This design comes from an exercise in tuning for small area and a short achievable clock period on the open sky130 flow, not from production work.
Where RTL was checked, it was by simulation tests only, not by an equivalence proof against the original.
Not every run is shown, and edits may drop behaviour that the tests do not exercise.
The RTL of runs 9, 10, 14 and 15 was laid out without a check of its function.

## design/flow/design.v

```verilog
package PSL_pkg;
    localparam j_bit_width   = 6;   
    localparam h_bit_width   = 6;   
    localparam i_bit_width   = 6;   
    localparam RNG_bit_width = 32;  
endpackage : PSL_pkg
`timescale 1ns / 1ps
module lfsr_bit_n (rst, q, c, d);
input rst, q, c;
output d;
assign d = ~((rst | q) & c);
endmodule
module lfsr_bit_p (rst, q, c, d);
input rst, q, c;
output d;
assign d = (rst | q) & c;
endmodule
module wbit_n (ld, ldn, w, q, d);
input ld, ldn, w, q;
output d;
assign d = ~((ld | q) & (ldn | w));
endmodule
module wbit_p (ld, ldn, w, q, d);
input ld, ldn, w, q;
output d;
assign d = (ld | q) & (ldn | w);
endmodule
`timescale 1ns / 1ps
module LUT_bias (rn, base, p31, hk, le, lt, tinf);
input  [31:0] rn;
output [4:0]  base;
output [5:0]  p31;
output        hk, le, lt, tinf;
wire [31:0] r = ~rn;
wire [31:0] th;
assign th[0] = r[31];
assign th[1] = th[0] & r[30];
assign th[2] = th[1] & r[29];
assign th[3] = th[2] & r[28];
assign th[4] = th[3] & r[27];
assign th[5] = th[4] & r[26];
assign th[6] = th[5] & r[25];
assign th[7] = th[6] & r[24];
assign th[8] = th[7] & r[23];
assign th[9] = th[8] & r[22];
assign th[10] = th[9] & r[21];
assign th[11] = th[10] & r[20];
assign th[12] = th[11] & r[19];
assign th[13] = th[12] & r[18];
assign th[14] = th[13] & r[17];
assign th[15] = th[14] & r[16];
assign th[16] = th[15] & r[15];
assign th[17] = th[16] & r[14];
assign th[18] = th[17] & r[13];
assign th[19] = th[18] & r[12];
assign th[20] = th[19] & r[11];
assign th[21] = th[20] & r[10];
assign th[22] = th[21] & r[9];
assign th[23] = th[22] & r[8];
assign th[24] = th[23] & r[7];
assign th[25] = th[24] & r[6];
assign th[26] = th[25] & r[5];
assign th[27] = th[26] & r[4];
assign th[28] = th[27] & r[3];
assign th[29] = th[28] & r[2];
assign th[30] = th[29] & r[1];
assign th[31] = th[30] & r[0];
wire [32:0] oh;
assign oh[0] = ~r[31];
assign oh[1] = th[0] & ~r[30];
assign oh[2] = th[1] & ~r[29];
assign oh[3] = th[2] & ~r[28];
assign oh[4] = th[3] & ~r[27];
assign oh[5] = th[4] & ~r[26];
assign oh[6] = th[5] & ~r[25];
assign oh[7] = th[6] & ~r[24];
assign oh[8] = th[7] & ~r[23];
assign oh[9] = th[8] & ~r[22];
assign oh[10] = th[9] & ~r[21];
assign oh[11] = th[10] & ~r[20];
assign oh[12] = th[11] & ~r[19];
assign oh[13] = th[12] & ~r[18];
assign oh[14] = th[13] & ~r[17];
assign oh[15] = th[14] & ~r[16];
assign oh[16] = th[15] & ~r[15];
assign oh[17] = th[16] & ~r[14];
assign oh[18] = th[17] & ~r[13];
assign oh[19] = th[18] & ~r[12];
assign oh[20] = th[19] & ~r[11];
assign oh[21] = th[20] & ~r[10];
assign oh[22] = th[21] & ~r[9];
assign oh[23] = th[22] & ~r[8];
assign oh[24] = th[23] & ~r[7];
assign oh[25] = th[24] & ~r[6];
assign oh[26] = th[25] & ~r[5];
assign oh[27] = th[26] & ~r[4];
assign oh[28] = th[27] & ~r[3];
assign oh[29] = th[28] & ~r[2];
assign oh[30] = th[29] & ~r[1];
assign oh[31] = th[30] & ~r[0];
assign oh[32] = th[31];
wire [31:0] lsel;
assign lsel[0] = oh[1] | oh[10] | oh[17] | oh[20] | oh[23] | oh[25] | oh[28] | oh[30] | th[31];
assign lsel[1] = oh[1] | oh[4] | oh[11] | oh[14] | oh[17] | oh[21] | oh[24] | oh[25] | oh[28] | th[30];
assign lsel[2] = oh[1] | oh[3] | oh[8] | oh[15] | oh[18] | oh[20] | oh[21] | oh[23] | oh[24] | oh[25] | oh[28] | th[29];
assign lsel[3] = oh[1] | oh[5] | oh[7] | oh[10] | oh[12] | oh[14] | oh[15] | oh[17] | oh[20] | oh[21] | oh[23] | oh[24] | oh[25] | oh[27] | th[28];
assign lsel[4] = oh[3] | oh[5] | oh[7] | oh[10] | oh[14] | oh[18] | oh[21] | oh[23] | oh[25] | th[27];
assign lsel[5] = oh[1] | oh[4] | oh[5] | oh[17] | oh[25] | th[26];
assign lsel[6] = oh[3] | oh[4] | oh[5] | oh[8] | oh[11] | oh[12] | oh[14] | oh[15] | oh[17] | oh[21] | oh[24] | th[25];
assign lsel[7] = oh[1] | oh[3] | oh[4] | oh[7] | oh[11] | oh[12] | oh[15] | oh[17] | oh[21] | th[24];
assign lsel[8] = oh[1] | oh[4] | oh[5] | oh[10] | oh[11] | oh[12] | oh[15] | th[23];
assign lsel[9] = oh[1] | oh[3] | oh[10] | oh[14] | oh[15] | oh[18] | oh[20] | oh[21] | th[22];
assign lsel[10] = oh[1] | oh[4] | oh[8] | oh[11] | oh[14] | oh[15] | th[21];
assign lsel[11] = oh[3] | oh[10] | oh[12] | oh[17] | oh[18] | th[20];
assign lsel[12] = oh[8] | oh[17] | oh[18] | th[19];
assign lsel[13] = oh[1] | oh[3] | oh[4] | oh[7] | oh[8] | oh[12] | oh[15] | th[18];
assign lsel[14] = oh[3] | oh[4] | oh[5] | oh[7] | oh[8] | oh[10] | oh[12] | oh[15] | th[17];
assign lsel[15] = oh[1] | oh[3] | oh[4] | oh[8] | oh[12] | oh[15] | th[16];
assign lsel[16] = oh[3] | oh[4] | oh[5] | oh[7] | oh[8] | oh[12] | oh[14] | th[15];
assign lsel[17] = oh[1] | oh[3] | oh[4] | oh[11] | oh[12] | th[14];
assign lsel[18] = oh[1] | oh[5] | oh[8] | oh[10] | oh[12] | th[13];
assign lsel[19] = oh[3] | oh[4] | oh[7] | oh[8] | oh[11] | th[12];
assign lsel[20] = oh[3] | oh[4] | oh[8] | th[11];
assign lsel[21] = oh[1] | oh[3] | oh[5] | th[10];
assign lsel[22] = oh[3] | oh[4] | oh[5] | oh[7] | oh[8] | th[9];
assign lsel[23] = oh[4] | th[8];
assign lsel[24] = oh[1] | oh[3] | oh[4] | oh[5] | th[7];
assign lsel[25] = oh[1] | oh[4] | oh[5] | th[6];
assign lsel[26] = th[5];
assign lsel[27] = oh[1] | th[4];
assign lsel[28] = oh[1] | th[3];
assign lsel[29] = oh[1] | th[2];
assign lsel[30] = th[1];
assign lsel[31] = th[0];
wire [31:0] cg0, ce0;
assign cg0[0] = lsel[0] & rn[0];
assign ce0[0] = lsel[0] ^ rn[0];
assign cg0[1] = lsel[1] & rn[1];
assign ce0[1] = lsel[1] ^ rn[1];
assign cg0[2] = lsel[2] & rn[2];
assign ce0[2] = lsel[2] ^ rn[2];
assign cg0[3] = lsel[3] & rn[3];
assign ce0[3] = lsel[3] ^ rn[3];
assign cg0[4] = lsel[4] & rn[4];
assign ce0[4] = lsel[4] ^ rn[4];
assign cg0[5] = lsel[5] & rn[5];
assign ce0[5] = lsel[5] ^ rn[5];
assign cg0[6] = lsel[6] & rn[6];
assign ce0[6] = lsel[6] ^ rn[6];
assign cg0[7] = lsel[7] & rn[7];
assign ce0[7] = lsel[7] ^ rn[7];
assign cg0[8] = lsel[8] & rn[8];
assign ce0[8] = lsel[8] ^ rn[8];
assign cg0[9] = lsel[9] & rn[9];
assign ce0[9] = lsel[9] ^ rn[9];
assign cg0[10] = lsel[10] & rn[10];
assign ce0[10] = lsel[10] ^ rn[10];
assign cg0[11] = lsel[11] & rn[11];
assign ce0[11] = lsel[11] ^ rn[11];
assign cg0[12] = lsel[12] & rn[12];
assign ce0[12] = lsel[12] ^ rn[12];
assign cg0[13] = lsel[13] & rn[13];
assign ce0[13] = lsel[13] ^ rn[13];
assign cg0[14] = lsel[14] & rn[14];
assign ce0[14] = lsel[14] ^ rn[14];
assign cg0[15] = lsel[15] & rn[15];
assign ce0[15] = lsel[15] ^ rn[15];
assign cg0[16] = lsel[16] & rn[16];
assign ce0[16] = lsel[16] ^ rn[16];
assign cg0[17] = lsel[17] & rn[17];
assign ce0[17] = lsel[17] ^ rn[17];
assign cg0[18] = lsel[18] & rn[18];
assign ce0[18] = lsel[18] ^ rn[18];
assign cg0[19] = lsel[19] & rn[19];
assign ce0[19] = lsel[19] ^ rn[19];
assign cg0[20] = lsel[20] & rn[20];
assign ce0[20] = lsel[20] ^ rn[20];
assign cg0[21] = lsel[21] & rn[21];
assign ce0[21] = lsel[21] ^ rn[21];
assign cg0[22] = lsel[22] & rn[22];
assign ce0[22] = lsel[22] ^ rn[22];
assign cg0[23] = lsel[23] & rn[23];
assign ce0[23] = lsel[23] ^ rn[23];
assign cg0[24] = lsel[24] & rn[24];
assign ce0[24] = lsel[24] ^ rn[24];
assign cg0[25] = lsel[25] & rn[25];
assign ce0[25] = lsel[25] ^ rn[25];
assign cg0[26] = lsel[26] & rn[26];
assign ce0[26] = lsel[26] ^ rn[26];
assign cg0[27] = lsel[27] & rn[27];
assign ce0[27] = lsel[27] ^ rn[27];
assign cg0[28] = lsel[28] & rn[28];
assign ce0[28] = lsel[28] ^ rn[28];
assign cg0[29] = lsel[29] & rn[29];
assign ce0[29] = lsel[29] ^ rn[29];
assign cg0[31:30] = 2'b00;
assign ce0[31:30] = 2'b11;
wire c1_0g, c1_0e;
assign c1_0g = ~(cg0[1] | (ce0[1] & cg0[0]));
assign c1_0e = ~(ce0[1] & ce0[0]);
wire c1_1g, c1_1e;
assign c1_1g = ~(cg0[3] | (ce0[3] & cg0[2]));
assign c1_1e = ~(ce0[3] & ce0[2]);
wire c1_2g, c1_2e;
assign c1_2g = ~(cg0[5] | (ce0[5] & cg0[4]));
assign c1_2e = ~(ce0[5] & ce0[4]);
wire c1_3g, c1_3e;
assign c1_3g = ~(cg0[7] | (ce0[7] & cg0[6]));
assign c1_3e = ~(ce0[7] & ce0[6]);
wire c1_4g, c1_4e;
assign c1_4g = ~(cg0[9] | (ce0[9] & cg0[8]));
assign c1_4e = ~(ce0[9] & ce0[8]);
wire c1_5g, c1_5e;
assign c1_5g = ~(cg0[11] | (ce0[11] & cg0[10]));
assign c1_5e = ~(ce0[11] & ce0[10]);
wire c1_6g, c1_6e;
assign c1_6g = ~(cg0[13] | (ce0[13] & cg0[12]));
assign c1_6e = ~(ce0[13] & ce0[12]);
wire c1_7g, c1_7e;
assign c1_7g = ~(cg0[15] | (ce0[15] & cg0[14]));
assign c1_7e = ~(ce0[15] & ce0[14]);
wire c1_8g, c1_8e;
assign c1_8g = ~(cg0[17] | (ce0[17] & cg0[16]));
assign c1_8e = ~(ce0[17] & ce0[16]);
wire c1_9g, c1_9e;
assign c1_9g = ~(cg0[19] | (ce0[19] & cg0[18]));
assign c1_9e = ~(ce0[19] & ce0[18]);
wire c1_10g, c1_10e;
assign c1_10g = ~(cg0[21] | (ce0[21] & cg0[20]));
assign c1_10e = ~(ce0[21] & ce0[20]);
wire c1_11g, c1_11e;
assign c1_11g = ~(cg0[23] | (ce0[23] & cg0[22]));
assign c1_11e = ~(ce0[23] & ce0[22]);
wire c1_12g, c1_12e;
assign c1_12g = ~(cg0[25] | (ce0[25] & cg0[24]));
assign c1_12e = ~(ce0[25] & ce0[24]);
wire c1_13g, c1_13e;
assign c1_13g = ~(cg0[27] | (ce0[27] & cg0[26]));
assign c1_13e = ~(ce0[27] & ce0[26]);
wire c1_14g, c1_14e;
assign c1_14g = ~(cg0[29] | (ce0[29] & cg0[28]));
assign c1_14e = ~(ce0[29] & ce0[28]);
wire c1_15g, c1_15e;
assign c1_15g = ~(cg0[31] | (ce0[31] & cg0[30]));
assign c1_15e = ~(ce0[31] & ce0[30]);
wire c2_0g, c2_0e;
assign c2_0g = ~(c1_1g & (c1_1e | c1_0g));
assign c2_0e = ~(c1_1e | c1_0e);
wire c2_1g, c2_1e;
assign c2_1g = ~(c1_3g & (c1_3e | c1_2g));
assign c2_1e = ~(c1_3e | c1_2e);
wire c2_2g, c2_2e;
assign c2_2g = ~(c1_5g & (c1_5e | c1_4g));
assign c2_2e = ~(c1_5e | c1_4e);
wire c2_3g, c2_3e;
assign c2_3g = ~(c1_7g & (c1_7e | c1_6g));
assign c2_3e = ~(c1_7e | c1_6e);
wire c2_4g, c2_4e;
assign c2_4g = ~(c1_9g & (c1_9e | c1_8g));
assign c2_4e = ~(c1_9e | c1_8e);
wire c2_5g, c2_5e;
assign c2_5g = ~(c1_11g & (c1_11e | c1_10g));
assign c2_5e = ~(c1_11e | c1_10e);
wire c2_6g, c2_6e;
assign c2_6g = ~(c1_13g & (c1_13e | c1_12g));
assign c2_6e = ~(c1_13e | c1_12e);
wire c2_7g, c2_7e;
assign c2_7g = ~(c1_15g & (c1_15e | c1_14g));
assign c2_7e = ~(c1_15e | c1_14e);
wire c3_0g, c3_0e;
assign c3_0g = ~(c2_1g | (c2_1e & c2_0g));
assign c3_0e = ~(c2_1e & c2_0e);
wire c3_1g, c3_1e;
assign c3_1g = ~(c2_3g | (c2_3e & c2_2g));
assign c3_1e = ~(c2_3e & c2_2e);
wire c3_2g, c3_2e;
assign c3_2g = ~(c2_5g | (c2_5e & c2_4g));
assign c3_2e = ~(c2_5e & c2_4e);
wire c3_3g, c3_3e;
assign c3_3g = ~(c2_7g | (c2_7e & c2_6g));
assign c3_3e = ~(c2_7e & c2_6e);
wire c4_0g, c4_0e;
assign c4_0g = ~(c3_1g & (c3_1e | c3_0g));
assign c4_0e = ~(c3_1e | c3_0e);
wire c4_1g, c4_1e;
assign c4_1g = ~(c3_3g & (c3_3e | c3_2g));
assign c4_1e = ~(c3_3e | c3_2e);
wire c5_0g, c5_0e;
assign c5_0g = ~(c4_1g | (c4_1e & c4_0g));
assign c5_0e = ~(c4_1e & c4_0e);
assign le = c5_0g;
assign lt = c5_0g & c5_0e;
assign hk = oh[1] | oh[3] | oh[4] | oh[5] | oh[7] | oh[8] | oh[10] | oh[11] | oh[12] | oh[14] | oh[15] | oh[17] | oh[18] | oh[20] | oh[21] | oh[23] | oh[24] | oh[25] | oh[27] | oh[28] | oh[30];
assign tinf = oh[32];
assign base[0] = (th[0] & ~th[1]) | (th[3] & ~th[4]) | (th[5] & ~th[7]) | (th[8] & ~th[10]) | (th[11] & ~th[12]) | (th[14] & ~th[15]) | (th[17] & ~th[18]) | (th[20] & ~th[21]) | (th[23] & ~th[24]) | (th[25] & ~th[27]) | (th[28] & ~th[30]);
assign base[1] = (th[1] & ~th[4]) | (th[7] & ~th[10]) | (th[12] & ~th[15]) | (th[18] & ~th[21]) | (th[24] & ~th[27]) | (th[30]);
assign base[2] = (th[4] & ~th[10]) | (th[15] & ~th[21]) | (th[27]);
assign base[3] = (th[10] & ~th[21]);
assign base[4] = (th[21]);
assign p31[0] = (~th[0]) | (th[1] & ~th[3]) | (th[4] & ~th[5]) | (th[7] & ~th[8]) | (th[10] & ~th[11]) | (th[12] & ~th[14]) | (th[15] & ~th[17]) | (th[18] & ~th[20]) | (th[21] & ~th[23]) | (th[24] & ~th[25]) | (th[27] & ~th[28]) | (th[30]);
assign p31[1] = (~th[0]) | (th[3] & ~th[5]) | (th[8] & ~th[11]) | (th[14] & ~th[17]) | (th[20] & ~th[23]) | (th[25] & ~th[28]);
assign p31[2] = (~th[0]) | (th[5] & ~th[11]) | (th[17] & ~th[23]) | (th[28]);
assign p31[3] = (~th[0]) | (th[11] & ~th[23]);
assign p31[4] = (~th[0]) | (th[23]);
assign p31[5] = (th[0]);
endmodule
module cmp_leaf (a, bn, g, e);
input a, bn;
output g, e;
assign g = a & bn;
assign e = a ^ bn;
endmodule
module cmp_node_p (gh, eh, gl, el, g, e);
input gh, eh, gl, el;
output g, e;
assign g = ~(gh | (eh & gl));
assign e = ~(eh & el);
endmodule
module cmp_node_n (gh, eh, gl, el, g, e);
input gh, eh, gl, el;
output g, e;
assign g = ~(gh & (eh | gl));
assign e = ~(eh | el);
endmodule
`timescale 1ns / 1ps
module fadd (a, b, c, s, co);
input a, b, c;
output s, co;
assign s = a ^ b ^ c;
assign co = (a & b) | (a & c) | (b & c);
endmodule
module hadd (a, b, s, co);
input a, b;
output s, co;
assign s = a ^ b;
assign co = a & b;
endmodule
`timescale 1ns / 1ps
module pbit (s_in, h_n, J_n, rn, en, keep, sq, d0, d1, d2);
input  [5:0]  s_in;
input  [5:0]  h_n;
input  [35:0] J_n;
input  [31:0] rn;     
input         en, keep, sq;
output        d0, d1, d2;
wire [4:0] base;
wire [5:0] p31;
wire hk, le, lt, tinf;
LUT_bias l_i (.rn(rn), .base(base), .p31(p31), .hk(hk), .le(le), .lt(lt), .tinf(tinf));
wire c1n = ~(hk & le);
wire th_c2 = hk & lt;
wire co1, co2, co3;
wire [8:0] ra, rb;
wire t0_1 = ~(J_n[1] ^ s_in[0]);
wire t0_2 = ~(J_n[2] ^ s_in[0]);
wire t0_3 = ~(J_n[3] ^ s_in[0]);
wire t0_4 = ~(J_n[4] ^ s_in[0]);
wire t0_5 = J_n[5] ^ s_in[0];
wire ci0 = ~(J_n[0] | s_in[0]);
wire t1_1 = ~(J_n[7] ^ s_in[1]);
wire t1_2 = ~(J_n[8] ^ s_in[1]);
wire t1_3 = ~(J_n[9] ^ s_in[1]);
wire t1_4 = ~(J_n[10] ^ s_in[1]);
wire t1_5 = J_n[11] ^ s_in[1];
wire ci1 = ~(J_n[6] | s_in[1]);
wire t2_1 = ~(J_n[13] ^ s_in[2]);
wire t2_2 = ~(J_n[14] ^ s_in[2]);
wire t2_3 = ~(J_n[15] ^ s_in[2]);
wire t2_4 = ~(J_n[16] ^ s_in[2]);
wire t2_5 = J_n[17] ^ s_in[2];
wire ci2 = ~(J_n[12] | s_in[2]);
wire t3_1 = ~(J_n[19] ^ s_in[3]);
wire t3_2 = ~(J_n[20] ^ s_in[3]);
wire t3_3 = ~(J_n[21] ^ s_in[3]);
wire t3_4 = ~(J_n[22] ^ s_in[3]);
wire t3_5 = J_n[23] ^ s_in[3];
wire ci3 = ~(J_n[18] | s_in[3]);
wire t4_1 = ~(J_n[25] ^ s_in[4]);
wire t4_2 = ~(J_n[26] ^ s_in[4]);
wire t4_3 = ~(J_n[27] ^ s_in[4]);
wire t4_4 = ~(J_n[28] ^ s_in[4]);
wire t4_5 = J_n[29] ^ s_in[4];
wire ci4 = ~(J_n[24] | s_in[4]);
wire t5_1 = ~(J_n[31] ^ s_in[5]);
wire t5_2 = ~(J_n[32] ^ s_in[5]);
wire t5_3 = ~(J_n[33] ^ s_in[5]);
wire t5_4 = ~(J_n[34] ^ s_in[5]);
wire t5_5 = J_n[35] ^ s_in[5];
wire ci5 = ~(J_n[30] | s_in[5]);
wire hb5 = ~h_n[5];
wire fs1, fc1;
fadd fa1 (.a(h_n[1]), .b(ci0), .c(ci1), .s(fs1), .co(fc1));
wire fs2, fc2;
fadd fa2 (.a(ci2), .b(ci3), .c(ci4), .s(fs2), .co(fc2));
wire hs3, hc3;
hadd ha3 (.a(J_n[0]), .b(J_n[6]), .s(hs3), .co(hc3));
wire fs4, fc4;
fadd fa4 (.a(ci5), .b(t0_1), .c(t1_1), .s(fs4), .co(fc4));
wire fs5, fc5;
fadd fa5 (.a(t2_1), .b(t3_1), .c(t4_1), .s(fs5), .co(fc5));
wire fs6, fc6;
fadd fa6 (.a(h_n[2]), .b(t0_2), .c(t1_2), .s(fs6), .co(fc6));
wire fs7, fc7;
fadd fa7 (.a(t2_2), .b(t3_2), .c(t4_2), .s(fs7), .co(fc7));
wire hs8, hc8;
hadd ha8 (.a(t5_2), .b(fc1), .s(hs8), .co(hc8));
wire fs9, fc9;
fadd fa9 (.a(h_n[3]), .b(t0_3), .c(t1_3), .s(fs9), .co(fc9));
wire fs10, fc10;
fadd fa10 (.a(t2_3), .b(t3_3), .c(t4_3), .s(fs10), .co(fc10));
wire fs11, fc11;
fadd fa11 (.a(h_n[4]), .b(t0_4), .c(t1_4), .s(fs11), .co(fc11));
wire hs12, hc12;
hadd ha12 (.a(t2_4), .b(t3_4), .s(hs12), .co(hc12));
wire fs13, fc13;
fadd fa13 (.a(hb5), .b(t0_5), .c(t1_5), .s(fs13), .co(fc13));
wire hs14, hc14;
hadd ha14 (.a(t2_5), .b(t3_5), .s(hs14), .co(hc14));
wire fs15, fc15;
fadd fa15 (.a(J_n[12]), .b(J_n[18]), .c(J_n[24]), .s(fs15), .co(fc15));
wire fs16, fc16;
fadd fa16 (.a(t5_1), .b(hc3), .c(fs1), .s(fs16), .co(fc16));
wire hs17, hc17;
hadd ha17 (.a(fs2), .b(fs4), .s(hs17), .co(hc17));
wire fs18, fc18;
fadd fa18 (.a(fc2), .b(fc4), .c(fc5), .s(fs18), .co(fc18));
wire fs19, fc19;
fadd fa19 (.a(fs6), .b(fs7), .c(hs8), .s(fs19), .co(fc19));
wire fs20, fc20;
fadd fa20 (.a(t5_3), .b(fc6), .c(fc7), .s(fs20), .co(fc20));
wire fs21, fc21;
fadd fa21 (.a(fs9), .b(fs10), .c(hc8), .s(fs21), .co(fc21));
wire fs22, fc22;
fadd fa22 (.a(t4_4), .b(t5_4), .c(hs12), .s(fs22), .co(fc22));
wire fs23, fc23;
fadd fa23 (.a(fc9), .b(fc10), .c(fs11), .s(fs23), .co(fc23));
wire fs24, fc24;
fadd fa24 (.a(t4_5), .b(t5_5), .c(hc12), .s(fs24), .co(fc24));
wire fs25, fc25;
fadd fa25 (.a(hs14), .b(fc11), .c(fs13), .s(fs25), .co(fc25));
wire hs26, hc26;
hadd ha26 (.a(J_n[30]), .b(h_n[0]), .s(hs26), .co(hc26));
wire fs27, fc27;
fadd fa27 (.a(fc15), .b(fs5), .c(hs17), .s(fs27), .co(fc27));
wire fs28, fc28;
fadd fa28 (.a(hc17), .b(fc16), .c(fs18), .s(fs28), .co(fc28));
wire fs29, fc29;
fadd fa29 (.a(fc18), .b(fs20), .c(fc19), .s(fs29), .co(fc29));
wire fs30, fc30;
fadd fa30 (.a(fs22), .b(fc20), .c(fs23), .s(fs30), .co(fc30));
wire fs31, fc31;
fadd fa31 (.a(fc22), .b(fs24), .c(fc23), .s(fs31), .co(fc31));
wire fs32, fc32;
fadd fa32 (.a(hc14), .b(fc13), .c(fc24), .s(fs32), .co(fc32));
wire hs33, hc33;
hadd ha33 (.a(hs26), .b(hs3), .s(hs33), .co(hc33));
wire fs34, fc34;
fadd fa34 (.a(hc26), .b(fs16), .c(fs27), .s(fs34), .co(fc34));
wire fs35, fc35;
fadd fa35 (.a(fs19), .b(fc27), .c(fs28), .s(fs35), .co(fc35));
wire fs36, fc36;
fadd fa36 (.a(fs21), .b(fc28), .c(fs29), .s(fs36), .co(fc36));
wire fs37, fc37;
fadd fa37 (.a(fc21), .b(fs30), .c(fc29), .s(fs37), .co(fc37));
wire fs38, fc38;
fadd fa38 (.a(fs25), .b(fc30), .c(fs31), .s(fs38), .co(fc38));
wire fs39, fc39;
fadd fa39 (.a(fc25), .b(fs32), .c(fc31), .s(fs39), .co(fc39));
assign ra = {1'b0, fc39, fc38, fc37, fc36, fc35, fc34, hc33, hs33};
assign rb = {1'b0, fc32, fs39, fs38, fs37, fs36, fs35, fs34, fs15};
wire [4:0] nbase = ~base;
geq_t g1 (.a(ra[7:0]), .b(rb[7:0]), .k(nbase), .cin(c1n), .co(co1));
geq_n g2 (.a(ra[7:0]), .b(rb[7:0]), .k(p31), .cin(th_c2), .co(co2));
geq_z g3 (.a(ra[7:0]), .b(rb[7:0]), .cin(1'b0), .co(co3));
wire s_new = (~tinf & co1) | (co2 & ~co3);
wire d = (en & s_new) | (keep & sq);
assign d0 = d;
assign d1 = d;
assign d2 = d;
endmodule
module geq_t (a, b, k, cin, co);
input [7:0] a, b;
input [4:0] k;
input cin;
output co;
wire [7:0] s, c;
assign s[0] = a[0] ^ b[0] ^ k[0];
assign c[0] = (a[0] & b[0]) | (a[0] & k[0]) | (b[0] & k[0]);
assign s[1] = a[1] ^ b[1] ^ k[1];
assign c[1] = (a[1] & b[1]) | (a[1] & k[1]) | (b[1] & k[1]);
assign s[2] = a[2] ^ b[2] ^ k[2];
assign c[2] = (a[2] & b[2]) | (a[2] & k[2]) | (b[2] & k[2]);
assign s[3] = a[3] ^ b[3] ^ k[3];
assign c[3] = (a[3] & b[3]) | (a[3] & k[3]) | (b[3] & k[3]);
assign s[4] = a[4] ^ b[4] ^ k[4];
assign c[4] = (a[4] & b[4]) | (a[4] & k[4]) | (b[4] & k[4]);
assign s[5] = a[5] ^ b[5];
assign c[5] = a[5] & b[5];
assign s[6] = a[6] ^ b[6];
assign c[6] = a[6] & b[6];
assign s[7] = a[7] ^ b[7];
assign c[7] = a[7] & b[7];
wire [7:0] y = {c[6:0], cin};
wire [7:0] g0 = s & y;
wire [7:0] p0 = s | y;
wire gg1 = g0[1] | (p0[1] & g0[0]);
wire pp1 = p0[1] & p0[0];
wire gg2 = g0[3] | (p0[3] & g0[2]);
wire pp2 = p0[3] & p0[2];
wire gg3 = g0[5] | (p0[5] & g0[4]);
wire pp3 = p0[5] & p0[4];
wire gg4 = g0[7] | (p0[7] & g0[6]);
wire pp4 = p0[7] & p0[6];
wire gg5 = gg2 | (pp2 & gg1);
wire pp5 = pp2 & pp1;
wire gg6 = gg4 | (pp4 & gg3);
wire pp6 = pp4 & pp3;
wire gg7 = gg6 | (pp6 & gg5);
wire pp7 = pp6 & pp5;
assign co = c[7] | gg7;
endmodule
module geq_n (a, b, k, cin, co);
input [7:0] a, b;
input [5:0] k;
input cin;
output co;
wire [7:0] s, c;
assign s[0] = a[0] ^ b[0] ^ k[0];
assign c[0] = (a[0] & b[0]) | (a[0] & k[0]) | (b[0] & k[0]);
assign s[1] = a[1] ^ b[1] ^ k[1];
assign c[1] = (a[1] & b[1]) | (a[1] & k[1]) | (b[1] & k[1]);
assign s[2] = a[2] ^ b[2] ^ k[2];
assign c[2] = (a[2] & b[2]) | (a[2] & k[2]) | (b[2] & k[2]);
assign s[3] = a[3] ^ b[3] ^ k[3];
assign c[3] = (a[3] & b[3]) | (a[3] & k[3]) | (b[3] & k[3]);
assign s[4] = a[4] ^ b[4] ^ k[4];
assign c[4] = (a[4] & b[4]) | (a[4] & k[4]) | (b[4] & k[4]);
assign s[5] = a[5] ^ b[5] ^ k[5];
assign c[5] = (a[5] & b[5]) | (a[5] & k[5]) | (b[5] & k[5]);
assign s[6] = a[6] ^ b[6];
assign c[6] = a[6] & b[6];
assign s[7] = a[7] ^ b[7];
assign c[7] = a[7] & b[7];
wire [7:0] y = {c[6:0], cin};
wire [7:0] g0 = s & y;
wire [7:0] p0 = s | y;
wire gg1 = g0[1] | (p0[1] & g0[0]);
wire pp1 = p0[1] & p0[0];
wire gg2 = g0[3] | (p0[3] & g0[2]);
wire pp2 = p0[3] & p0[2];
wire gg3 = g0[5] | (p0[5] & g0[4]);
wire pp3 = p0[5] & p0[4];
wire gg4 = g0[7] | (p0[7] & g0[6]);
wire pp4 = p0[7] & p0[6];
wire gg5 = gg2 | (pp2 & gg1);
wire pp5 = pp2 & pp1;
wire gg6 = gg4 | (pp4 & gg3);
wire pp6 = pp4 & pp3;
wire gg7 = gg6 | (pp6 & gg5);
wire pp7 = pp6 & pp5;
assign co = c[7] | gg7;
endmodule
module geq_z (a, b, cin, co);
input [7:0] a, b;
input cin;
output co;
wire [7:0] s, c;
assign s[0] = a[0] ^ b[0];
assign c[0] = a[0] & b[0];
assign s[1] = a[1] ^ b[1];
assign c[1] = a[1] & b[1];
assign s[2] = a[2] ^ b[2];
assign c[2] = a[2] & b[2];
assign s[3] = a[3] ^ b[3];
assign c[3] = a[3] & b[3];
assign s[4] = a[4] ^ b[4];
assign c[4] = a[4] & b[4];
assign s[5] = ~(a[5] ^ b[5]);
assign c[5] = a[5] | b[5];
assign s[6] = a[6] ^ b[6];
assign c[6] = a[6] & b[6];
assign s[7] = a[7] ^ b[7];
assign c[7] = a[7] & b[7];
wire [7:0] y = {c[6:0], cin};
wire [7:0] g0 = s & y;
wire [7:0] p0 = s | y;
wire gg1 = g0[1] | (p0[1] & g0[0]);
wire pp1 = p0[1] & p0[0];
wire gg2 = g0[3] | (p0[3] & g0[2]);
wire pp2 = p0[3] & p0[2];
wire gg3 = g0[5] | (p0[5] & g0[4]);
wire pp3 = p0[5] & p0[4];
wire gg4 = g0[7] | (p0[7] & g0[6]);
wire pp4 = p0[7] & p0[6];
wire gg5 = gg2 | (pp2 & gg1);
wire pp5 = pp2 & pp1;
wire gg6 = gg4 | (pp4 & gg3);
wire pp6 = pp4 & pp3;
wire gg7 = gg6 | (pp6 & gg5);
wire pp7 = pp6 & pp5;
assign co = c[7] | gg7;
endmodule
`timescale 1ns / 1ps
import PSL_pkg :: *;
module pbit_lattice (
    input  wire        clk,
    input  wire        rst,         
    input  wire        run,         
    input  wire [31:0] seed_mix,    
    input  wire        cfg_we,      
    input  wire [6:0]  cfg_addr,    
    input  wire [5:0]  cfg_wdata,   
    output wire [26:0] s            
);
localparam L = 3;
localparam N = L*L*L;
localparam [N*RNG_bit_width-1:0] SEEDS = {
        32'h55724a8a,
        32'hafa2d07c,
        32'h1121a14d,
        32'h8fde5639,
        32'h132a29cf,
        32'h27cd95a0,
        32'h26af91d1,
        32'ha71dba49,
        32'h5552da89,
        32'hdab4fcb8,
        32'h093f36eb,
        32'h8eca7365,
        32'h7965c0fe,
        32'h4d317c68,
        32'h022dd18d,
        32'h3c7ba9e3,
        32'h8be9794d,
        32'h3c95ad20,
        32'h819ed6b6,
        32'he7158a80,
        32'h21f64544,
        32'he06c85af,
        32'hbaec4ef7,
        32'h02ff349d,
        32'h4f876aa3,
        32'h9c2b9d9f,
        32'h2ae75e2e
};
reg [2:0] ph;
always @(posedge clk) begin
    if (rst) ph <= 3'b001;
    else ph <= {ph[1:0], ph[2]};
end
reg [j_bit_width-1:0]   Js [0:3*N-1];    
reg [h_bit_width-1:0]   hs [0:N-1];
reg [RNG_bit_width-1:0] rs [0:N-1];
reg [N-1:0]             ss0, ss1, ss2;
wire [4*N-1:0] dec;
genvar a;
generate
for (a = 0; a < 4*N; a = a + 1) begin : gdec
    assign dec[a] = cfg_we && (cfg_addr == a);
end
endgenerate
wire [5:0] wd0 = rst ? 6'd0 : cfg_wdata;
wire [5:0] wd1 = ~wd0;
wire [31:0] rmixn1 = ~({32{rst}} & seed_mix);    
wire [31:0] rmixn0 = ~({32{rst}} & ~seed_mix);   
wire s_en   = run & ~rst;
wire s_keep = ~run & ~rst;
genvar x, y, z, d, b;
generate
for (z = 0; z < L; z = z + 1) begin : gz
  for (y = 0; y < L; y = y + 1) begin : gy
    localparam integer UA  = (L - (y+z)%L) % L;
    localparam integer A   = UA + L*y + L*L*z;
    localparam integer XP  = (UA+1)%L + L*y + L*L*z;
    localparam integer XM  = (UA+L-1)%L + L*y + L*L*z;
    localparam integer YP  = UA + L*((y+1)%L) + L*L*z;
    localparam integer YM  = UA + L*((y+L-1)%L) + L*L*z;
    localparam integer ZP  = UA + L*y + L*L*((z+1)%L);
    localparam integer ZM  = UA + L*y + L*L*((z+L-1)%L);
    wire s_d0, s_d1, s_d2;     
    wire [RNG_bit_width-1:0] r_next;
    pbit unit (
        .s_in({ss2[ZM], ss2[ZP], ss1[YM], ss1[YP], ss0[XM], ss0[XP]}),
        .h_n(hs[A]),
        .J_n({Js[3*ZM+2], Js[3*A+2], Js[3*YM+1], Js[3*A+1], Js[3*XM+0], Js[3*A+0]}),
        .rn(rs[A]), .en(s_en), .keep(s_keep), .sq(ss0[A]), .d0(s_d0), .d1(s_d1), .d2(s_d2));
    wire [RNG_bit_width-1:0] r_a = ~rs[A];
    assign r_next = {r_a[RNG_bit_width-2:0], ~(r_a[31] ^ r_a[21] ^ r_a[1] ^ r_a[0])};
    for (x = 0; x < L; x = x + 1) begin : gu
      localparam integer U   = x;
      localparam integer S   = U + L*y + L*L*z;
      localparam integer SRC = (U+1)%L + L*y + L*L*z;
      localparam integer X0  = (U+1)%L, X1 = (U+2)%L, X2 = U;
      localparam integer I0  = X0 + L*y + L*L*z, I1 = X1 + L*y + L*L*z, I2 = X2 + L*y + L*L*z;
      localparam POL  = (U == (UA+1)%L);
      localparam PSRC = (((U+1)%L) == (UA+1)%L);
      localparam INV  = POL ^ PSRC;
      localparam LPOL  = !POL;
      localparam LPSRC = !PSRC;
      localparam LINV  = LPOL ^ LPSRC;
      localparam [RNG_bit_width-1:0] SEED = SEEDS[S*RNG_bit_width +: RNG_bit_width];
      wire [RNG_bit_width-1:0] rq = (SRC == A) ? (r_next ^ {RNG_bit_width{LPSRC}}) : rs[SRC];
      wire [RNG_bit_width-1:0] rd;
      for (b = 0; b < RNG_bit_width; b = b + 1) begin : gb
        if (LINV) begin : n
          lfsr_bit_n g (.rst(rst), .q(rq[b]), .c((SEED[b] ^ LPOL) ? rmixn0[b] : rmixn1[b]), .d(rd[b]));
        end else begin : p
          lfsr_bit_p g (.rst(rst), .q(rq[b]), .c((SEED[b] ^ LPOL) ? rmixn1[b] : rmixn0[b]), .d(rd[b]));
        end
      end
      always @(posedge clk) rs[S] <= rd;
      if (SRC == A) begin : sa
        always @(posedge clk) begin
          ss0[S] <= s_d0;
          ss1[S] <= s_d1;
          ss2[S] <= s_d2;
        end
      end else if (S == A) begin : sc
        always @(posedge clk) ss0[S] <= rst ? 1'b0 : ss0[SRC];
      end else begin : sb
        always @(posedge clk) begin
          ss0[S] <= rst ? 1'b0 : ss0[SRC];
          ss1[S] <= rst ? 1'b0 : ss1[SRC];
          ss2[S] <= rst ? 1'b0 : ss2[SRC];
        end
      end
      wire hld = rst | (ph[0] & dec[3*N+I0]) | (ph[1] & dec[3*N+I1]) | (ph[2] & dec[3*N+I2]);
      wire [h_bit_width-1:0] hd;
      for (b = 0; b < h_bit_width; b = b + 1) begin : ghb
        if (INV) begin : n
          wbit_n g (.ld(hld), .ldn(~hld), .w(POL ? wd0[b] : wd1[b]), .q(hs[SRC][b]), .d(hd[b]));
        end else begin : p
          wbit_p g (.ld(hld), .ldn(~hld), .w(POL ? wd1[b] : wd0[b]), .q(hs[SRC][b]), .d(hd[b]));
        end
      end
      always @(posedge clk) hs[S] <= hd;
      for (d = 0; d < 3; d = d + 1) begin : gd
        wire jld = rst | (ph[0] & dec[3*I0+d]) | (ph[1] & dec[3*I1+d]) | (ph[2] & dec[3*I2+d]);
        wire [j_bit_width-1:0] jd;
        for (b = 0; b < j_bit_width; b = b + 1) begin : gjb
          if (INV) begin : n
            wbit_n g (.ld(jld), .ldn(~jld), .w(POL ? wd0[b] : wd1[b]), .q(Js[3*SRC+d][b]), .d(jd[b]));
          end else begin : p
            wbit_p g (.ld(jld), .ldn(~jld), .w(POL ? wd1[b] : wd0[b]), .q(Js[3*SRC+d][b]), .d(jd[b]));
          end
        end
        always @(posedge clk) Js[3*S+d] <= jd;
      end
      localparam integer Q0 = x + L*y + L*L*z;
      localparam integer Q1 = (x+L-1)%L + L*y + L*L*z;
      localparam integer Q2 = (x+L-2)%L + L*y + L*L*z;
      assign s[S] = (ph[0] & ss0[Q0]) | (ph[1] & ss0[Q1]) | (ph[2] & ss0[Q2]);
    end
  end
end
endgenerate
endmodule
```

## design/flow/run.sh

```bash
#!/bin/bash
# synth_recipe.tcl (not shown) runs the flow's synth.tcl, then flattens the netlist and writes it again
# the make line also repeats each setting of config.mk as NAME=value (left out here)
make -C /OpenROAD-flow-scripts/flow DESIGN_CONFIG=/design/flow/config.mk WORK_HOME=/design/flow/orfs CLKGATE_MAP_FILE= SYNTH_SCRIPT=/design/flow/synth_recipe.tcl finish
```

## design/flow/config.mk

```make
export PLATFORM = sky130hd
export DESIGN_NAME = pbit_lattice
export DESIGN_NICKNAME = pbit_lattice
export VERILOG_FILES = /design/flow/design.v
export SDC_FILE = /design/flow/constraint.sdc
export NUM_CORES = 4
export LEC_CHECK = 0
export CAP_MARGIN = 20
export CORE_MARGIN = 2
export CORE_UTILIZATION = 55
export CTS_CLUSTER_DIAMETER = 100
export CTS_CLUSTER_SIZE = 30
export SETUP_SLACK_MARGIN = 5
export SLEW_MARGIN = 20
export SYNTH_HIERARCHICAL = 1
export SYNTH_MINIMUM_KEEP_SIZE = 0
```

## design/flow/constraint.sdc

```tcl
create_clock -name core_clock -period 10.0 [get_ports {clk}]
set_input_delay 2.0000 -clock core_clock [delete_from_list [all_inputs] [get_ports {clk}]]
set_output_delay 2.0000 -clock core_clock [all_outputs]
set_load 0.01 [all_outputs]
```

==> key figures, run 1 <==
STA
  – Final clock period utilization by the worst path: 48.9%
  – RSZ-0062 raised after global routing: true
  – Highest Clock Rate: 0.205 GHz
  – Max-slew violation count: 0
  – Final total negative setup slack: 0 ns
  – Relative slew slack: 12.9%
  – Setup violators final: 0
  – Actual slew at the worst max-slew pin: 1.29 ns
  – Count of final hold-check violations: 0
  – Final Hold Slack: 0.389 ns
  – Clock period minus worst slack: 4.89 ns

Placement
  – Global placement routability congestion: 1.05
  – Placement-stage worst setup slack: 4.23 ns
  – Detailed placer's ending HPWL: 222 mm
  – Number of port buffers: 75
  – Cell area reported after detailed placement: 82400 sq um

Status
  – Status: no timing/DRC/antenna violations

Floorplan
  – DIE HEIGHT: 385 um
  – Initial standard-cell utilization of the core: 55.6%
  – Total I/O pin count: 76
  – Die W: 385 um
  – Total Die Area: 148000 sq um

Worst setup path
  – Worst-path maximum fanout: 16
  – Arrival time of the worst setup path: 5.51 ns
  – Worst setup path category: reg -> reg
  – Type of origin of the critical path: flop
  – Critical Path RT: 10.62 ns

Clocking
  – Hold buffer count at cts: 0
  – Clock-pin slew of the registers on the worst-case setup and hold paths: 0.12 ns
  – Longest Clk Path Bufs: 3
  – TritonCTS clock tree: built
  – TritonCTS buffer count: 70
  – Clock Root Buffer: sky130_fd_sc_hd__clkbuf_16
  – Worst skew pair latency: 0.73 ns
  – Clock tree sinks: 1578

Cells and area
  – Number of nets in the layout: 9050
  – Layout-stage area growth over the synthesis result: 6.78%
  – Share of post-route cells with drive strength above 1: 7.36%
  – Area of all placed cells without fillers: 85300 sq um

Job
  – Max-cap violations: 0

Synth
  – Number of storage elements in the synthesis netlist: 1578
  – Fraction of synthesized cell area taken by the top area cell type: 39.5%
  – Synth top area cells: sky130_fd_sc_hd__dfxtp_1 40%, sky130_fd_sc_hd__fa_1 9.7%, sky130_fd_sc_hd__ha_1 6.8%
  – Sequential cell area fraction in the yosys report: 39.5%
  – Top-count cell post-synth: sky130_fd_sc_hd__dfxtp_1
  – Post-synth EDFFs: 0
  – Post-synthesis area per instance: 9.83 sq um
  – Count of synthesis-stage warnings from yosys: 13
  – Total standard cell area after synthesis: 79900 sq um
  – Mapped Cells: 8131
  – Post-synthesis cell type count: 102
  – Synth cell count leaders: 1578 x sky130_fd_sc_hd__dfxtp_1, 579 x sky130_fd_sc_hd__o21ai_1, 570 x sky130_fd_sc_hd__nor2_1
  – Dominant register cell in the synthesized netlist: sky130_fd_sc_hd__dfxtp_1

Drt
  – Via count of the routed design: 67.4k
  – Routed len/inst: 29.1 um
  – Post-route ant nets: 0
  – DRC marker count from the first detailed-route iteration: 7750
  – Total length of routed wires: 294 mm
  – TritonRoute pass-1 iters: 9
  – Detailed-route DRC error count: 0

Global routing
  – Final global-route overflow total: 0
  – Pin count of the biggest net entering global routing: 189
  – Antenna violations before repair: 5
  – Global-route total usage across every layer: 38.8%

Worst hold path
  – Class of the most critical hold timing path: reg -> reg
## run 1: per-layer routing
layer	GRT usage, %	part of all wire, %
met5	0	0.0054
met4	24.0	7.6
met3	6.15	8.3
met2	59.7	44
met1	51.4	41
## run 1: Yosys stat by module, one instance, submodules excluded, excerpt
module        cells  copies in the design  flops+latches
fadd              1                   288              0
geq_t            35                     9              0
geq_n            38                     9              0
pbit_lattice   2308                     1           1578
pbit             57                     9              0
lfsr_bit_n        1                   576              0
LUT_bias        281                     9              0
hadd              1                    63              0
## run 1: timing repair
item	in CTS	in global routing
gates resized for setup	21	119
setup endpoints to repair	21	72
buffers inserted	0	19
gates cloned	0	0
pin swaps	1	21
## run 1: registers in the layout, indices dropped and copies added (netlist names)
| name | flops |
|---|---|
| rs | 864 |
| Js | 486 |
| hs | 162 |
| ss0 | 27 |
| ss1 | 18 |
| ss2 | 18 |
| ph | 3 |
## run 1: logic make-up after synthesis
family | after synthesis | synth area share, %
muxes | 2 | 0.0282
DFF | 1578 | 39.5
buffers and inverters | 614 | 3.60
other | 9 | 0.0423
AOI/OAI and AO/OA | 2827 | 23.2
xor gates and xnor gates | 297 | 3.76
adders and majority gates | 837 | 16.7
and+or+nand+nor | 1967 | 13.2
## run 1: path summary, 6_finish.rpt
kind / from / end / slack [ns] / depth (start not counted)
max: rs[19][26] / ss0[18] / 5.11 / 19
min: hs[16][1] / hs[15][1] / 0.39 / 1
max reg2reg: rs[19][26] / ss0[18] / 5.11 / 19
min reg2reg: hs[16][1] / hs[15][1] / 0.39 / 1
## run 1: area by class of cell
| cell class | instances | area [sq um] |
|---|---|---|
| Antenna cell | 3 | 7.51 |
| Clock buffer | 73 | 1810 |
| Clock inverter | 25 | 408 |
| Fill cell | 12565 | 58500 |
| Inverter | 413 | 1550 |
| Multi-Input combinational cell | 5948 | 46000 |
| Sequential cell | 1578 | 31600 |
| Tap cell | 1903 | 2380 |
| Timing Repair Buffer | 171 | 1550 |
## run 1: layout by cell type (no fill, tap or decap), types with 54 or more instances in the layout
cell type	instances
sky130_fd_sc_hd__a21oi_1	294
sky130_fd_sc_hd__a221oi_1	55
sky130_fd_sc_hd__buf_4	90
sky130_fd_sc_hd__clkbuf_16	72
sky130_fd_sc_hd__clkdlybuf4s50_1	74
sky130_fd_sc_hd__dfxtp_1	1533
sky130_fd_sc_hd__fa_1	386
sky130_fd_sc_hd__ha_1	432
sky130_fd_sc_hd__inv_1	397
sky130_fd_sc_hd__nand2_1	316
sky130_fd_sc_hd__nand2b_1	115
sky130_fd_sc_hd__nand3_1	136
sky130_fd_sc_hd__nand4_1	74
sky130_fd_sc_hd__nor2_1	553
sky130_fd_sc_hd__nor2b_1	142
sky130_fd_sc_hd__nor3_1	102
sky130_fd_sc_hd__o2111ai_1	54
sky130_fd_sc_hd__o211ai_1	82
sky130_fd_sc_hd__o21a_1	302
sky130_fd_sc_hd__o21ai_0	320
sky130_fd_sc_hd__o21ai_1	584
sky130_fd_sc_hd__o22a_1	217
sky130_fd_sc_hd__o22ai_1	481
sky130_fd_sc_hd__or3_1	60
sky130_fd_sc_hd__xnor2_1	233
sky130_fd_sc_hd__xor2_2	54
## run 1: critical path, cell delays in order, from the launching register on
cell and delay [ns]:
sky130_fd_sc_hd__dfxtp_2 0.44, sky130_fd_sc_hd__or4_4 0.63, sky130_fd_sc_hd__nor4_4 0.47, sky130_fd_sc_hd__nand4b_1 0.29, sky130_fd_sc_hd__nor2_1 0.29, sky130_fd_sc_hd__or3_1 0.17, sky130_fd_sc_hd__ha_1 0.25, sky130_fd_sc_hd__a211oi_1 0.26
sky130_fd_sc_hd__o211ai_1 0.13, sky130_fd_sc_hd__o211ai_1 0.26, sky130_fd_sc_hd__a211oi_1 0.12, sky130_fd_sc_hd__nor3_1 0.32, sky130_fd_sc_hd__nand2_2 0.20, sky130_fd_sc_hd__o211ai_1 0.14, sky130_fd_sc_hd__a21oi_1 0.06, sky130_fd_sc_hd__o221ai_1 0.21
sky130_fd_sc_hd__nand3_1 0.09, sky130_fd_sc_hd__inv_1 0.07, sky130_fd_sc_hd__o22ai_2 0.09, sky130_fd_sc_hd__a22o_2 0.26
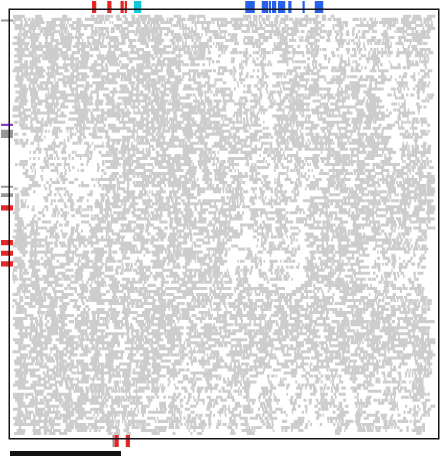
**Above:** run 1 (pin map).
The bar under the picture is 100 um long. Pins as bars across the die edge, other pins in gray.
purple -> run  # pins 1, direction input, edge left
blue -> seed_mix  # pins 32, direction input, edge top
cyan -> cfg_wdata  # pins 6, direction input, edge top
red -> s  # pins 27, direction output, edge 12 left, 9 top, 6 bottom

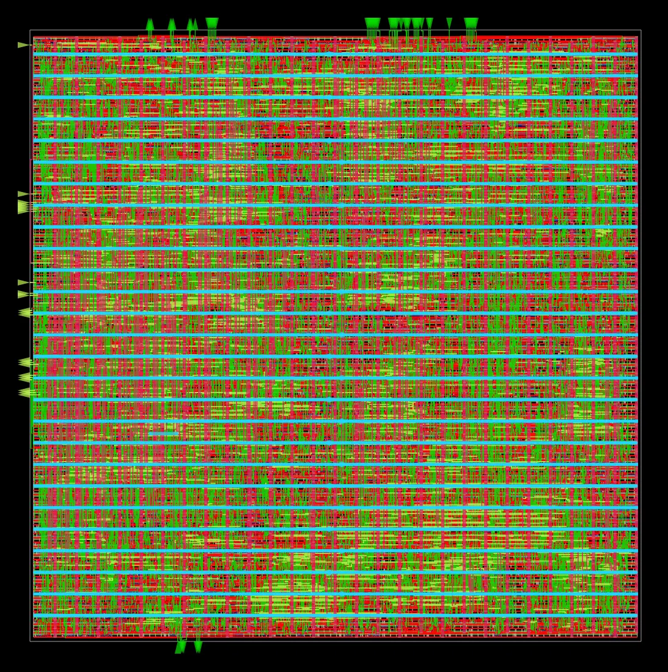
**Above:** run 1 (full-chip view from the flow's report step).
Final Util: 59.3%
# rows: 139

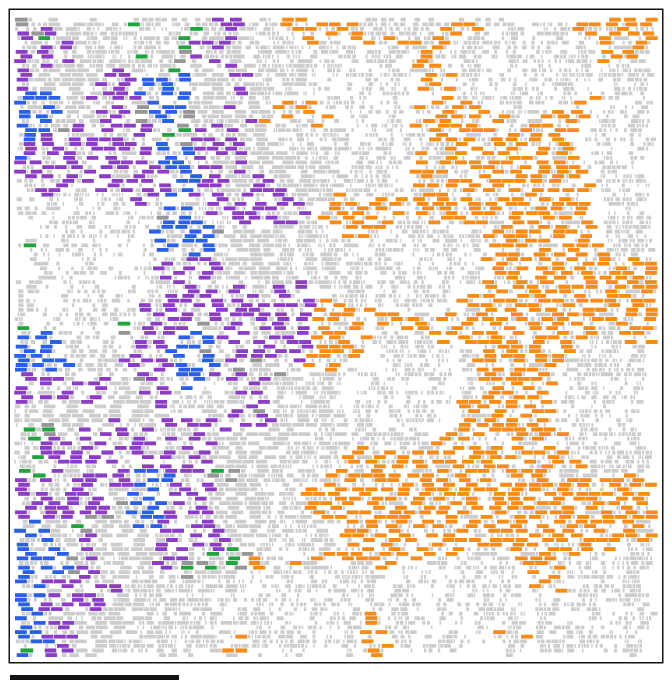
**Above:** run 1 (where the registers sit).
The bar under the picture is 100 um long. Other sequential cells in the stronger gray, the rest of the logic in the fainter gray.
purple -> Js  # flops 486
green -> ss0  # flops 27
blue -> hs  # flops 162
orange -> rs  # flops 864
share of cell area taken by flip-flops and latches: 37.1%

**Run 1: cell area per tile**

The die is cut into 39 by 39 equal tiles; black is low, pale yellow is high, 0 to 100% covered.
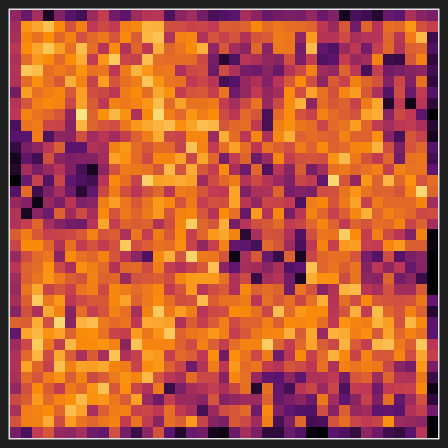

## Run 2: what changed since run 1
--- a/design/flow/config.mk
+++ b/design/flow/config.mk
@@ -8,7 +8,7 @@
 export CAP_MARGIN = 20
 export CORE_MARGIN = 2
-export CORE_UTILIZATION = 55
-export CTS_CLUSTER_DIAMETER = 100
-export CTS_CLUSTER_SIZE = 30
+export CORE_UTILIZATION = 65
+export CTS_CLUSTER_DIAMETER = 80
+export CTS_CLUSTER_SIZE = 24
 export SETUP_SLACK_MARGIN = 5
 export SLEW_MARGIN = 20
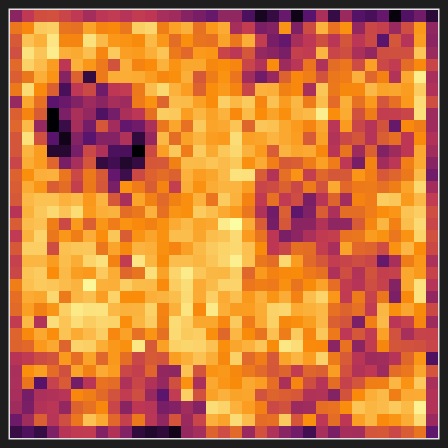
**Above:** run 2 (cell area per tile).
The die is cut into 35 by 35 equal tiles; black is low, pale yellow is high, 0 to 100% covered.
fullest tile = 100%
mean over tiles = 66%
tiles over 75% full = 41%
nearly empty tiles = 0.20%
initial standard-cell utilization of the core: 65.6%
Final Util: 69.9%

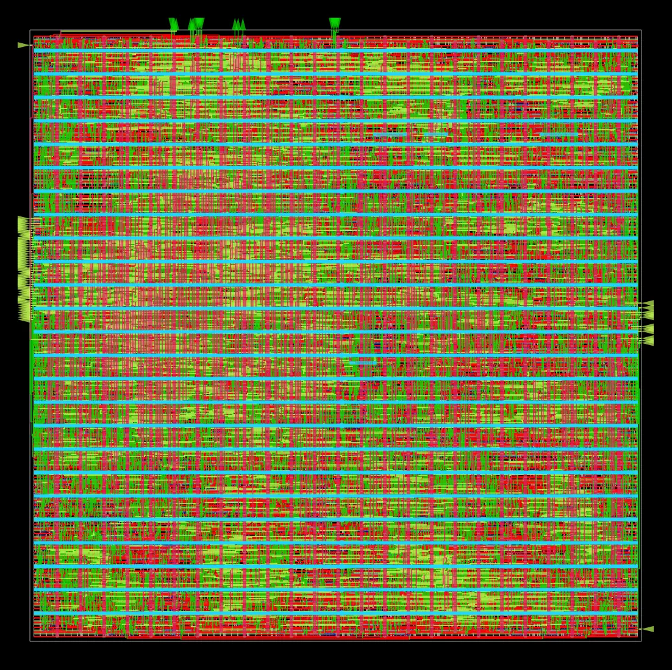
**Above:** run 2 (full-chip view from the flow's report step).
Die W: 355 um
DIE HEIGHT: 355 um
total I/O pin count: 76
Total Die Area: 126000 sq um
total length of routed wires: 295 mm

==> key figures, run 2 <==
Worst setup path
  – Register-to-register setup slack: 5.02 ns (-0.09 ns)
  – Arrival time of the worst setup path: 3.01 ns (-2.50 ns)
  – Worst reg2reg path depth: 14 (-5)
  – Worst-path maximum fanout: 43 (+27)
  – Worst setup path category: reg -> out
  – Critical Path RT: 8.00 ns (-2.62 ns)
  – Endpoint type of the worst setup path: output port
  – Worst R2R Start: ss0[10]
  – Reg-to-reg endpoint: ss0[10]
  – Type of origin of the critical path: flop

Cells and area
  – Post-layout instance count excluding filler cells: 9846
  – Area of all placed cells without fillers: 85200 sq um (-0.19%)
  – Number of flip-flops under the largest register name: 864 (unchanged)
  – Number of nets in the layout: 9058 (+0.088%)
  – Area used by multi-input combinational logic: 45900 sq um (-0.13%)
  – Reg with most FFs: rs
  – Share of post-route cells with drive strength above 1: 7.19% (-0.16 points)
  – Register cell area after layout: 31600 sq um (about the same)
  – Fillcell total: 9380 (-25%)
  – Leading cell types in the layout, fill and taps excluded: 1539 x sky130_fd_sc_hd__dfxtp_1, 585 x sky130_fd_sc_hd__o21ai_1, 556 x sky130_fd_sc_hd__nor2_1
  – Most common library cell in the layout ignoring fill and taps: sky130_fd_sc_hd__dfxtp_1
  – Largest registers: rs (864), Js (486), hs (162)
  – Layout-stage area growth over the synthesis result: 6.58%

Drt
  – Detail-routed via count per cell: 7.03
  – TritonRoute pass-1 iters: 11 (+2)
  – Post-route ant nets: 0 (unchanged)
  – DRC marker count from the first detailed-route iteration: 9874 (+27%)
  – Via count of the routed design: 69.2k (+2.7%)
  – Detailed-route DRC error count: 0 (unchanged)
  – Routed len/inst: 30.0 um (+3.0%)

Worst hold path
  – Startpoint of the worst hold path: rs[25][2]
  – Destination of the worst hold path: rs[24][2]
  – Number of cells on the worst hold path: 1 (unchanged)
  – Class of the most critical hold timing path: reg -> reg

Synth
  – Dominant register cell in the synthesized netlist: sky130_fd_sc_hd__dfxtp_1
  – Count of synthesis-stage warnings from yosys: 13 (unchanged)
  – Post-synth EDFFs: 0 (unchanged)
  – Post-synthesis area per instance: 9.83 sq um (unchanged)
  – Total standard cell area after synthesis: 79900 sq um (unchanged)
  – Post-synthesis cell type with the largest combined area: sky130_fd_sc_hd__dfxtp_1
  – Number of storage elements in the synthesis netlist: 1578 (unchanged)
  – Mapped Cells: 8131 (unchanged)
  – Fraction of synthesized cell area taken by the top area cell type: 39.5% (unchanged)
  – Post-synthesis cell type count: 102 (unchanged)
  – Share of flip-flops with an asynchronous set or reset: 0%
  – Top-count cell post-synth: sky130_fd_sc_hd__dfxtp_1
  – Synth cell count leaders: 1578 x sky130_fd_sc_hd__dfxtp_1, 579 x sky130_fd_sc_hd__o21ai_1, 570 x sky130_fd_sc_hd__nor2_1
  – Sequential cell area fraction in the yosys report: 39.5% (unchanged)
  – Synth top area cells: sky130_fd_sc_hd__dfxtp_1 40%, sky130_fd_sc_hd__fa_1 9.7%, sky130_fd_sc_hd__ha_1 6.8%

Global routing
  – Pin count of the biggest net entering global routing: 205 (+8.5%)
  – Wire length of the first global-routing pass: 431 mm
  – Vias in the first global route: 66.3k
  – Final global-route overflow total: 0 (unchanged)
  – Antenna violations before repair: 10 (+5)
  – Global-route total usage across every layer: 45.9% (+7.0 points)

STA
  – Final Skew: 0.0357 ns
  – Least setup slack across all paths after layout: 4.99 ns
  – Clock period minus worst slack: 5.01 ns (+0.127 ns)
  – Count of final hold-check violations: 0 (unchanged)
  – Final total negative setup slack: 0 ns (unchanged)
  – Relative slew slack: 15.9% (+3.0 points)
  – Max-slew violation count: 0 (unchanged)
  – Actual slew at the worst max-slew pin: 1.26 ns (-0.0285 ns)
  – RSZ-0062 raised after global routing: true
  – Highest Clock Rate: 0.200 GHz (-2.5%)
  – Final Hold Slack: 0.389 ns (-0.000544 ns)
  – Setup violators final: 0 (unchanged)
  – Final clock period utilization by the worst path: 50.1% (+1.3 points)

Clocking
  – Worst skew pair latency: 0.74 ns (about the same)
  – Clock tree sinks: 1578 (unchanged)
  – Clock-pin slew of the registers on the worst-case setup and hold paths: 0.09 ns (-0.03 ns)
  – Clock Root Buffer: sky130_fd_sc_hd__clkbuf_16
  – H-tree lvl count: 3
  – Longest Clk Path Bufs: 3 (unchanged)
  – TritonCTS clock tree: built
  – TritonCTS buffer count: 84 (+20%)
  – Hold buffer count at cts: 0 (unchanged)

Floorplan
  – # rows: 128 (-7.9%)
  – Total core area: 122000 sq um

Placement
  – Global placement routability congestion: 1.09 (+3.6%)
  – Detailed placer's ending HPWL: 215 mm (-3.1%)
  – Cell total after placement: 9710
  – Cell area reported after detailed placement: 82100 sq um (-0.40%)
  – Placement-stage worst setup slack: 4.34 ns (+0.107 ns)

Job
  – Max-cap violations: 0 (unchanged)

Status
  – Status: no timing/DRC/antenna violations
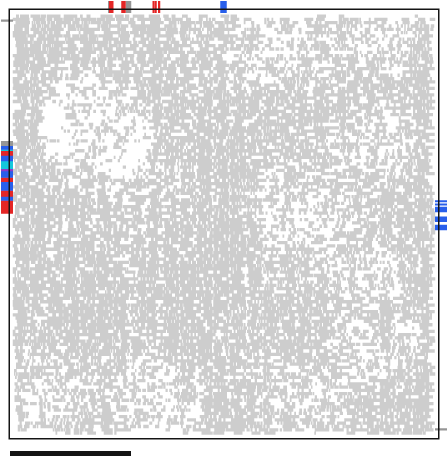
**Above:** run 2 (pin map).
The bar under the picture is 100 um long. Pins as bars across the die edge, other pins in gray.
blue -> seed_mix  # pins 32, direction input, edge 16 left, 11 right, 5 top
cyan -> cfg_wdata  # pins 6, direction input, edge left
purple -> run  # pins 1, direction input, edge left
red -> s  # pins 27, direction output, edge 18 left, 9 top
number of port buffers: 75

[run 2: area by class of cell]
type,instances,area share [%]
Multi-Input combinational cell,5948,53.9
Timing Repair Buffer,165,1.74
Antenna cell,6,0.0176
Inverter,413,1.82
Clock buffer,94,2.65
Sequential cell,1578,37.2
Clock inverter,17,0.313
Tap cell,1625,2.39
[run 2: cell families after synthesis]
group,count (synthesis),share of synthesized area (%)
xor+xnor,297,3.76
compound gates,2827,23.2
simple gates,1967,13.2
mux,2,0.0282
other cells,9,0.0423
fa+ha+maj,837,16.7
buf+inv,614,3.60
flops,1578,39.5
[run 2: per-layer routing]
layer,track usage (%),vias to the layer above,part of all wire [%]
li1,-,30066,-
met1,60.3,33489,38
met2,63.9,4621,40
met3,15.2,1037,14
met4,31.2,8,8.3
met5,0,-,0.021
[run 2: worst max-delay path by stage]
stage	start	endpoint	slack (ns)	depth (start not counted)
floorplan	rst	Js[12][0]	5.15	6
global placement	cfg_addr[2]	Js[69][1]	4.39	6
detailed placement	cfg_addr[1]	Js[48][3]	4.34	6
CTS	ph[0]	s[21]	5.00	4
global route	rs[5][20]	ss2[4]	4.96	19
finish	ph[2]	s[22]	4.99	4
[run 2: repair_timing]
action,in CTS,in global routing
setup endpoints to repair,25,52
pin swaps,2,16
gates resized for setup,24,93
setup buffers,1,16
[run 2: worst max-delay path: stages, from the launching register on]
cell and delay (ns):
sky130_fd_sc_hd__dfxtp_2 0.36, sky130_fd_sc_hd__buf_6 0.25, sky130_fd_sc_hd__a222oi_1 0.98, sky130_fd_sc_hd__inv_1 0.11, sky130_fd_sc_hd__clkdlybuf4s50_1 0.54
[run 2: per-module statistics from Yosys (local to each module, per instance), a selection]
module | flops+latches | area (sq um) | cells inside | times used
pbit_lattice | 1578 | 36000 | 2308 | 1
pbit | 0 | 473 | 57 | 9
geq_n | 0 | 305 | 38 | 9
geq_t | 0 | 288 | 35 | 9
geq_z | 0 | 215 | 29 | 9
fadd | 0 | 20.0 | 1 | 288
hadd | 0 | 12.5 | 1 | 63
wbit_p | 0 | 8.76 | 1 | 216
lfsr_bit_p | 0 | 7.51 | 1 | 288
wbit_n | 0 | 6.26 | 1 | 432
lfsr_bit_n | 0 | 5.00 | 1 | 576
**Run 2: where the registers sit**

The bar under the picture is 100 um long. Other sequential cells in the stronger gray, the rest of the logic in the fainter gray.
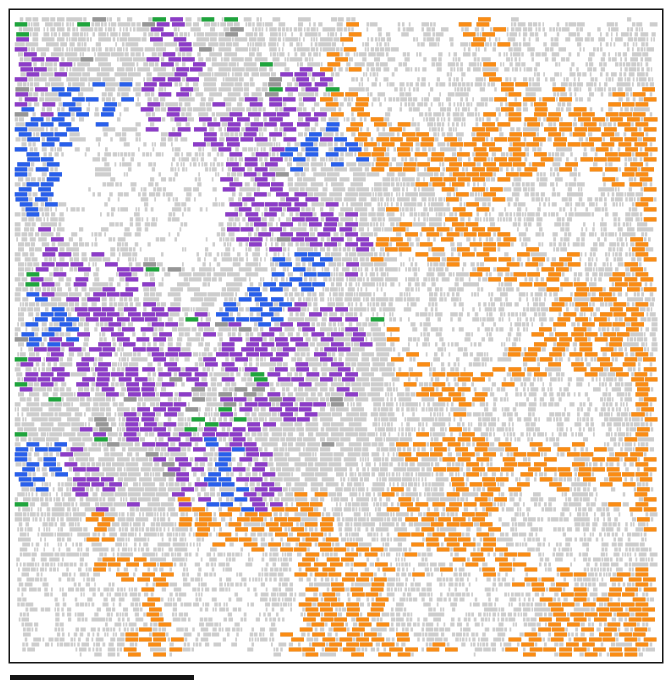

## Run 3: what changed since run 2
--- a/design/flow/design.v
+++ b/design/flow/design.v
@@ -501,5 +501,5 @@
 assign s[7] = a[7] ^ b[7];
 assign c[7] = a[7] & b[7];
-wire [7:0] y = {c[6:0], cin};
+wire [7:0] y = {c[6:0], 1'b0};
 wire [7:0] g0 = s & y;
 wire [7:0] p0 = s | y;
@@ -518,5 +518,5 @@
 wire gg7 = gg6 | (pp6 & gg5);
 wire pp7 = pp6 & pp5;
-assign co = c[7] | gg7;
+assign co = c[7] | gg7 | (pp7 & cin);
 endmodule
 module geq_n (a, b, k, cin, co);
@@ -542,5 +542,5 @@
 assign s[7] = a[7] ^ b[7];
 assign c[7] = a[7] & b[7];
-wire [7:0] y = {c[6:0], cin};
+wire [7:0] y = {c[6:0], 1'b0};
 wire [7:0] g0 = s & y;
 wire [7:0] p0 = s | y;
@@ -559,5 +559,5 @@
 wire gg7 = gg6 | (pp6 & gg5);
 wire pp7 = pp6 & pp5;
-assign co = c[7] | gg7;
+assign co = c[7] | gg7 | (pp7 & cin);
 endmodule
 module geq_z (a, b, cin, co);
@@ -582,5 +582,5 @@
 assign s[7] = a[7] ^ b[7];
 assign c[7] = a[7] & b[7];
-wire [7:0] y = {c[6:0], cin};
+wire [7:0] y = {c[6:0], 1'b0};
 wire [7:0] g0 = s & y;
 wire [7:0] p0 = s | y;
@@ -599,5 +599,5 @@
 wire gg7 = gg6 | (pp6 & gg5);
 wire pp7 = pp6 & pp5;
-assign co = c[7] | gg7;
+assign co = c[7] | gg7 | (pp7 & cin);
 endmodule
 `timescale 1ns / 1ps
--- a/design/flow/config.mk
+++ b/design/flow/config.mk
@@ -8,5 +8,5 @@
 export CAP_MARGIN = 20
 export CORE_MARGIN = 2
-export CORE_UTILIZATION = 65
+export CORE_UTILIZATION = 55
 export CTS_CLUSTER_DIAMETER = 80
 export CTS_CLUSTER_SIZE = 24
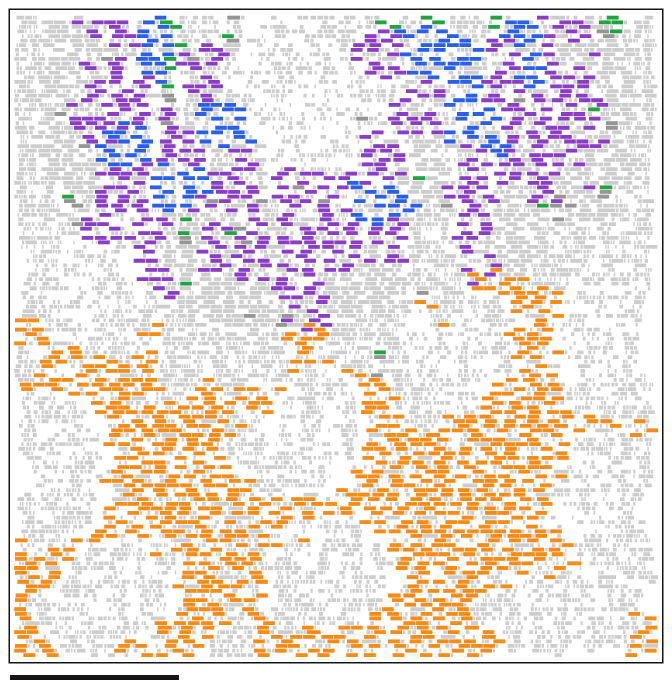
**Above:** run 3 (where the registers sit).
The bar under the picture is 100 um long. Other sequential cells in the stronger gray, the rest of the logic in the fainter gray.
blue -> hs  # flops 162
green -> ss0  # flops 27
orange -> rs  # flops 864
purple -> Js  # flops 486
register cell area after layout: 31700 sq um
share of cell area taken by flip-flops and latches: 36.6%
Final Util: 59.5%

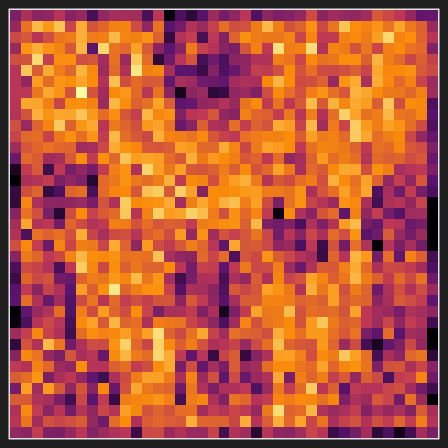
**Above:** run 3 (cell area per tile).
The die is cut into 39 by 39 equal tiles; black is low, pale yellow is high, 0 to 100% covered.
mean over tiles = 56%
tiles over 75% full = 16%
fullest tile = 99%
total core area: 146000 sq um
initial standard-cell utilization of the core: 55.3%

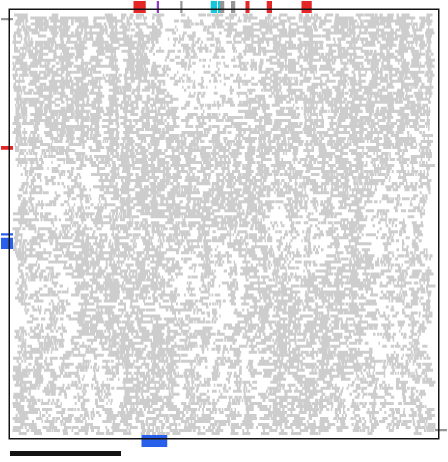
**Above:** run 3 (pin map).
The bar under the picture is 100 um long. Pins as bars across the die edge, other pins in gray.
red -> s  # pins 27, direction output, edge 25 top, 2 left
purple -> run  # pins 1, direction input, edge top
blue -> seed_mix  # pins 32, direction input, edge 24 bottom, 8 left
cyan -> cfg_wdata  # pins 6, direction input, edge top
all pins by edge = 40 top, 24 bottom, 11 left, 1 right
Die W: 387 um
DIE HEIGHT: 387 um

==> key figures, run 3 <==
Status
  – Status: no timing/DRC/antenna violations

Placement
  – Number of port buffers: 75 (unchanged)
  – Global placement routability congestion: 1.06 (-2.1%)
  – Cell total after placement: 10.1k (+4.1%)
  – Placement-stage worst setup slack: 4.16 ns (-0.180 ns)
  – Detailed placer's ending HPWL: 221 mm (+3.2%)

Drt
  – Via count of the routed design: 68.4k (-1.3%)
  – TritonRoute pass-1 iters: 9 (-2)
  – Detailed-route DRC error count: 0 (unchanged)
  – Total length of routed wires: 299 mm (+1.4%)
  – DRC marker count from the first detailed-route iteration: 8043 (-19%)
  – Post-route ant nets: 0 (unchanged)
  – Detail-routed via count per cell: 6.66 (-5.3%)

STA
  – Final Skew: 0.0588 ns (+0.0231 ns)
  – Setup violators final: 0 (unchanged)
  – Least setup slack across all paths after layout: 4.98 ns (-0.00290 ns)
  – Relative slew slack: 13.5% (-2.3 points)
  – Final clock period utilization by the worst path: 50.2% (about the same)
  – Final total negative setup slack: 0 ns (unchanged)
  – Actual slew at the worst max-slew pin: 1.30 ns (+0.0352 ns)
  – Clock period minus worst slack: 5.02 ns (+0.00290 ns)
  – Final Hold Slack: 0.383 ns (-0.00592 ns)
  – Max-slew violation count: 0 (unchanged)
  – RSZ-0062 raised after global routing: true
  – Highest Clock Rate: 0.199 GHz (about the same)

Floorplan
  – Total Die Area: 150000 sq um (+19%)
  – Total I/O pin count: 76 (unchanged)
  – # rows: 140 (+9.4%)

Synth
  – Top-count cell post-synth: sky130_fd_sc_hd__dfxtp_1
  – Post-synthesis cell type count: 107 (+4.9%)
  – Dominant register cell in the synthesized netlist: sky130_fd_sc_hd__dfxtp_1
  – Post-synthesis cell type with the largest combined area: sky130_fd_sc_hd__dfxtp_1
  – Share of flip-flops with an asynchronous set or reset: 0% (unchanged)
  – Fraction of synthesized cell area taken by the top area cell type: 39.2% (-0.32 points)
  – Mapped Cells: 8257 (+1.5%)
  – Synth top area cells: sky130_fd_sc_hd__dfxtp_1 39%, sky130_fd_sc_hd__fa_1 9.6%, sky130_fd_sc_hd__ha_1 6.7%
  – Post-synth EDFFs: 0 (unchanged)
  – Count of synthesis-stage warnings from yosys: 13 (unchanged)
  – Number of storage elements in the synthesis netlist: 1578 (unchanged)
  – Total standard cell area after synthesis: 80600 sq um (+0.82%)

Global routing
  – Antenna violations before repair: 7 (-3)
  – Pin count of the biggest net entering global routing: 175 (-15%)
  – Wire length of the first global-routing pass: 436 mm (+1.1%)
  – Vias in the first global route: 65.0k (-2.0%)
  – Final global-route overflow total: 0 (unchanged)

Worst hold path
  – Number of cells on the worst hold path: 1 (unchanged)
  – Class of the most critical hold timing path: reg -> reg
  – Startpoint of the worst hold path: rs[25][15]

Job
  – Max-cap violations: 0 (unchanged)

Cells and area
  – Reg with most FFs: rs
  – Leading cell types in the layout, fill and taps excluded: 1526 x sky130_fd_sc_hd__dfxtp_1, 595 x sky130_fd_sc_hd__o21ai_1, 531 x sky130_fd_sc_hd__inv_1
  – Area used by multi-input combinational logic: 46200 sq um (+0.59%)
  – Most common library cell in the layout ignoring fill and taps: sky130_fd_sc_hd__dfxtp_1
  – Number of flip-flops under the largest register name: 864 (unchanged)
  – Share of post-route cells with drive strength above 1: 7.98% (+0.78 points)
  – Number of nets in the layout: 9181 (+1.4%)
  – Post-layout instance count excluding filler cells: 10.3k (+4.3%)
  – Layout-stage area growth over the synthesis result: 7.46%
  – Fillcell total: 12.6k (+35%)

Clocking
  – TritonCTS clock tree: built
  – TritonCTS buffer count: 87 (+3.6%)
  – Clock-pin slew of the registers on the worst-case setup and hold paths: 0.09 ns (about the same)
  – Worst skew pair latency: 0.76 ns (+0.02 ns)
  – Clock Root Buffer: sky130_fd_sc_hd__clkbuf_16

Worst setup path
  – Worst setup path category: in -> reg
  – Worst reg2reg path depth: 19 (+5)
  – Critical Path RT: 10.60 ns (+2.60 ns)
  – Type of origin of the critical path: input pin
  – Worst R2R Start: rs[19][24]
  – Register-to-register setup slack: 5.11 ns (+0.09 ns)
  – Arrival time of the worst setup path: 5.62 ns (+2.61 ns)
[run 3: cell count changes after synthesis, moves of 27 or more]
cell and change:
sky130_fd_sc_hd__nor2b_1 -54, sky130_fd_sc_hd__nor2_1 -27, sky130_fd_sc_hd__nand3_1 -36, sky130_fd_sc_hd__o22ai_1 +27
sky130_fd_sc_hd__inv_1 +135, sky130_fd_sc_hd__nand2_1 +27, sky130_fd_sc_hd__a22oi_1 +27, sky130_fd_sc_hd__o21ai_0 +27
[run 3: how the worst max path moves through the flow]
stage                startpoint         to  slack, ns  depth (start not counted)
floorplan                   rst  Js[12][0]       5.15                          6
global placement    cfg_addr[2]  Js[48][4]       4.24                          6
detailed placement       cfg_we  Js[37][2]       4.16                          6
CTS                   rs[0][26]     ss0[2]       5.00                         19
global route         rs[13][31]    ss0[12]       4.97                         19
finish              cfg_addr[2]  Js[70][3]       4.98                          6
[run 3: timing repair]
action,in CTS,in global routing
pin swaps,5,21
hold buffers,0,0
endpoints found under the setup margin,27,51
setup buffers,3,30
resized for setup,49,127
[run 3: metal layers]
layer  wire (um)  global-route usage, %  vias to the layer above
met3       32200                   10.4                      755
met2      125000                   56.7                     3584
met1      124000                   53.0                    33636
li1            -                      -                    30373
met4       18300                   19.5                        4
met5          27                      0                        -
[run 3: cell type report]
cell class / count / share of cell area, %
clock buffer: 95 / 2.60
multi-input combinational: 5930 / 53.4
antenna: 5 / 0.0145
sequential: 1578 / 36.6
clock inverter: 29 / 0.607
tap: 1917 / 2.77
inverter: 548 / 2.38
timing repair buffer: 168 / 1.69
[run 3: logic make-up after synthesis]
family | after synthesis | synth area share (%)
compound gates | 2899 | 23.6
simple gates | 1886 | 12.6
flops | 1578 | 39.2
fa+ha+maj | 837 | 16.6
buf+inv | 749 | 4.20
xor+xnor | 297 | 3.73
other cells | 9 | 0.0419
mux | 2 | 0.0280
[run 3: Yosys stat by module, one instance, submodules excluded]
module	cell area, sq um	flip-flops and latches	cells	times used
pbit_lattice	36000	1578	2308	1
fadd	20.0	0	1	288
lfsr_bit_n	5.00	0	1	576
geq_t	305	0	42	9
pbit	473	0	57	9
wbit_n	6.26	0	1	432
lfsr_bit_p	7.51	0	1	288
geq_n	333	0	43	9
geq_z	243	0	31	9
wbit_p	8.76	0	1	216
hadd	12.5	0	1	63
LUT_bias	1800	0	281	9
[run 3: stage by stage]
stage	util, %	area, sq um
4_1_cts	59.0	85900
3_5_place_dp	56.9	82900
3_3_place_gp	56.9	82900
5_1_grt	59.5	86600
6_report	59.5	86600
2_1_floorplan	-	80600
[run 3: worst max-delay path, cell delays in order]
cell and delay [ns]:
sky130_fd_sc_hd__clkdlybuf4s50_1 1.11, sky130_fd_sc_hd__or3_1 0.71, sky130_fd_sc_hd__o22ai_2 0.34, sky130_fd_sc_hd__nor3_1 0.84, sky130_fd_sc_hd__nor2_1 0.30, sky130_fd_sc_hd__o22a_1 0.29
**Run 3: full-chip view from the flow's report step**

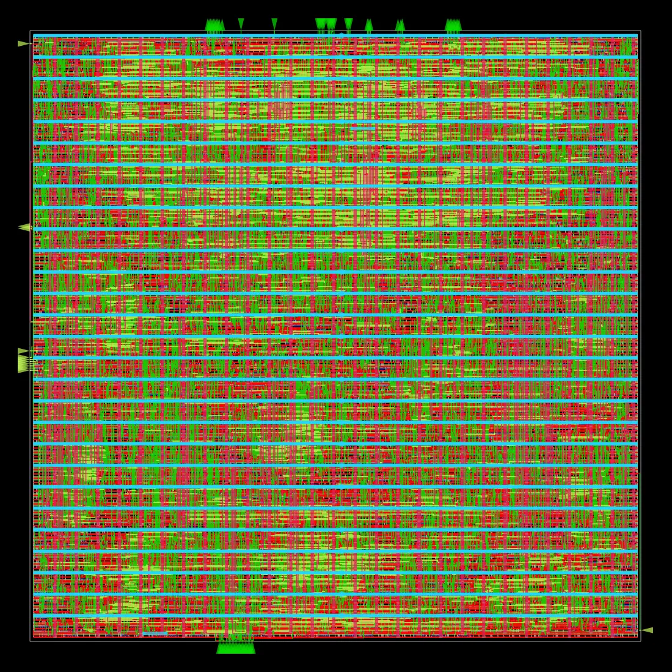

## Run 4: what changed since run 3
==> design/flow/flow/run.sh (new file) <==
#!/bin/bash
# The standard layout (standard.sh, unchanged synthesis and steps),
# with timing repair aimed at a 4 ns period: setup slack margin 6 ns against
# the design's 10 ns clock. All of make's output goes to standard.log.
set -euo pipefail
bash standard.sh SETUP_SLACK_MARGIN=6 finish > standard.log 2>&1
==> design/flow/standard.sh (new file) <==
#!/bin/bash
# synth_recipe.tcl (not shown) runs the flow's synth.tcl, then flattens the netlist and writes it again
# the make line also repeats each setting of config.mk as NAME=value (left out here)
make -C /OpenROAD-flow-scripts/flow DESIGN_CONFIG=/design/flow/config.mk WORK_HOME=/design/flow/orfs CLKGATE_MAP_FILE= SYNTH_SCRIPT=/design/flow/synth_recipe.tcl "${@:-finish}"
--- a/design/flow/config.mk
+++ b/design/flow/config.mk
@@ -11,5 +11,4 @@
 export CTS_CLUSTER_DIAMETER = 80
 export CTS_CLUSTER_SIZE = 24
-export SETUP_SLACK_MARGIN = 5
 export SLEW_MARGIN = 20
 export SYNTH_HIERARCHICAL = 1
removed: design/flow/run.sh
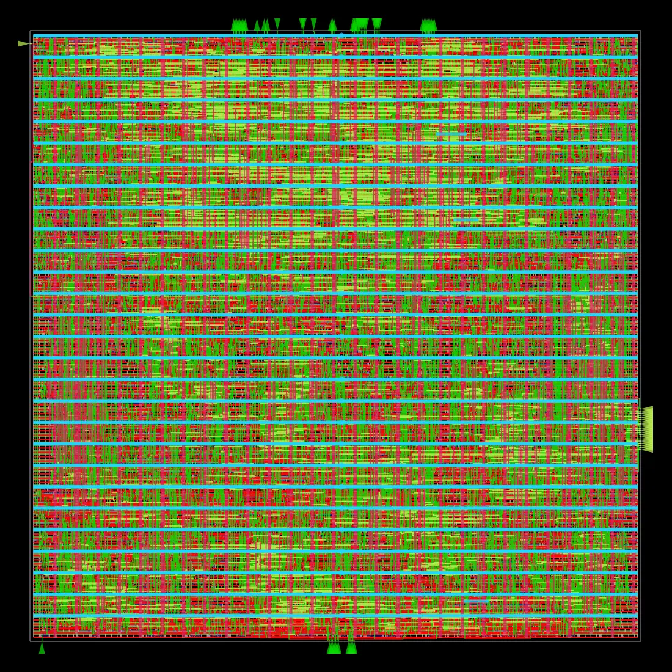
**Above:** run 4 (full-chip view from the flow's report step).
total length of routed wires: 306 mm
# rows: 140
Final Util: 62.5%
area of all placed cells without fillers: 91000 sq um

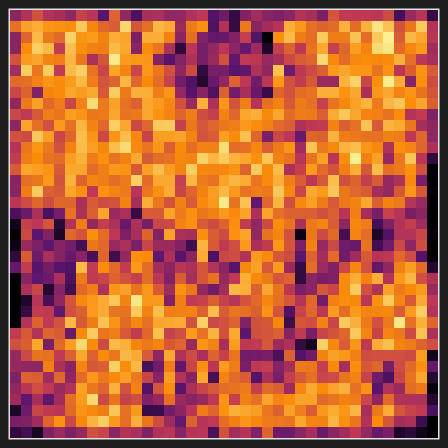
**Above:** run 4 (cell area per tile).
The die is cut into 39 by 39 equal tiles; black is low, pale yellow is high, 0 to 100% covered.
tiles over 75% full = 24%
nearly empty tiles = 1.1%
fullest tile = 97%

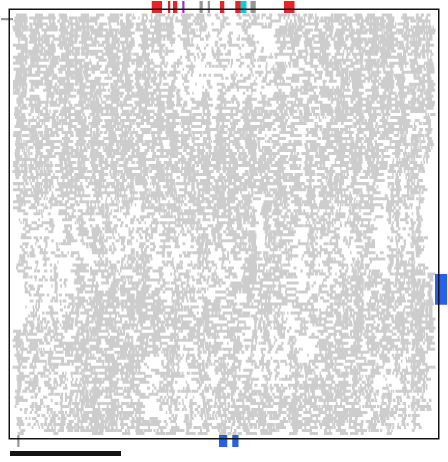
**Above:** run 4 (pin map).
The bar under the picture is 100 um long. Pins as bars across the die edge, other pins in gray.
blue -> seed_mix  # pins 32, direction input, edge 20 right, 12 bottom
red -> s  # pins 27, direction output, edge top
purple -> run  # pins 1, direction input, edge top
cyan -> cfg_wdata  # pins 6, direction input, edge top
all pins by edge = 42 top, 20 right, 13 bottom, 1 left

==> key figures, run 4 <==
Synth
  – Number of storage elements in the synthesis netlist: 1578 (unchanged)
  – Dominant register cell in the synthesized netlist: sky130_fd_sc_hd__dfxtp_1
  – Fraction of synthesized cell area taken by the top area cell type: 39.2% (unchanged)
  – Synth top area cells: sky130_fd_sc_hd__dfxtp_1 39%, sky130_fd_sc_hd__fa_1 9.6%, sky130_fd_sc_hd__ha_1 6.7%
  – Total standard cell area after synthesis: 80600 sq um (unchanged)
  – Post-synthesis cell type with the largest combined area: sky130_fd_sc_hd__dfxtp_1
  – Post-synth EDFFs: 0 (unchanged)
  – Post-synthesis cell type count: 107 (unchanged)
  – Share of flip-flops with an asynchronous set or reset: 0% (unchanged)
  – Top-count cell post-synth: sky130_fd_sc_hd__dfxtp_1

Global routing
  – Vias in the first global route: 67.7k (+4.2%)
  – Wire length of the first global-routing pass: 445 mm (+2.3%)
  – Antenna violations before repair: 13 (+6)
  – Pin count of the biggest net entering global routing: 206 (+18%)
  – Final global-route overflow total: 0 (unchanged)

Cells and area
  – Number of nets in the layout: 9434 (+2.8%)
  – Layout-stage area growth over the synthesis result: 12.9%
  – Reg with most FFs: rs
  – Most common library cell in the layout ignoring fill and taps: sky130_fd_sc_hd__dfxtp_1
  – Post-layout instance count excluding filler cells: 10.5k (+2.5%)
  – Share of post-route cells with drive strength above 1: 16.5% (+8.5 points)
  – Number of flip-flops under the largest register name: 864 (unchanged)

STA
  – Final total negative setup slack: 0 ns (unchanged)
  – Actual slew at the worst max-slew pin: 1.40 ns (+0.107 ns)
  – Highest Clock Rate: 0.221 GHz (+11%)
  – RSZ-0062 raised after global routing: true
  – Setup violators final: 0 (unchanged)
  – Final clock period utilization by the worst path: 45.2% (-4.9 points)
  – Final Skew: 0.0406 ns (-0.0182 ns)
  – Clock period minus worst slack: 4.52 ns (-0.494 ns)
  – Max-slew violation count: 0 (unchanged)

Clocking
  – Clock-pin slew of the registers on the worst-case setup and hold paths: 0.09 ns (about the same)
  – TritonCTS buffer count: 84 (-3.4%)
  – TritonCTS clock tree: built
  – Clock Root Buffer: sky130_fd_sc_hd__clkbuf_16

Placement
  – Number of port buffers: 75 (unchanged)
  – Detailed placer's ending HPWL: 221 mm (-0.18%)
  – Global placement routability congestion: 1.08 (+1.2%)
  – Cell total after placement: 10.1k (+0.079%)

Drt
  – Detailed-route DRC error count: 0 (unchanged)
  – Via count of the routed design: 70.1k (+2.5%)
  – TritonRoute pass-1 iters: 9 (unchanged)
  – Post-route ant nets: 0 (unchanged)
  – Detail-routed via count per cell: 6.66 (about the same)
  – DRC marker count from the first detailed-route iteration: 8142 (+1.2%)

Worst hold path
  – Startpoint of the worst hold path: rs[9][23]
  – Class of the most critical hold timing path: reg -> reg

Floorplan
  – DIE HEIGHT: 387 um (unchanged)
  – Total Die Area: 150000 sq um (unchanged)
  – Total core area: 146000 sq um (unchanged)
  – Initial standard-cell utilization of the core: 55.3% (unchanged)
  – Die W: 387 um (unchanged)

Status
  – Status: no timing/DRC/antenna violations

Worst setup path
  – Critical Path RT: 10.67 ns (+0.07 ns)
  – Arrival time of the worst setup path: 5.19 ns (-0.43 ns)
  – Start point of the critical path: rs[7][24]
  – Type of origin of the critical path: flop

Job
  – Max-cap violations: 0 (unchanged)
==> run 4: cell counts after synthesis <==
No cell type changed its count.
==> run 4: path summary, 6_finish.rpt <==
kind,end,slack [ns],depth (start not counted)
max reg2reg,ss0[6],5.48,16
min,rs[11][23],0.38,1
max,ss0[6],5.48,16
min reg2reg,rs[11][23],0.38,1
==> run 4: metrics by stage <==
| stage | area, sq um | setup slack (ns) | util (%) | hold slack, ns |
|---|---|---|---|---|
| after detailed placement | 83300 | 4.23 | 57.2 | 0.397 |
| final | 91000 | 5.48 | 62.5 | 0.375 |
| after global placement | 83200 | 4.40 | 57.2 | 0.394 |
| after floorplan | 80900 | 5.79 | - | 0.389 |
| after global routing | 90900 | 5.37 | 62.5 | 0.398 |
| after CTS | 89400 | 5.56 | 61.4 | 0.381 |
==> run 4: critical path: stages, from the launching register on <==
cell and delay, ns:
sky130_fd_sc_hd__dfxtp_4 0.38, sky130_fd_sc_hd__or4_4 0.60, sky130_fd_sc_hd__or4_4 0.52, sky130_fd_sc_hd__and4bb_4 0.43
sky130_fd_sc_hd__buf_6 0.12, sky130_fd_sc_hd__buf_4 0.09, sky130_fd_sc_hd__buf_4 0.12, sky130_fd_sc_hd__nor4_1 0.05
sky130_fd_sc_hd__or4_1 0.61, sky130_fd_sc_hd__inv_1 0.16, sky130_fd_sc_hd__fa_1 0.43, sky130_fd_sc_hd__maj3_1 0.34
sky130_fd_sc_hd__a21oi_1 0.16, sky130_fd_sc_hd__a21o_1 0.14, sky130_fd_sc_hd__inv_2 0.04, sky130_fd_sc_hd__o22ai_4 0.14
sky130_fd_sc_hd__a22o_4 0.15
==> run 4: routing by layer <==
| layer | track usage (%) | vias up | wire length, um |
|---|---|---|---|
| li1 | - | 30915 | - |
| met1 | 53.6 | 34655 | 124000 |
| met2 | 59.6 | 3756 | 132000 |
| met3 | 9.62 | 724 | 33000 |
| met4 | 18.5 | 6 | 16800 |
| met5 | 0 | - | 45 |
==> run 4: cell families (layout without fill, tap and decap cells) <==
family          after synthesis  count (layout)  share of synthesized area, %
buf+inv                     749            1093                          4.20
compound gates             2899            2899                          23.6
fa+ha+maj                   837             837                          16.6
mux                           2               2                        0.0280
xor+xnor                    297             297                          3.73
other cells                   9              13                        0.0419
simple gates               1886            1886                          12.6
flops                      1578            1578                          39.2
==> run 4: area by class of cell <==
cell class	count	area [sq um]
diodes	4	10.0
repair buffers	422	3570
fillers	12246	54600
clock inverters	31	374
flip-flops and latches	1578	32200
clock buffers	90	2140
multi-input cells	5930	48200
repair inverters	2	12.5
inverters	548	2080
well taps	1917	2400
==> run 4: modules after synthesis (local to each module, per instance), a selection <==
| module | area (sq um) | cells inside |
|---|---|---|
| fadd | 20.0 | 1 |
| geq_t | 305 | 42 |
| wbit_n | 6.26 | 1 |
| pbit_lattice | 36000 | 2308 |
| wbit_p | 8.76 | 1 |
| geq_n | 333 | 43 |
==> run 4: timing repair <==
item	CTS	global route
pin swaps	180	138
setup buffers	200	79
resized for setup	715	251
setup endpoints to repair	916	874
cloned	3	2
hold buffers	0	0
**Run 4: where the registers sit**

The bar under the picture is 100 um long. Other sequential cells in the stronger gray, the rest of the logic in the fainter gray.
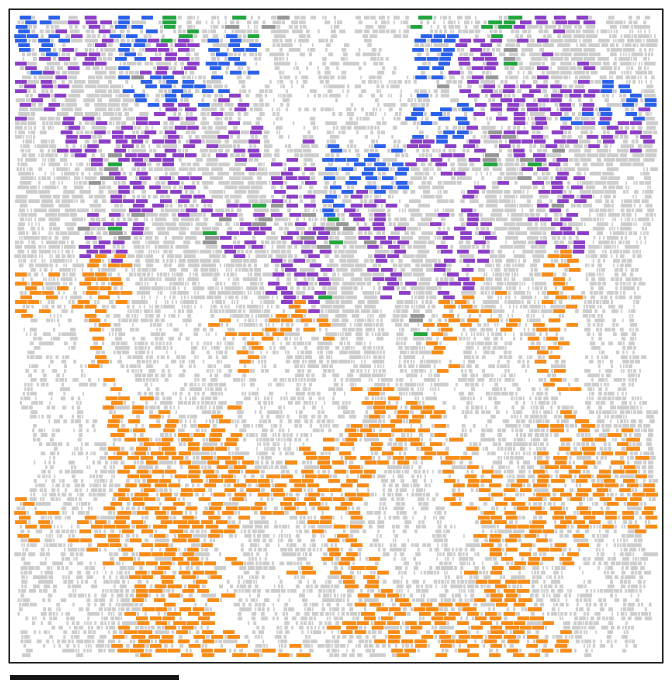

## Run 5: what changed since run 4
--- a/design/flow/config.mk
+++ b/design/flow/config.mk
@@ -14,2 +14,3 @@
 export SYNTH_HIERARCHICAL = 1
 export SYNTH_MINIMUM_KEEP_SIZE = 0
+export TNS_END_PERCENT = 10
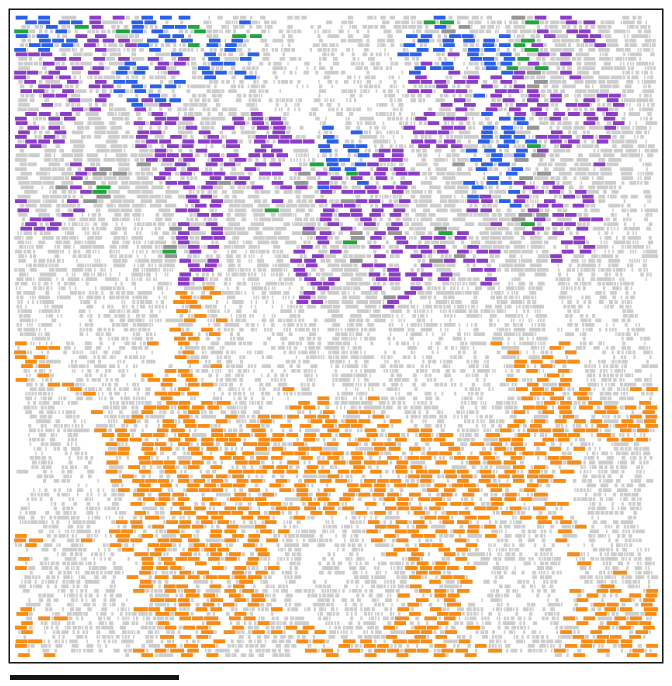
**Above:** run 5 (where the registers sit).
The bar under the picture is 100 um long. Other sequential cells in the stronger gray, the rest of the logic in the fainter gray.
blue -> hs  # flops 162, where a horizontal strip, top
orange -> rs  # flops 864
green -> ss0  # flops 27
purple -> Js  # flops 486
not colored = 39

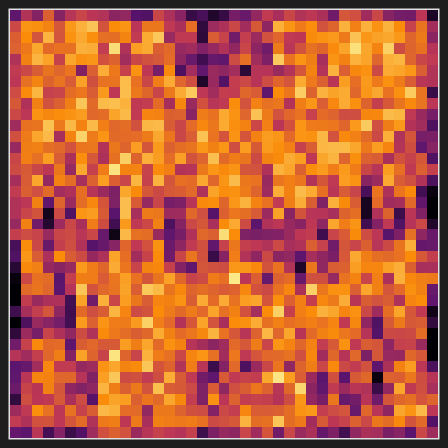
**Above:** run 5 (cell area per tile).
The die is cut into 39 by 39 equal tiles; black is low, pale yellow is high, 0 to 100% covered.
mean over tiles = 59%
tiles over 75% full = 19%
fullest tile = 95%
nearly empty tiles = 0.50%
Final Util: 61.7%

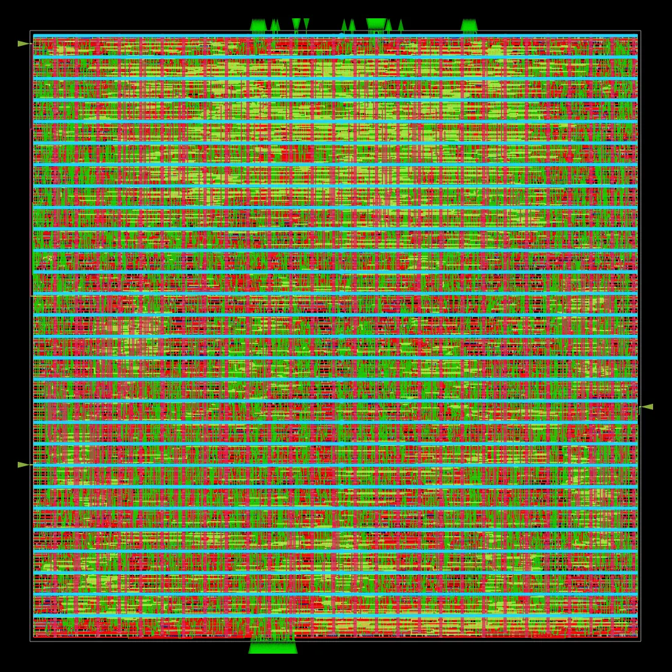
**Above:** run 5 (full-chip view from the flow's report step).
Total Die Area: 150000 sq um
total length of routed wires: 302 mm
post-layout instance count excluding filler cells: 10.4k
area of all placed cells without fillers: 89800 sq um

==> key figures, run 5 <==
Cells and area
  – Leading cell types in the layout, fill and taps excluded: 1385 x sky130_fd_sc_hd__dfxtp_1, 604 x sky130_fd_sc_hd__o21ai_1, 518 x sky130_fd_sc_hd__inv_1
  – Number of nets in the layout: 9350 (-0.89%)
  – Number of flip-flops under the largest register name: 864 (unchanged)
  – Layout-stage area growth over the synthesis result: 11.5%
  – Largest registers: rs (864), Js (486), hs (162)
  – Share of post-route cells with drive strength above 1: 14.1% (-2.4 points)
  – Reg with most FFs: rs
  – Most common library cell in the layout ignoring fill and taps: sky130_fd_sc_hd__dfxtp_1

Synth
  – Synth cell count leaders: 1578 x sky130_fd_sc_hd__dfxtp_1, 588 x sky130_fd_sc_hd__o21ai_1, 543 x sky130_fd_sc_hd__nor2_1
  – Mapped Cells: 8257
  – Post-synthesis cell type with the largest combined area: sky130_fd_sc_hd__dfxtp_1
  – Dominant register cell in the synthesized netlist: sky130_fd_sc_hd__dfxtp_1
  – Count of synthesis-stage warnings from yosys: 13
  – Share of flip-flops with an asynchronous set or reset: 0% (unchanged)
  – Post-synth EDFFs: 0 (unchanged)
  – Sequential cell area fraction in the yosys report: 39.2%
  – Total standard cell area after synthesis: 80600 sq um (unchanged)
  – Top-count cell post-synth: sky130_fd_sc_hd__dfxtp_1
  – Post-synthesis area per instance: 9.76 sq um
  – Number of storage elements in the synthesis netlist: 1578 (unchanged)
  – Synth top area cells: sky130_fd_sc_hd__dfxtp_1 39%, sky130_fd_sc_hd__fa_1 9.6%, sky130_fd_sc_hd__ha_1 6.7%
  – Fraction of synthesized cell area taken by the top area cell type: 39.2% (unchanged)
  – Post-synthesis cell type count: 107 (unchanged)

STA
  – Relative slew slack: 13.8%
  – Highest Clock Rate: 0.217 GHz (-1.7%)
  – Count of final hold-check violations: 0
  – Actual slew at the worst max-slew pin: 1.28 ns (-0.127 ns)
  – Final Hold Slack: 0.381 ns (+0.00624 ns)
  – Setup violators final: 0 (unchanged)
  – RSZ-0062 raised after global routing: true
  – Final total negative setup slack: 0 ns (unchanged)
  – Least setup slack across all paths after layout: 5.40 ns (-0.0782 ns)
  – Final clock period utilization by the worst path: 46.0% (+0.78 points)
  – Final Skew: 0.0298 ns (-0.0108 ns)
  – Clock period minus worst slack: 4.60 ns (+0.0782 ns)
  – Max-slew violation count: 0 (unchanged)

Job
  – Max-cap violations: 0 (unchanged)

Status
  – Status: no timing/DRC/antenna violations

Worst setup path
  – Worst R2R Start: rs[0][26]
  – Endpoint type of the worst setup path: flop
  – Start point of the critical path: rs[0][26]
  – Worst setup path category: reg -> reg
  – Worst reg2reg path depth: 21 (+5)
  – Critical Path RT: 10.61 ns (-0.06 ns)
  – Type of origin of the critical path: flop
  – Arrival time of the worst setup path: 5.21 ns (+0.02 ns)
  – Worst-path maximum fanout: 6

Drt
  – Post-route ant nets: 0 (unchanged)
  – TritonRoute pass-1 iters: 9 (unchanged)
  – Via count of the routed design: 69.6k (-0.61%)
  – Detail-routed via count per cell: 6.67 (+0.21%)
  – Detailed-route DRC error count: 0 (unchanged)
  – Routed len/inst: 29.0 um
  – DRC marker count from the first detailed-route iteration: 8523 (+4.7%)

Clocking
  – TritonCTS buffer count: 88 (+4.8%)
  – Worst skew pair latency: 0.73 ns
  – TritonCTS clock tree: built
  – Clock-pin slew of the registers on the worst-case setup and hold paths: 0.09 ns (about the same)
  – Clock tree sinks: 1578
  – Clock Root Buffer: sky130_fd_sc_hd__clkbuf_16
  – Longest Clk Path Bufs: 3
  – H-tree lvl count: 3

Global routing
  – Wire length of the first global-routing pass: 440 mm (-1.3%)
  – Vias in the first global route: 66.1k (-2.3%)
  – Global-route total usage across every layer: 39.1%
  – Antenna violations before repair: 7 (-6)
  – Final global-route overflow total: 0 (unchanged)
  – Pin count of the biggest net entering global routing: 239 (+16%)

Floorplan
  – # rows: 140 (unchanged)
  – DIE HEIGHT: 387 um (unchanged)
  – Total core area: 146000 sq um (unchanged)
  – Die W: 387 um (unchanged)
  – Initial standard-cell utilization of the core: 55.3% (unchanged)
  – Total I/O pin count: 76

Placement
  – Detailed placer's ending HPWL: 218 mm (-1.2%)
  – Cell total after placement: 10.1k (-0.020%)
  – Cell area reported after detailed placement: 83100 sq um (-0.18%)
  – Global placement routability congestion: 1.03 (-4.5%)
  – Placement-stage worst setup slack: 4.21 ns (-0.0184 ns)
  – Number of port buffers: 75 (unchanged)

Worst hold path
  – Number of cells on the worst hold path: 1 (unchanged)
  – Class of the most critical hold timing path: reg -> reg
  – Startpoint of the worst hold path: rs[24][20]
-- run 5: cell counts after synthesis --
No cell type changed its count.
-- run 5: logic make-up (layout without fill, tap and decap cells) --
logic type | Yosys count | count (layout) | synth area share, %
compound gates | 2899 | 2899 | 23.6
mux | 2 | 2 | 0.0280
fa+ha+maj | 837 | 837 | 16.6
xor+xnor | 297 | 297 | 3.73
flops | 1578 | 1578 | 39.2
simple gates | 1886 | 1888 | 12.6
buf+inv | 749 | 1007 | 4.20
other cells | 9 | 11 | 0.0419
-- run 5: metal layers --
layer / up-vias / global-route usage (%) / part of all wire, %
met5: - / 0 / 0
met3: 686 / 8.76 / 11
met1: 34447 / 53.2 / 41
li1: 30697 / - / -
met4: 0 / 18.0 / 5.4
met2: 3797 / 59.2 / 43
-- run 5: critical path: stages (launching register included) --
cell and delay [ns]:
sky130_fd_sc_hd__dfxtp_4 0.35, sky130_fd_sc_hd__or4_4 0.59, sky130_fd_sc_hd__nor4_4 0.45, sky130_fd_sc_hd__nand4b_1 0.28
sky130_fd_sc_hd__buf_4 0.23, sky130_fd_sc_hd__o21bai_4 0.17, sky130_fd_sc_hd__o211ai_1 0.12, sky130_fd_sc_hd__ha_1 0.28
sky130_fd_sc_hd__nand4_1 0.12, sky130_fd_sc_hd__o211ai_1 0.11, sky130_fd_sc_hd__o211ai_1 0.25, sky130_fd_sc_hd__buf_4 0.15
sky130_fd_sc_hd__a211oi_1 0.06, sky130_fd_sc_hd__nor3_1 0.18, sky130_fd_sc_hd__nand2_1 0.17, sky130_fd_sc_hd__inv_1 0.10
sky130_fd_sc_hd__o22ai_1 0.07, sky130_fd_sc_hd__a22o_1 0.23, sky130_fd_sc_hd__a21o_1 0.17, sky130_fd_sc_hd__inv_2 0.07
sky130_fd_sc_hd__o22ai_4 0.08, sky130_fd_sc_hd__a22o_2 0.24
-- run 5: final timing paths --
kind / slack [ns] / endpoint
min reg2reg: 0.38 / rs[26][20]
min: 0.38 / rs[26][20]
max: 5.40 / ss0[2]
max reg2reg: 5.40 / ss0[2]
-- run 5: area by class of cell --
class / instances / area (sq um)
clock buffers: 96 / 2320
repair buffers: 333 / 2870
inverters: 548 / 2080
multi-input cells: 5932 / 47600
fillers: 12385 / 55700
well taps: 1917 / 2400
flip-flops and latches: 1578 / 32100
clock inverters: 29 / 513
repair inverters: 1 / 7.51
diodes: 2 / 5.00
-- run 5: what timing repair did --
action | in CTS | in global routing
endpoints found under the hold margin | 0 | 0
gates resized for setup | 514 | 189
hold buffers | 0 | 0
cloned | 3 | 2
setup buffers | 141 | 50
pin swaps | 144 | 142
endpoints found under the setup margin | 1037 | 873
-- run 5: modules after synthesis, one instance, submodules excluded --
module	area [sq um]	cells
pbit_lattice	36000	2308
LUT_bias	1800	281
pbit	473	57
geq_n	333	43
geq_t	305	42
geq_z	243	31
fadd	20.0	1
hadd	12.5	1
wbit_p	8.76	1
lfsr_bit_p	7.51	1
wbit_n	6.26	1
lfsr_bit_n	5.00	1
**Run 5: pin map**

The bar under the picture is 100 um long. Pins as bars across the die edge, other pins in gray.
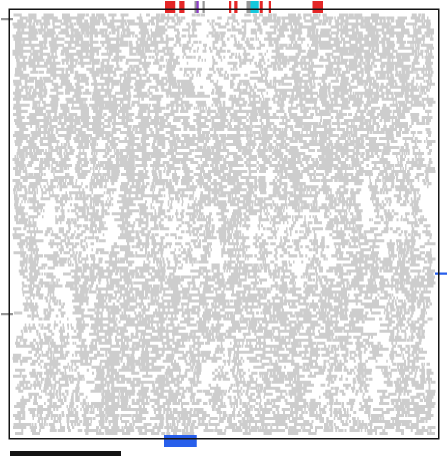

## Run 6: what changed since run 5
--- a/design/flow/design.v
+++ b/design/flow/design.v
@@ -501,5 +501,5 @@
 assign s[7] = a[7] ^ b[7];
 assign c[7] = a[7] & b[7];
-wire [7:0] y = {c[6:0], 1'b0};
+wire [7:0] y = {c[6:0], cin};
 wire [7:0] g0 = s & y;
 wire [7:0] p0 = s | y;
@@ -518,5 +518,5 @@
 wire gg7 = gg6 | (pp6 & gg5);
 wire pp7 = pp6 & pp5;
-assign co = c[7] | gg7 | (pp7 & cin);
+assign co = c[7] | gg7;
 endmodule
 module geq_n (a, b, k, cin, co);
@@ -542,5 +542,5 @@
 assign s[7] = a[7] ^ b[7];
 assign c[7] = a[7] & b[7];
-wire [7:0] y = {c[6:0], 1'b0};
+wire [7:0] y = {c[6:0], cin};
 wire [7:0] g0 = s & y;
 wire [7:0] p0 = s | y;
@@ -559,5 +559,5 @@
 wire gg7 = gg6 | (pp6 & gg5);
 wire pp7 = pp6 & pp5;
-assign co = c[7] | gg7 | (pp7 & cin);
+assign co = c[7] | gg7;
 endmodule
 module geq_z (a, b, cin, co);
@@ -582,5 +582,5 @@
 assign s[7] = a[7] ^ b[7];
 assign c[7] = a[7] & b[7];
-wire [7:0] y = {c[6:0], 1'b0};
+wire [7:0] y = {c[6:0], cin};
 wire [7:0] g0 = s & y;
 wire [7:0] p0 = s | y;
@@ -599,5 +599,5 @@
 wire gg7 = gg6 | (pp6 & gg5);
 wire pp7 = pp6 & pp5;
-assign co = c[7] | gg7 | (pp7 & cin);
+assign co = c[7] | gg7;
 endmodule
 `timescale 1ns / 1ps
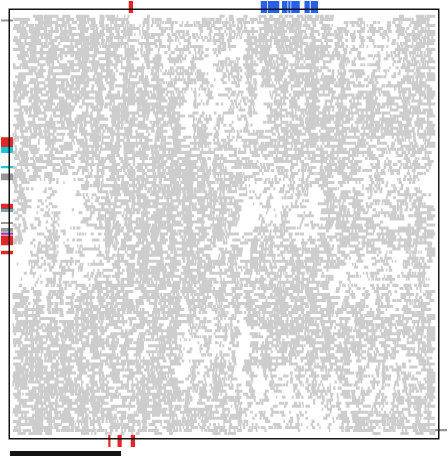
**Above:** run 6 (pin map).
The bar under the picture is 100 um long. Pins as bars across the die edge, other pins in gray.
cyan -> cfg_wdata  # pins 6, direction input, edge left
blue -> seed_mix  # pins 32, direction input, edge top
red -> s  # pins 27, direction output, edge 17 left, 7 bottom, 3 top
purple -> run  # pins 1, direction input, edge left
all pins by edge = 35 top, 33 left, 7 bottom, 1 right
Die W: 385 um
DIE HEIGHT: 385 um

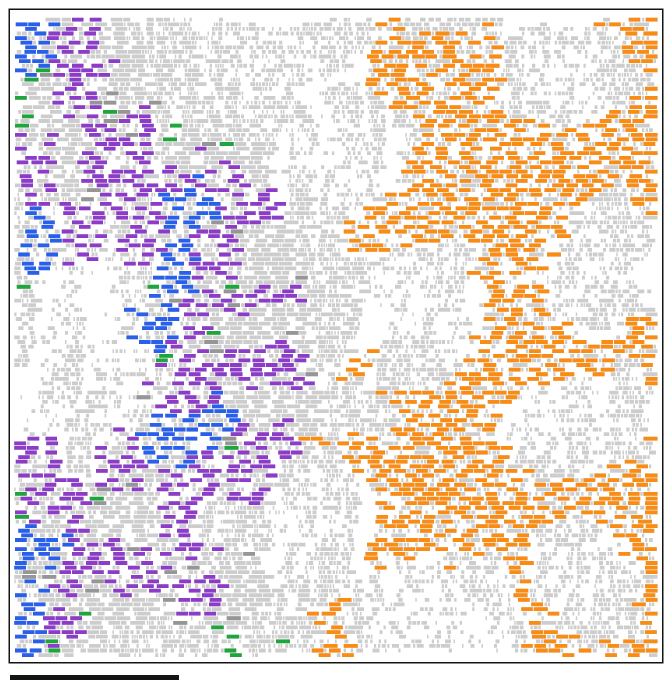
**Above:** run 6 (where the registers sit).
The bar under the picture is 100 um long. Other sequential cells in the stronger gray, the rest of the logic in the fainter gray.
blue -> hs  # flops 162
green -> ss0  # flops 27
orange -> rs  # flops 864
purple -> Js  # flops 486
register cell area after layout: 32100 sq um
Final Util: 62.4%
share of cell area taken by flip-flops and latches: 35.8%

==> key figures, run 6 <==
Cells and area
  – Largest registers: rs (864), Js (486), hs (162)
  – Leading cell types in the layout, fill and taps excluded: 1362 x sky130_fd_sc_hd__dfxtp_1, 592 x sky130_fd_sc_hd__o21ai_1, 519 x sky130_fd_sc_hd__nor2_1
  – Reg with most FFs: rs
  – Share of post-route cells with drive strength above 1: 15.3% (+1.2 points)
  – Layout-stage area growth over the synthesis result: 12.3%
  – Most common library cell in the layout ignoring fill and taps: sky130_fd_sc_hd__dfxtp_1
  – Number of nets in the layout: 9242 (-1.2%)
  – Number of flip-flops under the largest register name: 864 (unchanged)

STA
  – Final clock period utilization by the worst path: 45.0% (-1.0 points)
  – Max-slew violation count: 0 (unchanged)
  – RSZ-0062 raised after global routing: true
  – Setup violators final: 0 (unchanged)
  – Final Skew: 0.0571 ns (+0.0273 ns)
  – Final total negative setup slack: 0 ns (unchanged)
  – Clock period minus worst slack: 4.50 ns (-0.103 ns)
  – Count of final hold-check violations: 0 (unchanged)
  – Highest Clock Rate: 0.222 GHz (+2.3%)
  – Relative slew slack: 18.4% (+4.6 points)
  – Actual slew at the worst max-slew pin: 1.21 ns (-0.0622 ns)

Job
  – Max-cap violations: 0 (unchanged)

Drt
  – Routed len/inst: 29.4 um (+1.6%)
  – Detail-routed via count per cell: 6.68 (+0.10%)
  – DRC marker count from the first detailed-route iteration: 8048 (-5.6%)
  – Post-route ant nets: 0 (unchanged)
  – Detailed-route DRC error count: 0 (unchanged)
  – Via count of the routed design: 68.9k (-1.0%)
  – TritonRoute pass-1 iters: 8 (-1)

Clocking
  – Longest Clk Path Bufs: 3 (unchanged)
  – Worst skew pair latency: 0.74 ns (about the same)
  – Clock Root Buffer: sky130_fd_sc_hd__clkbuf_16
  – H-tree lvl count: 3 (unchanged)
  – Clock tree sinks: 1578 (unchanged)
  – Hold buffer count at cts: 0 (unchanged)
  – TritonCTS buffer count: 88 (unchanged)
  – TritonCTS clock tree: built
  – Clock-pin slew of the registers on the worst-case setup and hold paths: 0.09 ns (about the same)

Synth
  – Synth top area cells: sky130_fd_sc_hd__dfxtp_1 40%, sky130_fd_sc_hd__fa_1 9.7%, sky130_fd_sc_hd__ha_1 6.8%
  – Dominant register cell in the synthesized netlist: sky130_fd_sc_hd__dfxtp_1
  – Number of storage elements in the synthesis netlist: 1578 (unchanged)
  – Post-synthesis cell type count: 102 (-4.7%)
  – Post-synthesis area per instance: 9.83 sq um (+0.73%)
  – Top-count cell post-synth: sky130_fd_sc_hd__dfxtp_1
  – Fraction of synthesized cell area taken by the top area cell type: 39.5% (+0.32 points)
  – Synth cell count leaders: 1578 x sky130_fd_sc_hd__dfxtp_1, 579 x sky130_fd_sc_hd__o21ai_1, 570 x sky130_fd_sc_hd__nor2_1
  – Post-synthesis cell type with the largest combined area: sky130_fd_sc_hd__dfxtp_1
  – Count of synthesis-stage warnings from yosys: 13 (unchanged)
  – Total standard cell area after synthesis: 79900 sq um (-0.81%)
  – Post-synth EDFFs: 0 (unchanged)
  – Mapped Cells: 8131 (-1.5%)
  – Share of flip-flops with an asynchronous set or reset: 0% (unchanged)
  – Sequential cell area fraction in the yosys report: 39.5% (+0.32 points)

Status
  – Status: no timing/DRC/antenna violations

Global routing
  – Wire length of the first global-routing pass: 440 mm (+0.18%)
  – Pin count of the biggest net entering global routing: 175 (-27%)
  – Antenna violations before repair: 8 (+1)
  – Vias in the first global route: 66.1k (-0.080%)
  – Global-route total usage across every layer: 40.0% (+0.96 points)
  – Final global-route overflow total: 0 (unchanged)

Worst setup path
  – Type of origin of the critical path: flop
  – Slowest cell delay on critical path: 0.58 ns (about the same)
  – Cells along the critical path: buf_8, or4_4, or4_4, and4bb_4, nand2b_1, or4b_2, ha_1, nand4_1, o211ai_1, o211ai_1, a211oi_1, nor3_1, nand2_1, o211ai_1, a21oi_1, o221ai_1, nand3_1, inv_1, o22ai_2, a22o_2
  – Crit-path slowest cell: sky130_fd_sc_hd__or4_4
  – Worst-path maximum fanout: 8 (+2)
  – Worst setup path category: reg -> reg
  – Critical Path RT: 10.62 ns (about the same)
  – Endpoint type of the worst setup path: flop
  – Top cell by count, worst path: sky130_fd_sc_hd__o211ai_1
  – Arrival time of the worst setup path: 5.12 ns (-0.09 ns)

Placement
  – Number of port buffers: 75 (unchanged)
  – Global placement routability congestion: 1.05 (+2.3%)
  – Detailed placer's ending HPWL: 223 mm (+1.9%)

Floorplan
  – Total core area: 144000 sq um (-1.2%)
  – Initial standard-cell utilization of the core: 55.6% (+0.21 points)
  – Total I/O pin count: 76 (unchanged)

Worst hold path
  – Class of the most critical hold timing path: reg -> reg
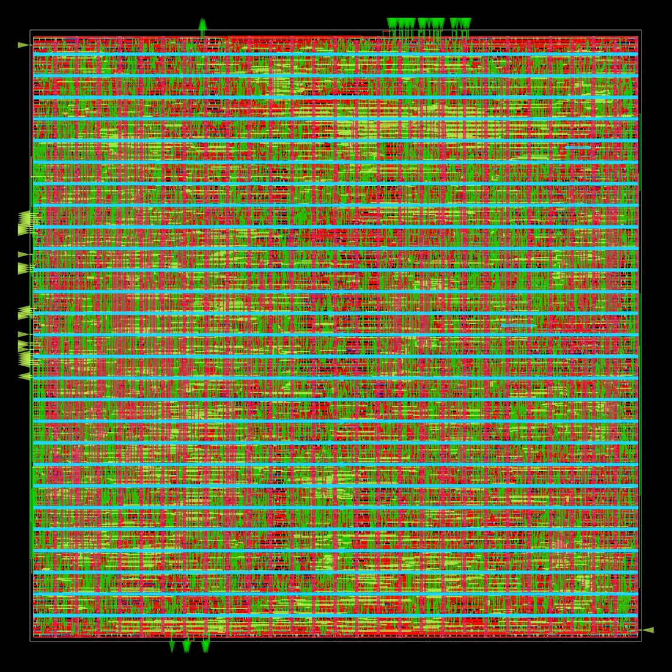
**Above:** run 6 (full-chip view from the flow's report step).
# rows: 139
total length of routed wires: 304 mm
area of all placed cells without fillers: 89700 sq um
Total Die Area: 148000 sq um

-- run 6: cell count changes in the layout (fill, tap and decap cells not counted), moves of 23 or more --
cell                      change
sky130_fd_sc_hd__fa_1        -25
sky130_fd_sc_hd__a22oi_1     -27
sky130_fd_sc_hd__o21ai_0     -28
sky130_fd_sc_hd__dfxtp_1     -23
sky130_fd_sc_hd__fa_2        +25
sky130_fd_sc_hd__nor2b_1     +55
sky130_fd_sc_hd__inv_1      -128
sky130_fd_sc_hd__dfxtp_2     +25
sky130_fd_sc_hd__o22ai_1     -23
sky130_fd_sc_hd__nand2_1     -32
sky130_fd_sc_hd__nand3_1     +38
-- run 6: metal layers --
layer  routed length, um  vias to the layer above  track usage, %
li1                    -                    30481               -
met1              122000                    34049            53.0
met2              133000                     3577            61.5
met3               27000                      812            6.89
met4               22000                        4            24.0
met5                  33                        -               0
-- run 6: modules after synthesis (local to each module, per instance), excerpt --
| module | flops+latches | cells inside |
|---|---|---|
| LUT_bias | 0 | 281 |
| pbit | 0 | 57 |
| geq_n | 0 | 38 |
| geq_z | 0 | 29 |
| fadd | 0 | 1 |
| hadd | 0 | 1 |
| wbit_p | 0 | 1 |
| lfsr_bit_p | 0 | 1 |
| wbit_n | 0 | 1 |
| lfsr_bit_n | 0 | 1 |
-- run 6: stage by stage --
| stage | hold WS, ns | worst slack (ns) | cell area [sq um] | std cells |
|---|---|---|---|---|
| 2_1_floorplan | 0.389 | 5.96 | 80600 | 8140 |
| 3_3_place_gp | 0.394 | 4.12 | 83000 | 9987 |
| 3_5_place_dp | 0.397 | 4.08 | 83000 | 9988 |
| 4_1_cts | 0.369 | 5.55 | 88700 | 10259 |
| 5_1_grt | 0.377 | 5.33 | 89700 | 10313 |
| 6_report | 0.381 | 5.50 | 89700 | 10320 |
-- run 6: layout make-up --
| cell class | count | area (sq um) |
|---|---|---|
| flip-flops and latches | 1578 | 32100 |
| well taps | 1903 | 2380 |
| diodes | 7 | 17.5 |
| multi-input cells | 5948 | 47800 |
| repair inverters | 2 | 10.0 |
| inverters | 413 | 1570 |
| repair buffers | 343 | 3000 |
| clock buffers | 94 | 2300 |
| fillers | 11929 | 54100 |
| clock inverters | 32 | 573 |
-- run 6: logic make-up after synthesis --
logic type,share of synthesized area (%)
mux,0.0282
flops,39.5
compound gates,23.2
simple gates,13.2
other cells,0.0423
buf+inv,3.60
xor+xnor,3.76
fa+ha+maj,16.7
-- run 6: worst max-delay path: cells and delay by family, from the launching register on --
family | cells | cell delay, ns
adder cells (fa/ha/maj) | 1 | 0.22
flip-flops | 1 | 0.33
AND/OR/NAND/NOR | 9 | 2.39
buffers and inverters | 2 | 0.21
AO/OA/AOI/OAI | 8 | 1.21
-- run 6: worst paths after layout --
path / end / depth (start not counted) / slack [ns] / from
max: ss1[12] / 20 / 5.50 / rs[13][11]
min: rs[24][13] / 1 / 0.38 / rs[25][13]
max reg2reg: ss1[12] / 20 / 5.50 / rs[13][11]
min reg2reg: rs[24][13] / 1 / 0.38 / rs[25][13]
-- run 6: timing repair --
action,4_1_cts,5_1_grt
gates cloned,5,1
setup endpoints to repair,968,837
pin swaps,160,128
buffers inserted,140,52
resized for setup,584,141
**Run 6: cell area per tile**

The die is cut into 39 by 39 equal tiles; black is low, pale yellow is high, 0 to 100% covered.
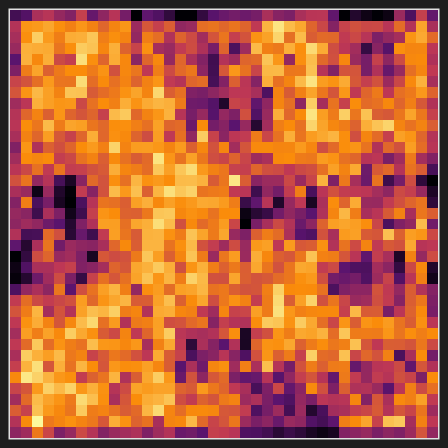

## Run 7: what changed since run 6
--- a/design/flow/config.mk
+++ b/design/flow/config.mk
@@ -11,4 +11,5 @@
 export CTS_CLUSTER_DIAMETER = 80
 export CTS_CLUSTER_SIZE = 24
+export PLACE_DENSITY = 0.7
 export SLEW_MARGIN = 20
 export SYNTH_HIERARCHICAL = 1
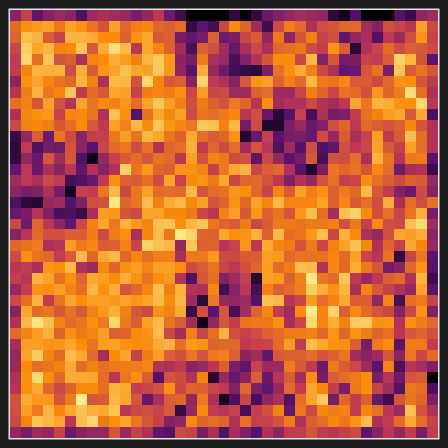
**Above:** run 7 (cell area per tile).
The die is cut into 39 by 39 equal tiles; black is low, pale yellow is high, 0 to 100% covered.
mean over tiles = 59%
fullest tile = 97%
tiles over 75% full = 23%
nearly empty tiles = 0.60%

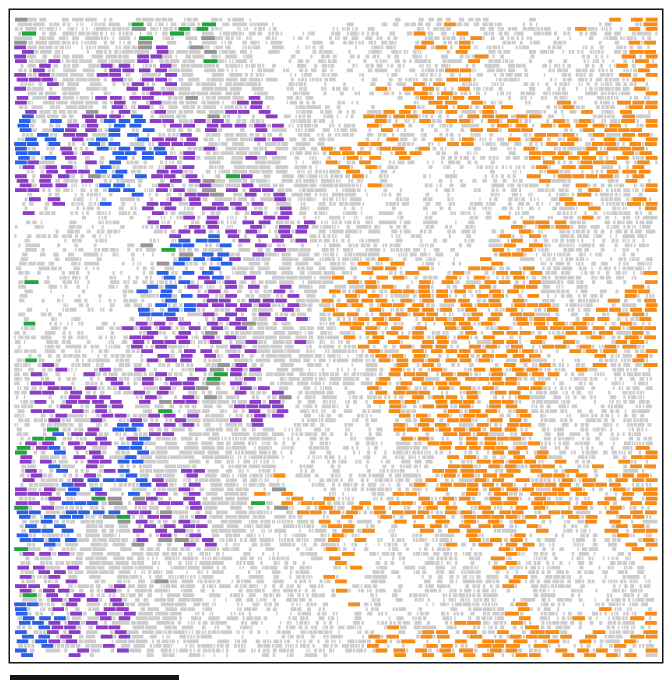
**Above:** run 7 (where the registers sit).
The bar under the picture is 100 um long. Other sequential cells in the stronger gray, the rest of the logic in the fainter gray.
orange -> rs  # flops 864
green -> ss0  # flops 27
blue -> hs  # flops 162, where a vertical strip on the left
purple -> Js  # flops 486
not colored = 39
share of cell area taken by flip-flops and latches: 35.6%
register cell area after layout: 32200 sq um
Final Util: 63.0%

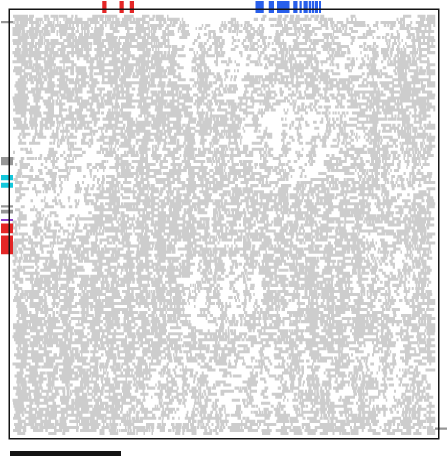
**Above:** run 7 (pin map).
The bar under the picture is 100 um long. Pins as bars across the die edge, other pins in gray.
blue -> seed_mix  # pins 32, direction input, edge top
red -> s  # pins 27, direction output, edge 18 left, 9 top
purple -> run  # pins 1, direction input, edge left
cyan -> cfg_wdata  # pins 6, direction input, edge left

==> key figures, run 7 <==
Clocking
  – Clock-pin slew of the registers on the worst-case setup and hold paths: 0.09 ns (about the same)
  – TritonCTS clock tree: built
  – Clock tree sinks: 1578 (unchanged)
  – Clock Root Buffer: sky130_fd_sc_hd__clkbuf_16
  – H-tree lvl count: 3 (unchanged)
  – Longest Clk Path Bufs: 3 (unchanged)
  – TritonCTS buffer count: 89 (+1.1%)
  – Worst skew pair latency: 0.76 ns (+0.02 ns)

Drt
  – Detail-routed via count per cell: 6.67 (-0.20%)
  – Routed len/inst: 29.6 um (+0.55%)
  – DRC marker count from the first detailed-route iteration: 8341 (+3.6%)
  – Via count of the routed design: 69.2k (+0.39%)
  – Detailed-route DRC error count: 0 (unchanged)
  – Total length of routed wires: 307 mm (+1.1%)
  – TritonRoute pass-1 iters: 9 (+1)
  – Post-route ant nets: 0 (unchanged)

Global routing
  – Met2 Use GR: 60.0% (-1.5 points)
  – Vias in the first global route: 66.4k (+0.48%)
  – Global-route total usage across every layer: 40.3% (+0.21 points)
  – Met3 usage in global routing: 7.89% (+1.0 points)
  – Antenna violations before repair: 3 (-5)
  – Grt peak-use layer: met2
  – Final global-route overflow total: 0 (unchanged)
  – Pin count of the biggest net entering global routing: 256 (+46%)
  – Wire length of the first global-routing pass: 443 mm (+0.59%)
  – Routing usage on met1: 53.1% (+0.16 points)

STA
  – Setup violators final: 0 (unchanged)
  – Clock period minus worst slack: 4.50 ns (+0.00282 ns)
  – Count of final hold-check violations: 0 (unchanged)
  – RSZ-0062 raised after global routing: true
  – Final Skew: 0.0445 ns (-0.0126 ns)
  – Relative slew slack: 15.8% (-2.5 points)
  – Max-slew violation count: 0 (unchanged)
  – Highest Clock Rate: 0.222 GHz (about the same)
  – Actual slew at the worst max-slew pin: 1.25 ns (+0.0375 ns)
  – Final total negative setup slack: 0 ns (unchanged)
  – Final clock period utilization by the worst path: 45.0% (about the same)

Cells and area
  – Reg with most FFs: rs
  – Most common library cell in the layout ignoring fill and taps: sky130_fd_sc_hd__dfxtp_1
  – Number of nets in the layout: 9302 (+0.65%)
  – Share of post-route cells with drive strength above 1: 16.4% (+1.1 points)
  – Largest registers: rs (864), Js (486), hs (162)
  – Layout-stage area growth over the synthesis result: 13.3%
  – Post-layout instance count excluding filler cells: 10.4k (+0.59%)
  – Fillcell total: 11.9k (-0.050%)
  – Leading cell types in the layout, fill and taps excluded: 1354 x sky130_fd_sc_hd__dfxtp_1, 600 x sky130_fd_sc_hd__o21ai_1, 517 x sky130_fd_sc_hd__nor2_1
  – Number of flip-flops under the largest register name: 864 (unchanged)

Status
  – Status: no timing/DRC/antenna violations

Floorplan
  – Total Die Area: 148000 sq um (unchanged)
  – # rows: 139 (unchanged)
  – Total I/O pin count: 76 (unchanged)
  – DIE HEIGHT: 385 um (unchanged)
  – Total core area: 144000 sq um (unchanged)
  – Die W: 385 um (unchanged)
  – Initial standard-cell utilization of the core: 55.6% (unchanged)

Synth
  – Sequential cell area fraction in the yosys report: 39.5% (unchanged)
  – Post-synthesis area per instance: 9.83 sq um (unchanged)
  – Post-synthesis cell type count: 102 (unchanged)
  – Total standard cell area after synthesis: 79900 sq um (unchanged)
  – Post-synth EDFFs: 0 (unchanged)
  – Share of flip-flops with an asynchronous set or reset: 0% (unchanged)
  – Post-synthesis cell type with the largest combined area: sky130_fd_sc_hd__dfxtp_1
  – Synth top area cells: sky130_fd_sc_hd__dfxtp_1 40%, sky130_fd_sc_hd__fa_1 9.7%, sky130_fd_sc_hd__ha_1 6.8%
  – Fraction of synthesized cell area taken by the top area cell type: 39.5% (unchanged)
  – Top-count cell post-synth: sky130_fd_sc_hd__dfxtp_1
  – Number of storage elements in the synthesis netlist: 1578 (unchanged)
  – Synth cell count leaders: 1578 x sky130_fd_sc_hd__dfxtp_1, 579 x sky130_fd_sc_hd__o21ai_1, 570 x sky130_fd_sc_hd__nor2_1
  – Count of synthesis-stage warnings from yosys: 13 (unchanged)
  – Mapped Cells: 8131 (unchanged)
  – Dominant register cell in the synthesized netlist: sky130_fd_sc_hd__dfxtp_1

Worst setup path
  – Critical Path RT: 10.70 ns (+0.08 ns)
  – Endpoint type of the worst setup path: flop
  – Worst-path maximum fanout: 8 (unchanged)
  – Worst setup path category: reg -> reg
  – Type of origin of the critical path: flop
  – Arrival time of the worst setup path: 5.20 ns (+0.08 ns)

Placement
  – Cell total after placement: 9997 (+0.090%)
  – Number of port buffers: 75 (unchanged)
  – Global placement routability congestion: 1.06 (+0.86%)
  – Detailed placer's ending HPWL: 225 mm (+1.2%)

Job
  – Max-cap violations: 0 (unchanged)

Worst hold path
  – Class of the most critical hold timing path: reg -> reg
## run 7: cell counts after synthesis
No cell type changed its count.
## run 7: path summary, 6_finish.rpt
path              depth (start not counted)  startpoint  slack, ns          to
hold reg to reg                           1  rs[22][18]       0.38  rs[21][18]
hold / removal                            1  rs[22][18]       0.38  rs[21][18]
setup reg to reg                         19  rs[15][11]       5.50     ss2[17]
setup / recovery                         19  rs[15][11]       5.50     ss2[17]
## run 7: logic make-up (layout without fill, tap and decap cells)
group	count (synthesis)	in the layout	synth area share (%)
compound gates	2827	2827	23.2
mux	2	2	0.0282
fa+ha+maj	837	837	16.7
other cells	9	21	0.0423
simple gates	1967	1967	13.2
flops	1578	1578	39.5
xor+xnor	297	297	3.76
buf+inv	614	949	3.60
## run 7: final cells by class
| type | count | area, sq um | share of cell area [%] |
|---|---|---|---|
| diodes | 3 | 7.51 | 0.00829 |
| clock buffers | 95 | 2300 | 2.54 |
| clock inverters | 37 | 566 | 0.625 |
| inverters | 413 | 1570 | 1.74 |
| multi-input cells | 5948 | 48200 | 53.2 |
| flip-flops and latches | 1578 | 32200 | 35.6 |
| well taps | 1903 | 2380 | 2.63 |
| repair buffers | 404 | 3370 | 3.72 |
## run 7: layer usage
layer / wire [um] / part of all wire [%] / up-vias
met2: 131000 / 43 / 3658
met3: 28200 / 9.2 / 895
met4: 25100 / 8.2 / 2
met5: 7 / 0.0023 / -
li1: - / - / 30617
met1: 123000 / 40 / 34020
## run 7: critical path: stages, from the launching register on
cell                       delay [ns]
sky130_fd_sc_hd__dfxtp_4         0.39
sky130_fd_sc_hd__or4_4           0.52
sky130_fd_sc_hd__or4_4           0.52
sky130_fd_sc_hd__and4bb_4        0.43
sky130_fd_sc_hd__buf_6           0.12
sky130_fd_sc_hd__nand4b_1        0.11
sky130_fd_sc_hd__ha_1            0.26
sky130_fd_sc_hd__nand4_1         0.19
sky130_fd_sc_hd__o211ai_1        0.13
sky130_fd_sc_hd__o211ai_1        0.27
sky130_fd_sc_hd__nand4_1         0.17
sky130_fd_sc_hd__a21oi_2         0.20
sky130_fd_sc_hd__and2_4          0.23
sky130_fd_sc_hd__o211ai_1        0.11
sky130_fd_sc_hd__a21oi_1         0.13
sky130_fd_sc_hd__o221ai_1        0.13
sky130_fd_sc_hd__nand3_1         0.13
sky130_fd_sc_hd__inv_2           0.05
sky130_fd_sc_hd__o22ai_4         0.15
sky130_fd_sc_hd__a22o_2          0.19
## run 7: per-stage QoR
stage	cell area, sq um	setup WS [ns]	hold slack, ns
floorplan	80600	5.96	0.389
global placement	83100	4.55	0.394
detailed placement	83100	4.45	0.397
CTS	89300	5.55	0.379
global route	90500	5.34	0.394
finish	90500	5.50	0.382
## run 7: what timing repair did
action                                  CTS  global route
buffers inserted                        185            59
hold buffers                              0             0
pin swaps                               187            63
endpoints found under the setup margin  867           788
gates cloned                              0             4
resized for setup                       620           171
## run 7: modules after synthesis, one instance, submodules excluded
module	flops+latches	times used	cell area, sq um	cells
pbit_lattice	1578	1	36000	2308
LUT_bias	0	9	1800	281
pbit	0	9	473	57
geq_n	0	9	305	38
geq_t	0	9	288	35
geq_z	0	9	215	29
fadd	0	288	20.0	1
hadd	0	63	12.5	1
wbit_p	0	216	8.76	1
lfsr_bit_p	0	288	7.51	1
wbit_n	0	432	6.26	1
lfsr_bit_n	0	576	5.00	1
**Run 7: full-chip view from the flow's report step**

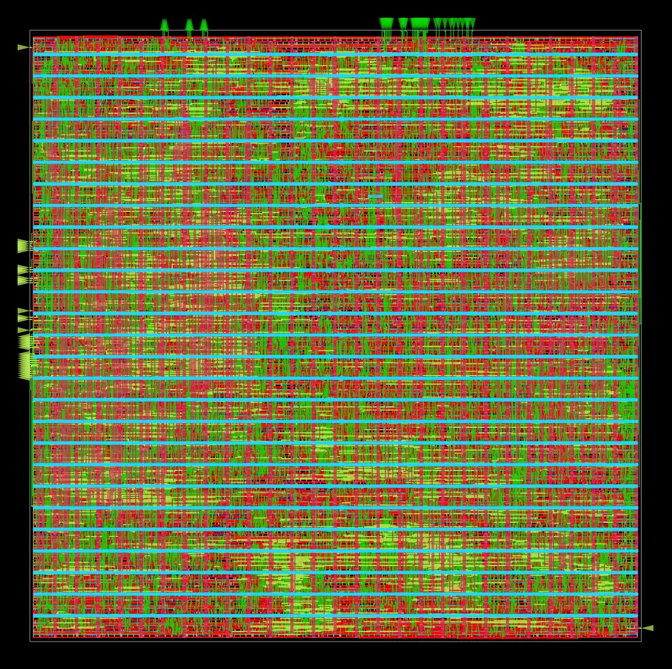

## Run 8: what changed since run 7
==> design/flow/flow/run.sh (replaced) <==
#!/bin/bash
# The standard layout (standard.sh, unchanged synthesis and steps),
# with timing repair aimed at a 3.7 ns period: setup slack margin 6.3 ns against
# the design's 10 ns clock. All of make's output goes to standard.log.
set -euo pipefail
bash standard.sh SETUP_SLACK_MARGIN=6.3 finish > standard.log 2>&1
--- a/design/flow/config.mk
+++ b/design/flow/config.mk
@@ -11,5 +11,4 @@
 export CTS_CLUSTER_DIAMETER = 80
 export CTS_CLUSTER_SIZE = 24
-export PLACE_DENSITY = 0.7
 export SLEW_MARGIN = 20
 export SYNTH_HIERARCHICAL = 1
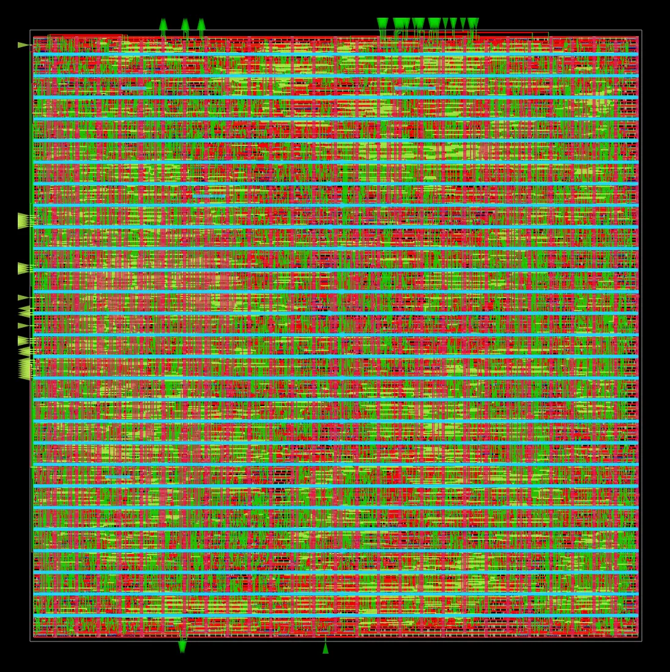
**Above:** run 8 (full-chip view from the flow's report step).
post-layout instance count excluding filler cells: 10.4k
Final Util: 63.3%
total length of routed wires: 307 mm
area of all placed cells without fillers: 91000 sq um

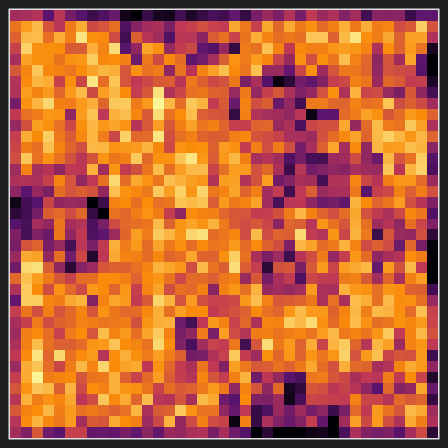
**Above:** run 8 (cell area per tile).
The die is cut into 39 by 39 equal tiles; black is low, pale yellow is high, 0 to 100% covered.
nearly empty tiles = 1.0%
fullest tile = 98%
tiles over 75% full = 26%

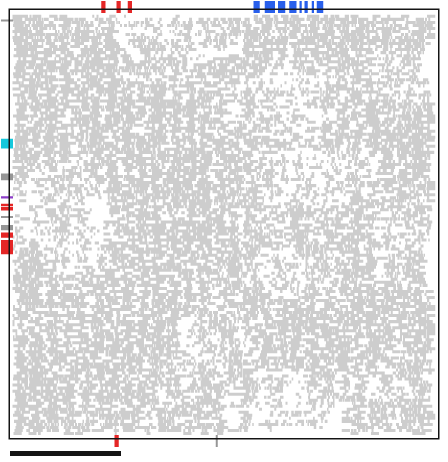
**Above:** run 8 (pin map).
The bar under the picture is 100 um long. Pins as bars across the die edge, other pins in gray.
cyan -> cfg_wdata  # pins 6, direction input, edge left
blue -> seed_mix  # pins 32, direction input, edge top
purple -> run  # pins 1, direction input, edge left
red -> s  # pins 27, direction output, edge 15 left, 9 top, 3 bottom
all pins by edge = 41 top, 31 left, 4 bottom

==> key figures, run 8 <==
Worst setup path
  – Register-to-register setup slack: 5.40 ns (-0.10 ns)
  – Top cell by count, worst path: sky130_fd_sc_hd__o211ai_1
  – Endpoint type of the worst setup path: flop
  – Crit-path slowest cell: sky130_fd_sc_hd__or4_4
  – Critical Path RT: 10.68 ns (-0.02 ns)
  – Crit path max-delay family: simple AND/OR/NAND/NOR gates
  – Worst setup path category: reg -> reg
  – Worst-path maximum fanout: 4 (-4)
  – Crit path buf inv count: 2 (unchanged)
  – Arrival time of the worst setup path: 5.29 ns (+0.09 ns)
  – Type of origin of the critical path: flop
  – Cells along the critical path: or4_4, or4_4, and4bb_4, nand2_2, or4b_4, ha_4, a21oi_2, o211ai_1, o211ai_1, buf_4, nand4_1, a21oi_2, and2_4, o211ai_1, a21oi_1, o221ai_1, nand3_1, inv_1, o22ai_2, a22o_2
  – Slowest cell delay on critical path: 0.54 ns (+0.02 ns)

Synth
  – Synth cell count leaders: 1578 x sky130_fd_sc_hd__dfxtp_1, 579 x sky130_fd_sc_hd__o21ai_1, 570 x sky130_fd_sc_hd__nor2_1
  – Synth top area cells: sky130_fd_sc_hd__dfxtp_1 40%, sky130_fd_sc_hd__fa_1 9.7%, sky130_fd_sc_hd__ha_1 6.8%
  – Post-synthesis area per instance: 9.83 sq um (unchanged)
  – Count of synthesis-stage warnings from yosys: 13 (unchanged)
  – Dominant register cell in the synthesized netlist: sky130_fd_sc_hd__dfxtp_1
  – Post-synthesis cell type with the largest combined area: sky130_fd_sc_hd__dfxtp_1
  – Post-synthesis cell type count: 102 (unchanged)
  – Total standard cell area after synthesis: 79900 sq um (unchanged)
  – Number of storage elements in the synthesis netlist: 1578 (unchanged)
  – Sequential cell area fraction in the yosys report: 39.5% (unchanged)
  – Top-count cell post-synth: sky130_fd_sc_hd__dfxtp_1
  – Post-synth EDFFs: 0 (unchanged)
  – Mapped Cells: 8131 (unchanged)
  – Share of flip-flops with an asynchronous set or reset: 0% (unchanged)
  – Fraction of synthesized cell area taken by the top area cell type: 39.5% (unchanged)

Job
  – Max-cap violations: 0 (unchanged)

Cells and area
  – Number of flip-flops under the largest register name: 864 (unchanged)
  – Register cell area after layout: 32200 sq um (about the same)
  – Largest registers: rs (864), Js (486), hs (162)
  – Number of nets in the layout: 9351 (+0.53%)
  – Fillcell total: 11.9k (-0.43%)
  – Layout-stage area growth over the synthesis result: 13.9%
  – Area used by multi-input combinational logic: 48200 sq um (about the same)
  – Most common library cell in the layout ignoring fill and taps: sky130_fd_sc_hd__dfxtp_1
  – Reg with most FFs: rs
  – Share of post-route cells with drive strength above 1: 17.0% (+0.61 points)
  – Leading cell types in the layout, fill and taps excluded: 1357 x sky130_fd_sc_hd__dfxtp_1, 602 x sky130_fd_sc_hd__o21ai_1, 516 x sky130_fd_sc_hd__nor2_1

STA
  – Setup violators final: 0 (unchanged)
  – Relative slew slack: 13.9% (-2.0 points)
  – RSZ-0062 raised after global routing: true
  – Highest Clock Rate: 0.217 GHz (-2.2%)
  – Count of final hold-check violations: 0 (unchanged)
  – Final total negative setup slack: 0 ns (unchanged)
  – Max-slew violation count: 0 (unchanged)
  – Final clock period utilization by the worst path: 46.0% (+1.0 points)
  – Final Hold Slack: 0.370 ns (-0.0112 ns)
  – Clock period minus worst slack: 4.60 ns (+0.103 ns)
  – Final Skew: 0.0313 ns (-0.0132 ns)
  – Actual slew at the worst max-slew pin: 1.28 ns (+0.0292 ns)

Clocking
  – Clock Root Buffer: sky130_fd_sc_hd__clkbuf_16
  – Clock tree sinks: 1578 (unchanged)
  – TritonCTS clock tree: built
  – Longest Clk Path Bufs: 3 (unchanged)
  – TritonCTS buffer count: 89 (unchanged)
  – Worst skew pair latency: 0.74 ns (-0.02 ns)
  – Clock-pin slew of the registers on the worst-case setup and hold paths: 0.10 ns (about the same)
  – H-tree lvl count: 3 (unchanged)

Placement
  – Global placement routability congestion: 1.08 (+1.5%)
  – Cell area reported after detailed placement: 83100 sq um (about the same)
  – Number of port buffers: 75 (unchanged)
  – Detailed placer's ending HPWL: 219 mm (-2.8%)

Global routing
  – Antenna violations before repair: 10 (+7)
  – Wire length of the first global-routing pass: 442 mm (-0.28%)
  – Global-route total usage across every layer: 40.2% (about the same)
  – Vias in the first global route: 66.1k (-0.40%)
  – Final global-route overflow total: 0 (unchanged)
  – Pin count of the biggest net entering global routing: 206 (-20%)

Floorplan
  – Initial standard-cell utilization of the core: 55.6% (unchanged)
  – Total core area: 144000 sq um (unchanged)
  – Total Die Area: 148000 sq um (unchanged)
  – DIE HEIGHT: 385 um (unchanged)
  – Die W: 385 um (unchanged)
  – # rows: 139 (unchanged)
  – Total I/O pin count: 76 (unchanged)

Status
  – Status: no timing/DRC/antenna violations

Worst hold path
  – Class of the most critical hold timing path: reg -> reg

Drt
  – Via count of the routed design: 69.7k (+0.79%)
  – TritonRoute pass-1 iters: 6 (-3)
  – Detail-routed via count per cell: 6.69 (+0.39%)
  – Post-route ant nets: 0 (unchanged)
  – Detailed-route DRC error count: 0 (unchanged)
  – Routed len/inst: 29.5 um (-0.45%)
  – DRC marker count from the first detailed-route iteration: 8440 (+1.2%)
## run 8: path summary, 6_finish.rpt
| path | startpoint | end | cells after the start |
|---|---|---|---|
| worst max-delay path | rs[15][12] | ss2[17] | 20 |
| worst min-delay path | rs[8][26] | rs[7][26] | 1 |
| worst max register to register | rs[15][12] | ss2[17] | 20 |
| worst min register to register | rs[8][26] | rs[7][26] | 1 |
## run 8: kinds of logic (layout without fill, tap and decap cells)
kind of cell / count (synthesis) / after routing / synth area share [%]
buf+inv: 614 / 985 / 3.60
simple gates: 1967 / 1970 / 13.2
mux: 2 / 2 / 0.0282
xor+xnor: 297 / 297 / 3.76
fa+ha+maj: 837 / 837 / 16.7
flops: 1578 / 1578 / 39.5
compound gates: 2827 / 2827 / 23.2
other cells: 9 / 23 / 0.0423
## run 8: routing by layer
metal	vias to the layer above	part of all wire (%)	track usage [%]
met5	-	0.022	0
li1	30736	-	-
met4	8	7.7	25.7
met3	951	9.7	7.83
met2	3836	42	60.0
met1	34205	40	53.5
## run 8: repair_timing
action,4_1_cts,5_1_grt
pin swaps,182,108
gates cloned,9,2
gates resized for setup,739,174
endpoints found under the setup margin,1361,1332
setup buffers,217,67
hold buffers,0,0
## run 8: per-module statistics from Yosys, one instance, submodules excluded
module | cells | flops+latches | copies in the design | cell area (sq um)
pbit_lattice | 2308 | 1578 | 1 | 36000
LUT_bias | 281 | 0 | 9 | 1800
pbit | 57 | 0 | 9 | 473
geq_n | 38 | 0 | 9 | 305
geq_t | 35 | 0 | 9 | 288
geq_z | 29 | 0 | 9 | 215
fadd | 1 | 0 | 288 | 20.0
hadd | 1 | 0 | 63 | 12.5
wbit_p | 1 | 0 | 216 | 8.76
lfsr_bit_p | 1 | 0 | 288 | 7.51
wbit_n | 1 | 0 | 432 | 6.26
lfsr_bit_n | 1 | 0 | 576 | 5.00
## run 8: worst reg2reg max path, delay by kind of cell, from the launching register on
| family | cells | cell delay (ns) |
|---|---|---|
| adders and majority gates | 1 | 0.20 |
| and+or+nand+nor | 8 | 2.20 |
| buffers and inverters | 2 | 0.22 |
| DFF | 1 | 0.37 |
| AOI/OAI and AO/OA | 9 | 1.55 |
## run 8: per-stage QoR
stage	instances	setup slack, ns
2_1_floorplan	8140	5.96
3_3_place_gp	9997	4.24
3_5_place_dp	9999	4.12
4_1_cts	10347	5.56
5_1_grt	10417	5.30
6_report	10422	5.40
## run 8: area by class of cell
type	instances	area share, %
multi-input combinational	5951	52.9
sequential	1578	35.4
timing repair buffer	449	4.30
tap	1903	2.62
clock buffer	94	2.50
inverter	413	1.73
clock inverter	28	0.532
antenna	5	0.0137
timing repair inverter	1	0.00825
**Run 8: where the registers sit**

The bar under the picture is 100 um long. Other sequential cells in the stronger gray, the rest of the logic in the fainter gray.
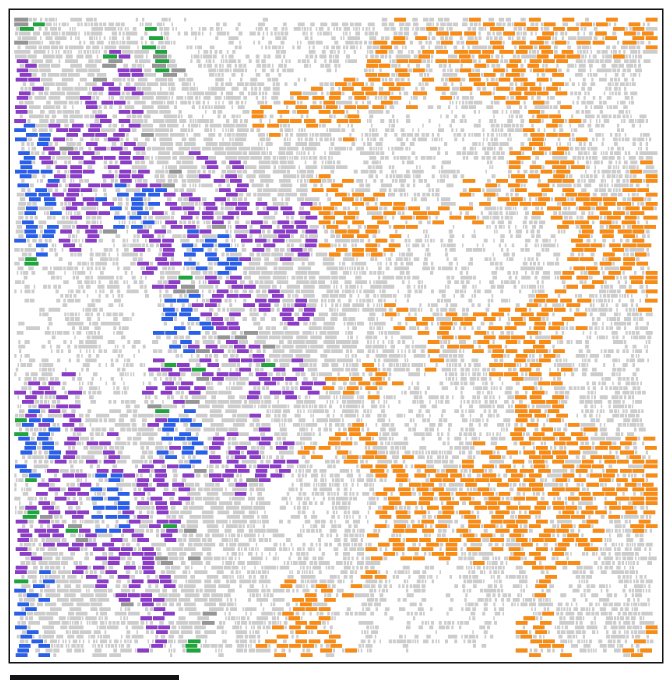

## Run 9: what changed since run 8
--- a/design/flow/design.v
+++ b/design/flow/design.v
@@ -337,17 +337,13 @@
 endmodule
 `timescale 1ns / 1ps
-module pbit (s_in, h_n, J_n, rn, en, keep, sq, d0, d1, d2);
+module pbit (s_in, h_n, J_n, nbase, p31, c1n, th_c2, tinf, first, r31n, en, keep, sq, d0, d1, d2);
 input  [5:0]  s_in;
 input  [5:0]  h_n;
 input  [35:0] J_n;
-input  [31:0] rn;     
+input  [4:0]  nbase;
+input  [5:0]  p31;
+input         c1n, th_c2, tinf, first, r31n;
 input         en, keep, sq;
 output        d0, d1, d2;
-wire [4:0] base;
-wire [5:0] p31;
-wire hk, le, lt, tinf;
-LUT_bias l_i (.rn(rn), .base(base), .p31(p31), .hk(hk), .le(le), .lt(lt), .tinf(tinf));
-wire c1n = ~(hk & le);
-wire th_c2 = hk & lt;
 wire co1, co2, co3;
 wire [8:0] ra, rb;
@@ -469,9 +465,8 @@
 assign ra = {1'b0, fc39, fc38, fc37, fc36, fc35, fc34, hc33, hs33};
 assign rb = {1'b0, fc32, fs39, fs38, fs37, fs36, fs35, fs34, fs15};
-wire [4:0] nbase = ~base;
 geq_t g1 (.a(ra[7:0]), .b(rb[7:0]), .k(nbase), .cin(c1n), .co(co1));
 geq_n g2 (.a(ra[7:0]), .b(rb[7:0]), .k(p31), .cin(th_c2), .co(co2));
 geq_z g3 (.a(ra[7:0]), .b(rb[7:0]), .cin(1'b0), .co(co3));
-wire s_new = (~tinf & co1) | (co2 & ~co3);
+wire s_new = first ? r31n : ((~tinf & co1) | (co2 & ~co3));
 wire d = (en & s_new) | (keep & sq);
 assign d0 = d;
@@ -501,5 +496,5 @@
 assign s[7] = a[7] ^ b[7];
 assign c[7] = a[7] & b[7];
-wire [7:0] y = {c[6:0], cin};
+wire [7:0] y = {c[6:0], 1'b0};
 wire [7:0] g0 = s & y;
 wire [7:0] p0 = s | y;
@@ -518,5 +513,5 @@
 wire gg7 = gg6 | (pp6 & gg5);
 wire pp7 = pp6 & pp5;
-assign co = c[7] | gg7;
+assign co = c[7] | gg7 | (pp7 & cin);
 endmodule
 module geq_n (a, b, k, cin, co);
@@ -542,5 +537,5 @@
 assign s[7] = a[7] ^ b[7];
 assign c[7] = a[7] & b[7];
-wire [7:0] y = {c[6:0], cin};
+wire [7:0] y = {c[6:0], 1'b0};
 wire [7:0] g0 = s & y;
 wire [7:0] p0 = s | y;
@@ -559,5 +554,5 @@
 wire gg7 = gg6 | (pp6 & gg5);
 wire pp7 = pp6 & pp5;
-assign co = c[7] | gg7;
+assign co = c[7] | gg7 | (pp7 & cin);
 endmodule
 module geq_z (a, b, cin, co);
@@ -582,5 +577,5 @@
 assign s[7] = a[7] ^ b[7];
 assign c[7] = a[7] & b[7];
-wire [7:0] y = {c[6:0], cin};
+wire [7:0] y = {c[6:0], 1'b0};
 wire [7:0] g0 = s & y;
 wire [7:0] p0 = s | y;
@@ -599,5 +594,5 @@
 wire gg7 = gg6 | (pp6 & gg5);
 wire pp7 = pp6 & pp5;
-assign co = c[7] | gg7;
+assign co = c[7] | gg7 | (pp7 & cin);
 endmodule
 `timescale 1ns / 1ps
@@ -649,4 +644,6 @@
     else ph <= {ph[1:0], ph[2]};
 end
+reg first;
+always @(posedge clk) first <= rst;
 reg [j_bit_width-1:0]   Js [0:3*N-1];    
 reg [h_bit_width-1:0]   hs [0:N-1];
@@ -680,10 +677,27 @@
     wire s_d0, s_d1, s_d2;     
     wire [RNG_bit_width-1:0] r_next;
+    localparam integer NX = (UA+1)%L + L*y + L*L*z;
+    wire [4:0] t_base;
+    wire [5:0] t_p31;
+    wire t_hk, t_le, t_lt, t_tinf;
+    LUT_bias lut (.rn(rs[NX]), .base(t_base), .p31(t_p31), .hk(t_hk), .le(t_le), .lt(t_lt), .tinf(t_tinf));
+    reg [4:0] q_nbase;
+    reg [5:0] q_p31;
+    reg q_c1n, q_c2, q_tinf;
+    always @(posedge clk) begin
+        q_nbase <= ~t_base;
+        q_p31   <= t_p31;
+        q_c1n   <= ~(t_hk & t_le);
+        q_c2    <= t_hk & t_lt;
+        q_tinf  <= t_tinf;
+    end
     pbit unit (
         .s_in({ss2[ZM], ss2[ZP], ss1[YM], ss1[YP], ss0[XM], ss0[XP]}),
         .h_n(hs[A]),
         .J_n({Js[3*ZM+2], Js[3*A+2], Js[3*YM+1], Js[3*A+1], Js[3*XM+0], Js[3*A+0]}),
-        .rn(rs[A]), .en(s_en), .keep(s_keep), .sq(ss0[A]), .d0(s_d0), .d1(s_d1), .d2(s_d2));
-    wire [RNG_bit_width-1:0] r_a = ~rs[A];
+        .nbase(q_nbase), .p31(q_p31), .c1n(q_c1n), .th_c2(q_c2), .tinf(q_tinf),
+        .first(first), .r31n(~rs[A][31]),
+        .en(s_en), .keep(s_keep), .sq(ss0[A]), .d0(s_d0), .d1(s_d1), .d2(s_d2));
+    wire [RNG_bit_width-1:0] r_a = rs[A];
     assign r_next = {r_a[RNG_bit_width-2:0], ~(r_a[31] ^ r_a[21] ^ r_a[1] ^ r_a[0])};
     for (x = 0; x < L; x = x + 1) begin : gu
@@ -696,6 +710,6 @@
       localparam PSRC = (((U+1)%L) == (UA+1)%L);
       localparam INV  = POL ^ PSRC;
-      localparam LPOL  = !POL;
-      localparam LPSRC = !PSRC;
+      localparam LPOL  = POL;
+      localparam LPSRC = PSRC;
       localparam LINV  = LPOL ^ LPSRC;
       localparam [RNG_bit_width-1:0] SEED = SEEDS[S*RNG_bit_width +: RNG_bit_width];
==> design/flow/run.sh (new file) <==
#!/bin/bash
# synth_recipe.tcl (not shown) runs the flow's synth.tcl, then flattens the netlist and writes it again
# the make line also repeats each setting of config.mk as NAME=value (left out here)
make -C /OpenROAD-flow-scripts/flow DESIGN_CONFIG=/design/flow/config.mk WORK_HOME=/design/flow/orfs CLKGATE_MAP_FILE= SYNTH_SCRIPT=/design/flow/synth_recipe.tcl finish
--- a/design/flow/config.mk
+++ b/design/flow/config.mk
@@ -11,6 +11,6 @@
 export CTS_CLUSTER_DIAMETER = 80
 export CTS_CLUSTER_SIZE = 24
+export SETUP_SLACK_MARGIN = 5
 export SLEW_MARGIN = 20
 export SYNTH_HIERARCHICAL = 1
 export SYNTH_MINIMUM_KEEP_SIZE = 0
-export TNS_END_PERCENT = 10
removed: design/flow/flow/run.sh
removed: design/flow/standard.sh
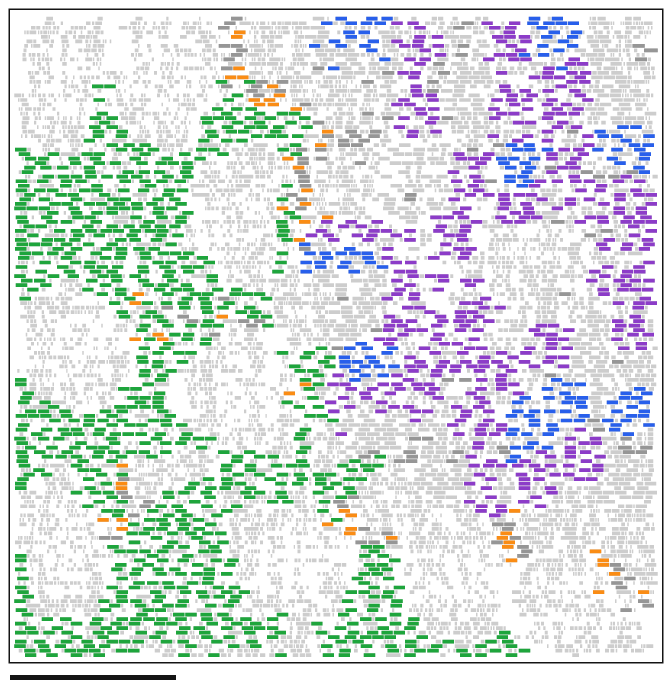
**Above:** run 9 (where the registers sit).
The bar under the picture is 100 um long. Other sequential cells in the stronger gray, the rest of the logic in the fainter gray.
green -> rs  # flops 864
purple -> Js  # flops 486
orange -> gz.gy.q_p31  # flops 54, where widely spread
blue -> hs  # flops 162
not colored = 139

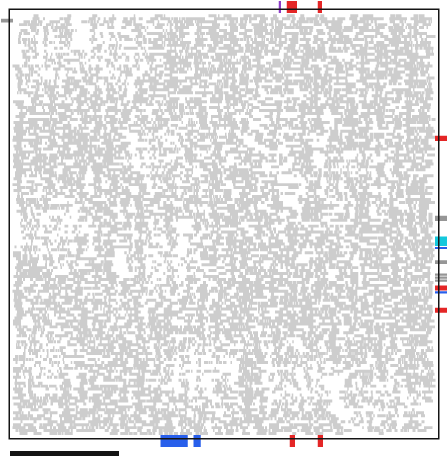
**Above:** run 9 (pin map).
The bar under the picture is 100 um long. Pins as bars across the die edge, other pins in gray.
purple -> run  # pins 1, direction input, edge top
red -> s  # pins 27, direction output, edge 12 top, 9 right, 6 bottom
cyan -> cfg_wdata  # pins 6, direction input, edge right
blue -> seed_mix  # pins 32, direction input, edge 30 bottom, 2 right
DIE HEIGHT: 393 um
Die W: 393 um

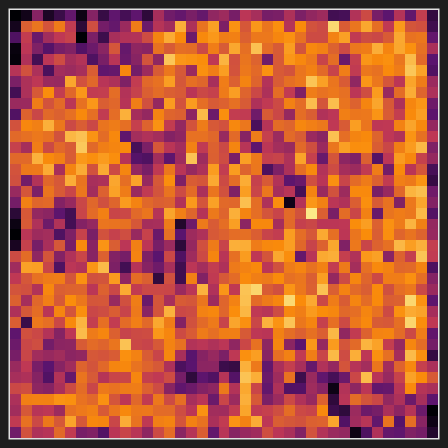
**Above:** run 9 (cell area per tile).
The die is cut into 39 by 39 equal tiles; black is low, pale yellow is high, 0 to 100% covered.
nearly empty tiles = 0.30%
tiles over 75% full = 14%
mean over tiles = 56%
fullest tile = 95%
initial standard-cell utilization of the core: 55.5%
total core area: 150000 sq um
Final Util: 59.4%

==> key figures, run 9 <==
STA
  – Actual slew at the worst max-slew pin: 1.33 ns (+0.0461 ns)
  – Max-slew violation count: 0 (unchanged)
  – Least setup slack across all paths after layout: 5.04 ns (-0.361 ns)
  – Count of final hold-check violations: 0 (unchanged)
  – Highest Clock Rate: 0.202 GHz (-7.3%)
  – Clock period minus worst slack: 4.96 ns (+0.361 ns)
  – RSZ-0062 raised after global routing: false
  – Final Skew: 0.0320 ns (+0.000660 ns)
  – Relative slew slack: 11.5% (-2.3 points)
  – Final clock period utilization by the worst path: 49.6% (+3.6 points)
  – Setup violators final: 0 (unchanged)
  – Final total negative setup slack: 0 ns (unchanged)

Cells and area
  – Layout-stage area growth over the synthesis result: 7.17%
  – Largest registers: rs (864), Js (486), hs (162)
  – Leading cell types in the layout, fill and taps excluded: 1678 x sky130_fd_sc_hd__dfxtp_1, 593 x sky130_fd_sc_hd__o21ai_1, 533 x sky130_fd_sc_hd__inv_1
  – Reg with most FFs: rs
  – Number of flip-flops under the largest register name: 864 (unchanged)
  – Share of post-route cells with drive strength above 1: 5.83% (-11 points)
  – Number of nets in the layout: 9298 (-0.57%)
  – Fillcell total: 13.1k (+11%)
  – Most common library cell in the layout ignoring fill and taps: sky130_fd_sc_hd__dfxtp_1
  – Area of all placed cells without fillers: 89100 sq um (-2.1%)

Synth
  – Post-synth EDFFs: 0 (unchanged)
  – Synth top area cells: sky130_fd_sc_hd__dfxtp_1 41%, sky130_fd_sc_hd__fa_1 9.3%, sky130_fd_sc_hd__ha_1 6.5%
  – Number of storage elements in the synthesis netlist: 1705 (+8.0%)
  – Post-synthesis cell type count: 102 (unchanged)
  – Share of flip-flops with an asynchronous set or reset: 0% (unchanged)
  – Synth cell count leaders: 1705 x sky130_fd_sc_hd__dfxtp_1, 594 x sky130_fd_sc_hd__o21ai_1, 539 x sky130_fd_sc_hd__inv_1
  – Mapped Cells: 8399 (+3.3%)
  – Top-count cell post-synth: sky130_fd_sc_hd__dfxtp_1
  – Sequential cell area fraction in the yosys report: 41.0% (+1.5 points)
  – Post-synthesis area per instance: 9.90 sq um (+0.76%)
  – Total standard cell area after synthesis: 83200 sq um (+4.1%)
  – Post-synthesis cell type with the largest combined area: sky130_fd_sc_hd__dfxtp_1
  – Count of synthesis-stage warnings from yosys: 13 (unchanged)
  – Dominant register cell in the synthesized netlist: sky130_fd_sc_hd__dfxtp_1
  – Fraction of synthesized cell area taken by the top area cell type: 41.0% (+1.5 points)

Clocking
  – Clock tree sinks: 1705 (+8.0%)
  – TritonCTS buffer count: 94 (+5.6%)
  – Clock-pin slew of the registers on the worst-case setup and hold paths: 0.09 ns (about the same)
  – H-tree lvl count: 3 (unchanged)
  – Hold buffer count at cts: 0 (unchanged)
  – Worst skew pair latency: 0.75 ns (about the same)
  – Longest Clk Path Bufs: 3 (unchanged)
  – Clock Root Buffer: sky130_fd_sc_hd__clkbuf_16
  – TritonCTS clock tree: built

Worst setup path
  – Worst-path maximum fanout: 7 (+3)
  – Endpoint type of the worst setup path: flop
  – Type of origin of the critical path: flop
  – Worst reg2reg path depth: 12 (-40%)
  – Worst R2R Start: ss2[2]
  – Critical Path RT: 10.59 ns (-0.09 ns)
  – Register-to-register setup slack: 5.04 ns (-0.36 ns)
  – Worst setup path category: reg -> reg
  – Arrival time of the worst setup path: 5.56 ns (+0.27 ns)
  – Reg-to-reg endpoint: ss1[10]

Drt
  – Detailed-route DRC error count: 0 (unchanged)
  – DRC marker count from the first detailed-route iteration: 8740 (+3.6%)
  – Via count of the routed design: 69.7k (-0.079%)
  – Post-route ant nets: 0 (unchanged)
  – TritonRoute pass-1 iters: 9 (+3)
  – Total length of routed wires: 305 mm (-0.56%)
  – Detail-routed via count per cell: 6.64 (-0.75%)
  – Routed len/inst: 29.1 um (-1.2%)

Global routing
  – Global-route total usage across every layer: 39.1% (-1.1 points)
  – Final global-route overflow total: 0 (unchanged)
  – Vias in the first global route: 66.1k (-0.11%)
  – Wire length of the first global-routing pass: 447 mm (+1.1%)
  – Antenna violations before repair: 16 (+6)
  – Pin count of the biggest net entering global routing: 236 (+15%)

Placement
  – Detailed placer's ending HPWL: 228 mm (+4.1%)
  – Global placement routability congestion: 1.02 (-5.0%)
  – Placement-stage worst setup slack: 4.64 ns (+0.524 ns)
  – Number of port buffers: 75 (unchanged)
  – Cell area reported after detailed placement: 86000 sq um (+3.5%)

Job
  – Max-cap violations: 0 (unchanged)

Worst hold path
  – Number of cells on the worst hold path: 1 (unchanged)
  – Startpoint of the worst hold path: rs[18][19]
  – Class of the most critical hold timing path: reg -> reg
  – Destination of the worst hold path: rs[20][19]

Floorplan
  – Total I/O pin count: 76 (unchanged)
  – Total Die Area: 154000 sq um (+4.0%)
  – # rows: 142 (+2.2%)

Status
  – Status: no timing/DRC/antenna violations
run 9: metrics by stage:
stage / cells / hold slack, ns
after floorplan: 8399 / 0.389
after global placement: 10347 / 0.394
after detailed placement: 10349 / 0.397
after CTS: 10485 / 0.383
after global routing: 10487 / 0.401
final: 10493 / 0.398
run 9: Yosys stat by module, one instance, submodules excluded:
| module | cells inside | flip-flops and latches | area, sq um | copies in the design |
|---|---|---|---|---|
| LUT_bias | 281 | 0 | 1800 | 9 |
| fadd | 1 | 0 | 20.0 | 288 |
| geq_n | 43 | 0 | 333 | 9 |
| geq_t | 42 | 0 | 305 | 9 |
| geq_z | 31 | 0 | 243 | 9 |
| hadd | 1 | 0 | 12.5 | 63 |
| lfsr_bit_n | 1 | 0 | 5.00 | 576 |
| lfsr_bit_p | 1 | 0 | 7.51 | 288 |
| pbit | 53 | 0 | 393 | 9 |
| pbit_lattice | 2486 | 1705 | 39400 | 1 |
| wbit_n | 1 | 0 | 6.26 | 432 |
| wbit_p | 1 | 0 | 8.76 | 216 |
run 9: final cells by class:
type,count,area (sq um),share of cell area [%]
Inverter,548,2060,2.31
Tap cell,2016,2520,2.83
Timing Repair Buffer,166,1460,1.64
Antenna cell,7,17.5,0.0197
Sequential cell,1705,34200,38.3
Clock inverter,32,509,0.571
Clock buffer,104,2500,2.81
Multi-Input combinational cell,5915,45900,51.5
run 9: worst max path at each step:
| stage | startpoint | end | slack (ns) | cells past startpoint |
|---|---|---|---|---|
| detailed placement | ss0[24] | ss1[25] | 4.64 | 13 |
| finish | ss2[2] | ss1[10] | 5.04 | 12 |
| floorplan | rst | Js[12][0] | 5.35 | 5 |
| global placement | ss0[24] | ss1[25] | 4.70 | 13 |
| CTS | ss1[23] | ss1[25] | 5.02 | 13 |
| global route | ss0[24] | ss1[25] | 5.00 | 13 |
run 9: layer usage:
metal	global-route usage (%)	part of all wire (%)	vias to the layer above
met3	8.44	10	753
li1	-	-	31059
met2	57.4	42	3623
met1	53.6	41	34232
met4	21.4	6.5	14
met5	0	0.029	-
run 9: cell families (layout without fill, tap and decap cells):
| family | count (synthesis) | count (layout) | share of synthesized area (%) |
|---|---|---|---|
| AOI/OAI and AO/OA | 3012 | 3012 | 24.2 |
| DFF | 1705 | 1705 | 41.0 |
| xor gates and xnor gates | 297 | 297 | 3.13 |
| adders and majority gates | 837 | 837 | 16.0 |
| buffers and inverters | 779 | 850 | 3.96 |
| other | 9 | 16 | 0.0406 |
| and+or+nand+nor | 1756 | 1756 | 11.5 |
| muxes | 4 | 4 | 0.0481 |
run 9: what timing repair did:
action,in CTS,in global routing
setup buffers,0,0
gates resized for setup,11,23
pin swaps,0,0
cloned,0,0
endpoints found under the setup margin,16,21
run 9: critical path, cell delays in order (launching register included):
cell,delay [ns]
sky130_fd_sc_hd__dfxtp_1,0.67
sky130_fd_sc_hd__xor2_1,0.51
sky130_fd_sc_hd__fa_1,0.59
sky130_fd_sc_hd__fa_1,0.53
sky130_fd_sc_hd__fa_1,0.59
sky130_fd_sc_hd__inv_1,0.08
sky130_fd_sc_hd__fa_1,0.52
sky130_fd_sc_hd__o211a_1,0.27
sky130_fd_sc_hd__a2111oi_2,0.27
sky130_fd_sc_hd__a211o_1,0.18
sky130_fd_sc_hd__a21o_1,0.09
sky130_fd_sc_hd__a221oi_2,0.07
sky130_fd_sc_hd__o21ai_1,0.41
**Run 9: full-chip view from the flow's report step**

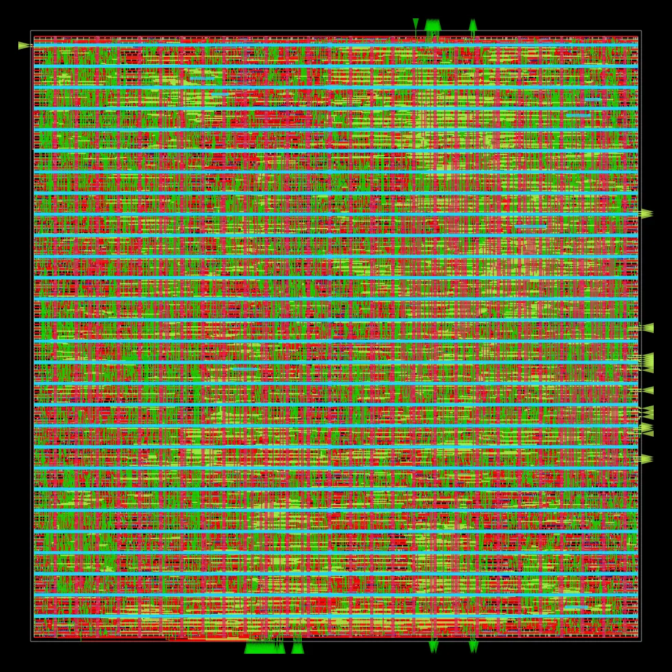

## Run 10: what changed since run 9
==> design/flow/flow/run.sh (new file) <==
#!/bin/bash
# The standard layout (standard.sh, unchanged synthesis and steps),
# with timing repair aimed at a 4 ns period: setup slack margin 6 ns against
# the design's 10 ns clock. All of make's output goes to standard.log.
set -euo pipefail
bash standard.sh SETUP_SLACK_MARGIN=6 finish > standard.log 2>&1
==> design/flow/standard.sh (new file) <==
#!/bin/bash
# synth_recipe.tcl (not shown) runs the flow's synth.tcl, then flattens the netlist and writes it again
# the make line also repeats each setting of config.mk as NAME=value (left out here)
make -C /OpenROAD-flow-scripts/flow DESIGN_CONFIG=/design/flow/config.mk WORK_HOME=/design/flow/orfs CLKGATE_MAP_FILE= SYNTH_SCRIPT=/design/flow/synth_recipe.tcl "${@:-finish}"
--- a/design/flow/config.mk
+++ b/design/flow/config.mk
@@ -11,5 +11,4 @@
 export CTS_CLUSTER_DIAMETER = 80
 export CTS_CLUSTER_SIZE = 24
-export SETUP_SLACK_MARGIN = 5
 export SLEW_MARGIN = 20
 export SYNTH_HIERARCHICAL = 1
removed: design/flow/run.sh
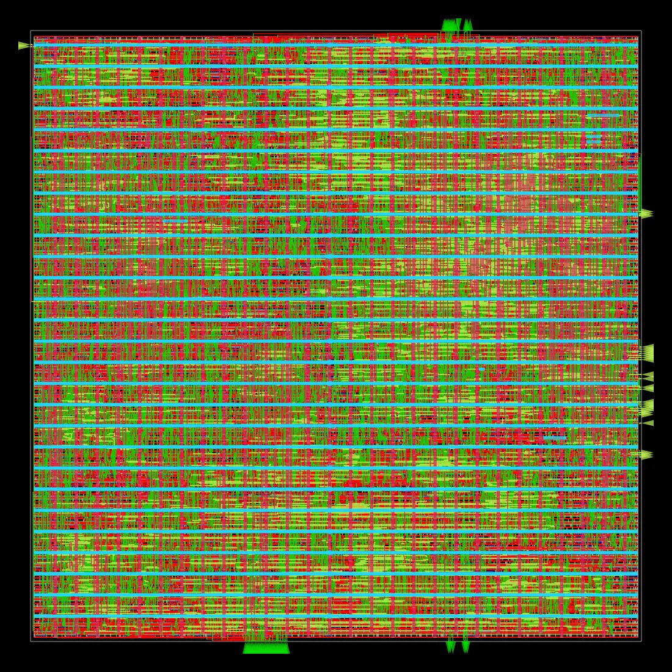
**Above:** run 10 (full-chip view from the flow's report step).
area of all placed cells without fillers: 92200 sq um
# rows: 142

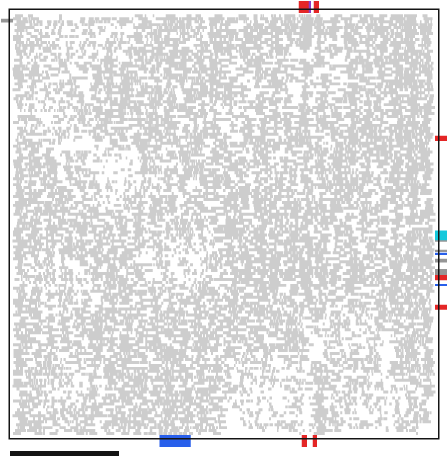
**Above:** run 10 (pin map).
The bar under the picture is 100 um long. Pins as bars across the die edge, other pins in gray.
blue -> seed_mix  # pins 32, direction input, edge 30 bottom, 2 right
red -> s  # pins 27, direction output, edge 12 top, 9 right, 6 bottom
cyan -> cfg_wdata  # pins 6, direction input, edge right
purple -> run  # pins 1, direction input, edge top
all pins by edge = 36 bottom, 25 right, 13 top, 2 left

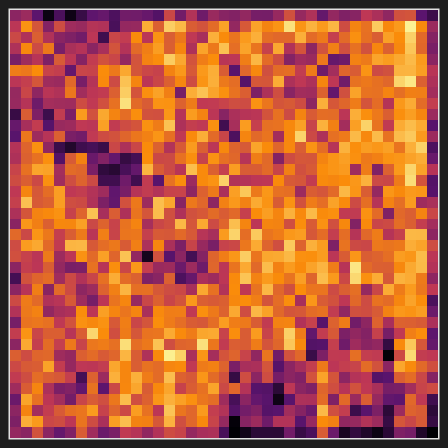
**Above:** run 10 (cell area per tile).
The die is cut into 39 by 39 equal tiles; black is low, pale yellow is high, 0 to 100% covered.
fullest tile = 97%
nearly empty tiles = 0.30%
mean over tiles = 58%
tiles over 75% full = 20%

==> key figures, run 10 <==
Status
  – Status: no timing/DRC/antenna violations

Worst setup path
  – Worst-path maximum fanout: 5 (-2)
  – Crit-path slowest cell: sky130_fd_sc_hd__fa_2
  – Endpoint type of the worst setup path: flop
  – Worst setup path category: reg -> reg
  – Cells along the critical path: buf_6, buf_4, xnor2_2, fa_2, fa_1, fa_1, fa_2, inv_1, fa_1, a31oi_1, nor2_1, a21oi_1, a21o_1, a221oi_2, o21ai_2
  – Critical Path RT: 10.63 ns (+0.04 ns)
  – Top cell by count, worst path: sky130_fd_sc_hd__fa_1
  – Arrival time of the worst setup path: 5.26 ns (-0.30 ns)
  – Slowest cell delay on critical path: 0.62 ns (-0.05 ns)
  – Type of origin of the critical path: flop

Global routing
  – Final global-route overflow total: 0 (unchanged)
  – Vias in the first global route: 68.0k (+2.9%)
  – Global-route total usage across every layer: 40.7% (+1.5 points)
  – Wire length of the first global-routing pass: 462 mm (+3.5%)
  – Antenna violations before repair: 27 (+11)
  – Pin count of the biggest net entering global routing: 176 (-25%)

Cells and area
  – Most common library cell in the layout ignoring fill and taps: sky130_fd_sc_hd__dfxtp_1
  – Leading cell types in the layout, fill and taps excluded: 1625 x sky130_fd_sc_hd__dfxtp_1, 591 x sky130_fd_sc_hd__o21ai_1, 519 x sky130_fd_sc_hd__inv_1
  – Share of post-route cells with drive strength above 1: 11.2% (+5.4 points)
  – Layout-stage area growth over the synthesis result: 10.9%
  – Reg with most FFs: rs
  – Fillcell total: 12.8k (-2.7%)
  – Largest registers: rs (864), Js (486), hs (162)
  – Number of nets in the layout: 9412 (+1.2%)
  – Number of flip-flops under the largest register name: 864 (unchanged)

Drt
  – Post-route ant nets: 0 (unchanged)
  – Via count of the routed design: 71.1k (+2.0%)
  – Routed len/inst: 30.1 um (+3.4%)
  – Total length of routed wires: 320 mm (+4.7%)
  – Detailed-route DRC error count: 0 (unchanged)
  – DRC marker count from the first detailed-route iteration: 8070 (-7.7%)
  – Detail-routed via count per cell: 6.69 (+0.79%)
  – TritonRoute pass-1 iters: 10 (+1)

Placement
  – Global placement routability congestion: 1.02 (-0.35%)
  – Detailed placer's ending HPWL: 234 mm (+2.5%)
  – Cell area reported after detailed placement: 86300 sq um (+0.35%)
  – Number of port buffers: 75 (unchanged)

Synth
  – Post-synth EDFFs: 0 (unchanged)
  – Share of flip-flops with an asynchronous set or reset: 0% (unchanged)
  – Post-synthesis area per instance: 9.90 sq um (unchanged)
  – Synth cell count leaders: 1705 x sky130_fd_sc_hd__dfxtp_1, 594 x sky130_fd_sc_hd__o21ai_1, 539 x sky130_fd_sc_hd__inv_1
  – Top-count cell post-synth: sky130_fd_sc_hd__dfxtp_1
  – Number of storage elements in the synthesis netlist: 1705 (unchanged)
  – Total standard cell area after synthesis: 83200 sq um (unchanged)
  – Synth top area cells: sky130_fd_sc_hd__dfxtp_1 41%, sky130_fd_sc_hd__fa_1 9.3%, sky130_fd_sc_hd__ha_1 6.5%
  – Mapped Cells: 8399 (unchanged)
  – Post-synthesis cell type count: 102 (unchanged)
  – Sequential cell area fraction in the yosys report: 41.0% (unchanged)
  – Count of synthesis-stage warnings from yosys: 13 (unchanged)
  – Fraction of synthesized cell area taken by the top area cell type: 41.0% (unchanged)
  – Dominant register cell in the synthesized netlist: sky130_fd_sc_hd__dfxtp_1
  – Post-synthesis cell type with the largest combined area: sky130_fd_sc_hd__dfxtp_1

Floorplan
  – DIE HEIGHT: 393 um (unchanged)
  – Initial standard-cell utilization of the core: 55.5% (unchanged)
  – Total core area: 150000 sq um (unchanged)
  – Total Die Area: 154000 sq um (unchanged)
  – Total I/O pin count: 76 (unchanged)
  – Die W: 393 um (unchanged)

Clocking
  – H-tree lvl count: 3 (unchanged)
  – Clock Root Buffer: sky130_fd_sc_hd__clkbuf_16
  – TritonCTS buffer count: 100 (+6.4%)
  – Hold buffer count at cts: 0 (unchanged)
  – Worst skew pair latency: 0.77 ns (+0.02 ns)
  – TritonCTS clock tree: built
  – Clock tree sinks: 1705 (unchanged)
  – Longest Clk Path Bufs: 3 (unchanged)
  – Clock-pin slew of the registers on the worst-case setup and hold paths: 0.10 ns (about the same)

STA
  – Actual slew at the worst max-slew pin: 1.21 ns (-0.120 ns)
  – Final Skew: 0.0562 ns (+0.0242 ns)
  – Final total negative setup slack: 0 ns (unchanged)
  – Relative slew slack: 19.5% (+8.0 points)
  – Count of final hold-check violations: 0 (unchanged)
  – Max-slew violation count: 0 (unchanged)
  – Highest Clock Rate: 0.216 GHz (+7.2%)
  – Clock period minus worst slack: 4.63 ns (-0.333 ns)
  – Final Hold Slack: 0.389 ns (-0.00911 ns)
  – Final clock period utilization by the worst path: 46.3% (-3.3 points)
  – RSZ-0062 raised after global routing: true
  – Setup violators final: 0 (unchanged)

Job
  – Max-cap violations: 0 (unchanged)

Worst hold path
  – Class of the most critical hold timing path: reg -> reg
## run 10: cell types whose count changed in the layout (fill, tap and decap cells not counted), moves of 24 or more
cell / delta
sky130_fd_sc_hd__a221oi_1: -35
sky130_fd_sc_hd__xnor2_2: +27
sky130_fd_sc_hd__dfxtp_4: +42
sky130_fd_sc_hd__fa_1: -65
sky130_fd_sc_hd__a221oi_2: +32
sky130_fd_sc_hd__fa_2: +65
sky130_fd_sc_hd__nand2_1: -24
sky130_fd_sc_hd__dfxtp_1: -53
sky130_fd_sc_hd__buf_4: +67
sky130_fd_sc_hd__xnor2_1: -34
sky130_fd_sc_hd__nor2_1: -26
sky130_fd_sc_hd__clkdlybuf4s50_1: -31
## run 10: layer usage
layer	GRT usage, %	vias up	share of wire [%]
met5	0	-	0.019
met3	11.3	877	11
met1	53.8	34961	40
met2	59.7	3906	42
li1	-	31312	-
met4	23.2	12	7.0
## run 10: kinds of logic after synthesis
| logic type | Yosys count | synth area share [%] |
|---|---|---|
| buf+inv | 779 | 3.96 |
| fa+ha+maj | 837 | 16.0 |
| mux | 4 | 0.0481 |
| xor+xnor | 297 | 3.13 |
| compound gates | 3012 | 24.2 |
| other cells | 9 | 0.0406 |
| simple gates | 1756 | 11.5 |
| flops | 1705 | 41.0 |
## run 10: worst max-delay path, delay by kind of cell, from the launching register on
kind / cells / cell delay, ns
flops: 1 / 0.40
xor+xnor: 1 / 0.14
buf+inv: 3 / 0.35
fa+ha+maj: 5 / 2.65
simple gates: 1 / 0.13
compound gates: 5 / 0.82
## run 10: final cells by class
type,count,area [sq um],area share (%)
multi-input cells,5915,47300,51.3
flip-flops and latches,1705,34300,37.2
clock buffers,107,2600,2.82
repair buffers,273,2550,2.76
well taps,2016,2520,2.74
inverters,548,2080,2.25
clock inverters,47,826,0.895
diodes,6,15.0,0.0163
repair inverters,1,7.51,0.00814
## run 10: worst paths after layout
kind	startpoint	endpoint	slack (ns)	cells after the start
max	ss0[14]	ss1[12]	5.37	15
min	Js[66][4]	Js[63][4]	0.39	1
max reg2reg	ss0[14]	ss1[12]	5.37	15
min reg2reg	Js[66][4]	Js[63][4]	0.39	1
## run 10: what timing repair did
action / CTS / global route
gates cloned: 6 / 1
pin swaps: 56 / 102
buffers inserted: 59 / 36
endpoints found under the setup margin: 801 / 717
resized for setup: 319 / 233
## run 10: per-stage QoR
stage	worst slack, ns	util [%]	instances
CTS	5.42	60.7	10575
floorplan	5.80	-	8399
global placement	4.60	57.5	10353
global route	5.26	61.5	10612
finish	5.37	61.5	10618
detailed placement	4.56	57.6	10356
## run 10: per-module statistics from Yosys (local to each module, per instance)
module	flops+latches	cells inside
hadd	0	1
lfsr_bit_p	0	1
geq_t	0	42
LUT_bias	0	281
lfsr_bit_n	0	1
pbit	0	53
geq_n	0	43
wbit_n	0	1
geq_z	0	31
wbit_p	0	1
fadd	0	1
pbit_lattice	1705	2486
**Run 10: where the registers sit**

The bar under the picture is 100 um long. Other sequential cells in the stronger gray, the rest of the logic in the fainter gray.
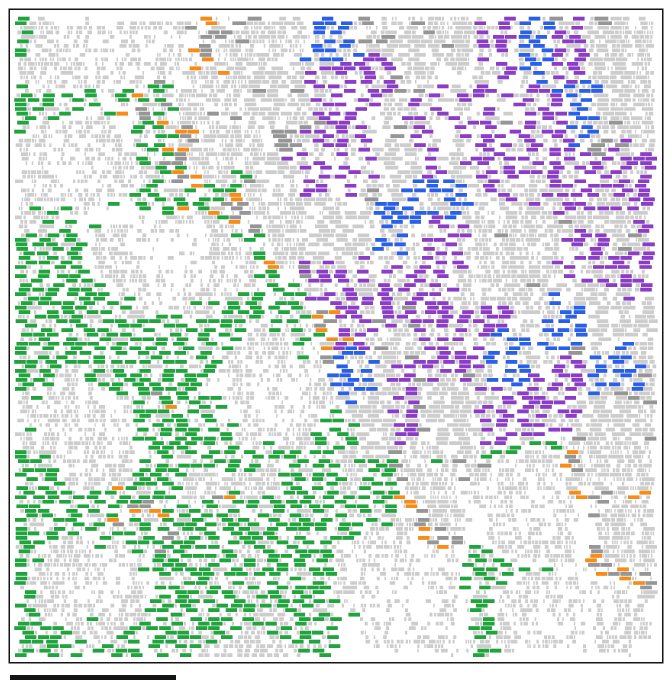

## Run 11: what changed since run 10
--- a/design/flow/design.v
+++ b/design/flow/design.v
@@ -27,8 +27,7 @@
 endmodule
 `timescale 1ns / 1ps
-module LUT_bias (rn, base, p31, hk, le, lt, tinf);
+module LUT_bias (rn, base, hk, le, lt, tinf);
 input  [31:0] rn;
 output [4:0]  base;
-output [5:0]  p31;
 output        hk, le, lt, tinf;
 wire [31:0] r = ~rn;
@@ -298,10 +297,4 @@
 assign base[3] = (th[10] & ~th[21]);
 assign base[4] = (th[21]);
-assign p31[0] = (~th[0]) | (th[1] & ~th[3]) | (th[4] & ~th[5]) | (th[7] & ~th[8]) | (th[10] & ~th[11]) | (th[12] & ~th[14]) | (th[15] & ~th[17]) | (th[18] & ~th[20]) | (th[21] & ~th[23]) | (th[24] & ~th[25]) | (th[27] & ~th[28]) | (th[30]);
-assign p31[1] = (~th[0]) | (th[3] & ~th[5]) | (th[8] & ~th[11]) | (th[14] & ~th[17]) | (th[20] & ~th[23]) | (th[25] & ~th[28]);
-assign p31[2] = (~th[0]) | (th[5] & ~th[11]) | (th[17] & ~th[23]) | (th[28]);
-assign p31[3] = (~th[0]) | (th[11] & ~th[23]);
-assign p31[4] = (~th[0]) | (th[23]);
-assign p31[5] = (th[0]);
 endmodule
 module cmp_leaf (a, bn, g, e);
@@ -327,24 +320,42 @@
 input a, b, c;
 output s, co;
-assign s = a ^ b ^ c;
-assign co = (a & b) | (a & c) | (b & c);
+wire t;
+xor_c x1 (.a(a), .b(b), .y(t));
+xor_c x2 (.a(t), .b(c), .y(s));
+maj_c m1 (.a(a), .b(b), .c(c), .y(co));
 endmodule
 module hadd (a, b, s, co);
 input a, b;
 output s, co;
-assign s = a ^ b;
-assign co = a & b;
+xor_c x1 (.a(a), .b(b), .y(s));
+and_c n1 (.a(a), .b(b), .y(co));
+endmodule
+module xor_c (a, b, y);
+input a, b;
+output y;
+assign y = a ^ b;
+endmodule
+module maj_c (a, b, c, y);
+input a, b, c;
+output y;
+assign y = (a & b) | (a & c) | (b & c);
+endmodule
+module and_c (a, b, y);
+input a, b;
+output y;
+assign y = a & b;
 endmodule
 `timescale 1ns / 1ps
-module pbit (s_in, h_n, J_n, nbase, p31, c1n, th_c2, tinf, first, r31n, en, keep, sq, d0, d1, d2);
+module pbit (s_in, h_n, J_n, base, c1n, th_c2, tinf, first, r31n, en, keep, sq, d0, d1, d2);
 input  [5:0]  s_in;
 input  [5:0]  h_n;
 input  [35:0] J_n;
-input  [4:0]  nbase;
-input  [5:0]  p31;
+input  [4:0]  base;
 input         c1n, th_c2, tinf, first, r31n;
 input         en, keep, sq;
 output        d0, d1, d2;
 wire co1, co2, co3;
+wire [4:0] nbase = ~base;
+wire [5:0] p31 = {1'b0, base} + 6'd31;
 wire [8:0] ra, rb;
 wire t0_1 = ~(J_n[1] ^ s_in[0]);
@@ -679,13 +690,10 @@
     localparam integer NX = (UA+1)%L + L*y + L*L*z;
     wire [4:0] t_base;
-    wire [5:0] t_p31;
     wire t_hk, t_le, t_lt, t_tinf;
-    LUT_bias lut (.rn(rs[NX]), .base(t_base), .p31(t_p31), .hk(t_hk), .le(t_le), .lt(t_lt), .tinf(t_tinf));
-    reg [4:0] q_nbase;
-    reg [5:0] q_p31;
+    LUT_bias lut (.rn(rs[NX]), .base(t_base), .hk(t_hk), .le(t_le), .lt(t_lt), .tinf(t_tinf));
+    reg [4:0] q_base;
     reg q_c1n, q_c2, q_tinf;
     always @(posedge clk) begin
-        q_nbase <= ~t_base;
-        q_p31   <= t_p31;
+        q_base  <= t_base;
         q_c1n   <= ~(t_hk & t_le);
         q_c2    <= t_hk & t_lt;
@@ -696,5 +704,5 @@
         .h_n(hs[A]),
         .J_n({Js[3*ZM+2], Js[3*A+2], Js[3*YM+1], Js[3*A+1], Js[3*XM+0], Js[3*A+0]}),
-        .nbase(q_nbase), .p31(q_p31), .c1n(q_c1n), .th_c2(q_c2), .tinf(q_tinf),
+        .base(q_base), .c1n(q_c1n), .th_c2(q_c2), .tinf(q_tinf),
         .first(first), .r31n(~rs[A][31]),
         .en(s_en), .keep(s_keep), .sq(ss0[A]), .d0(s_d0), .d1(s_d1), .d2(s_d2));
==> design/flow/flow/run.sh (replaced) <==
#!/bin/bash
# The standard layout (standard.sh, unchanged synthesis and steps),
# with timing repair aimed at a 3.5 ns period: setup slack margin 6.5 ns
# against the design's 10 ns clock. All of make's output goes to
# standard.log.
set -euo pipefail
bash standard.sh SETUP_SLACK_MARGIN=6.5 finish > standard.log 2>&1
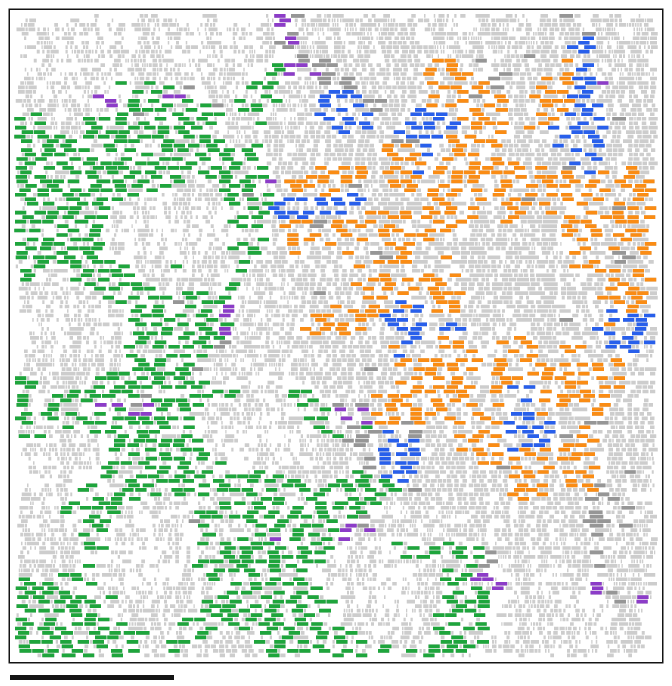
**Above:** run 11 (where the registers sit).
The bar under the picture is 100 um long. Other sequential cells in the stronger gray, the rest of the logic in the fainter gray.
green -> rs  # flops 864
orange -> Js  # flops 486
purple -> gz.gy.q_base  # flops 45, where widely spread
blue -> hs  # flops 162

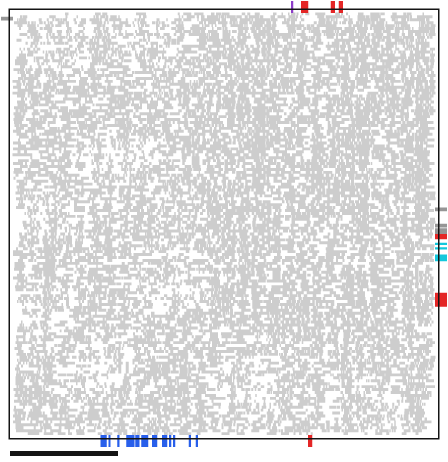
**Above:** run 11 (pin map).
The bar under the picture is 100 um long. Pins as bars across the die edge, other pins in gray.
red -> s  # pins 27, direction output, edge 12 right, 12 top, 3 bottom
cyan -> cfg_wdata  # pins 6, direction input, edge right
purple -> run  # pins 1, direction input, edge top
blue -> seed_mix  # pins 32, direction input, edge bottom
all pins by edge = 35 bottom, 26 right, 13 top, 2 left
DIE HEIGHT: 397 um
Die W: 397 um

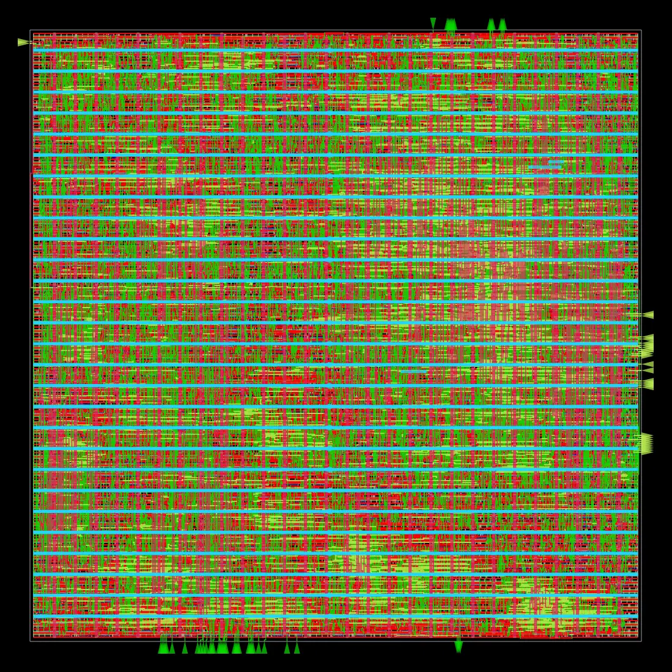
**Above:** run 11 (full-chip view from the flow's report step).
total length of routed wires: 329 mm
Total Die Area: 157000 sq um

==> key figures, run 11 <==
STA
  – Max-slew violation count: 0 (unchanged)
  – Final Skew: 0.0382 ns (-0.0180 ns)
  – Final clock period utilization by the worst path: 42.7% (-3.6 points)
  – Clock period minus worst slack: 4.27 ns (-0.356 ns)
  – Final Hold Slack: 0.381 ns (-0.00792 ns)
  – Highest Clock Rate: 0.234 GHz (+8.3%)

Global routing
  – Pin count of the biggest net entering global routing: 192 (+9.1%)
  – Antenna violations before repair: 7 (-74%)
  – Grt peak-use layer: met2
  – Global-route total usage across every layer: 39.9% (-0.74 points)
  – Final global-route overflow total: 0 (unchanged)
  – Wire length of the first global-routing pass: 473 mm (+2.2%)
  – Vias in the first global route: 71.4k (+5.0%)

Synth
  – Top-count cell post-synth: sky130_fd_sc_hd__dfxtp_1
  – Post-synthesis area per instance: 9.46 sq um (-4.4%)
  – Post-synthesis cell type with the largest combined area: sky130_fd_sc_hd__dfxtp_1
  – Fraction of synthesized cell area taken by the top area cell type: 39.0% (-2.1 points)
  – Synth top area cells: sky130_fd_sc_hd__dfxtp_1 39%, sky130_fd_sc_hd__xor2_1 7.3%, sky130_fd_sc_hd__ha_1 5.6%
  – Dominant register cell in the synthesized netlist: sky130_fd_sc_hd__dfxtp_1
  – Post-synthesis cell type count: 106 (+3.9%)
  – Number of storage elements in the synthesis netlist: 1651 (-3.2%)

Drt
  – Routed len/inst: 28.7 um (-4.8%)
  – Post-route ant nets: 0 (unchanged)
  – Detailed-route DRC error count: 0 (unchanged)
  – Detail-routed via count per cell: 6.61 (-1.3%)
  – DRC marker count from the first detailed-route iteration: 8683 (+7.6%)
  – TritonRoute pass-1 iters: 8 (-2)

Worst setup path
  – Crit-path slowest cell: sky130_fd_sc_hd__dfxtp_4
  – Crit path buf inv count: 1 (-2)
  – Endpoint type of the worst setup path: flop
  – Worst setup path category: reg -> reg
  – Slowest cell delay on critical path: 0.53 ns (-0.09 ns)
  – Crit path max-delay family: adder cells
  – Stages on the worst setup path: 14 (-1)
  – Critical Path RT: 10.61 ns (-0.02 ns)
  – Top cell by count, worst path: sky130_fd_sc_hd__xor2_1

Cells and area
  – Number of nets in the layout: 9917 (+5.4%)
  – Most common library cell in the layout ignoring fill and taps: sky130_fd_sc_hd__dfxtp_1
  – Area of all placed cells without fillers: 99900 sq um (+8.3%)
  – Share of post-route cells with drive strength above 1: 20.5% (+9.3 points)
  – Final Util: 65.1% (+3.6 points)
  – Number of flip-flops under the largest register name: 864 (unchanged)
  – Reg with most FFs: rs
  – Leading cell types in the layout, fill and taps excluded: 1485 x sky130_fd_sc_hd__dfxtp_1, 624 x sky130_fd_sc_hd__xor2_1, 598 x sky130_fd_sc_hd__o21ai_1
  – Fillcell total: 12.7k (-0.88%)
  – Layout-stage area growth over the synthesis result: 17.8%

Clocking
  – H-tree lvl count: 3 (unchanged)
  – TritonCTS buffer count: 97 (-3.0%)
  – TritonCTS clock tree: built
  – Worst skew pair latency: 0.76 ns (about the same)
  – Clock Root Buffer: sky130_fd_sc_hd__clkbuf_16
  – Hold buffer count at cts: 0 (unchanged)

Status
  – Status: no timing/DRC/antenna violations

Placement
  – Global placement routability congestion: 1.04 (+1.8%)
  – Detailed placer's ending HPWL: 229 mm (-2.1%)
  – Number of port buffers: 75 (unchanged)

Floorplan
  – Total core area: 154000 sq um (+2.4%)
  – Initial standard-cell utilization of the core: 55.2% (-0.23 points)
  – Total I/O pin count: 76 (unchanged)

Job
  – Max-cap violations: 0 (unchanged)
run 11: layout make-up:
class | count | area (sq um) | share of cell area (%)
clock inverter | 43 | 653 | 0.654
tap | 2044 | 2560 | 2.56
multi-input combinational | 6543 | 53400 | 53.4
timing repair buffer | 547 | 5230 | 5.23
timing repair inverter | 1 | 7.51 | 0.00752
clock buffer | 106 | 2540 | 2.55
inverter | 550 | 2100 | 2.11
sequential | 1651 | 33400 | 33.5
run 11: timing repair:
action                     4_1_cts  5_1_grt
setup endpoints to repair     1585      698
buffers inserted               184      182
pin swaps                      153      213
cloned                          21       17
gates resized for setup        689      494
run 11: modules after synthesis, one instance, submodules excluded, excerpt:
module | flip-flops and latches | copies in the design | cells
pbit_lattice | 1651 | 1 | 2434
lfsr_bit_p | 0 | 288 | 1
geq_n | 0 | 9 | 43
lfsr_bit_n | 0 | 576 | 1
wbit_n | 0 | 432 | 1
geq_t | 0 | 9 | 38
LUT_bias | 0 | 9 | 269
and_c | 0 | 63 | 1
run 11: logic make-up after synthesis:
| group | count (synthesis) | share of synthesized area [%] |
|---|---|---|
| adder cells (fa/ha/maj) | 810 | 12.3 |
| multiplexers | 9 | 0.122 |
| flip-flops | 1651 | 39.0 |
| other | 9 | 0.0398 |
| XOR/XNOR | 963 | 9.95 |
| AO/OA/AOI/OAI | 2909 | 22.8 |
| AND/OR/NAND/NOR | 1828 | 11.9 |
| buffers and inverters | 780 | 3.84 |
run 11: worst paths after layout:
check	to	startpoint
max	ss0[25]	ss1[23]
min	rs[22][23]	rs[23][23]
max reg2reg	ss0[25]	ss1[23]
min reg2reg	rs[22][23]	rs[23][23]
run 11: metrics by stage:
stage | cells | worst slack [ns]
global placement | 10932 | 4.70
detailed placement | 10932 | 4.68
finish | 11485 | 5.73
floorplan | 8959 | 6.24
global route | 11485 | 5.66
CTS | 11286 | 5.73
run 11: per-layer routing:
metal  vias to the layer above  routed length (um)
li1                      33788                   -
met1                     37120              132000
met2                      3994              142000
met3                       992               31600
met4                         6               24100
met5                         -                  42
**Run 11: cell area per tile**

The die is cut into 40 by 40 equal tiles; black is low, pale yellow is high, 0 to 100% covered.
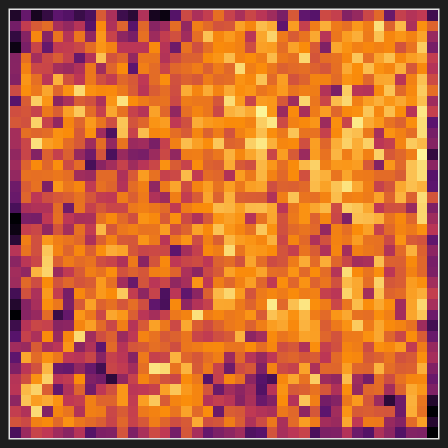

## Run 12: what changed since run 11
--- a/design/flow/config.mk
+++ b/design/flow/config.mk
@@ -14,2 +14,3 @@
 export SYNTH_HIERARCHICAL = 1
 export SYNTH_MINIMUM_KEEP_SIZE = 0
+export TNS_END_PERCENT = 10
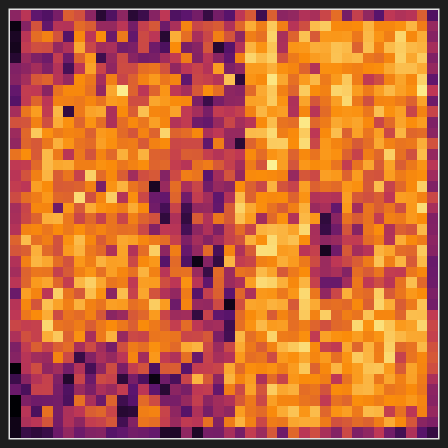
**Above:** run 12 (cell area per tile).
The die is cut into 40 by 40 equal tiles; black is low, pale yellow is high, 0 to 100% covered.
mean over tiles = 60%
tiles over 75% full = 26%
fullest tile = 97%
emptiest ninth of the die = bottom left
nearly empty tiles = 0.20%
initial standard-cell utilization of the core: 55.2%
Final Util: 63.6%

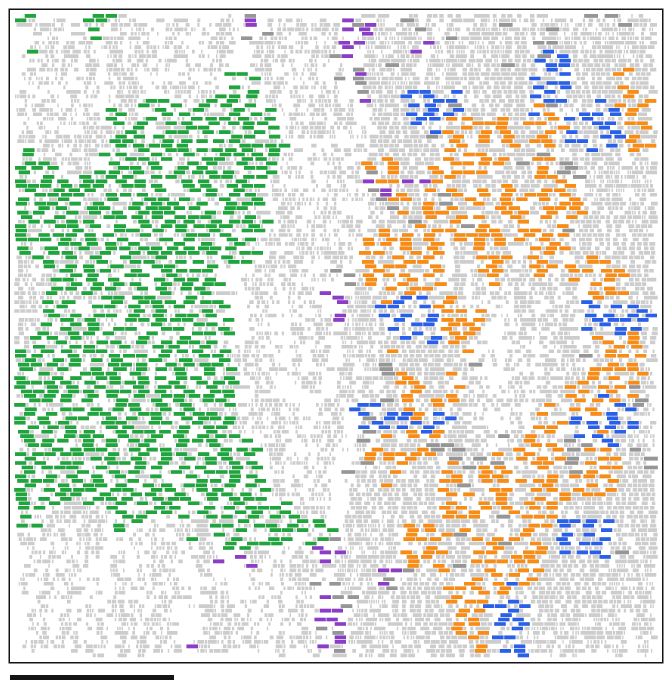
**Above:** run 12 (where the registers sit).
The bar under the picture is 100 um long. Other sequential cells in the stronger gray, the rest of the logic in the fainter gray.
blue -> hs  # flops 162
purple -> gz.gy.q_base  # flops 45, where a vertical strip down the middle
green -> rs  # flops 864
orange -> Js  # flops 486

==> key figures, run 12 <==
Status
  – Status: no timing/DRC/antenna violations

Synth
  – Synth top area cells: sky130_fd_sc_hd__dfxtp_1 39%, sky130_fd_sc_hd__xor2_1 7.3%, sky130_fd_sc_hd__ha_1 5.6%
  – Post-synth EDFFs: 0
  – Post-synthesis area per instance: 9.46 sq um (unchanged)
  – Post-synthesis cell type with the largest combined area: sky130_fd_sc_hd__dfxtp_1
  – Dominant register cell in the synthesized netlist: sky130_fd_sc_hd__dfxtp_1
  – Sequential cell area fraction in the yosys report: 39.0%
  – Post-synthesis cell type count: 106 (unchanged)
  – Post-synthesis share of cell area spent on full adders, half adders and majority gates: 12.3% (unchanged)
  – Mapped Cells: 8959
  – Share of synthesized cell area in and, or, nand and nor gates: 11.9% (unchanged)
  – Synthesized-area fraction occupied by xor and xnor cells: 9.95% (unchanged)
  – Mux contribution to synthesized area: 0.122% (unchanged)
  – Largest family of logic cells by synthesized area: compound AO/OA/AOI/OAI gates
  – Share of flip-flops with an asynchronous set or reset: 0%
  – Synth cell count leaders: 1651 x sky130_fd_sc_hd__dfxtp_1, 702 x sky130_fd_sc_hd__xor2_1, 576 x sky130_fd_sc_hd__o21ai_1
  – Share of the synthesized area in compound gates (AO/OA/AOI/OAI): 22.8% (unchanged)
  – Total standard cell area after synthesis: 84800 sq um
  – Number of storage elements in the synthesis netlist: 1651 (unchanged)
  – Fraction of synthesized cell area taken by the top area cell type: 39.0% (unchanged)
  – Top-count cell post-synth: sky130_fd_sc_hd__dfxtp_1
  – Count of synthesis-stage warnings from yosys: 13

Placement
  – Detailed placer's ending HPWL: 231 mm (+1.2%)
  – Cell area reported after detailed placement: 88100 sq um
  – Global placement routability congestion: 0.992 (-4.5%)
  – Number of port buffers: 75 (unchanged)
  – Placement-stage worst setup slack: 4.28 ns (-0.399 ns)

STA
  – Setup violators final: 0
  – Count of final hold-check violations: 0
  – Least setup slack across all paths after layout: 5.73 ns (+0.00139 ns)
  – Actual slew at the worst max-slew pin: 1.14 ns
  – Final clock period utilization by the worst path: 42.7% (about the same)
  – Final Skew: 0.0469 ns (+0.00876 ns)
  – Highest Clock Rate: 0.234 GHz (about the same)
  – RSZ-0062 raised after global routing: true
  – Clock period minus worst slack: 4.27 ns (-0.00139 ns)
  – Final total negative setup slack: 0 ns
  – Relative slew slack: 22.9%
  – Max-slew violation count: 0 (unchanged)

Clocking
  – Longest Clk Path Bufs: 3
  – H-tree lvl count: 3 (unchanged)
  – TritonCTS buffer count: 91 (-6.2%)
  – Clock Root Buffer: sky130_fd_sc_hd__clkbuf_16
  – Worst skew pair latency: 0.76 ns (about the same)
  – Clock tree sinks: 1651
  – TritonCTS clock tree: built
  – Clock-pin slew of the registers on the worst-case setup and hold paths: 0.09 ns
  – Hold buffer count at cts: 0 (unchanged)

Global routing
  – Pin count of the biggest net entering global routing: 133 (-31%)
  – Wire length of the first global-routing pass: 457 mm (-3.2%)
  – Global-route total usage across every layer: 38.4% (-1.5 points)
  – Vias in the first global route: 70.4k (-1.3%)
  – Final global-route overflow total: 0 (unchanged)
  – Antenna violations before repair: 7 (unchanged)

Cells and area
  – Most common library cell in the layout ignoring fill and taps: sky130_fd_sc_hd__dfxtp_1
  – Number of nets in the layout: 9827 (-0.91%)
  – Area of all placed cells without fillers: 97600 sq um (-2.3%)
  – Leading cell types in the layout, fill and taps excluded: 1491 x sky130_fd_sc_hd__dfxtp_1, 604 x sky130_fd_sc_hd__xor2_1, 589 x sky130_fd_sc_hd__o21ai_1
  – Largest registers: rs (864), Js (486), hs (162)
  – Reg with most FFs: rs
  – Share of post-route cells with drive strength above 1: 18.2% (-2.3 points)
  – Number of flip-flops under the largest register name: 864 (unchanged)
  – Layout-stage area growth over the synthesis result: 15.1%

Worst setup path
  – Critical Path RT: 10.57 ns (-0.04 ns)
  – Cells along the critical path: xnor2_2, xor2_1, xor2_2, xor2_2, xor2_1, xor2_1, xor2_1, inv_1, fa_1, o211a_1, a2111oi_2, a211o_1, a21o_1, a221oi_4, o21ai_4
  – Slowest cell delay on critical path: 0.54 ns (about the same)
  – Arrival time of the worst setup path: 4.84 ns
  – Endpoint type of the worst setup path: flop
  – Worst-path maximum fanout: 7
  – Worst setup path category: reg -> reg
  – Type of origin of the critical path: flop
  – Crit-path slowest cell: sky130_fd_sc_hd__fa_1
  – Top cell by count, worst path: sky130_fd_sc_hd__xor2_1

Floorplan
  – DIE HEIGHT: 397 um (unchanged)
  – # rows: 144
  – Total Die Area: 157000 sq um (unchanged)
  – Die W: 397 um (unchanged)
  – Total core area: 154000 sq um (unchanged)
  – Total I/O pin count: 76 (unchanged)

Drt
  – Routed len/inst: 27.9 um (-2.5%)
  – Detail-routed via count per cell: 6.55 (-0.83%)
  – Post-route ant nets: 0 (unchanged)
  – TritonRoute pass-1 iters: 7 (-1)
  – Detailed-route DRC error count: 0 (unchanged)
  – Via count of the routed design: 74.6k
  – DRC marker count from the first detailed-route iteration: 8354 (-3.8%)
  – Total length of routed wires: 318 mm (-3.4%)

Worst hold path
  – Class of the most critical hold timing path: reg -> reg

Job
  – Max-cap violations: 0 (unchanged)
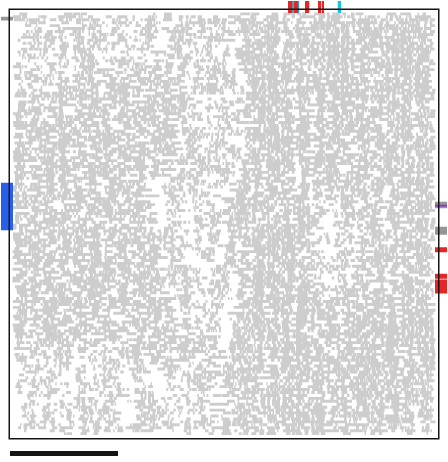
**Above:** run 12 (pin map).
The bar under the picture is 100 um long. Pins as bars across the die edge, other pins in gray.
red -> s  # pins 27, direction output, edge 15 right, 12 top
purple -> run  # pins 1, direction input, edge right
cyan -> cfg_wdata  # pins 6, direction input, edge top
blue -> seed_mix  # pins 32, direction input, edge left

==> run 12: worst max-delay path, delay by kind of cell (launching register included) <==
| kind | cells | cell delay, ns |
|---|---|---|
| xor gates and xnor gates | 7 | 1.81 |
| DFF | 1 | 0.43 |
| adders and majority gates | 1 | 0.54 |
| buffers and inverters | 1 | 0.11 |
| AOI/OAI and AO/OA | 6 | 1.17 |
==> run 12: final cells by class <==
class                   instances  area (sq um)
clock inverters                34           551
flip-flops and latches       1651         33400
repair buffers                474          4340
multi-input cells            6532         52200
inverters                     550          2100
fillers                     12943         55900
clock buffers                  97          2340
repair inverters                1          5.00
well taps                    2044          2560
diodes                          1          2.50
==> run 12: repair_timing <==
action	4_1_cts	5_1_grt
gates cloned	6	13
hold endpoints to repair	0	0
pin swaps	57	257
buffers inserted	61	222
setup endpoints to repair	1448	1138
resized for setup	292	639
==> run 12: kinds of logic (layout without fill, tap and decap cells) <==
kind of cell    Yosys count  in the layout
fa+ha+maj               810            810
other cells               9             10
xor+xnor                963            963
flops                  1651           1651
compound gates         2909           2909
mux                       9              9
buf+inv                 780           1156
simple gates           1828           1832
==> run 12: worst paths after layout <==
path	slack (ns)	cells past startpoint	end	start
setup reg to reg	5.73	15	ss0[23]	ss2[12]
setup / recovery	5.73	15	ss0[23]	ss2[12]
hold reg to reg	0.40	1	rs[16][11]	rs[17][11]
hold / removal	0.40	1	rs[16][11]	rs[17][11]
==> run 12: per-stage QoR <==
stage,hold slack (ns),instances
3_5_place_dp,0.397,10947
5_1_grt,0.409,11384
4_1_cts,0.400,11145
3_3_place_gp,0.394,10944
2_1_floorplan,0.389,8959
6_report,0.398,11384
==> run 12: per-module statistics from Yosys (local to each module, per instance), a selection <==
module / cell area (sq um) / flip-flops and latches
geq_z: 243 / 0
wbit_n: 6.26 / 0
lfsr_bit_p: 7.51 / 0
geq_t: 294 / 0
xor_c: 8.76 / 0
pbit_lattice: 38400 / 1651
maj_c: 11.3 / 0
lfsr_bit_n: 5.00 / 0
LUT_bias: 1730 / 0
geq_n: 333 / 0
==> run 12: routing by layer <==
| metal | global-route usage [%] | routed length, um |
|---|---|---|
| met5 | 0 | 25 |
| met4 | 20.9 | 21300 |
| met3 | 6.64 | 27800 |
| met1 | 48.9 | 125000 |
| met2 | 62.1 | 144000 |
**Run 12: full-chip view from the flow's report step**

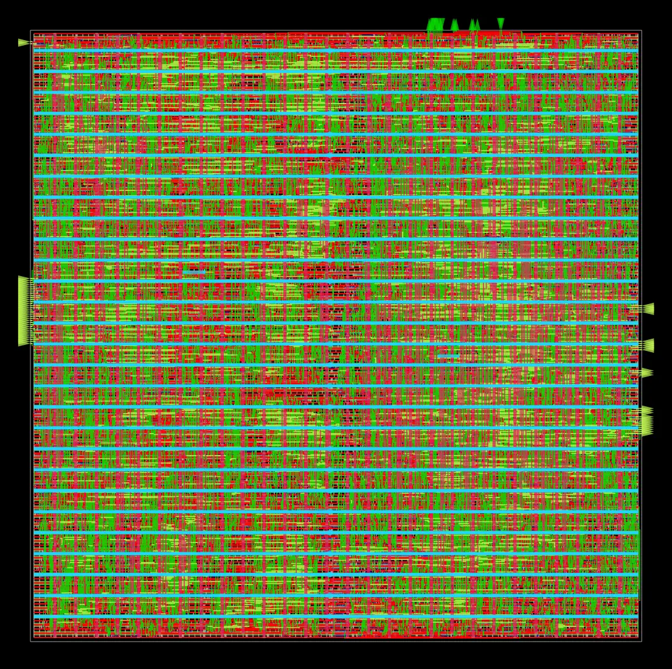

## Run 13: what changed since run 12
==> design/flow/run.sh (new file) <==
#!/bin/bash
# synth_recipe.tcl (not shown) runs the flow's synth.tcl, then flattens the netlist and writes it again
# the make line also repeats each setting of config.mk as NAME=value (left out here)
make -C /OpenROAD-flow-scripts/flow DESIGN_CONFIG=/design/flow/config.mk WORK_HOME=/design/flow/orfs CLKGATE_MAP_FILE= SYNTH_SCRIPT=/design/flow/synth_recipe.tcl finish
--- a/design/flow/config.mk
+++ b/design/flow/config.mk
@@ -11,6 +11,6 @@
 export CTS_CLUSTER_DIAMETER = 80
 export CTS_CLUSTER_SIZE = 24
+export SETUP_SLACK_MARGIN = 5
 export SLEW_MARGIN = 20
 export SYNTH_HIERARCHICAL = 1
 export SYNTH_MINIMUM_KEEP_SIZE = 0
-export TNS_END_PERCENT = 10
removed: design/flow/flow/run.sh
removed: design/flow/standard.sh
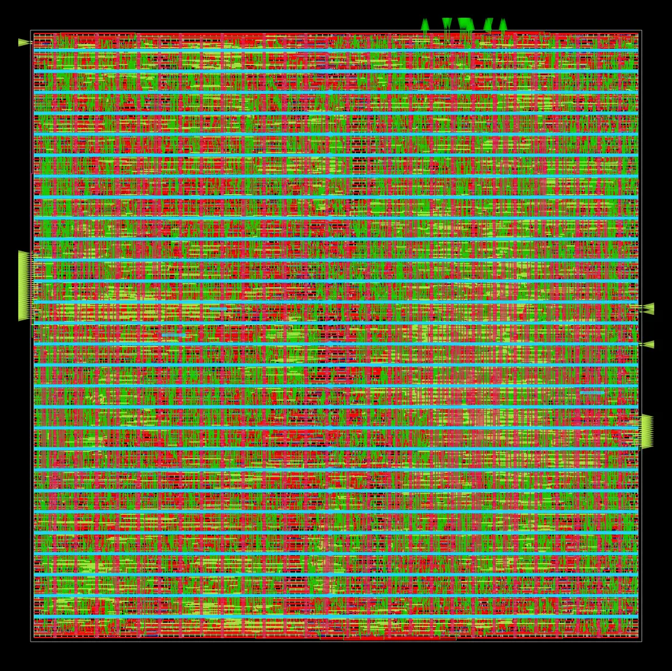
**Above:** run 13 (full-chip view from the flow's report step).
Final Util: 59.0%
total length of routed wires: 300 mm
area of all placed cells without fillers: 90600 sq um

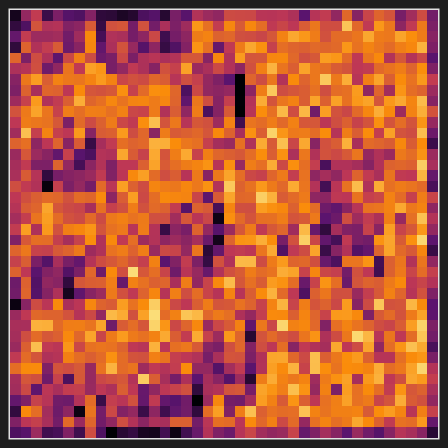
**Above:** run 13 (cell area per tile).
The die is cut into 40 by 40 equal tiles; black is low, pale yellow is high, 0 to 100% covered.
fullest tile = 93%
mean over tiles = 56%
tiles over 75% full = 14%
nearly empty tiles = 0.40%
total core area: 154000 sq um

==> key figures, run 13 <==
Status
  – Status: no timing/DRC/antenna violations

Clocking
  – Clock-pin slew of the registers on the worst-case setup and hold paths: 0.09 ns (about the same)
  – Longest Clk Path Bufs: 3 (unchanged)
  – Clock tree sinks: 1651 (unchanged)
  – H-tree lvl count: 3 (unchanged)
  – Clock Root Buffer: sky130_fd_sc_hd__clkbuf_16
  – Hold buffer count at cts: 0 (unchanged)
  – Worst skew pair latency: 0.74 ns (-0.02 ns)
  – TritonCTS clock tree: built
  – TritonCTS buffer count: 93 (+2.2%)

Global routing
  – Global-route total usage across every layer: 36.9% (-1.5 points)
  – Pin count of the biggest net entering global routing: 238 (+79%)
  – Wire length of the first global-routing pass: 442 mm (-3.4%)
  – Vias in the first global route: 68.7k (-2.4%)
  – Antenna violations before repair: 16 (+9)
  – Final global-route overflow total: 0 (unchanged)

Synth
  – Post-synthesis cell type with the largest combined area: sky130_fd_sc_hd__dfxtp_1
  – Post-synthesis cell type count: 106 (unchanged)
  – Number of storage elements in the synthesis netlist: 1651 (unchanged)
  – Post-synth EDFFs: 0 (unchanged)
  – Total standard cell area after synthesis: 84800 sq um (unchanged)
  – Top-count cell post-synth: sky130_fd_sc_hd__dfxtp_1
  – Fraction of synthesized cell area taken by the top area cell type: 39.0% (unchanged)
  – Mapped Cells: 8959 (unchanged)
  – Count of synthesis-stage warnings from yosys: 13 (unchanged)
  – Synth top area cells: sky130_fd_sc_hd__dfxtp_1 39%, sky130_fd_sc_hd__xor2_1 7.3%, sky130_fd_sc_hd__ha_1 5.6%
  – Share of flip-flops with an asynchronous set or reset: 0% (unchanged)
  – Post-synthesis area per instance: 9.46 sq um (unchanged)
  – Dominant register cell in the synthesized netlist: sky130_fd_sc_hd__dfxtp_1
  – Sequential cell area fraction in the yosys report: 39.0% (unchanged)
  – Synth cell count leaders: 1651 x sky130_fd_sc_hd__dfxtp_1, 702 x sky130_fd_sc_hd__xor2_1, 576 x sky130_fd_sc_hd__o21ai_1

STA
  – Final clock period utilization by the worst path: 51.0% (+8.3 points)
  – Max-slew violation count: 0 (unchanged)
  – Relative slew slack: 16.7% (-6.2 points)
  – Final total negative setup slack: 0 ns (unchanged)
  – Clock period minus worst slack: 5.10 ns (+0.827 ns)
  – Setup violators final: 0 (unchanged)
  – RSZ-0062 raised after global routing: false
  – Actual slew at the worst max-slew pin: 1.25 ns (+0.105 ns)
  – Least setup slack across all paths after layout: 4.90 ns (-0.827 ns)
  – Highest Clock Rate: 0.196 GHz (-16%)
  – Final Hold Slack: 0.406 ns (+0.00887 ns)
  – Count of final hold-check violations: 0 (unchanged)
  – Final Skew: 0.0451 ns (-0.00181 ns)

Floorplan
  – # rows: 144 (unchanged)
  – DIE HEIGHT: 397 um (unchanged)
  – Die W: 397 um (unchanged)
  – Initial standard-cell utilization of the core: 55.2% (unchanged)
  – Total I/O pin count: 76 (unchanged)
  – Total Die Area: 157000 sq um (unchanged)

Drt
  – TritonRoute pass-1 iters: 8 (+1)
  – DRC marker count from the first detailed-route iteration: 8176 (-2.1%)
  – Routed len/inst: 27.1 um (-3.2%)
  – Detail-routed via count per cell: 6.52 (-0.46%)
  – Detailed-route DRC error count: 0 (unchanged)
  – Post-route ant nets: 0 (unchanged)
  – Via count of the routed design: 72.2k (-3.2%)

Cells and area
  – Reg with most FFs: rs
  – Most common library cell in the layout ignoring fill and taps: sky130_fd_sc_hd__dfxtp_1
  – Share of post-route cells with drive strength above 1: 8.49% (-9.7 points)
  – Largest registers: rs (864), Js (486), hs (162)
  – Leading cell types in the layout, fill and taps excluded: 1641 x sky130_fd_sc_hd__dfxtp_1, 702 x sky130_fd_sc_hd__xor2_1, 578 x sky130_fd_sc_hd__o21ai_1
  – Layout-stage area growth over the synthesis result: 6.88%
  – Number of flip-flops under the largest register name: 864 (unchanged)
  – Number of nets in the layout: 9514 (-3.2%)

Job
  – Max-cap violations: 0 (unchanged)

Worst setup path
  – Endpoint type of the worst setup path: flop
  – Critical Path RT: 10.61 ns (+0.04 ns)
  – Arrival time of the worst setup path: 5.71 ns (+0.87 ns)
  – Worst setup path category: in -> reg
  – Crit path max-delay family: buffers and inverters
  – Crit-path slowest cell: sky130_fd_sc_hd__clkinv_1
  – Type of origin of the critical path: input pin
  – Worst-path maximum fanout: 81 (+74)
  – Top cell by count, worst path: sky130_fd_sc_hd__buf_4
  – Slowest cell delay on critical path: 0.92 ns (+0.38 ns)
  – Crit path buf inv count: 5 (+4)
  – Cells along the critical path: buf_8, clkinv_1, nand2_2, buf_4, inv_2, buf_4, o22a_1

Placement
  – Placement-stage worst setup slack: 4.25 ns (-0.0304 ns)
  – Number of port buffers: 75 (unchanged)
  – Detailed placer's ending HPWL: 222 mm (-3.9%)
  – Cell area reported after detailed placement: 87700 sq um (-0.48%)
  – Global placement routability congestion: 1.04 (+4.8%)

Worst hold path
  – Class of the most critical hold timing path: reg -> reg
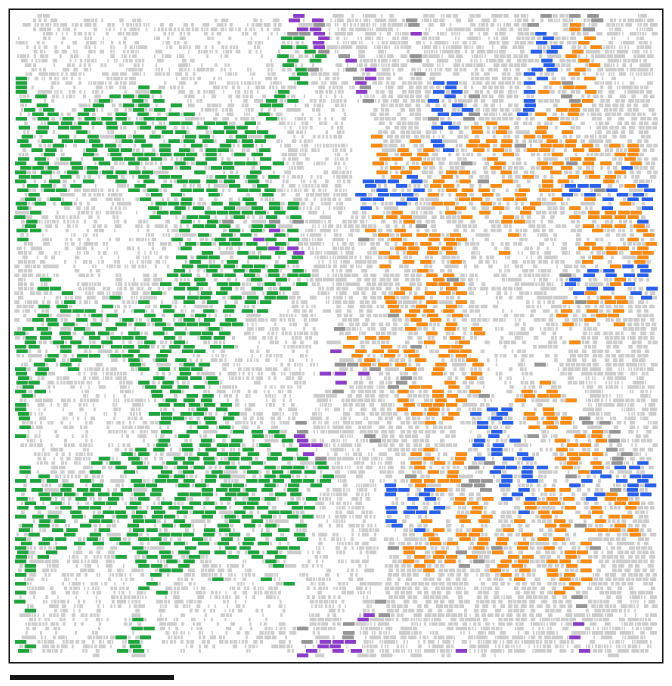
**Above:** run 13 (where the registers sit).
The bar under the picture is 100 um long. Other sequential cells in the stronger gray, the rest of the logic in the fainter gray.
blue -> hs  # flops 162
orange -> Js  # flops 486
purple -> gz.gy.q_base  # flops 45, where a vertical strip down the middle
green -> rs  # flops 864
not colored = 94

## run 13: cell counts after synthesis
Identical to the previous run, type by type.
## run 13: modules after synthesis, one instance, submodules excluded, a selection
module | flops+latches | cell area (sq um)
lfsr_bit_p | 0 | 7.51
wbit_n | 0 | 6.26
wbit_p | 0 | 8.76
pbit | 0 | 453
geq_t | 0 | 294
lfsr_bit_n | 0 | 5.00
and_c | 0 | 6.26
geq_n | 0 | 333
maj_c | 0 | 11.3
geq_z | 0 | 243
pbit_lattice | 1651 | 38400
## run 13: metal layers
layer	wire length (um)	vias to the layer above	track usage [%]	part of all wire [%]
met2	132000	3164	58.1	44
met4	19200	6	20.0	6.4
met3	23700	738	6.34	7.9
met5	36	-	0	0.012
li1	-	32971	-	-
met1	124000	35362	48.4	41
## run 13: path summary, 6_finish.rpt
check	from	end	slack (ns)	cells past startpoint
worst max-delay path	rst	Js[32][5]	4.90	7
worst min-delay path	rs[18][6]	rs[20][6]	0.41	1
worst max register to register	ss2[22]	ss1[12]	5.19	14
worst min register to register	rs[18][6]	rs[20][6]	0.41	1
## run 13: cell type report
cell class / instances / area [sq um]
antenna: 6 / 15.0
clock buffer: 97 / 2380
clock inverter: 34 / 477
fill: 13701 / 62900
inverter: 550 / 2070
multi-input combinational: 6528 / 48600
sequential: 1651 / 33100
tap: 2044 / 2560
timing repair buffer: 164 / 1480
## run 13: per-stage QoR
stage / instances
final: 11074
after global routing: 11069
after CTS: 11068
after detailed placement: 10937
after global placement: 10935
after floorplan: 8959
## run 13: timing repair
| item | 4_1_cts | 5_1_grt |
|---|---|---|
| pin swaps | 0 | 1 |
| endpoints found under the setup margin | 9 | 63 |
| hold endpoints to repair | 0 | 0 |
| setup buffers | 0 | 0 |
| resized for setup | 3 | 9 |
## run 13: cells by family (layout without fill, tap and decap cells)
logic type	count (synthesis)	in the layout	synth area share [%]
compound gates	2909	2909	22.8
xor+xnor	963	963	9.95
fa+ha+maj	810	810	12.3
buf+inv	780	845	3.84
flops	1651	1651	39.0
mux	9	9	0.122
other cells	9	15	0.0398
simple gates	1828	1828	11.9
## run 13: worst register-to-register path, cell delays in order, from the launching register on
cell and delay, ns:
sky130_fd_sc_hd__dfxtp_1 0.62, sky130_fd_sc_hd__xnor2_1 0.21, sky130_fd_sc_hd__maj3_2 0.37, sky130_fd_sc_hd__maj3_2 0.37
sky130_fd_sc_hd__maj3_2 0.35, sky130_fd_sc_hd__xor2_1 0.19, sky130_fd_sc_hd__xor2_1 0.28, sky130_fd_sc_hd__inv_1 0.10
sky130_fd_sc_hd__fa_1 0.59, sky130_fd_sc_hd__o211a_1 0.20, sky130_fd_sc_hd__a2111oi_2 0.05, sky130_fd_sc_hd__a211o_1 0.27
sky130_fd_sc_hd__a21o_1 0.17, sky130_fd_sc_hd__a221oi_1 0.60, sky130_fd_sc_hd__o21ai_0 0.27
**Run 13: pin map**

The bar under the picture is 100 um long. Pins as bars across the die edge, other pins in gray.
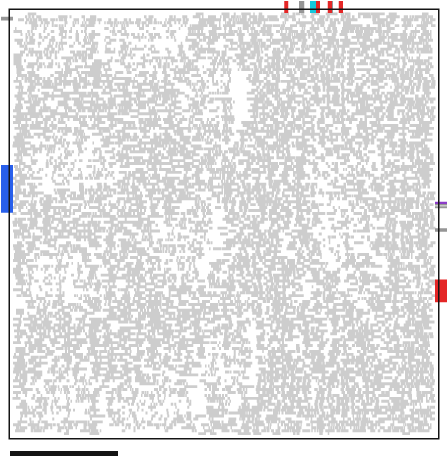

## Run 14: what changed since run 13
--- a/design/flow/design.v
+++ b/design/flow/design.v
@@ -11,8 +11,8 @@
 assign d = ~((rst | q) & c);
 endmodule
-module lfsr_bit_p (rst, q, c, d);
-input rst, q, c;
+module lfsr_bit_p (nrst, q, b, d);
+input nrst, q, b;
 output d;
-assign d = (rst | q) & c;
+assign d = (nrst & q) | b;
 endmodule
 module wbit_n (ld, ldn, w, q, d);
@@ -27,7 +27,8 @@
 endmodule
 `timescale 1ns / 1ps
-module LUT_bias (rn, base, hk, le, lt, tinf);
+module LUT_bias (rn, base, p31, hk, le, lt, tinf);
 input  [31:0] rn;
 output [4:0]  base;
+output [5:0]  p31;
 output        hk, le, lt, tinf;
 wire [31:0] r = ~rn;
@@ -193,6 +194,8 @@
 assign cg0[29] = lsel[29] & rn[29];
 assign ce0[29] = lsel[29] ^ rn[29];
-assign cg0[31:30] = 2'b00;
-assign ce0[31:30] = 2'b11;
+assign cg0[30] = lsel[30] & rn[30];
+assign ce0[30] = lsel[30] ^ rn[30];
+assign cg0[31] = lsel[31] & rn[31];
+assign ce0[31] = lsel[31] ^ rn[31];
 wire c1_0g, c1_0e;
 assign c1_0g = ~(cg0[1] | (ce0[1] & cg0[0]));
@@ -297,4 +300,10 @@
 assign base[3] = (th[10] & ~th[21]);
 assign base[4] = (th[21]);
+assign p31[0] = (~th[0]) | (th[1] & ~th[3]) | (th[4] & ~th[5]) | (th[7] & ~th[8]) | (th[10] & ~th[11]) | (th[12] & ~th[14]) | (th[15] & ~th[17]) | (th[18] & ~th[20]) | (th[21] & ~th[23]) | (th[24] & ~th[25]) | (th[27] & ~th[28]) | (th[30]);
+assign p31[1] = (~th[0]) | (th[3] & ~th[5]) | (th[8] & ~th[11]) | (th[14] & ~th[17]) | (th[20] & ~th[23]) | (th[25] & ~th[28]);
+assign p31[2] = (~th[0]) | (th[5] & ~th[11]) | (th[17] & ~th[23]) | (th[28]);
+assign p31[3] = (~th[0]) | (th[11] & ~th[23]);
+assign p31[4] = (~th[0]) | (th[23]);
+assign p31[5] = (th[0]);
 endmodule
 module cmp_leaf (a, bn, g, e);
@@ -320,42 +329,27 @@
 input a, b, c;
 output s, co;
-wire t;
-xor_c x1 (.a(a), .b(b), .y(t));
-xor_c x2 (.a(t), .b(c), .y(s));
-maj_c m1 (.a(a), .b(b), .c(c), .y(co));
+assign s = a ^ b ^ c;
+assign co = (a & b) | (a & c) | (b & c);
 endmodule
 module hadd (a, b, s, co);
 input a, b;
 output s, co;
-xor_c x1 (.a(a), .b(b), .y(s));
-and_c n1 (.a(a), .b(b), .y(co));
-endmodule
-module xor_c (a, b, y);
-input a, b;
-output y;
-assign y = a ^ b;
-endmodule
-module maj_c (a, b, c, y);
-input a, b, c;
-output y;
-assign y = (a & b) | (a & c) | (b & c);
-endmodule
-module and_c (a, b, y);
-input a, b;
-output y;
-assign y = a & b;
+assign s = a ^ b;
+assign co = a & b;
 endmodule
 `timescale 1ns / 1ps
-module pbit (s_in, h_n, J_n, base, c1n, th_c2, tinf, first, r31n, en, keep, sq, d0, d1, d2);
+module pbit (s_in, h_n, J_n, rn, s_new);
 input  [5:0]  s_in;
 input  [5:0]  h_n;
 input  [35:0] J_n;
-input  [4:0]  base;
-input         c1n, th_c2, tinf, first, r31n;
-input         en, keep, sq;
-output        d0, d1, d2;
+input  [31:0] rn;     
+output        s_new;
+wire [4:0] base;
+wire [5:0] p31;
+wire hk, le, lt, tinf;
+LUT_bias l_i (.rn(rn), .base(base), .p31(p31), .hk(hk), .le(le), .lt(lt), .tinf(tinf));
+wire c1n = ~(hk & le);
+wire th_c2 = hk & lt;
 wire co1, co2, co3;
-wire [4:0] nbase = ~base;
-wire [5:0] p31 = {1'b0, base} + 6'd31;
 wire [8:0] ra, rb;
 wire t0_1 = ~(J_n[1] ^ s_in[0]);
@@ -476,12 +470,9 @@
 assign ra = {1'b0, fc39, fc38, fc37, fc36, fc35, fc34, hc33, hs33};
 assign rb = {1'b0, fc32, fs39, fs38, fs37, fs36, fs35, fs34, fs15};
+wire [4:0] nbase = ~base;
 geq_t g1 (.a(ra[7:0]), .b(rb[7:0]), .k(nbase), .cin(c1n), .co(co1));
 geq_n g2 (.a(ra[7:0]), .b(rb[7:0]), .k(p31), .cin(th_c2), .co(co2));
 geq_z g3 (.a(ra[7:0]), .b(rb[7:0]), .cin(1'b0), .co(co3));
-wire s_new = first ? r31n : ((~tinf & co1) | (co2 & ~co3));
-wire d = (en & s_new) | (keep & sq);
-assign d0 = d;
-assign d1 = d;
-assign d2 = d;
+assign s_new = (~tinf & co1) | (co2 & ~co3);
 endmodule
 module geq_t (a, b, k, cin, co);
@@ -507,5 +498,5 @@
 assign s[7] = a[7] ^ b[7];
 assign c[7] = a[7] & b[7];
-wire [7:0] y = {c[6:0], 1'b0};
+wire [7:0] y = {c[6:0], cin};
 wire [7:0] g0 = s & y;
 wire [7:0] p0 = s | y;
@@ -524,5 +515,5 @@
 wire gg7 = gg6 | (pp6 & gg5);
 wire pp7 = pp6 & pp5;
-assign co = c[7] | gg7 | (pp7 & cin);
+assign co = c[7] | gg7;
 endmodule
 module geq_n (a, b, k, cin, co);
@@ -548,5 +539,5 @@
 assign s[7] = a[7] ^ b[7];
 assign c[7] = a[7] & b[7];
-wire [7:0] y = {c[6:0], 1'b0};
+wire [7:0] y = {c[6:0], cin};
 wire [7:0] g0 = s & y;
 wire [7:0] p0 = s | y;
@@ -565,5 +556,5 @@
 wire gg7 = gg6 | (pp6 & gg5);
 wire pp7 = pp6 & pp5;
-assign co = c[7] | gg7 | (pp7 & cin);
+assign co = c[7] | gg7;
 endmodule
 module geq_z (a, b, cin, co);
@@ -588,5 +579,5 @@
 assign s[7] = a[7] ^ b[7];
 assign c[7] = a[7] & b[7];
-wire [7:0] y = {c[6:0], 1'b0};
+wire [7:0] y = {c[6:0], cin};
 wire [7:0] g0 = s & y;
 wire [7:0] p0 = s | y;
@@ -605,5 +596,5 @@
 wire gg7 = gg6 | (pp6 & gg5);
 wire pp7 = pp6 & pp5;
-assign co = c[7] | gg7 | (pp7 & cin);
+assign co = c[7] | gg7;
 endmodule
 `timescale 1ns / 1ps
@@ -655,10 +646,8 @@
     else ph <= {ph[1:0], ph[2]};
 end
-reg first;
-always @(posedge clk) first <= rst;
 reg [j_bit_width-1:0]   Js [0:3*N-1];    
 reg [h_bit_width-1:0]   hs [0:N-1];
 reg [RNG_bit_width-1:0] rs [0:N-1];
-reg [N-1:0]             ss0, ss1, ss2;
+reg [N-1:0]             ss;
 wire [4*N-1:0] dec;
 genvar a;
@@ -670,8 +659,9 @@
 wire [5:0] wd0 = rst ? 6'd0 : cfg_wdata;
 wire [5:0] wd1 = ~wd0;
-wire [31:0] rmixn1 = ~({32{rst}} & seed_mix);    
-wire [31:0] rmixn0 = ~({32{rst}} & ~seed_mix);   
-wire s_en   = run & ~rst;
-wire s_keep = ~run & ~rst;
+wire nrst = ~rst;
+wire [31:0] rmix1 = {32{rst}} & seed_mix;
+wire [31:0] rmix0 = {32{rst}} & ~seed_mix;
+wire [31:0] rmixn1 = ~rmix1;    
+wire [31:0] rmixn0 = ~rmix0;    
 genvar x, y, z, d, b;
 generate
@@ -686,26 +676,12 @@
     localparam integer ZP  = UA + L*y + L*L*((z+1)%L);
     localparam integer ZM  = UA + L*y + L*L*((z+L-1)%L);
-    wire s_d0, s_d1, s_d2;     
+    wire s_new;
     wire [RNG_bit_width-1:0] r_next;
-    localparam integer NX = (UA+1)%L + L*y + L*L*z;
-    wire [4:0] t_base;
-    wire t_hk, t_le, t_lt, t_tinf;
-    LUT_bias lut (.rn(rs[NX]), .base(t_base), .hk(t_hk), .le(t_le), .lt(t_lt), .tinf(t_tinf));
-    reg [4:0] q_base;
-    reg q_c1n, q_c2, q_tinf;
-    always @(posedge clk) begin
-        q_base  <= t_base;
-        q_c1n   <= ~(t_hk & t_le);
-        q_c2    <= t_hk & t_lt;
-        q_tinf  <= t_tinf;
-    end
     pbit unit (
-        .s_in({ss2[ZM], ss2[ZP], ss1[YM], ss1[YP], ss0[XM], ss0[XP]}),
+        .s_in({ss[ZM], ss[ZP], ss[YM], ss[YP], ss[XM], ss[XP]}),
         .h_n(hs[A]),
         .J_n({Js[3*ZM+2], Js[3*A+2], Js[3*YM+1], Js[3*A+1], Js[3*XM+0], Js[3*A+0]}),
-        .base(q_base), .c1n(q_c1n), .th_c2(q_c2), .tinf(q_tinf),
-        .first(first), .r31n(~rs[A][31]),
-        .en(s_en), .keep(s_keep), .sq(ss0[A]), .d0(s_d0), .d1(s_d1), .d2(s_d2));
-    wire [RNG_bit_width-1:0] r_a = rs[A];
+        .rn(rs[A]), .s_new(s_new));
+    wire [RNG_bit_width-1:0] r_a = ~rs[A];
     assign r_next = {r_a[RNG_bit_width-2:0], ~(r_a[31] ^ r_a[21] ^ r_a[1] ^ r_a[0])};
     for (x = 0; x < L; x = x + 1) begin : gu
@@ -718,6 +694,6 @@
       localparam PSRC = (((U+1)%L) == (UA+1)%L);
       localparam INV  = POL ^ PSRC;
-      localparam LPOL  = POL;
-      localparam LPSRC = PSRC;
+      localparam LPOL  = !POL;
+      localparam LPSRC = !PSRC;
       localparam LINV  = LPOL ^ LPSRC;
       localparam [RNG_bit_width-1:0] SEED = SEEDS[S*RNG_bit_width +: RNG_bit_width];
@@ -728,22 +704,12 @@
           lfsr_bit_n g (.rst(rst), .q(rq[b]), .c((SEED[b] ^ LPOL) ? rmixn0[b] : rmixn1[b]), .d(rd[b]));
         end else begin : p
-          lfsr_bit_p g (.rst(rst), .q(rq[b]), .c((SEED[b] ^ LPOL) ? rmixn1[b] : rmixn0[b]), .d(rd[b]));
+          lfsr_bit_p g (.nrst(nrst), .q(rq[b]), .b((SEED[b] ^ LPOL) ? rmix0[b] : rmix1[b]), .d(rd[b]));
         end
       end
       always @(posedge clk) rs[S] <= rd;
-      if (SRC == A) begin : sa
-        always @(posedge clk) begin
-          ss0[S] <= s_d0;
-          ss1[S] <= s_d1;
-          ss2[S] <= s_d2;
-        end
-      end else if (S == A) begin : sc
-        always @(posedge clk) ss0[S] <= rst ? 1'b0 : ss0[SRC];
-      end else begin : sb
-        always @(posedge clk) begin
-          ss0[S] <= rst ? 1'b0 : ss0[SRC];
-          ss1[S] <= rst ? 1'b0 : ss1[SRC];
-          ss2[S] <= rst ? 1'b0 : ss2[SRC];
-        end
+      always @(posedge clk) begin
+          if (rst) ss[S] <= 1'b0;
+          else if (SRC == A) ss[S] <= run ? s_new : ss[SRC];
+          else ss[S] <= ss[SRC];
       end
       wire hld = rst | (ph[0] & dec[3*N+I0]) | (ph[1] & dec[3*N+I1]) | (ph[2] & dec[3*N+I2]);
@@ -772,5 +738,5 @@
       localparam integer Q1 = (x+L-1)%L + L*y + L*L*z;
       localparam integer Q2 = (x+L-2)%L + L*y + L*L*z;
-      assign s[S] = (ph[0] & ss0[Q0]) | (ph[1] & ss0[Q1]) | (ph[2] & ss0[Q2]);
+      assign s[S] = (ph[0] & ss[Q0]) | (ph[1] & ss[Q1]) | (ph[2] & ss[Q2]);
     end
   end
--- a/design/flow/config.mk
+++ b/design/flow/config.mk
@@ -9,6 +9,6 @@
 export CORE_MARGIN = 2
 export CORE_UTILIZATION = 55
-export CTS_CLUSTER_DIAMETER = 80
-export CTS_CLUSTER_SIZE = 24
+export CTS_CLUSTER_DIAMETER = 100
+export CTS_CLUSTER_SIZE = 30
 export SETUP_SLACK_MARGIN = 5
 export SLEW_MARGIN = 20
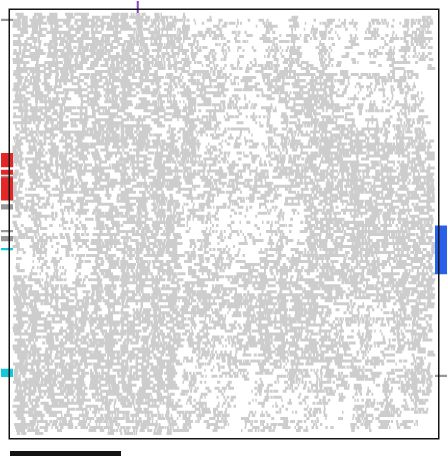
**Above:** run 14 (pin map).
The bar under the picture is 100 um long. Pins as bars across the die edge, other pins in gray.
red -> s  # pins 27, direction output, edge left
cyan -> cfg_wdata  # pins 6, direction input, edge left
purple -> run  # pins 1, direction input, edge top
blue -> seed_mix  # pins 32, direction input, edge right
all pins by edge = 42 left, 33 right, 1 top

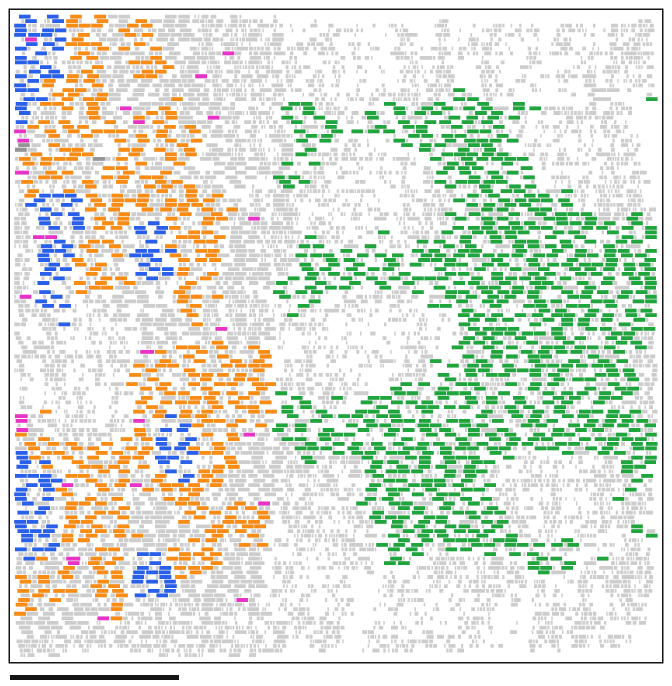
**Above:** run 14 (where the registers sit).
The bar under the picture is 100 um long. Other sequential cells in the stronger gray, the rest of the logic in the fainter gray.
orange -> Js  # flops 486
blue -> hs  # flops 162, where a vertical strip on the left
magenta -> ss  # flops 27
green -> rs  # flops 864
not colored = 3
share of cell area taken by flip-flops and latches: 36.3%

==> key figures, run 14 <==
Status
  – Status: no timing/DRC/antenna violations

Synth
  – Largest family of logic cells by synthesized area: compound AO/OA/AOI/OAI gates
  – Mapped Cells: 8235 (-8.1%)
  – Synthesized-area fraction occupied by xor and xnor cells: 3.75% (-6.2 points)
  – Dominant register cell in the synthesized netlist: sky130_fd_sc_hd__dfxtp_1
  – Post-synthesis area per instance: 9.75 sq um (+3.0%)
  – Total standard cell area after synthesis: 80300 sq um (-5.3%)
  – Post-synthesis cell type count: 92 (-13%)
  – Number of storage elements in the synthesis netlist: 1542 (-6.6%)
  – Synth top area cells: sky130_fd_sc_hd__dfxtp_1 38%, sky130_fd_sc_hd__fa_1 9.7%, sky130_fd_sc_hd__ha_1 6.9%
  – Share of the synthesized area in compound gates (AO/OA/AOI/OAI): 23.6% (+0.73 points)
  – Post-synthesis cell type with the largest combined area: sky130_fd_sc_hd__dfxtp_1
  – Fraction of synthesized cell area taken by the top area cell type: 38.5% (-0.52 points)
  – Post-synth EDFFs: 0 (unchanged)
  – Mux contribution to synthesized area: 0.224% (+0.10 points)
  – Post-synthesis share of cell area spent on full adders, half adders and majority gates: 16.8% (+4.4 points)
  – Top-count cell post-synth: sky130_fd_sc_hd__dfxtp_1
  – Share of synthesized cell area in and, or, nand and nor gates: 13.2% (+1.3 points)
  – Share of flip-flops with an asynchronous set or reset: 0% (unchanged)
  – Synth cell count leaders: 1542 x sky130_fd_sc_hd__dfxtp_1, 584 x sky130_fd_sc_hd__o21ai_1, 480 x sky130_fd_sc_hd__o22ai_1
  – Sequential cell area fraction in the yosys report: 38.5% (-0.52 points)
  – Count of synthesis-stage warnings from yosys: 13 (unchanged)

Worst setup path
  – Type of origin of the critical path: flop
  – Arrival time of the worst setup path: 5.60 ns (-0.11 ns)
  – Worst reg2reg path depth: 15 (+1)
  – Endpoint type of the worst setup path: flop
  – Worst setup path category: reg -> reg
  – Reg-to-reg endpoint: ss[10]
  – Worst R2R Start: ss[20]
  – Critical Path RT: 10.68 ns (+0.07 ns)
  – Register-to-register setup slack: 5.08 ns (-0.11 ns)
  – Worst-path maximum fanout: 22 (-73%)

Drt
  – DRC marker count from the first detailed-route iteration: 8620 (+5.4%)
  – Highest metal layer with signal wires: met4
  – Via count of the routed design: 68.8k (-4.7%)
  – Detailed-route DRC error count: 0 (unchanged)
  – Routed len/inst: 30.5 um (+13%)
  – TritonRoute pass-1 iters: 8 (unchanged)
  – Wire length on met1: 125 mm (+0.69%)
  – DR WL met3: 29.3 mm (+23%)
  – Detail-routed via count per cell: 6.75 (+3.5%)
  – Detailed route wirelength on metal2: 134 mm (+1.1%)
  – Post-route ant nets: 0 (unchanged)

Placement
  – Number of port buffers: 75 (unchanged)
  – Global placement routability congestion: 1.04 (-0.35%)
  – Detailed placer's ending HPWL: 235 mm (+5.7%)
  – Placement-stage worst setup slack: 4.60 ns (+0.348 ns)
  – Cell area reported after detailed placement: 83000 sq um (-5.4%)
  – Cell total after placement: 10.1k (-7.6%)

Worst hold path
  – Destination of the worst hold path: rs[7][5]
  – Startpoint of the worst hold path: rs[8][5]
  – Class of the most critical hold timing path: reg -> reg
  – Number of cells on the worst hold path: 1 (unchanged)

Cells and area
  – Most common library cell in the layout ignoring fill and taps: sky130_fd_sc_hd__dfxtp_1
  – Share of post-route cells with drive strength above 1: 5.98% (-2.5 points)
  – Layout-stage area growth over the synthesis result: 6.12%
  – Register cell area after layout: 30900 sq um (-6.6%)
  – Number of nets in the layout: 9142 (-3.9%)
  – Largest registers: rs (864), Js (486), hs (162)
  – Post-layout instance count excluding filler cells: 10.2k (-7.9%)
  – Area of all placed cells without fillers: 85200 sq um (-6.0%)
  – Reg with most FFs: rs
  – Area used by multi-input combinational logic: 46500 sq um (-4.3%)
  – Number of flip-flops under the largest register name: 864 (unchanged)
  – Leading cell types in the layout, fill and taps excluded: 1537 x sky130_fd_sc_hd__dfxtp_1, 584 x sky130_fd_sc_hd__o21ai_1, 479 x sky130_fd_sc_hd__o22ai_1
  – Fillcell total: 12.7k (-7.5%)

Floorplan
  – Initial standard-cell utilization of the core: 55.3% (about the same)
  – Total Die Area: 149000 sq um (-5.3%)
  – Die W: 386 um (-2.7%)
  – Total I/O pin count: 76 (unchanged)
  – Total core area: 145000 sq um (-5.4%)

Job
  – Max-cap violations: 0 (unchanged)

STA
  – Final clock period utilization by the worst path: 49.2% (-1.8 points)
  – Actual slew at the worst max-slew pin: 1.25 ns (+0.00476 ns)
  – Max-slew violation count: 0 (unchanged)
  – Final Hold Slack: 0.396 ns (-0.0101 ns)
  – Final Skew: 0.0416 ns (-0.00349 ns)
  – Least setup slack across all paths after layout: 5.08 ns (+0.180 ns)
  – Setup violators final: 0 (unchanged)
  – Highest Clock Rate: 0.203 GHz (+3.7%)
  – Final total negative setup slack: 0 ns (unchanged)
  – Count of final hold-check violations: 0 (unchanged)
  – Clock period minus worst slack: 4.92 ns (-0.180 ns)
  – RSZ-0062 raised after global routing: true
  – Relative slew slack: 15.6% (-1.1 points)

Clocking
  – Longest Clk Path Bufs: 3 (unchanged)
  – H-tree lvl count: 2 (-1)
  – TritonCTS clock tree: built
  – Worst skew pair latency: 0.75 ns (about the same)
  – Hold buffer count at cts: 0 (unchanged)
  – Clock-pin slew of the registers on the worst-case setup and hold paths: 0.11 ns (+0.02 ns)
  – TritonCTS buffer count: 61 (-34%)
  – Clock Root Buffer: sky130_fd_sc_hd__clkbuf_16
  – Clock tree sinks: 1542 (-6.6%)

Global routing
  – Vias in the first global route: 64.8k (-5.8%)
  – Antenna violations before repair: 6 (-10)
  – Pin count of the biggest net entering global routing: 201 (-16%)
  – Global-route total usage across every layer: 40.6% (+3.6 points)
  – Final global-route overflow total: 0 (unchanged)
  – Wire length of the first global-routing pass: 445 mm (+0.56%)
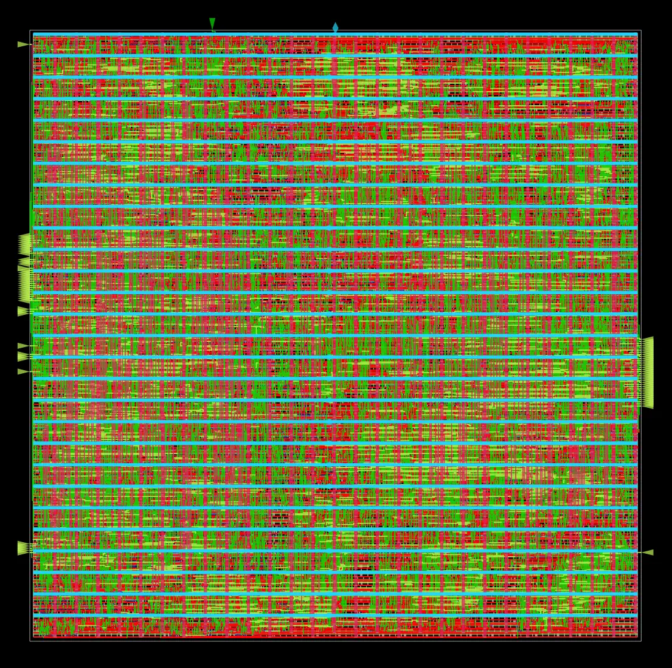
**Above:** run 14 (full-chip view from the flow's report step).
DIE HEIGHT: 386 um
# rows: 140
total length of routed wires: 311 mm
Final Util: 58.7%

==> run 14: worst max-delay path by stage <==
stage	start	endpoint	cells past startpoint
after detailed placement	cfg_addr[6]	Js[74][4]	6
after global routing	rs[11][20]	ss[10]	21
after floorplan	rst	Js[12][0]	6
after global placement	cfg_addr[3]	hs[20][2]	7
final	ss[20]	ss[10]	15
after CTS	ss[24]	ss[25]	16
==> run 14: modules after synthesis, one instance, submodules excluded <==
module        area (sq um)  times used  cells  flops+latches
wbit_n                6.26         432      1              0
LUT_bias              1910           9    295              0
wbit_p                8.76         216      1              0
hadd                  12.5          63      1              0
geq_t                  288           9     35              0
lfsr_bit_n            5.00         576      1              0
lfsr_bit_p            7.51         288      1              0
pbit_lattice         35500           1   2313           1542
pbit                   448           9     54              0
geq_n                  305           9     38              0
geq_z                  215           9     29              0
fadd                  20.0         288      1              0
==> run 14: what timing repair did <==
action	CTS	global route
pin swaps	0	5
setup endpoints to repair	6	9
resized for setup	12	63
setup buffers	0	12
==> run 14: kinds of logic after synthesis <==
group | after synthesis
compound gates | 2897
simple gates | 1933
flops | 1542
fa+ha+maj | 846
buf+inv | 696
xor+xnor | 297
mux | 15
other cells | 9
==> run 14: routing by layer <==
metal,track usage [%],up-vias
li1,-,30315
met1,55.1,33909
met2,61.6,3827
met3,5.89,786
met4,23.6,0
met5,0,-
==> run 14: critical path, cell delays in order (launching register included) <==
cell and delay [ns]:
sky130_fd_sc_hd__dfxtp_1 0.33, sky130_fd_sc_hd__buf_8 0.20, sky130_fd_sc_hd__xnor2_1 0.57, sky130_fd_sc_hd__fa_1 0.58, sky130_fd_sc_hd__fa_1 0.43, sky130_fd_sc_hd__fa_1 0.46
sky130_fd_sc_hd__fa_1 0.62, sky130_fd_sc_hd__ha_1 0.31, sky130_fd_sc_hd__a21oi_1 0.17, sky130_fd_sc_hd__o221ai_1 0.17, sky130_fd_sc_hd__a31oi_1 0.22, sky130_fd_sc_hd__o22ai_1 0.11
sky130_fd_sc_hd__a211o_1 0.34, sky130_fd_sc_hd__o22ai_1 0.12, sky130_fd_sc_hd__mux2i_1 0.10, sky130_fd_sc_hd__nor2_1 0.09
==> run 14: final cells by class <==
class | instances | share of cell area, %
inverters | 445 | 1.99
repair buffers | 209 | 2.27
diodes | 1 | 0.00294
well taps | 1917 | 2.82
multi-input cells | 6006 | 54.6
clock inverters | 13 | 0.259
clock buffers | 64 | 1.86
flip-flops and latches | 1542 | 36.3
**Run 14: cell area per tile**

The die is cut into 39 by 39 equal tiles; black is low, pale yellow is high, 0 to 100% covered.
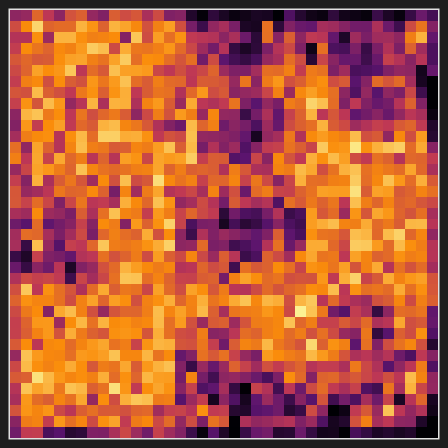

## Run 15: files that changed since run 14, shown whole
==> design/flow/design.v <==
package PSL_pkg;
    localparam j_bit_width   = 6;   
    localparam h_bit_width   = 6;   
    localparam i_bit_width   = 6;   
    localparam RNG_bit_width = 32;  
endpackage : PSL_pkg
import PSL_pkg :: *;
module LFSR_n (r, r_next);
  input  [RNG_bit_width-1:0] r;
  output [RNG_bit_width-1:0] r_next;
  assign r_next = {r[RNG_bit_width-2:0], ~(r[31] ^ r[21] ^ r[1] ^ r[0])};
endmodule
`timescale 1ns / 1ps
import PSL_pkg :: *;
module LUT_bias ( Iin, Out);
input  [i_bit_width-2:0] Iin;
output reg [RNG_bit_width-1:0] Out;
always @ * 
begin 
case (Iin)
5'b00000 : Out =32'b10000000000000000000000000000000;
5'b00001 : Out =32'b10111011001001101010011110101111;
5'b00010 : Out =32'b11100001011110111110101011010100;
5'b00011 : Out =32'b11110011110110111110010111100010;
5'b00100 : Out =32'b11111011011001010100000101111000;
5'b00101 : Out =32'b11111110010010010110000010011000;
5'b00110 : Out =32'b11111111010111011111010001000100;
5'b00111 : Out =32'b11111111110001000100101100011001;
5'b01000 : Out =32'b11111111111010100000010111000010;
5'b01001 : Out =32'b11111111111101111110100111001000;
5'b01010 : Out =32'b11111111111111010000011001011010;
5'b01011 : Out =32'b11111111111111101110011111001100;
5'b01100 : Out =32'b11111111111111111001100011101011;
5'b01101 : Out =32'b11111111111111111101101000010100;
5'b01110 : Out =32'b11111111111111111111001000001101;
5'b01111 : Out =32'b11111111111111111111101011011110;
5'b10000 : Out =32'b11111111111111111111111000011101;
5'b10001 : Out =32'b11111111111111111111111101001110;
5'b10010 : Out =32'b11111111111111111111111110111111;
5'b10011 : Out =32'b11111111111111111111111111101000;
5'b10100 : Out =32'b11111111111111111111111111110111;
5'b10101 : Out =32'b11111111111111111111111111111101;
5'b10110 : Out =32'b11111111111111111111111111111111;
5'b10111 : Out =32'b11111111111111111111111111111111;
5'b11000 : Out =32'b11111111111111111111111111111111;
5'b11001 : Out =32'b11111111111111111111111111111111;
5'b11010 : Out =32'b11111111111111111111111111111111;
5'b11011 : Out =32'b11111111111111111111111111111111;
5'b11100 : Out =32'b11111111111111111111111111111111;
5'b11101 : Out =32'b11111111111111111111111111111111;
5'b11110 : Out =32'b11111111111111111111111111111111;
5'b11111 : Out =32'b11111111111111111111111111111111;
endcase
end
endmodule
`timescale 1ns / 1ps
import PSL_pkg :: *;
module weight (s_in0, s_in1, s_in2, s_in3, s_in4, s_in5, h_n, J_n0, J_n1, J_n2, J_n3, J_n4, J_n5, Iin);
output [i_bit_width-1:0] Iin;
input [j_bit_width-1:0] J_n0, J_n1, J_n2, J_n3, J_n4, J_n5;
input [h_bit_width-1:0] h_n;
input s_in0, s_in1, s_in2, s_in3, s_in4, s_in5;
wire signed [8:0] t0 = $signed({{3{J_n0[5]}}, J_n0} ^ {9{~s_in0}});
wire signed [8:0] t1 = $signed({{3{J_n1[5]}}, J_n1} ^ {9{~s_in1}});
wire signed [8:0] t2 = $signed({{3{J_n2[5]}}, J_n2} ^ {9{~s_in2}});
wire signed [8:0] t3 = $signed({{3{J_n3[5]}}, J_n3} ^ {9{~s_in3}});
wire signed [8:0] t4 = $signed({{3{J_n4[5]}}, J_n4} ^ {9{~s_in4}});
wire signed [8:0] t5 = $signed({{3{J_n5[5]}}, J_n5} ^ {9{~s_in5}});
wire signed [8:0] th = $signed({{3{h_n[5]}}, h_n});
wire [2:0] nneg = {2'b0, ~s_in0} + {2'b0, ~s_in1} + {2'b0, ~s_in2} + {2'b0, ~s_in3} + {2'b0, ~s_in4} + {2'b0, ~s_in5};
wire signed [8:0] I = t0 + t1 + t2 + t3 + t4 + t5 + th + $signed({6'b0, nneg});
assign Iin = (I > 9'sd31) ? 6'sd31 : (I < -9'sd31) ? -6'sd31 : I[5:0];
endmodule
`timescale 1ns / 1ps
import PSL_pkg :: *;
module pbit (h_n, J_n0, J_n1, J_n2, J_n3, J_n4, J_n5, s_in0, s_in1, s_in2, s_in3, s_in4, s_in5, r, s_new);
input [j_bit_width-1:0] J_n0, J_n1, J_n2, J_n3, J_n4, J_n5;
input [h_bit_width-1:0] h_n;
input s_in0, s_in1, s_in2, s_in3, s_in4, s_in5;
input [RNG_bit_width-1:0] r;
output s_new;
wire [i_bit_width-1:0] Iin;
wire [i_bit_width-1:0] Iin_LUT = Iin[i_bit_width-1] ? -Iin : Iin;
wire [RNG_bit_width-1:0] LUT_out;
weight weight_i (.s_in0(s_in0), .s_in1(s_in1), .s_in2(s_in2), .s_in3(s_in3), .s_in4(s_in4), .s_in5(s_in5), .h_n(h_n), .J_n0(J_n0), .J_n1(J_n1), .J_n2(J_n2), .J_n3(J_n3), .J_n4(J_n4), .J_n5(J_n5), .Iin(Iin));
LUT_bias Lut_i (.Iin(Iin_LUT[i_bit_width-2:0]), .Out(LUT_out));
assign s_new = (LUT_out == r) ? 1'b0 : (Iin[i_bit_width-1] ? (LUT_out < r) : (LUT_out > r));
endmodule
`timescale 1ns / 1ps
import PSL_pkg :: *;
module pbit_lattice (
    input  wire        clk,
    input  wire        rst,         
    input  wire        run,         
    input  wire [31:0] seed_mix,    
    input  wire        cfg_we,      
    input  wire [6:0]  cfg_addr,    
    input  wire [5:0]  cfg_wdata,   
    output wire [26:0] s            
);
localparam L = 3;
localparam N = L*L*L;
localparam [N*RNG_bit_width-1:0] SEEDS = {
        32'h55724a8a,
        32'hafa2d07c,
        32'h1121a14d,
        32'h8fde5639,
        32'h132a29cf,
        32'h27cd95a0,
        32'h26af91d1,
        32'ha71dba49,
        32'h5552da89,
        32'hdab4fcb8,
        32'h093f36eb,
        32'h8eca7365,
        32'h7965c0fe,
        32'h4d317c68,
        32'h022dd18d,
        32'h3c7ba9e3,
        32'h8be9794d,
        32'h3c95ad20,
        32'h819ed6b6,
        32'he7158a80,
        32'h21f64544,
        32'he06c85af,
        32'hbaec4ef7,
        32'h02ff349d,
        32'h4f876aa3,
        32'h9c2b9d9f,
        32'h2ae75e2e
};
reg [2:0] ph;
always @(posedge clk) begin
    if (rst) ph <= 3'b001;
    else ph <= {ph[1:0], ph[2]};
end
reg [j_bit_width-1:0]   Js [0:3*N-1];    
reg [h_bit_width-1:0]   hs [0:N-1];
reg [RNG_bit_width-1:0] rs [0:N-1];
reg [N-1:0]             ss;
wire [4*N-1:0] dec;
genvar a;
generate
for (a = 0; a < 4*N; a = a + 1) begin : gdec
    assign dec[a] = cfg_we && (cfg_addr == a);
end
endgenerate
wire [5:0] wd = rst ? 6'd0 : cfg_wdata;
genvar x, y, z, d;
generate
for (z = 0; z < L; z = z + 1) begin : gz
  for (y = 0; y < L; y = y + 1) begin : gy
    localparam integer UA  = (L - (y+z)%L) % L;
    localparam integer A   = UA + L*y + L*L*z;
    localparam integer XP  = (UA+1)%L + L*y + L*L*z;
    localparam integer XM  = (UA+L-1)%L + L*y + L*L*z;
    localparam integer YP  = UA + L*((y+1)%L) + L*L*z;
    localparam integer YM  = UA + L*((y+L-1)%L) + L*L*z;
    localparam integer ZP  = UA + L*y + L*L*((z+1)%L);
    localparam integer ZM  = UA + L*y + L*L*((z+L-1)%L);
    wire s_new;
    wire [RNG_bit_width-1:0] r_next;
    pbit unit (
        .h_n(hs[A]),
        .J_n0(Js[3*A+0]),  .J_n1(Js[3*XM+0]),
        .J_n2(Js[3*A+1]),  .J_n3(Js[3*YM+1]),
        .J_n4(Js[3*A+2]),  .J_n5(Js[3*ZM+2]),
        .s_in0(ss[XP]), .s_in1(ss[XM]), .s_in2(ss[YP]), .s_in3(ss[YM]), .s_in4(ss[ZP]), .s_in5(ss[ZM]),
        .r(rs[A]), .s_new(s_new));
    LFSR_n step (.r(rs[A]), .r_next(r_next));
    for (x = 0; x < L; x = x + 1) begin : gu
      localparam integer U   = x;
      localparam integer S   = U + L*y + L*L*z;
      localparam integer SRC = (U+1)%L + L*y + L*L*z;
      localparam integer X0  = (U+1)%L, X1 = (U+2)%L, X2 = U;
      localparam integer I0  = X0 + L*y + L*L*z, I1 = X1 + L*y + L*L*z, I2 = X2 + L*y + L*L*z;
      always @(posedge clk) begin
          if (rst) rs[S] <= SEEDS[S*RNG_bit_width +: RNG_bit_width] ^ seed_mix;
          else if (SRC == A) rs[S] <= r_next;
          else rs[S] <= rs[SRC];
      end
      always @(posedge clk) begin
          if (rst) ss[S] <= 1'b0;
          else if (SRC == A) ss[S] <= run ? s_new : ss[SRC];
          else ss[S] <= ss[SRC];
      end
      wire hld = rst | (ph[0] & dec[3*N+I0]) | (ph[1] & dec[3*N+I1]) | (ph[2] & dec[3*N+I2]);
      always @(posedge clk) hs[S] <= hld ? wd : hs[SRC];
      for (d = 0; d < 3; d = d + 1) begin : gd
        wire jld = rst | (ph[0] & dec[3*I0+d]) | (ph[1] & dec[3*I1+d]) | (ph[2] & dec[3*I2+d]);
        always @(posedge clk) Js[3*S+d] <= jld ? wd : Js[3*SRC+d];
      end
      localparam integer Q0 = x + L*y + L*L*z;
      localparam integer Q1 = (x+L-1)%L + L*y + L*L*z;
      localparam integer Q2 = (x+L-2)%L + L*y + L*L*z;
      assign s[S] = (ph[0] & ss[Q0]) | (ph[1] & ss[Q1]) | (ph[2] & ss[Q2]);
    end
  end
end
endgenerate
endmodule
==> design/flow/config.mk <==
export PLATFORM = sky130hd
export DESIGN_NAME = pbit_lattice
export DESIGN_NICKNAME = pbit_lattice
export VERILOG_FILES = /design/flow/design.v
export SDC_FILE = /design/flow/constraint.sdc
export NUM_CORES = 4
export LEC_CHECK = 0
export CAP_MARGIN = 20
export CORE_MARGIN = 2
export CORE_UTILIZATION = 40
export SLEW_MARGIN = 20
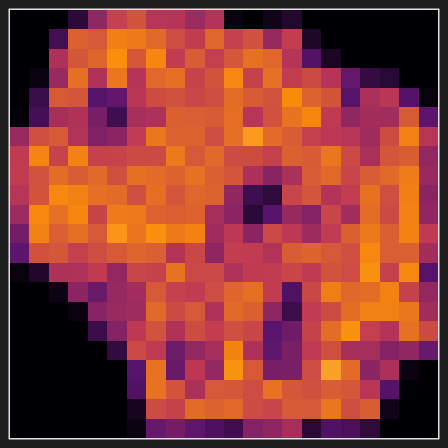
**Above:** run 15 (cell area per tile).
The die is cut into 22 by 22 equal tiles; black is low, pale yellow is high, 0 to 100% covered.
emptiest ninth of the die = bottom left
tiles over 75% full = 1.7%
fullest tile = 80%
nearly empty tiles = 16%
mean over tiles = 43%
Final Util: 45.3%
total core area: 195000 sq um
initial standard-cell utilization of the core: 40.3%

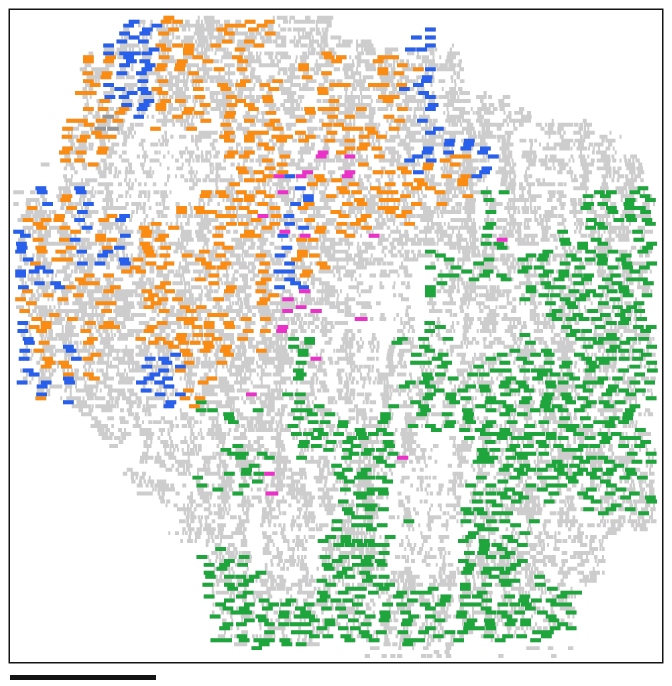
**Above:** run 15 (where the registers sit).
The bar under the picture is 100 um long. Other sequential cells in the stronger gray, the rest of the logic in the fainter gray.
blue -> hs  # flops 162
magenta -> ss  # flops 27
orange -> Js  # flops 486
green -> rs  # flops 864
register cell area after layout: 30900 sq um
share of cell area taken by flip-flops and latches: 34.9%

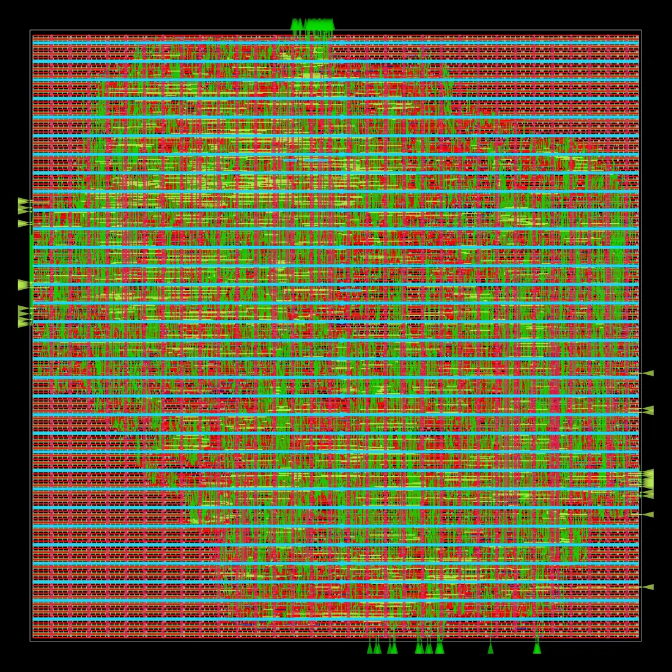
**Above:** run 15 (full-chip view from the flow's report step).
area of all placed cells without fillers: 88400 sq um
post-layout instance count excluding filler cells: 11.6k
# rows: 162

==> key figures, run 15 <==
Status
  – Status: no timing/DRC/antenna violations

Cells and area
  – Most common library cell in the layout ignoring fill and taps: sky130_fd_sc_hd__dfxtp_1
  – Fillcell total: 19.0k (+49%)
  – Largest registers: rs (864), Js (486), hs (162)
  – Reg with most FFs: rs
  – Number of nets in the layout: 9749 (+6.6%)
  – Leading cell types in the layout, fill and taps excluded: 1533 x sky130_fd_sc_hd__dfxtp_1, 1496 x sky130_fd_sc_hd__o21ai_0, 1305 x sky130_fd_sc_hd__inv_1
  – Layout-stage area growth over the synthesis result: 12.5%
  – Share of post-route cells with drive strength above 1: 8.90% (+2.9 points)
  – Number of flip-flops under the largest register name: 864 (unchanged)

Global routing
  – Wire length of the first global-routing pass: 386 mm (-13%)
  – Pin count of the biggest net entering global routing: 191 (-5.0%)
  – Vias in the first global route: 59.2k (-8.6%)
  – Final global-route overflow total: 0 (unchanged)
  – Global-route total usage across every layer: 25.8% (-15 points)
  – Antenna violations before repair: 16 (+10)

Worst setup path
  – Worst setup path category: reg -> reg
  – Register-to-register setup slack: 0.36 ns (-4.72 ns)
  – Critical Path RT: 10.68 ns (about the same)
  – Crit-path slowest cell: sky130_fd_sc_hd__or4_1
  – Worst-path maximum fanout: 22 (unchanged)
  – Slowest cell delay on critical path: 0.61 ns (about the same)
  – Endpoint type of the worst setup path: flop
  – Arrival time of the worst setup path: 10.32 ns (+4.72 ns)
  – Type of origin of the critical path: flop
  – Top cell by count, worst path: sky130_fd_sc_hd__fa_1

Synth
  – Total standard cell area after synthesis: 78600 sq um (-2.1%)
  – Mapped Cells: 8966 (+8.9%)
  – Number of storage elements in the synthesis netlist: 1542 (unchanged)
  – Post-synthesis cell type count: 101 (+9.8%)
  – Dominant register cell in the synthesized netlist: sky130_fd_sc_hd__dfxtp_1
  – Mux contribution to synthesized area: 3.23% (+3.0 points)
  – Synth top area cells: sky130_fd_sc_hd__dfxtp_1 39%, sky130_fd_sc_hd__o21ai_0 9.5%, sky130_fd_sc_hd__fa_1 8.7%
  – Largest family of logic cells by synthesized area: compound AO/OA/AOI/OAI gates
  – Share of the synthesized area in compound gates (AO/OA/AOI/OAI): 17.4% (-6.1 points)
  – Post-synth EDFFs: 0 (unchanged)
  – Share of synthesized cell area in and, or, nand and nor gates: 9.96% (-3.3 points)
  – Sequential cell area fraction in the yosys report: 39.3% (+0.82 points)
  – Synth cell count leaders: 1542 x sky130_fd_sc_hd__dfxtp_1, 1499 x sky130_fd_sc_hd__o21ai_0, 1306 x sky130_fd_sc_hd__inv_1
  – Synthesized-area fraction occupied by xor and xnor cells: 4.74% (+0.99 points)
  – Post-synthesis cell type with the largest combined area: sky130_fd_sc_hd__dfxtp_1
  – Post-synthesis share of cell area spent on full adders, half adders and majority gates: 16.3% (-0.46 points)
  – Post-synthesis area per instance: 8.77 sq um (-10%)
  – Top-count cell post-synth: sky130_fd_sc_hd__dfxtp_1
  – Fraction of synthesized cell area taken by the top area cell type: 39.3% (+0.82 points)
  – Share of flip-flops with an asynchronous set or reset: 0% (unchanged)
  – Count of synthesis-stage warnings from yosys: 8 (-5)

Drt
  – DRC marker count from the first detailed-route iteration: 5883 (-32%)
  – Via count of the routed design: 62.0k (-10%)
  – Detailed-route DRC error count: 0 (unchanged)
  – Routed len/inst: 22.5 um (-26%)
  – Total length of routed wires: 262 mm (-16%)
  – Post-route ant nets: 0 (unchanged)
  – TritonRoute pass-1 iters: 9 (+1)
  – Detail-routed via count per cell: 5.32 (-21%)

STA
  – Final Skew: 0.0623 ns (+0.0207 ns)
  – Highest Clock Rate: 0.104 GHz (-49%)
  – Clock period minus worst slack: 9.64 ns (+4.72 ns)
  – Least setup slack across all paths after layout: 0.359 ns (-4.72 ns)
  – Count of final hold-check violations: 0 (unchanged)
  – Final Hold Slack: 0.393 ns (-0.00323 ns)
  – Actual slew at the worst max-slew pin: 1.15 ns (-0.109 ns)
  – Relative slew slack: 23.6% (+8.0 points)
  – Max-slew violation count: 0 (unchanged)
  – Final clock period utilization by the worst path: 96.4% (+47 points)
  – Setup violators final: 0 (unchanged)
  – Final total negative setup slack: 0 ns (unchanged)

Placement
  – Detailed placer's ending HPWL: 195 mm (-17%)
  – Number of port buffers: 75 (unchanged)
  – Cell area reported after detailed placement: 82300 sq um (-0.78%)
  – Global placement routability congestion: 0.989 (-4.5%)
  – Placement-stage worst setup slack: -0.150 ns (-4.75 ns)

Clocking
  – Longest Clk Path Bufs: 3 (unchanged)
  – Clock-pin slew of the registers on the worst-case setup and hold paths: 0.06 ns (-0.05 ns)
  – Hold buffer count at cts: 0 (unchanged)
  – Clock tree sinks: 1542 (unchanged)
  – Worst skew pair latency: 0.85 ns (+0.10 ns)
  – TritonCTS clock tree: built
  – Clock Root Buffer: sky130_fd_sc_hd__clkbuf_16
  – TritonCTS buffer count: 163 (+170%)
  – H-tree lvl count: 4 (+2)

Job
  – Max-cap violations: 0 (unchanged)

Floorplan
  – DIE HEIGHT: 447 um (+16%)
  – Die W: 447 um (+16%)
  – Total Die Area: 200000 sq um (+34%)
  – Total I/O pin count: 76 (unchanged)

Worst hold path
  – Class of the most critical hold timing path: reg -> reg
run 15: critical path: cells and delay by family (launching register included):
kind / cells / cell delay [ns]
flops: 1 / 0.34
xor+xnor: 1 / 0.20
compound gates: 5 / 0.78
simple gates: 12 / 3.51
fa+ha+maj: 11 / 4.13
buf+inv: 6 / 0.53
run 15: kinds of logic (layout without fill, tap and decap cells):
logic type               after synthesis  in the layout
other                                  0              6
multiplexers                         232            232
flip-flops                          1542           1542
buffers and inverters               1867           1913
XOR/XNOR                             422            422
adder cells (fa/ha/maj)              819            819
AO/OA/AOI/OAI                       2370           2370
AND/OR/NAND/NOR                     1714           1714
run 15: metal layers:
layer	track usage, %	up-vias	wire, um
met3	3.64	411	17300
met4	10.1	6	11100
met2	40.9	2061	118000
met5	0	-	36
li1	-	29316	-
met1	35.5	30167	116000
run 15: cell type report:
type                       instances  area [sq um]  area share (%)
timing repair buffer             305          2540            2.87
tap                             2624          3280            3.71
sequential                      1542         30900            34.9
multi-input combinational       5557         41000            46.3
clock inverter                    70          1120            1.27
antenna                            6          15.0          0.0170
clock buffer                     226          4680            5.29
inverter                        1312          4930            5.57
run 15: stage by stage:
stage	util, %	instances
finish	45.3	11642
floorplan	-	8966
CTS	45.1	11633
detailed placement	42.2	11337
global route	45.3	11636
global placement	42.2	11337
run 15: path summary, 6_finish.rpt:
kind / depth (start not counted) / to / startpoint
max: 35 / ss[6] / ss[8]
min: 2 / Js[58][2] / Js[61][2]
max reg2reg: 35 / ss[6] / ss[8]
min reg2reg: 2 / Js[58][2] / Js[61][2]
run 15: what timing repair did:
item	CTS	global route
pin swaps	0	5
gates resized for setup	5	58
endpoints found under the setup margin	3	9
hold endpoints to repair	0	0
setup buffers	0	2

## re-timing with driven ports
How much do the figures lean on ideal ports? The routed layouts below were timed once more, with nothing changed but the port constraints. Step 1: set_driving_cell puts a clkbuf_16 on clk and a buf_2 on each other input, an assumption about the parent block. Step 2 times the ports against the registers' clock, not the clock port: input delays grow and output delays shrink by t, the midpoint of the rising clock arrivals with the driver on. Slacks: ideal / step 1 / step 2; pairs: ideal / step 1.
run | t, ns | slack for setup (ns) | worst hold slack (ns) | worst setup path after step 2 | slew at the worst register clock pin (ns)
run 1 | 0.800 | 5.114 / 5.114 / 4.463 | 0.389 / 0.389 / 0.389 | input to register | 0.12 / 0.12
run 2 | 0.811 | 4.988 / 4.902 / 4.249 | 0.389 / 0.389 / 0.389 | input to register | 0.10 / 0.10
run 3 | 0.817 | 4.985 / 4.991 / 4.229 | 0.383 / 0.383 / 0.383 | input to register | 0.10 / 0.10
run 4 | 0.793 | 5.479 / 5.479 / 5.086 | 0.375 / 0.375 / 0.375 | input to register | 0.10 / 0.10
run 5 | 0.798 | 5.401 / 5.401 / 4.965 | 0.381 / 0.381 / 0.381 | input to register | 0.10 / 0.10
run 6 | 0.797 | 5.504 / 5.504 / 4.986 | 0.381 / 0.381 / 0.381 | input to register | 0.10 / 0.10
run 7 | 0.830 | 5.501 / 5.501 / 4.886 | 0.382 / 0.382 / 0.382 | input to register | 0.10 / 0.10
run 8 | 0.822 | 5.399 / 5.399 / 5.069 | 0.370 / 0.370 / 0.370 | input to register | 0.10 / 0.10
run 9 | 0.823 | 5.038 / 4.977 / 4.364 | 0.398 / 0.398 / 0.398 | input to register | 0.10 / 0.10
run 10 | 0.835 | 5.371 / 5.371 / 5.042 | 0.389 / 0.389 / 0.389 | input to register | 0.10 / 0.10
run 11 | 0.820 | 5.726 / 5.702 / 5.596 | 0.381 / 0.381 / 0.381 | input to register | 0.10 / 0.10
run 12 | 0.832 | 5.728 / 5.656 / 5.135 | 0.398 / 0.398 / 0.398 | input to register | 0.10 / 0.10
run 13 | 0.799 | 4.901 / 4.929 / 4.130 | 0.406 / 0.406 / 0.406 | input to register | 0.10 / 0.10
run 14 | 0.818 | 5.081 / 5.081 / 4.481 | 0.396 / 0.396 / 0.396 | input to register | 0.12 / 0.12
run 15 | 0.913 | 0.359 / 0.359 / 0.359 | 0.393 / 0.393 / 0.393 | register to register | 0.07 / 0.07
After both steps every run listed still meets setup and hold. The setup slack of run 13, which loses most, moves by +0.028 ns with the drivers and by -0.771 ns with both steps.
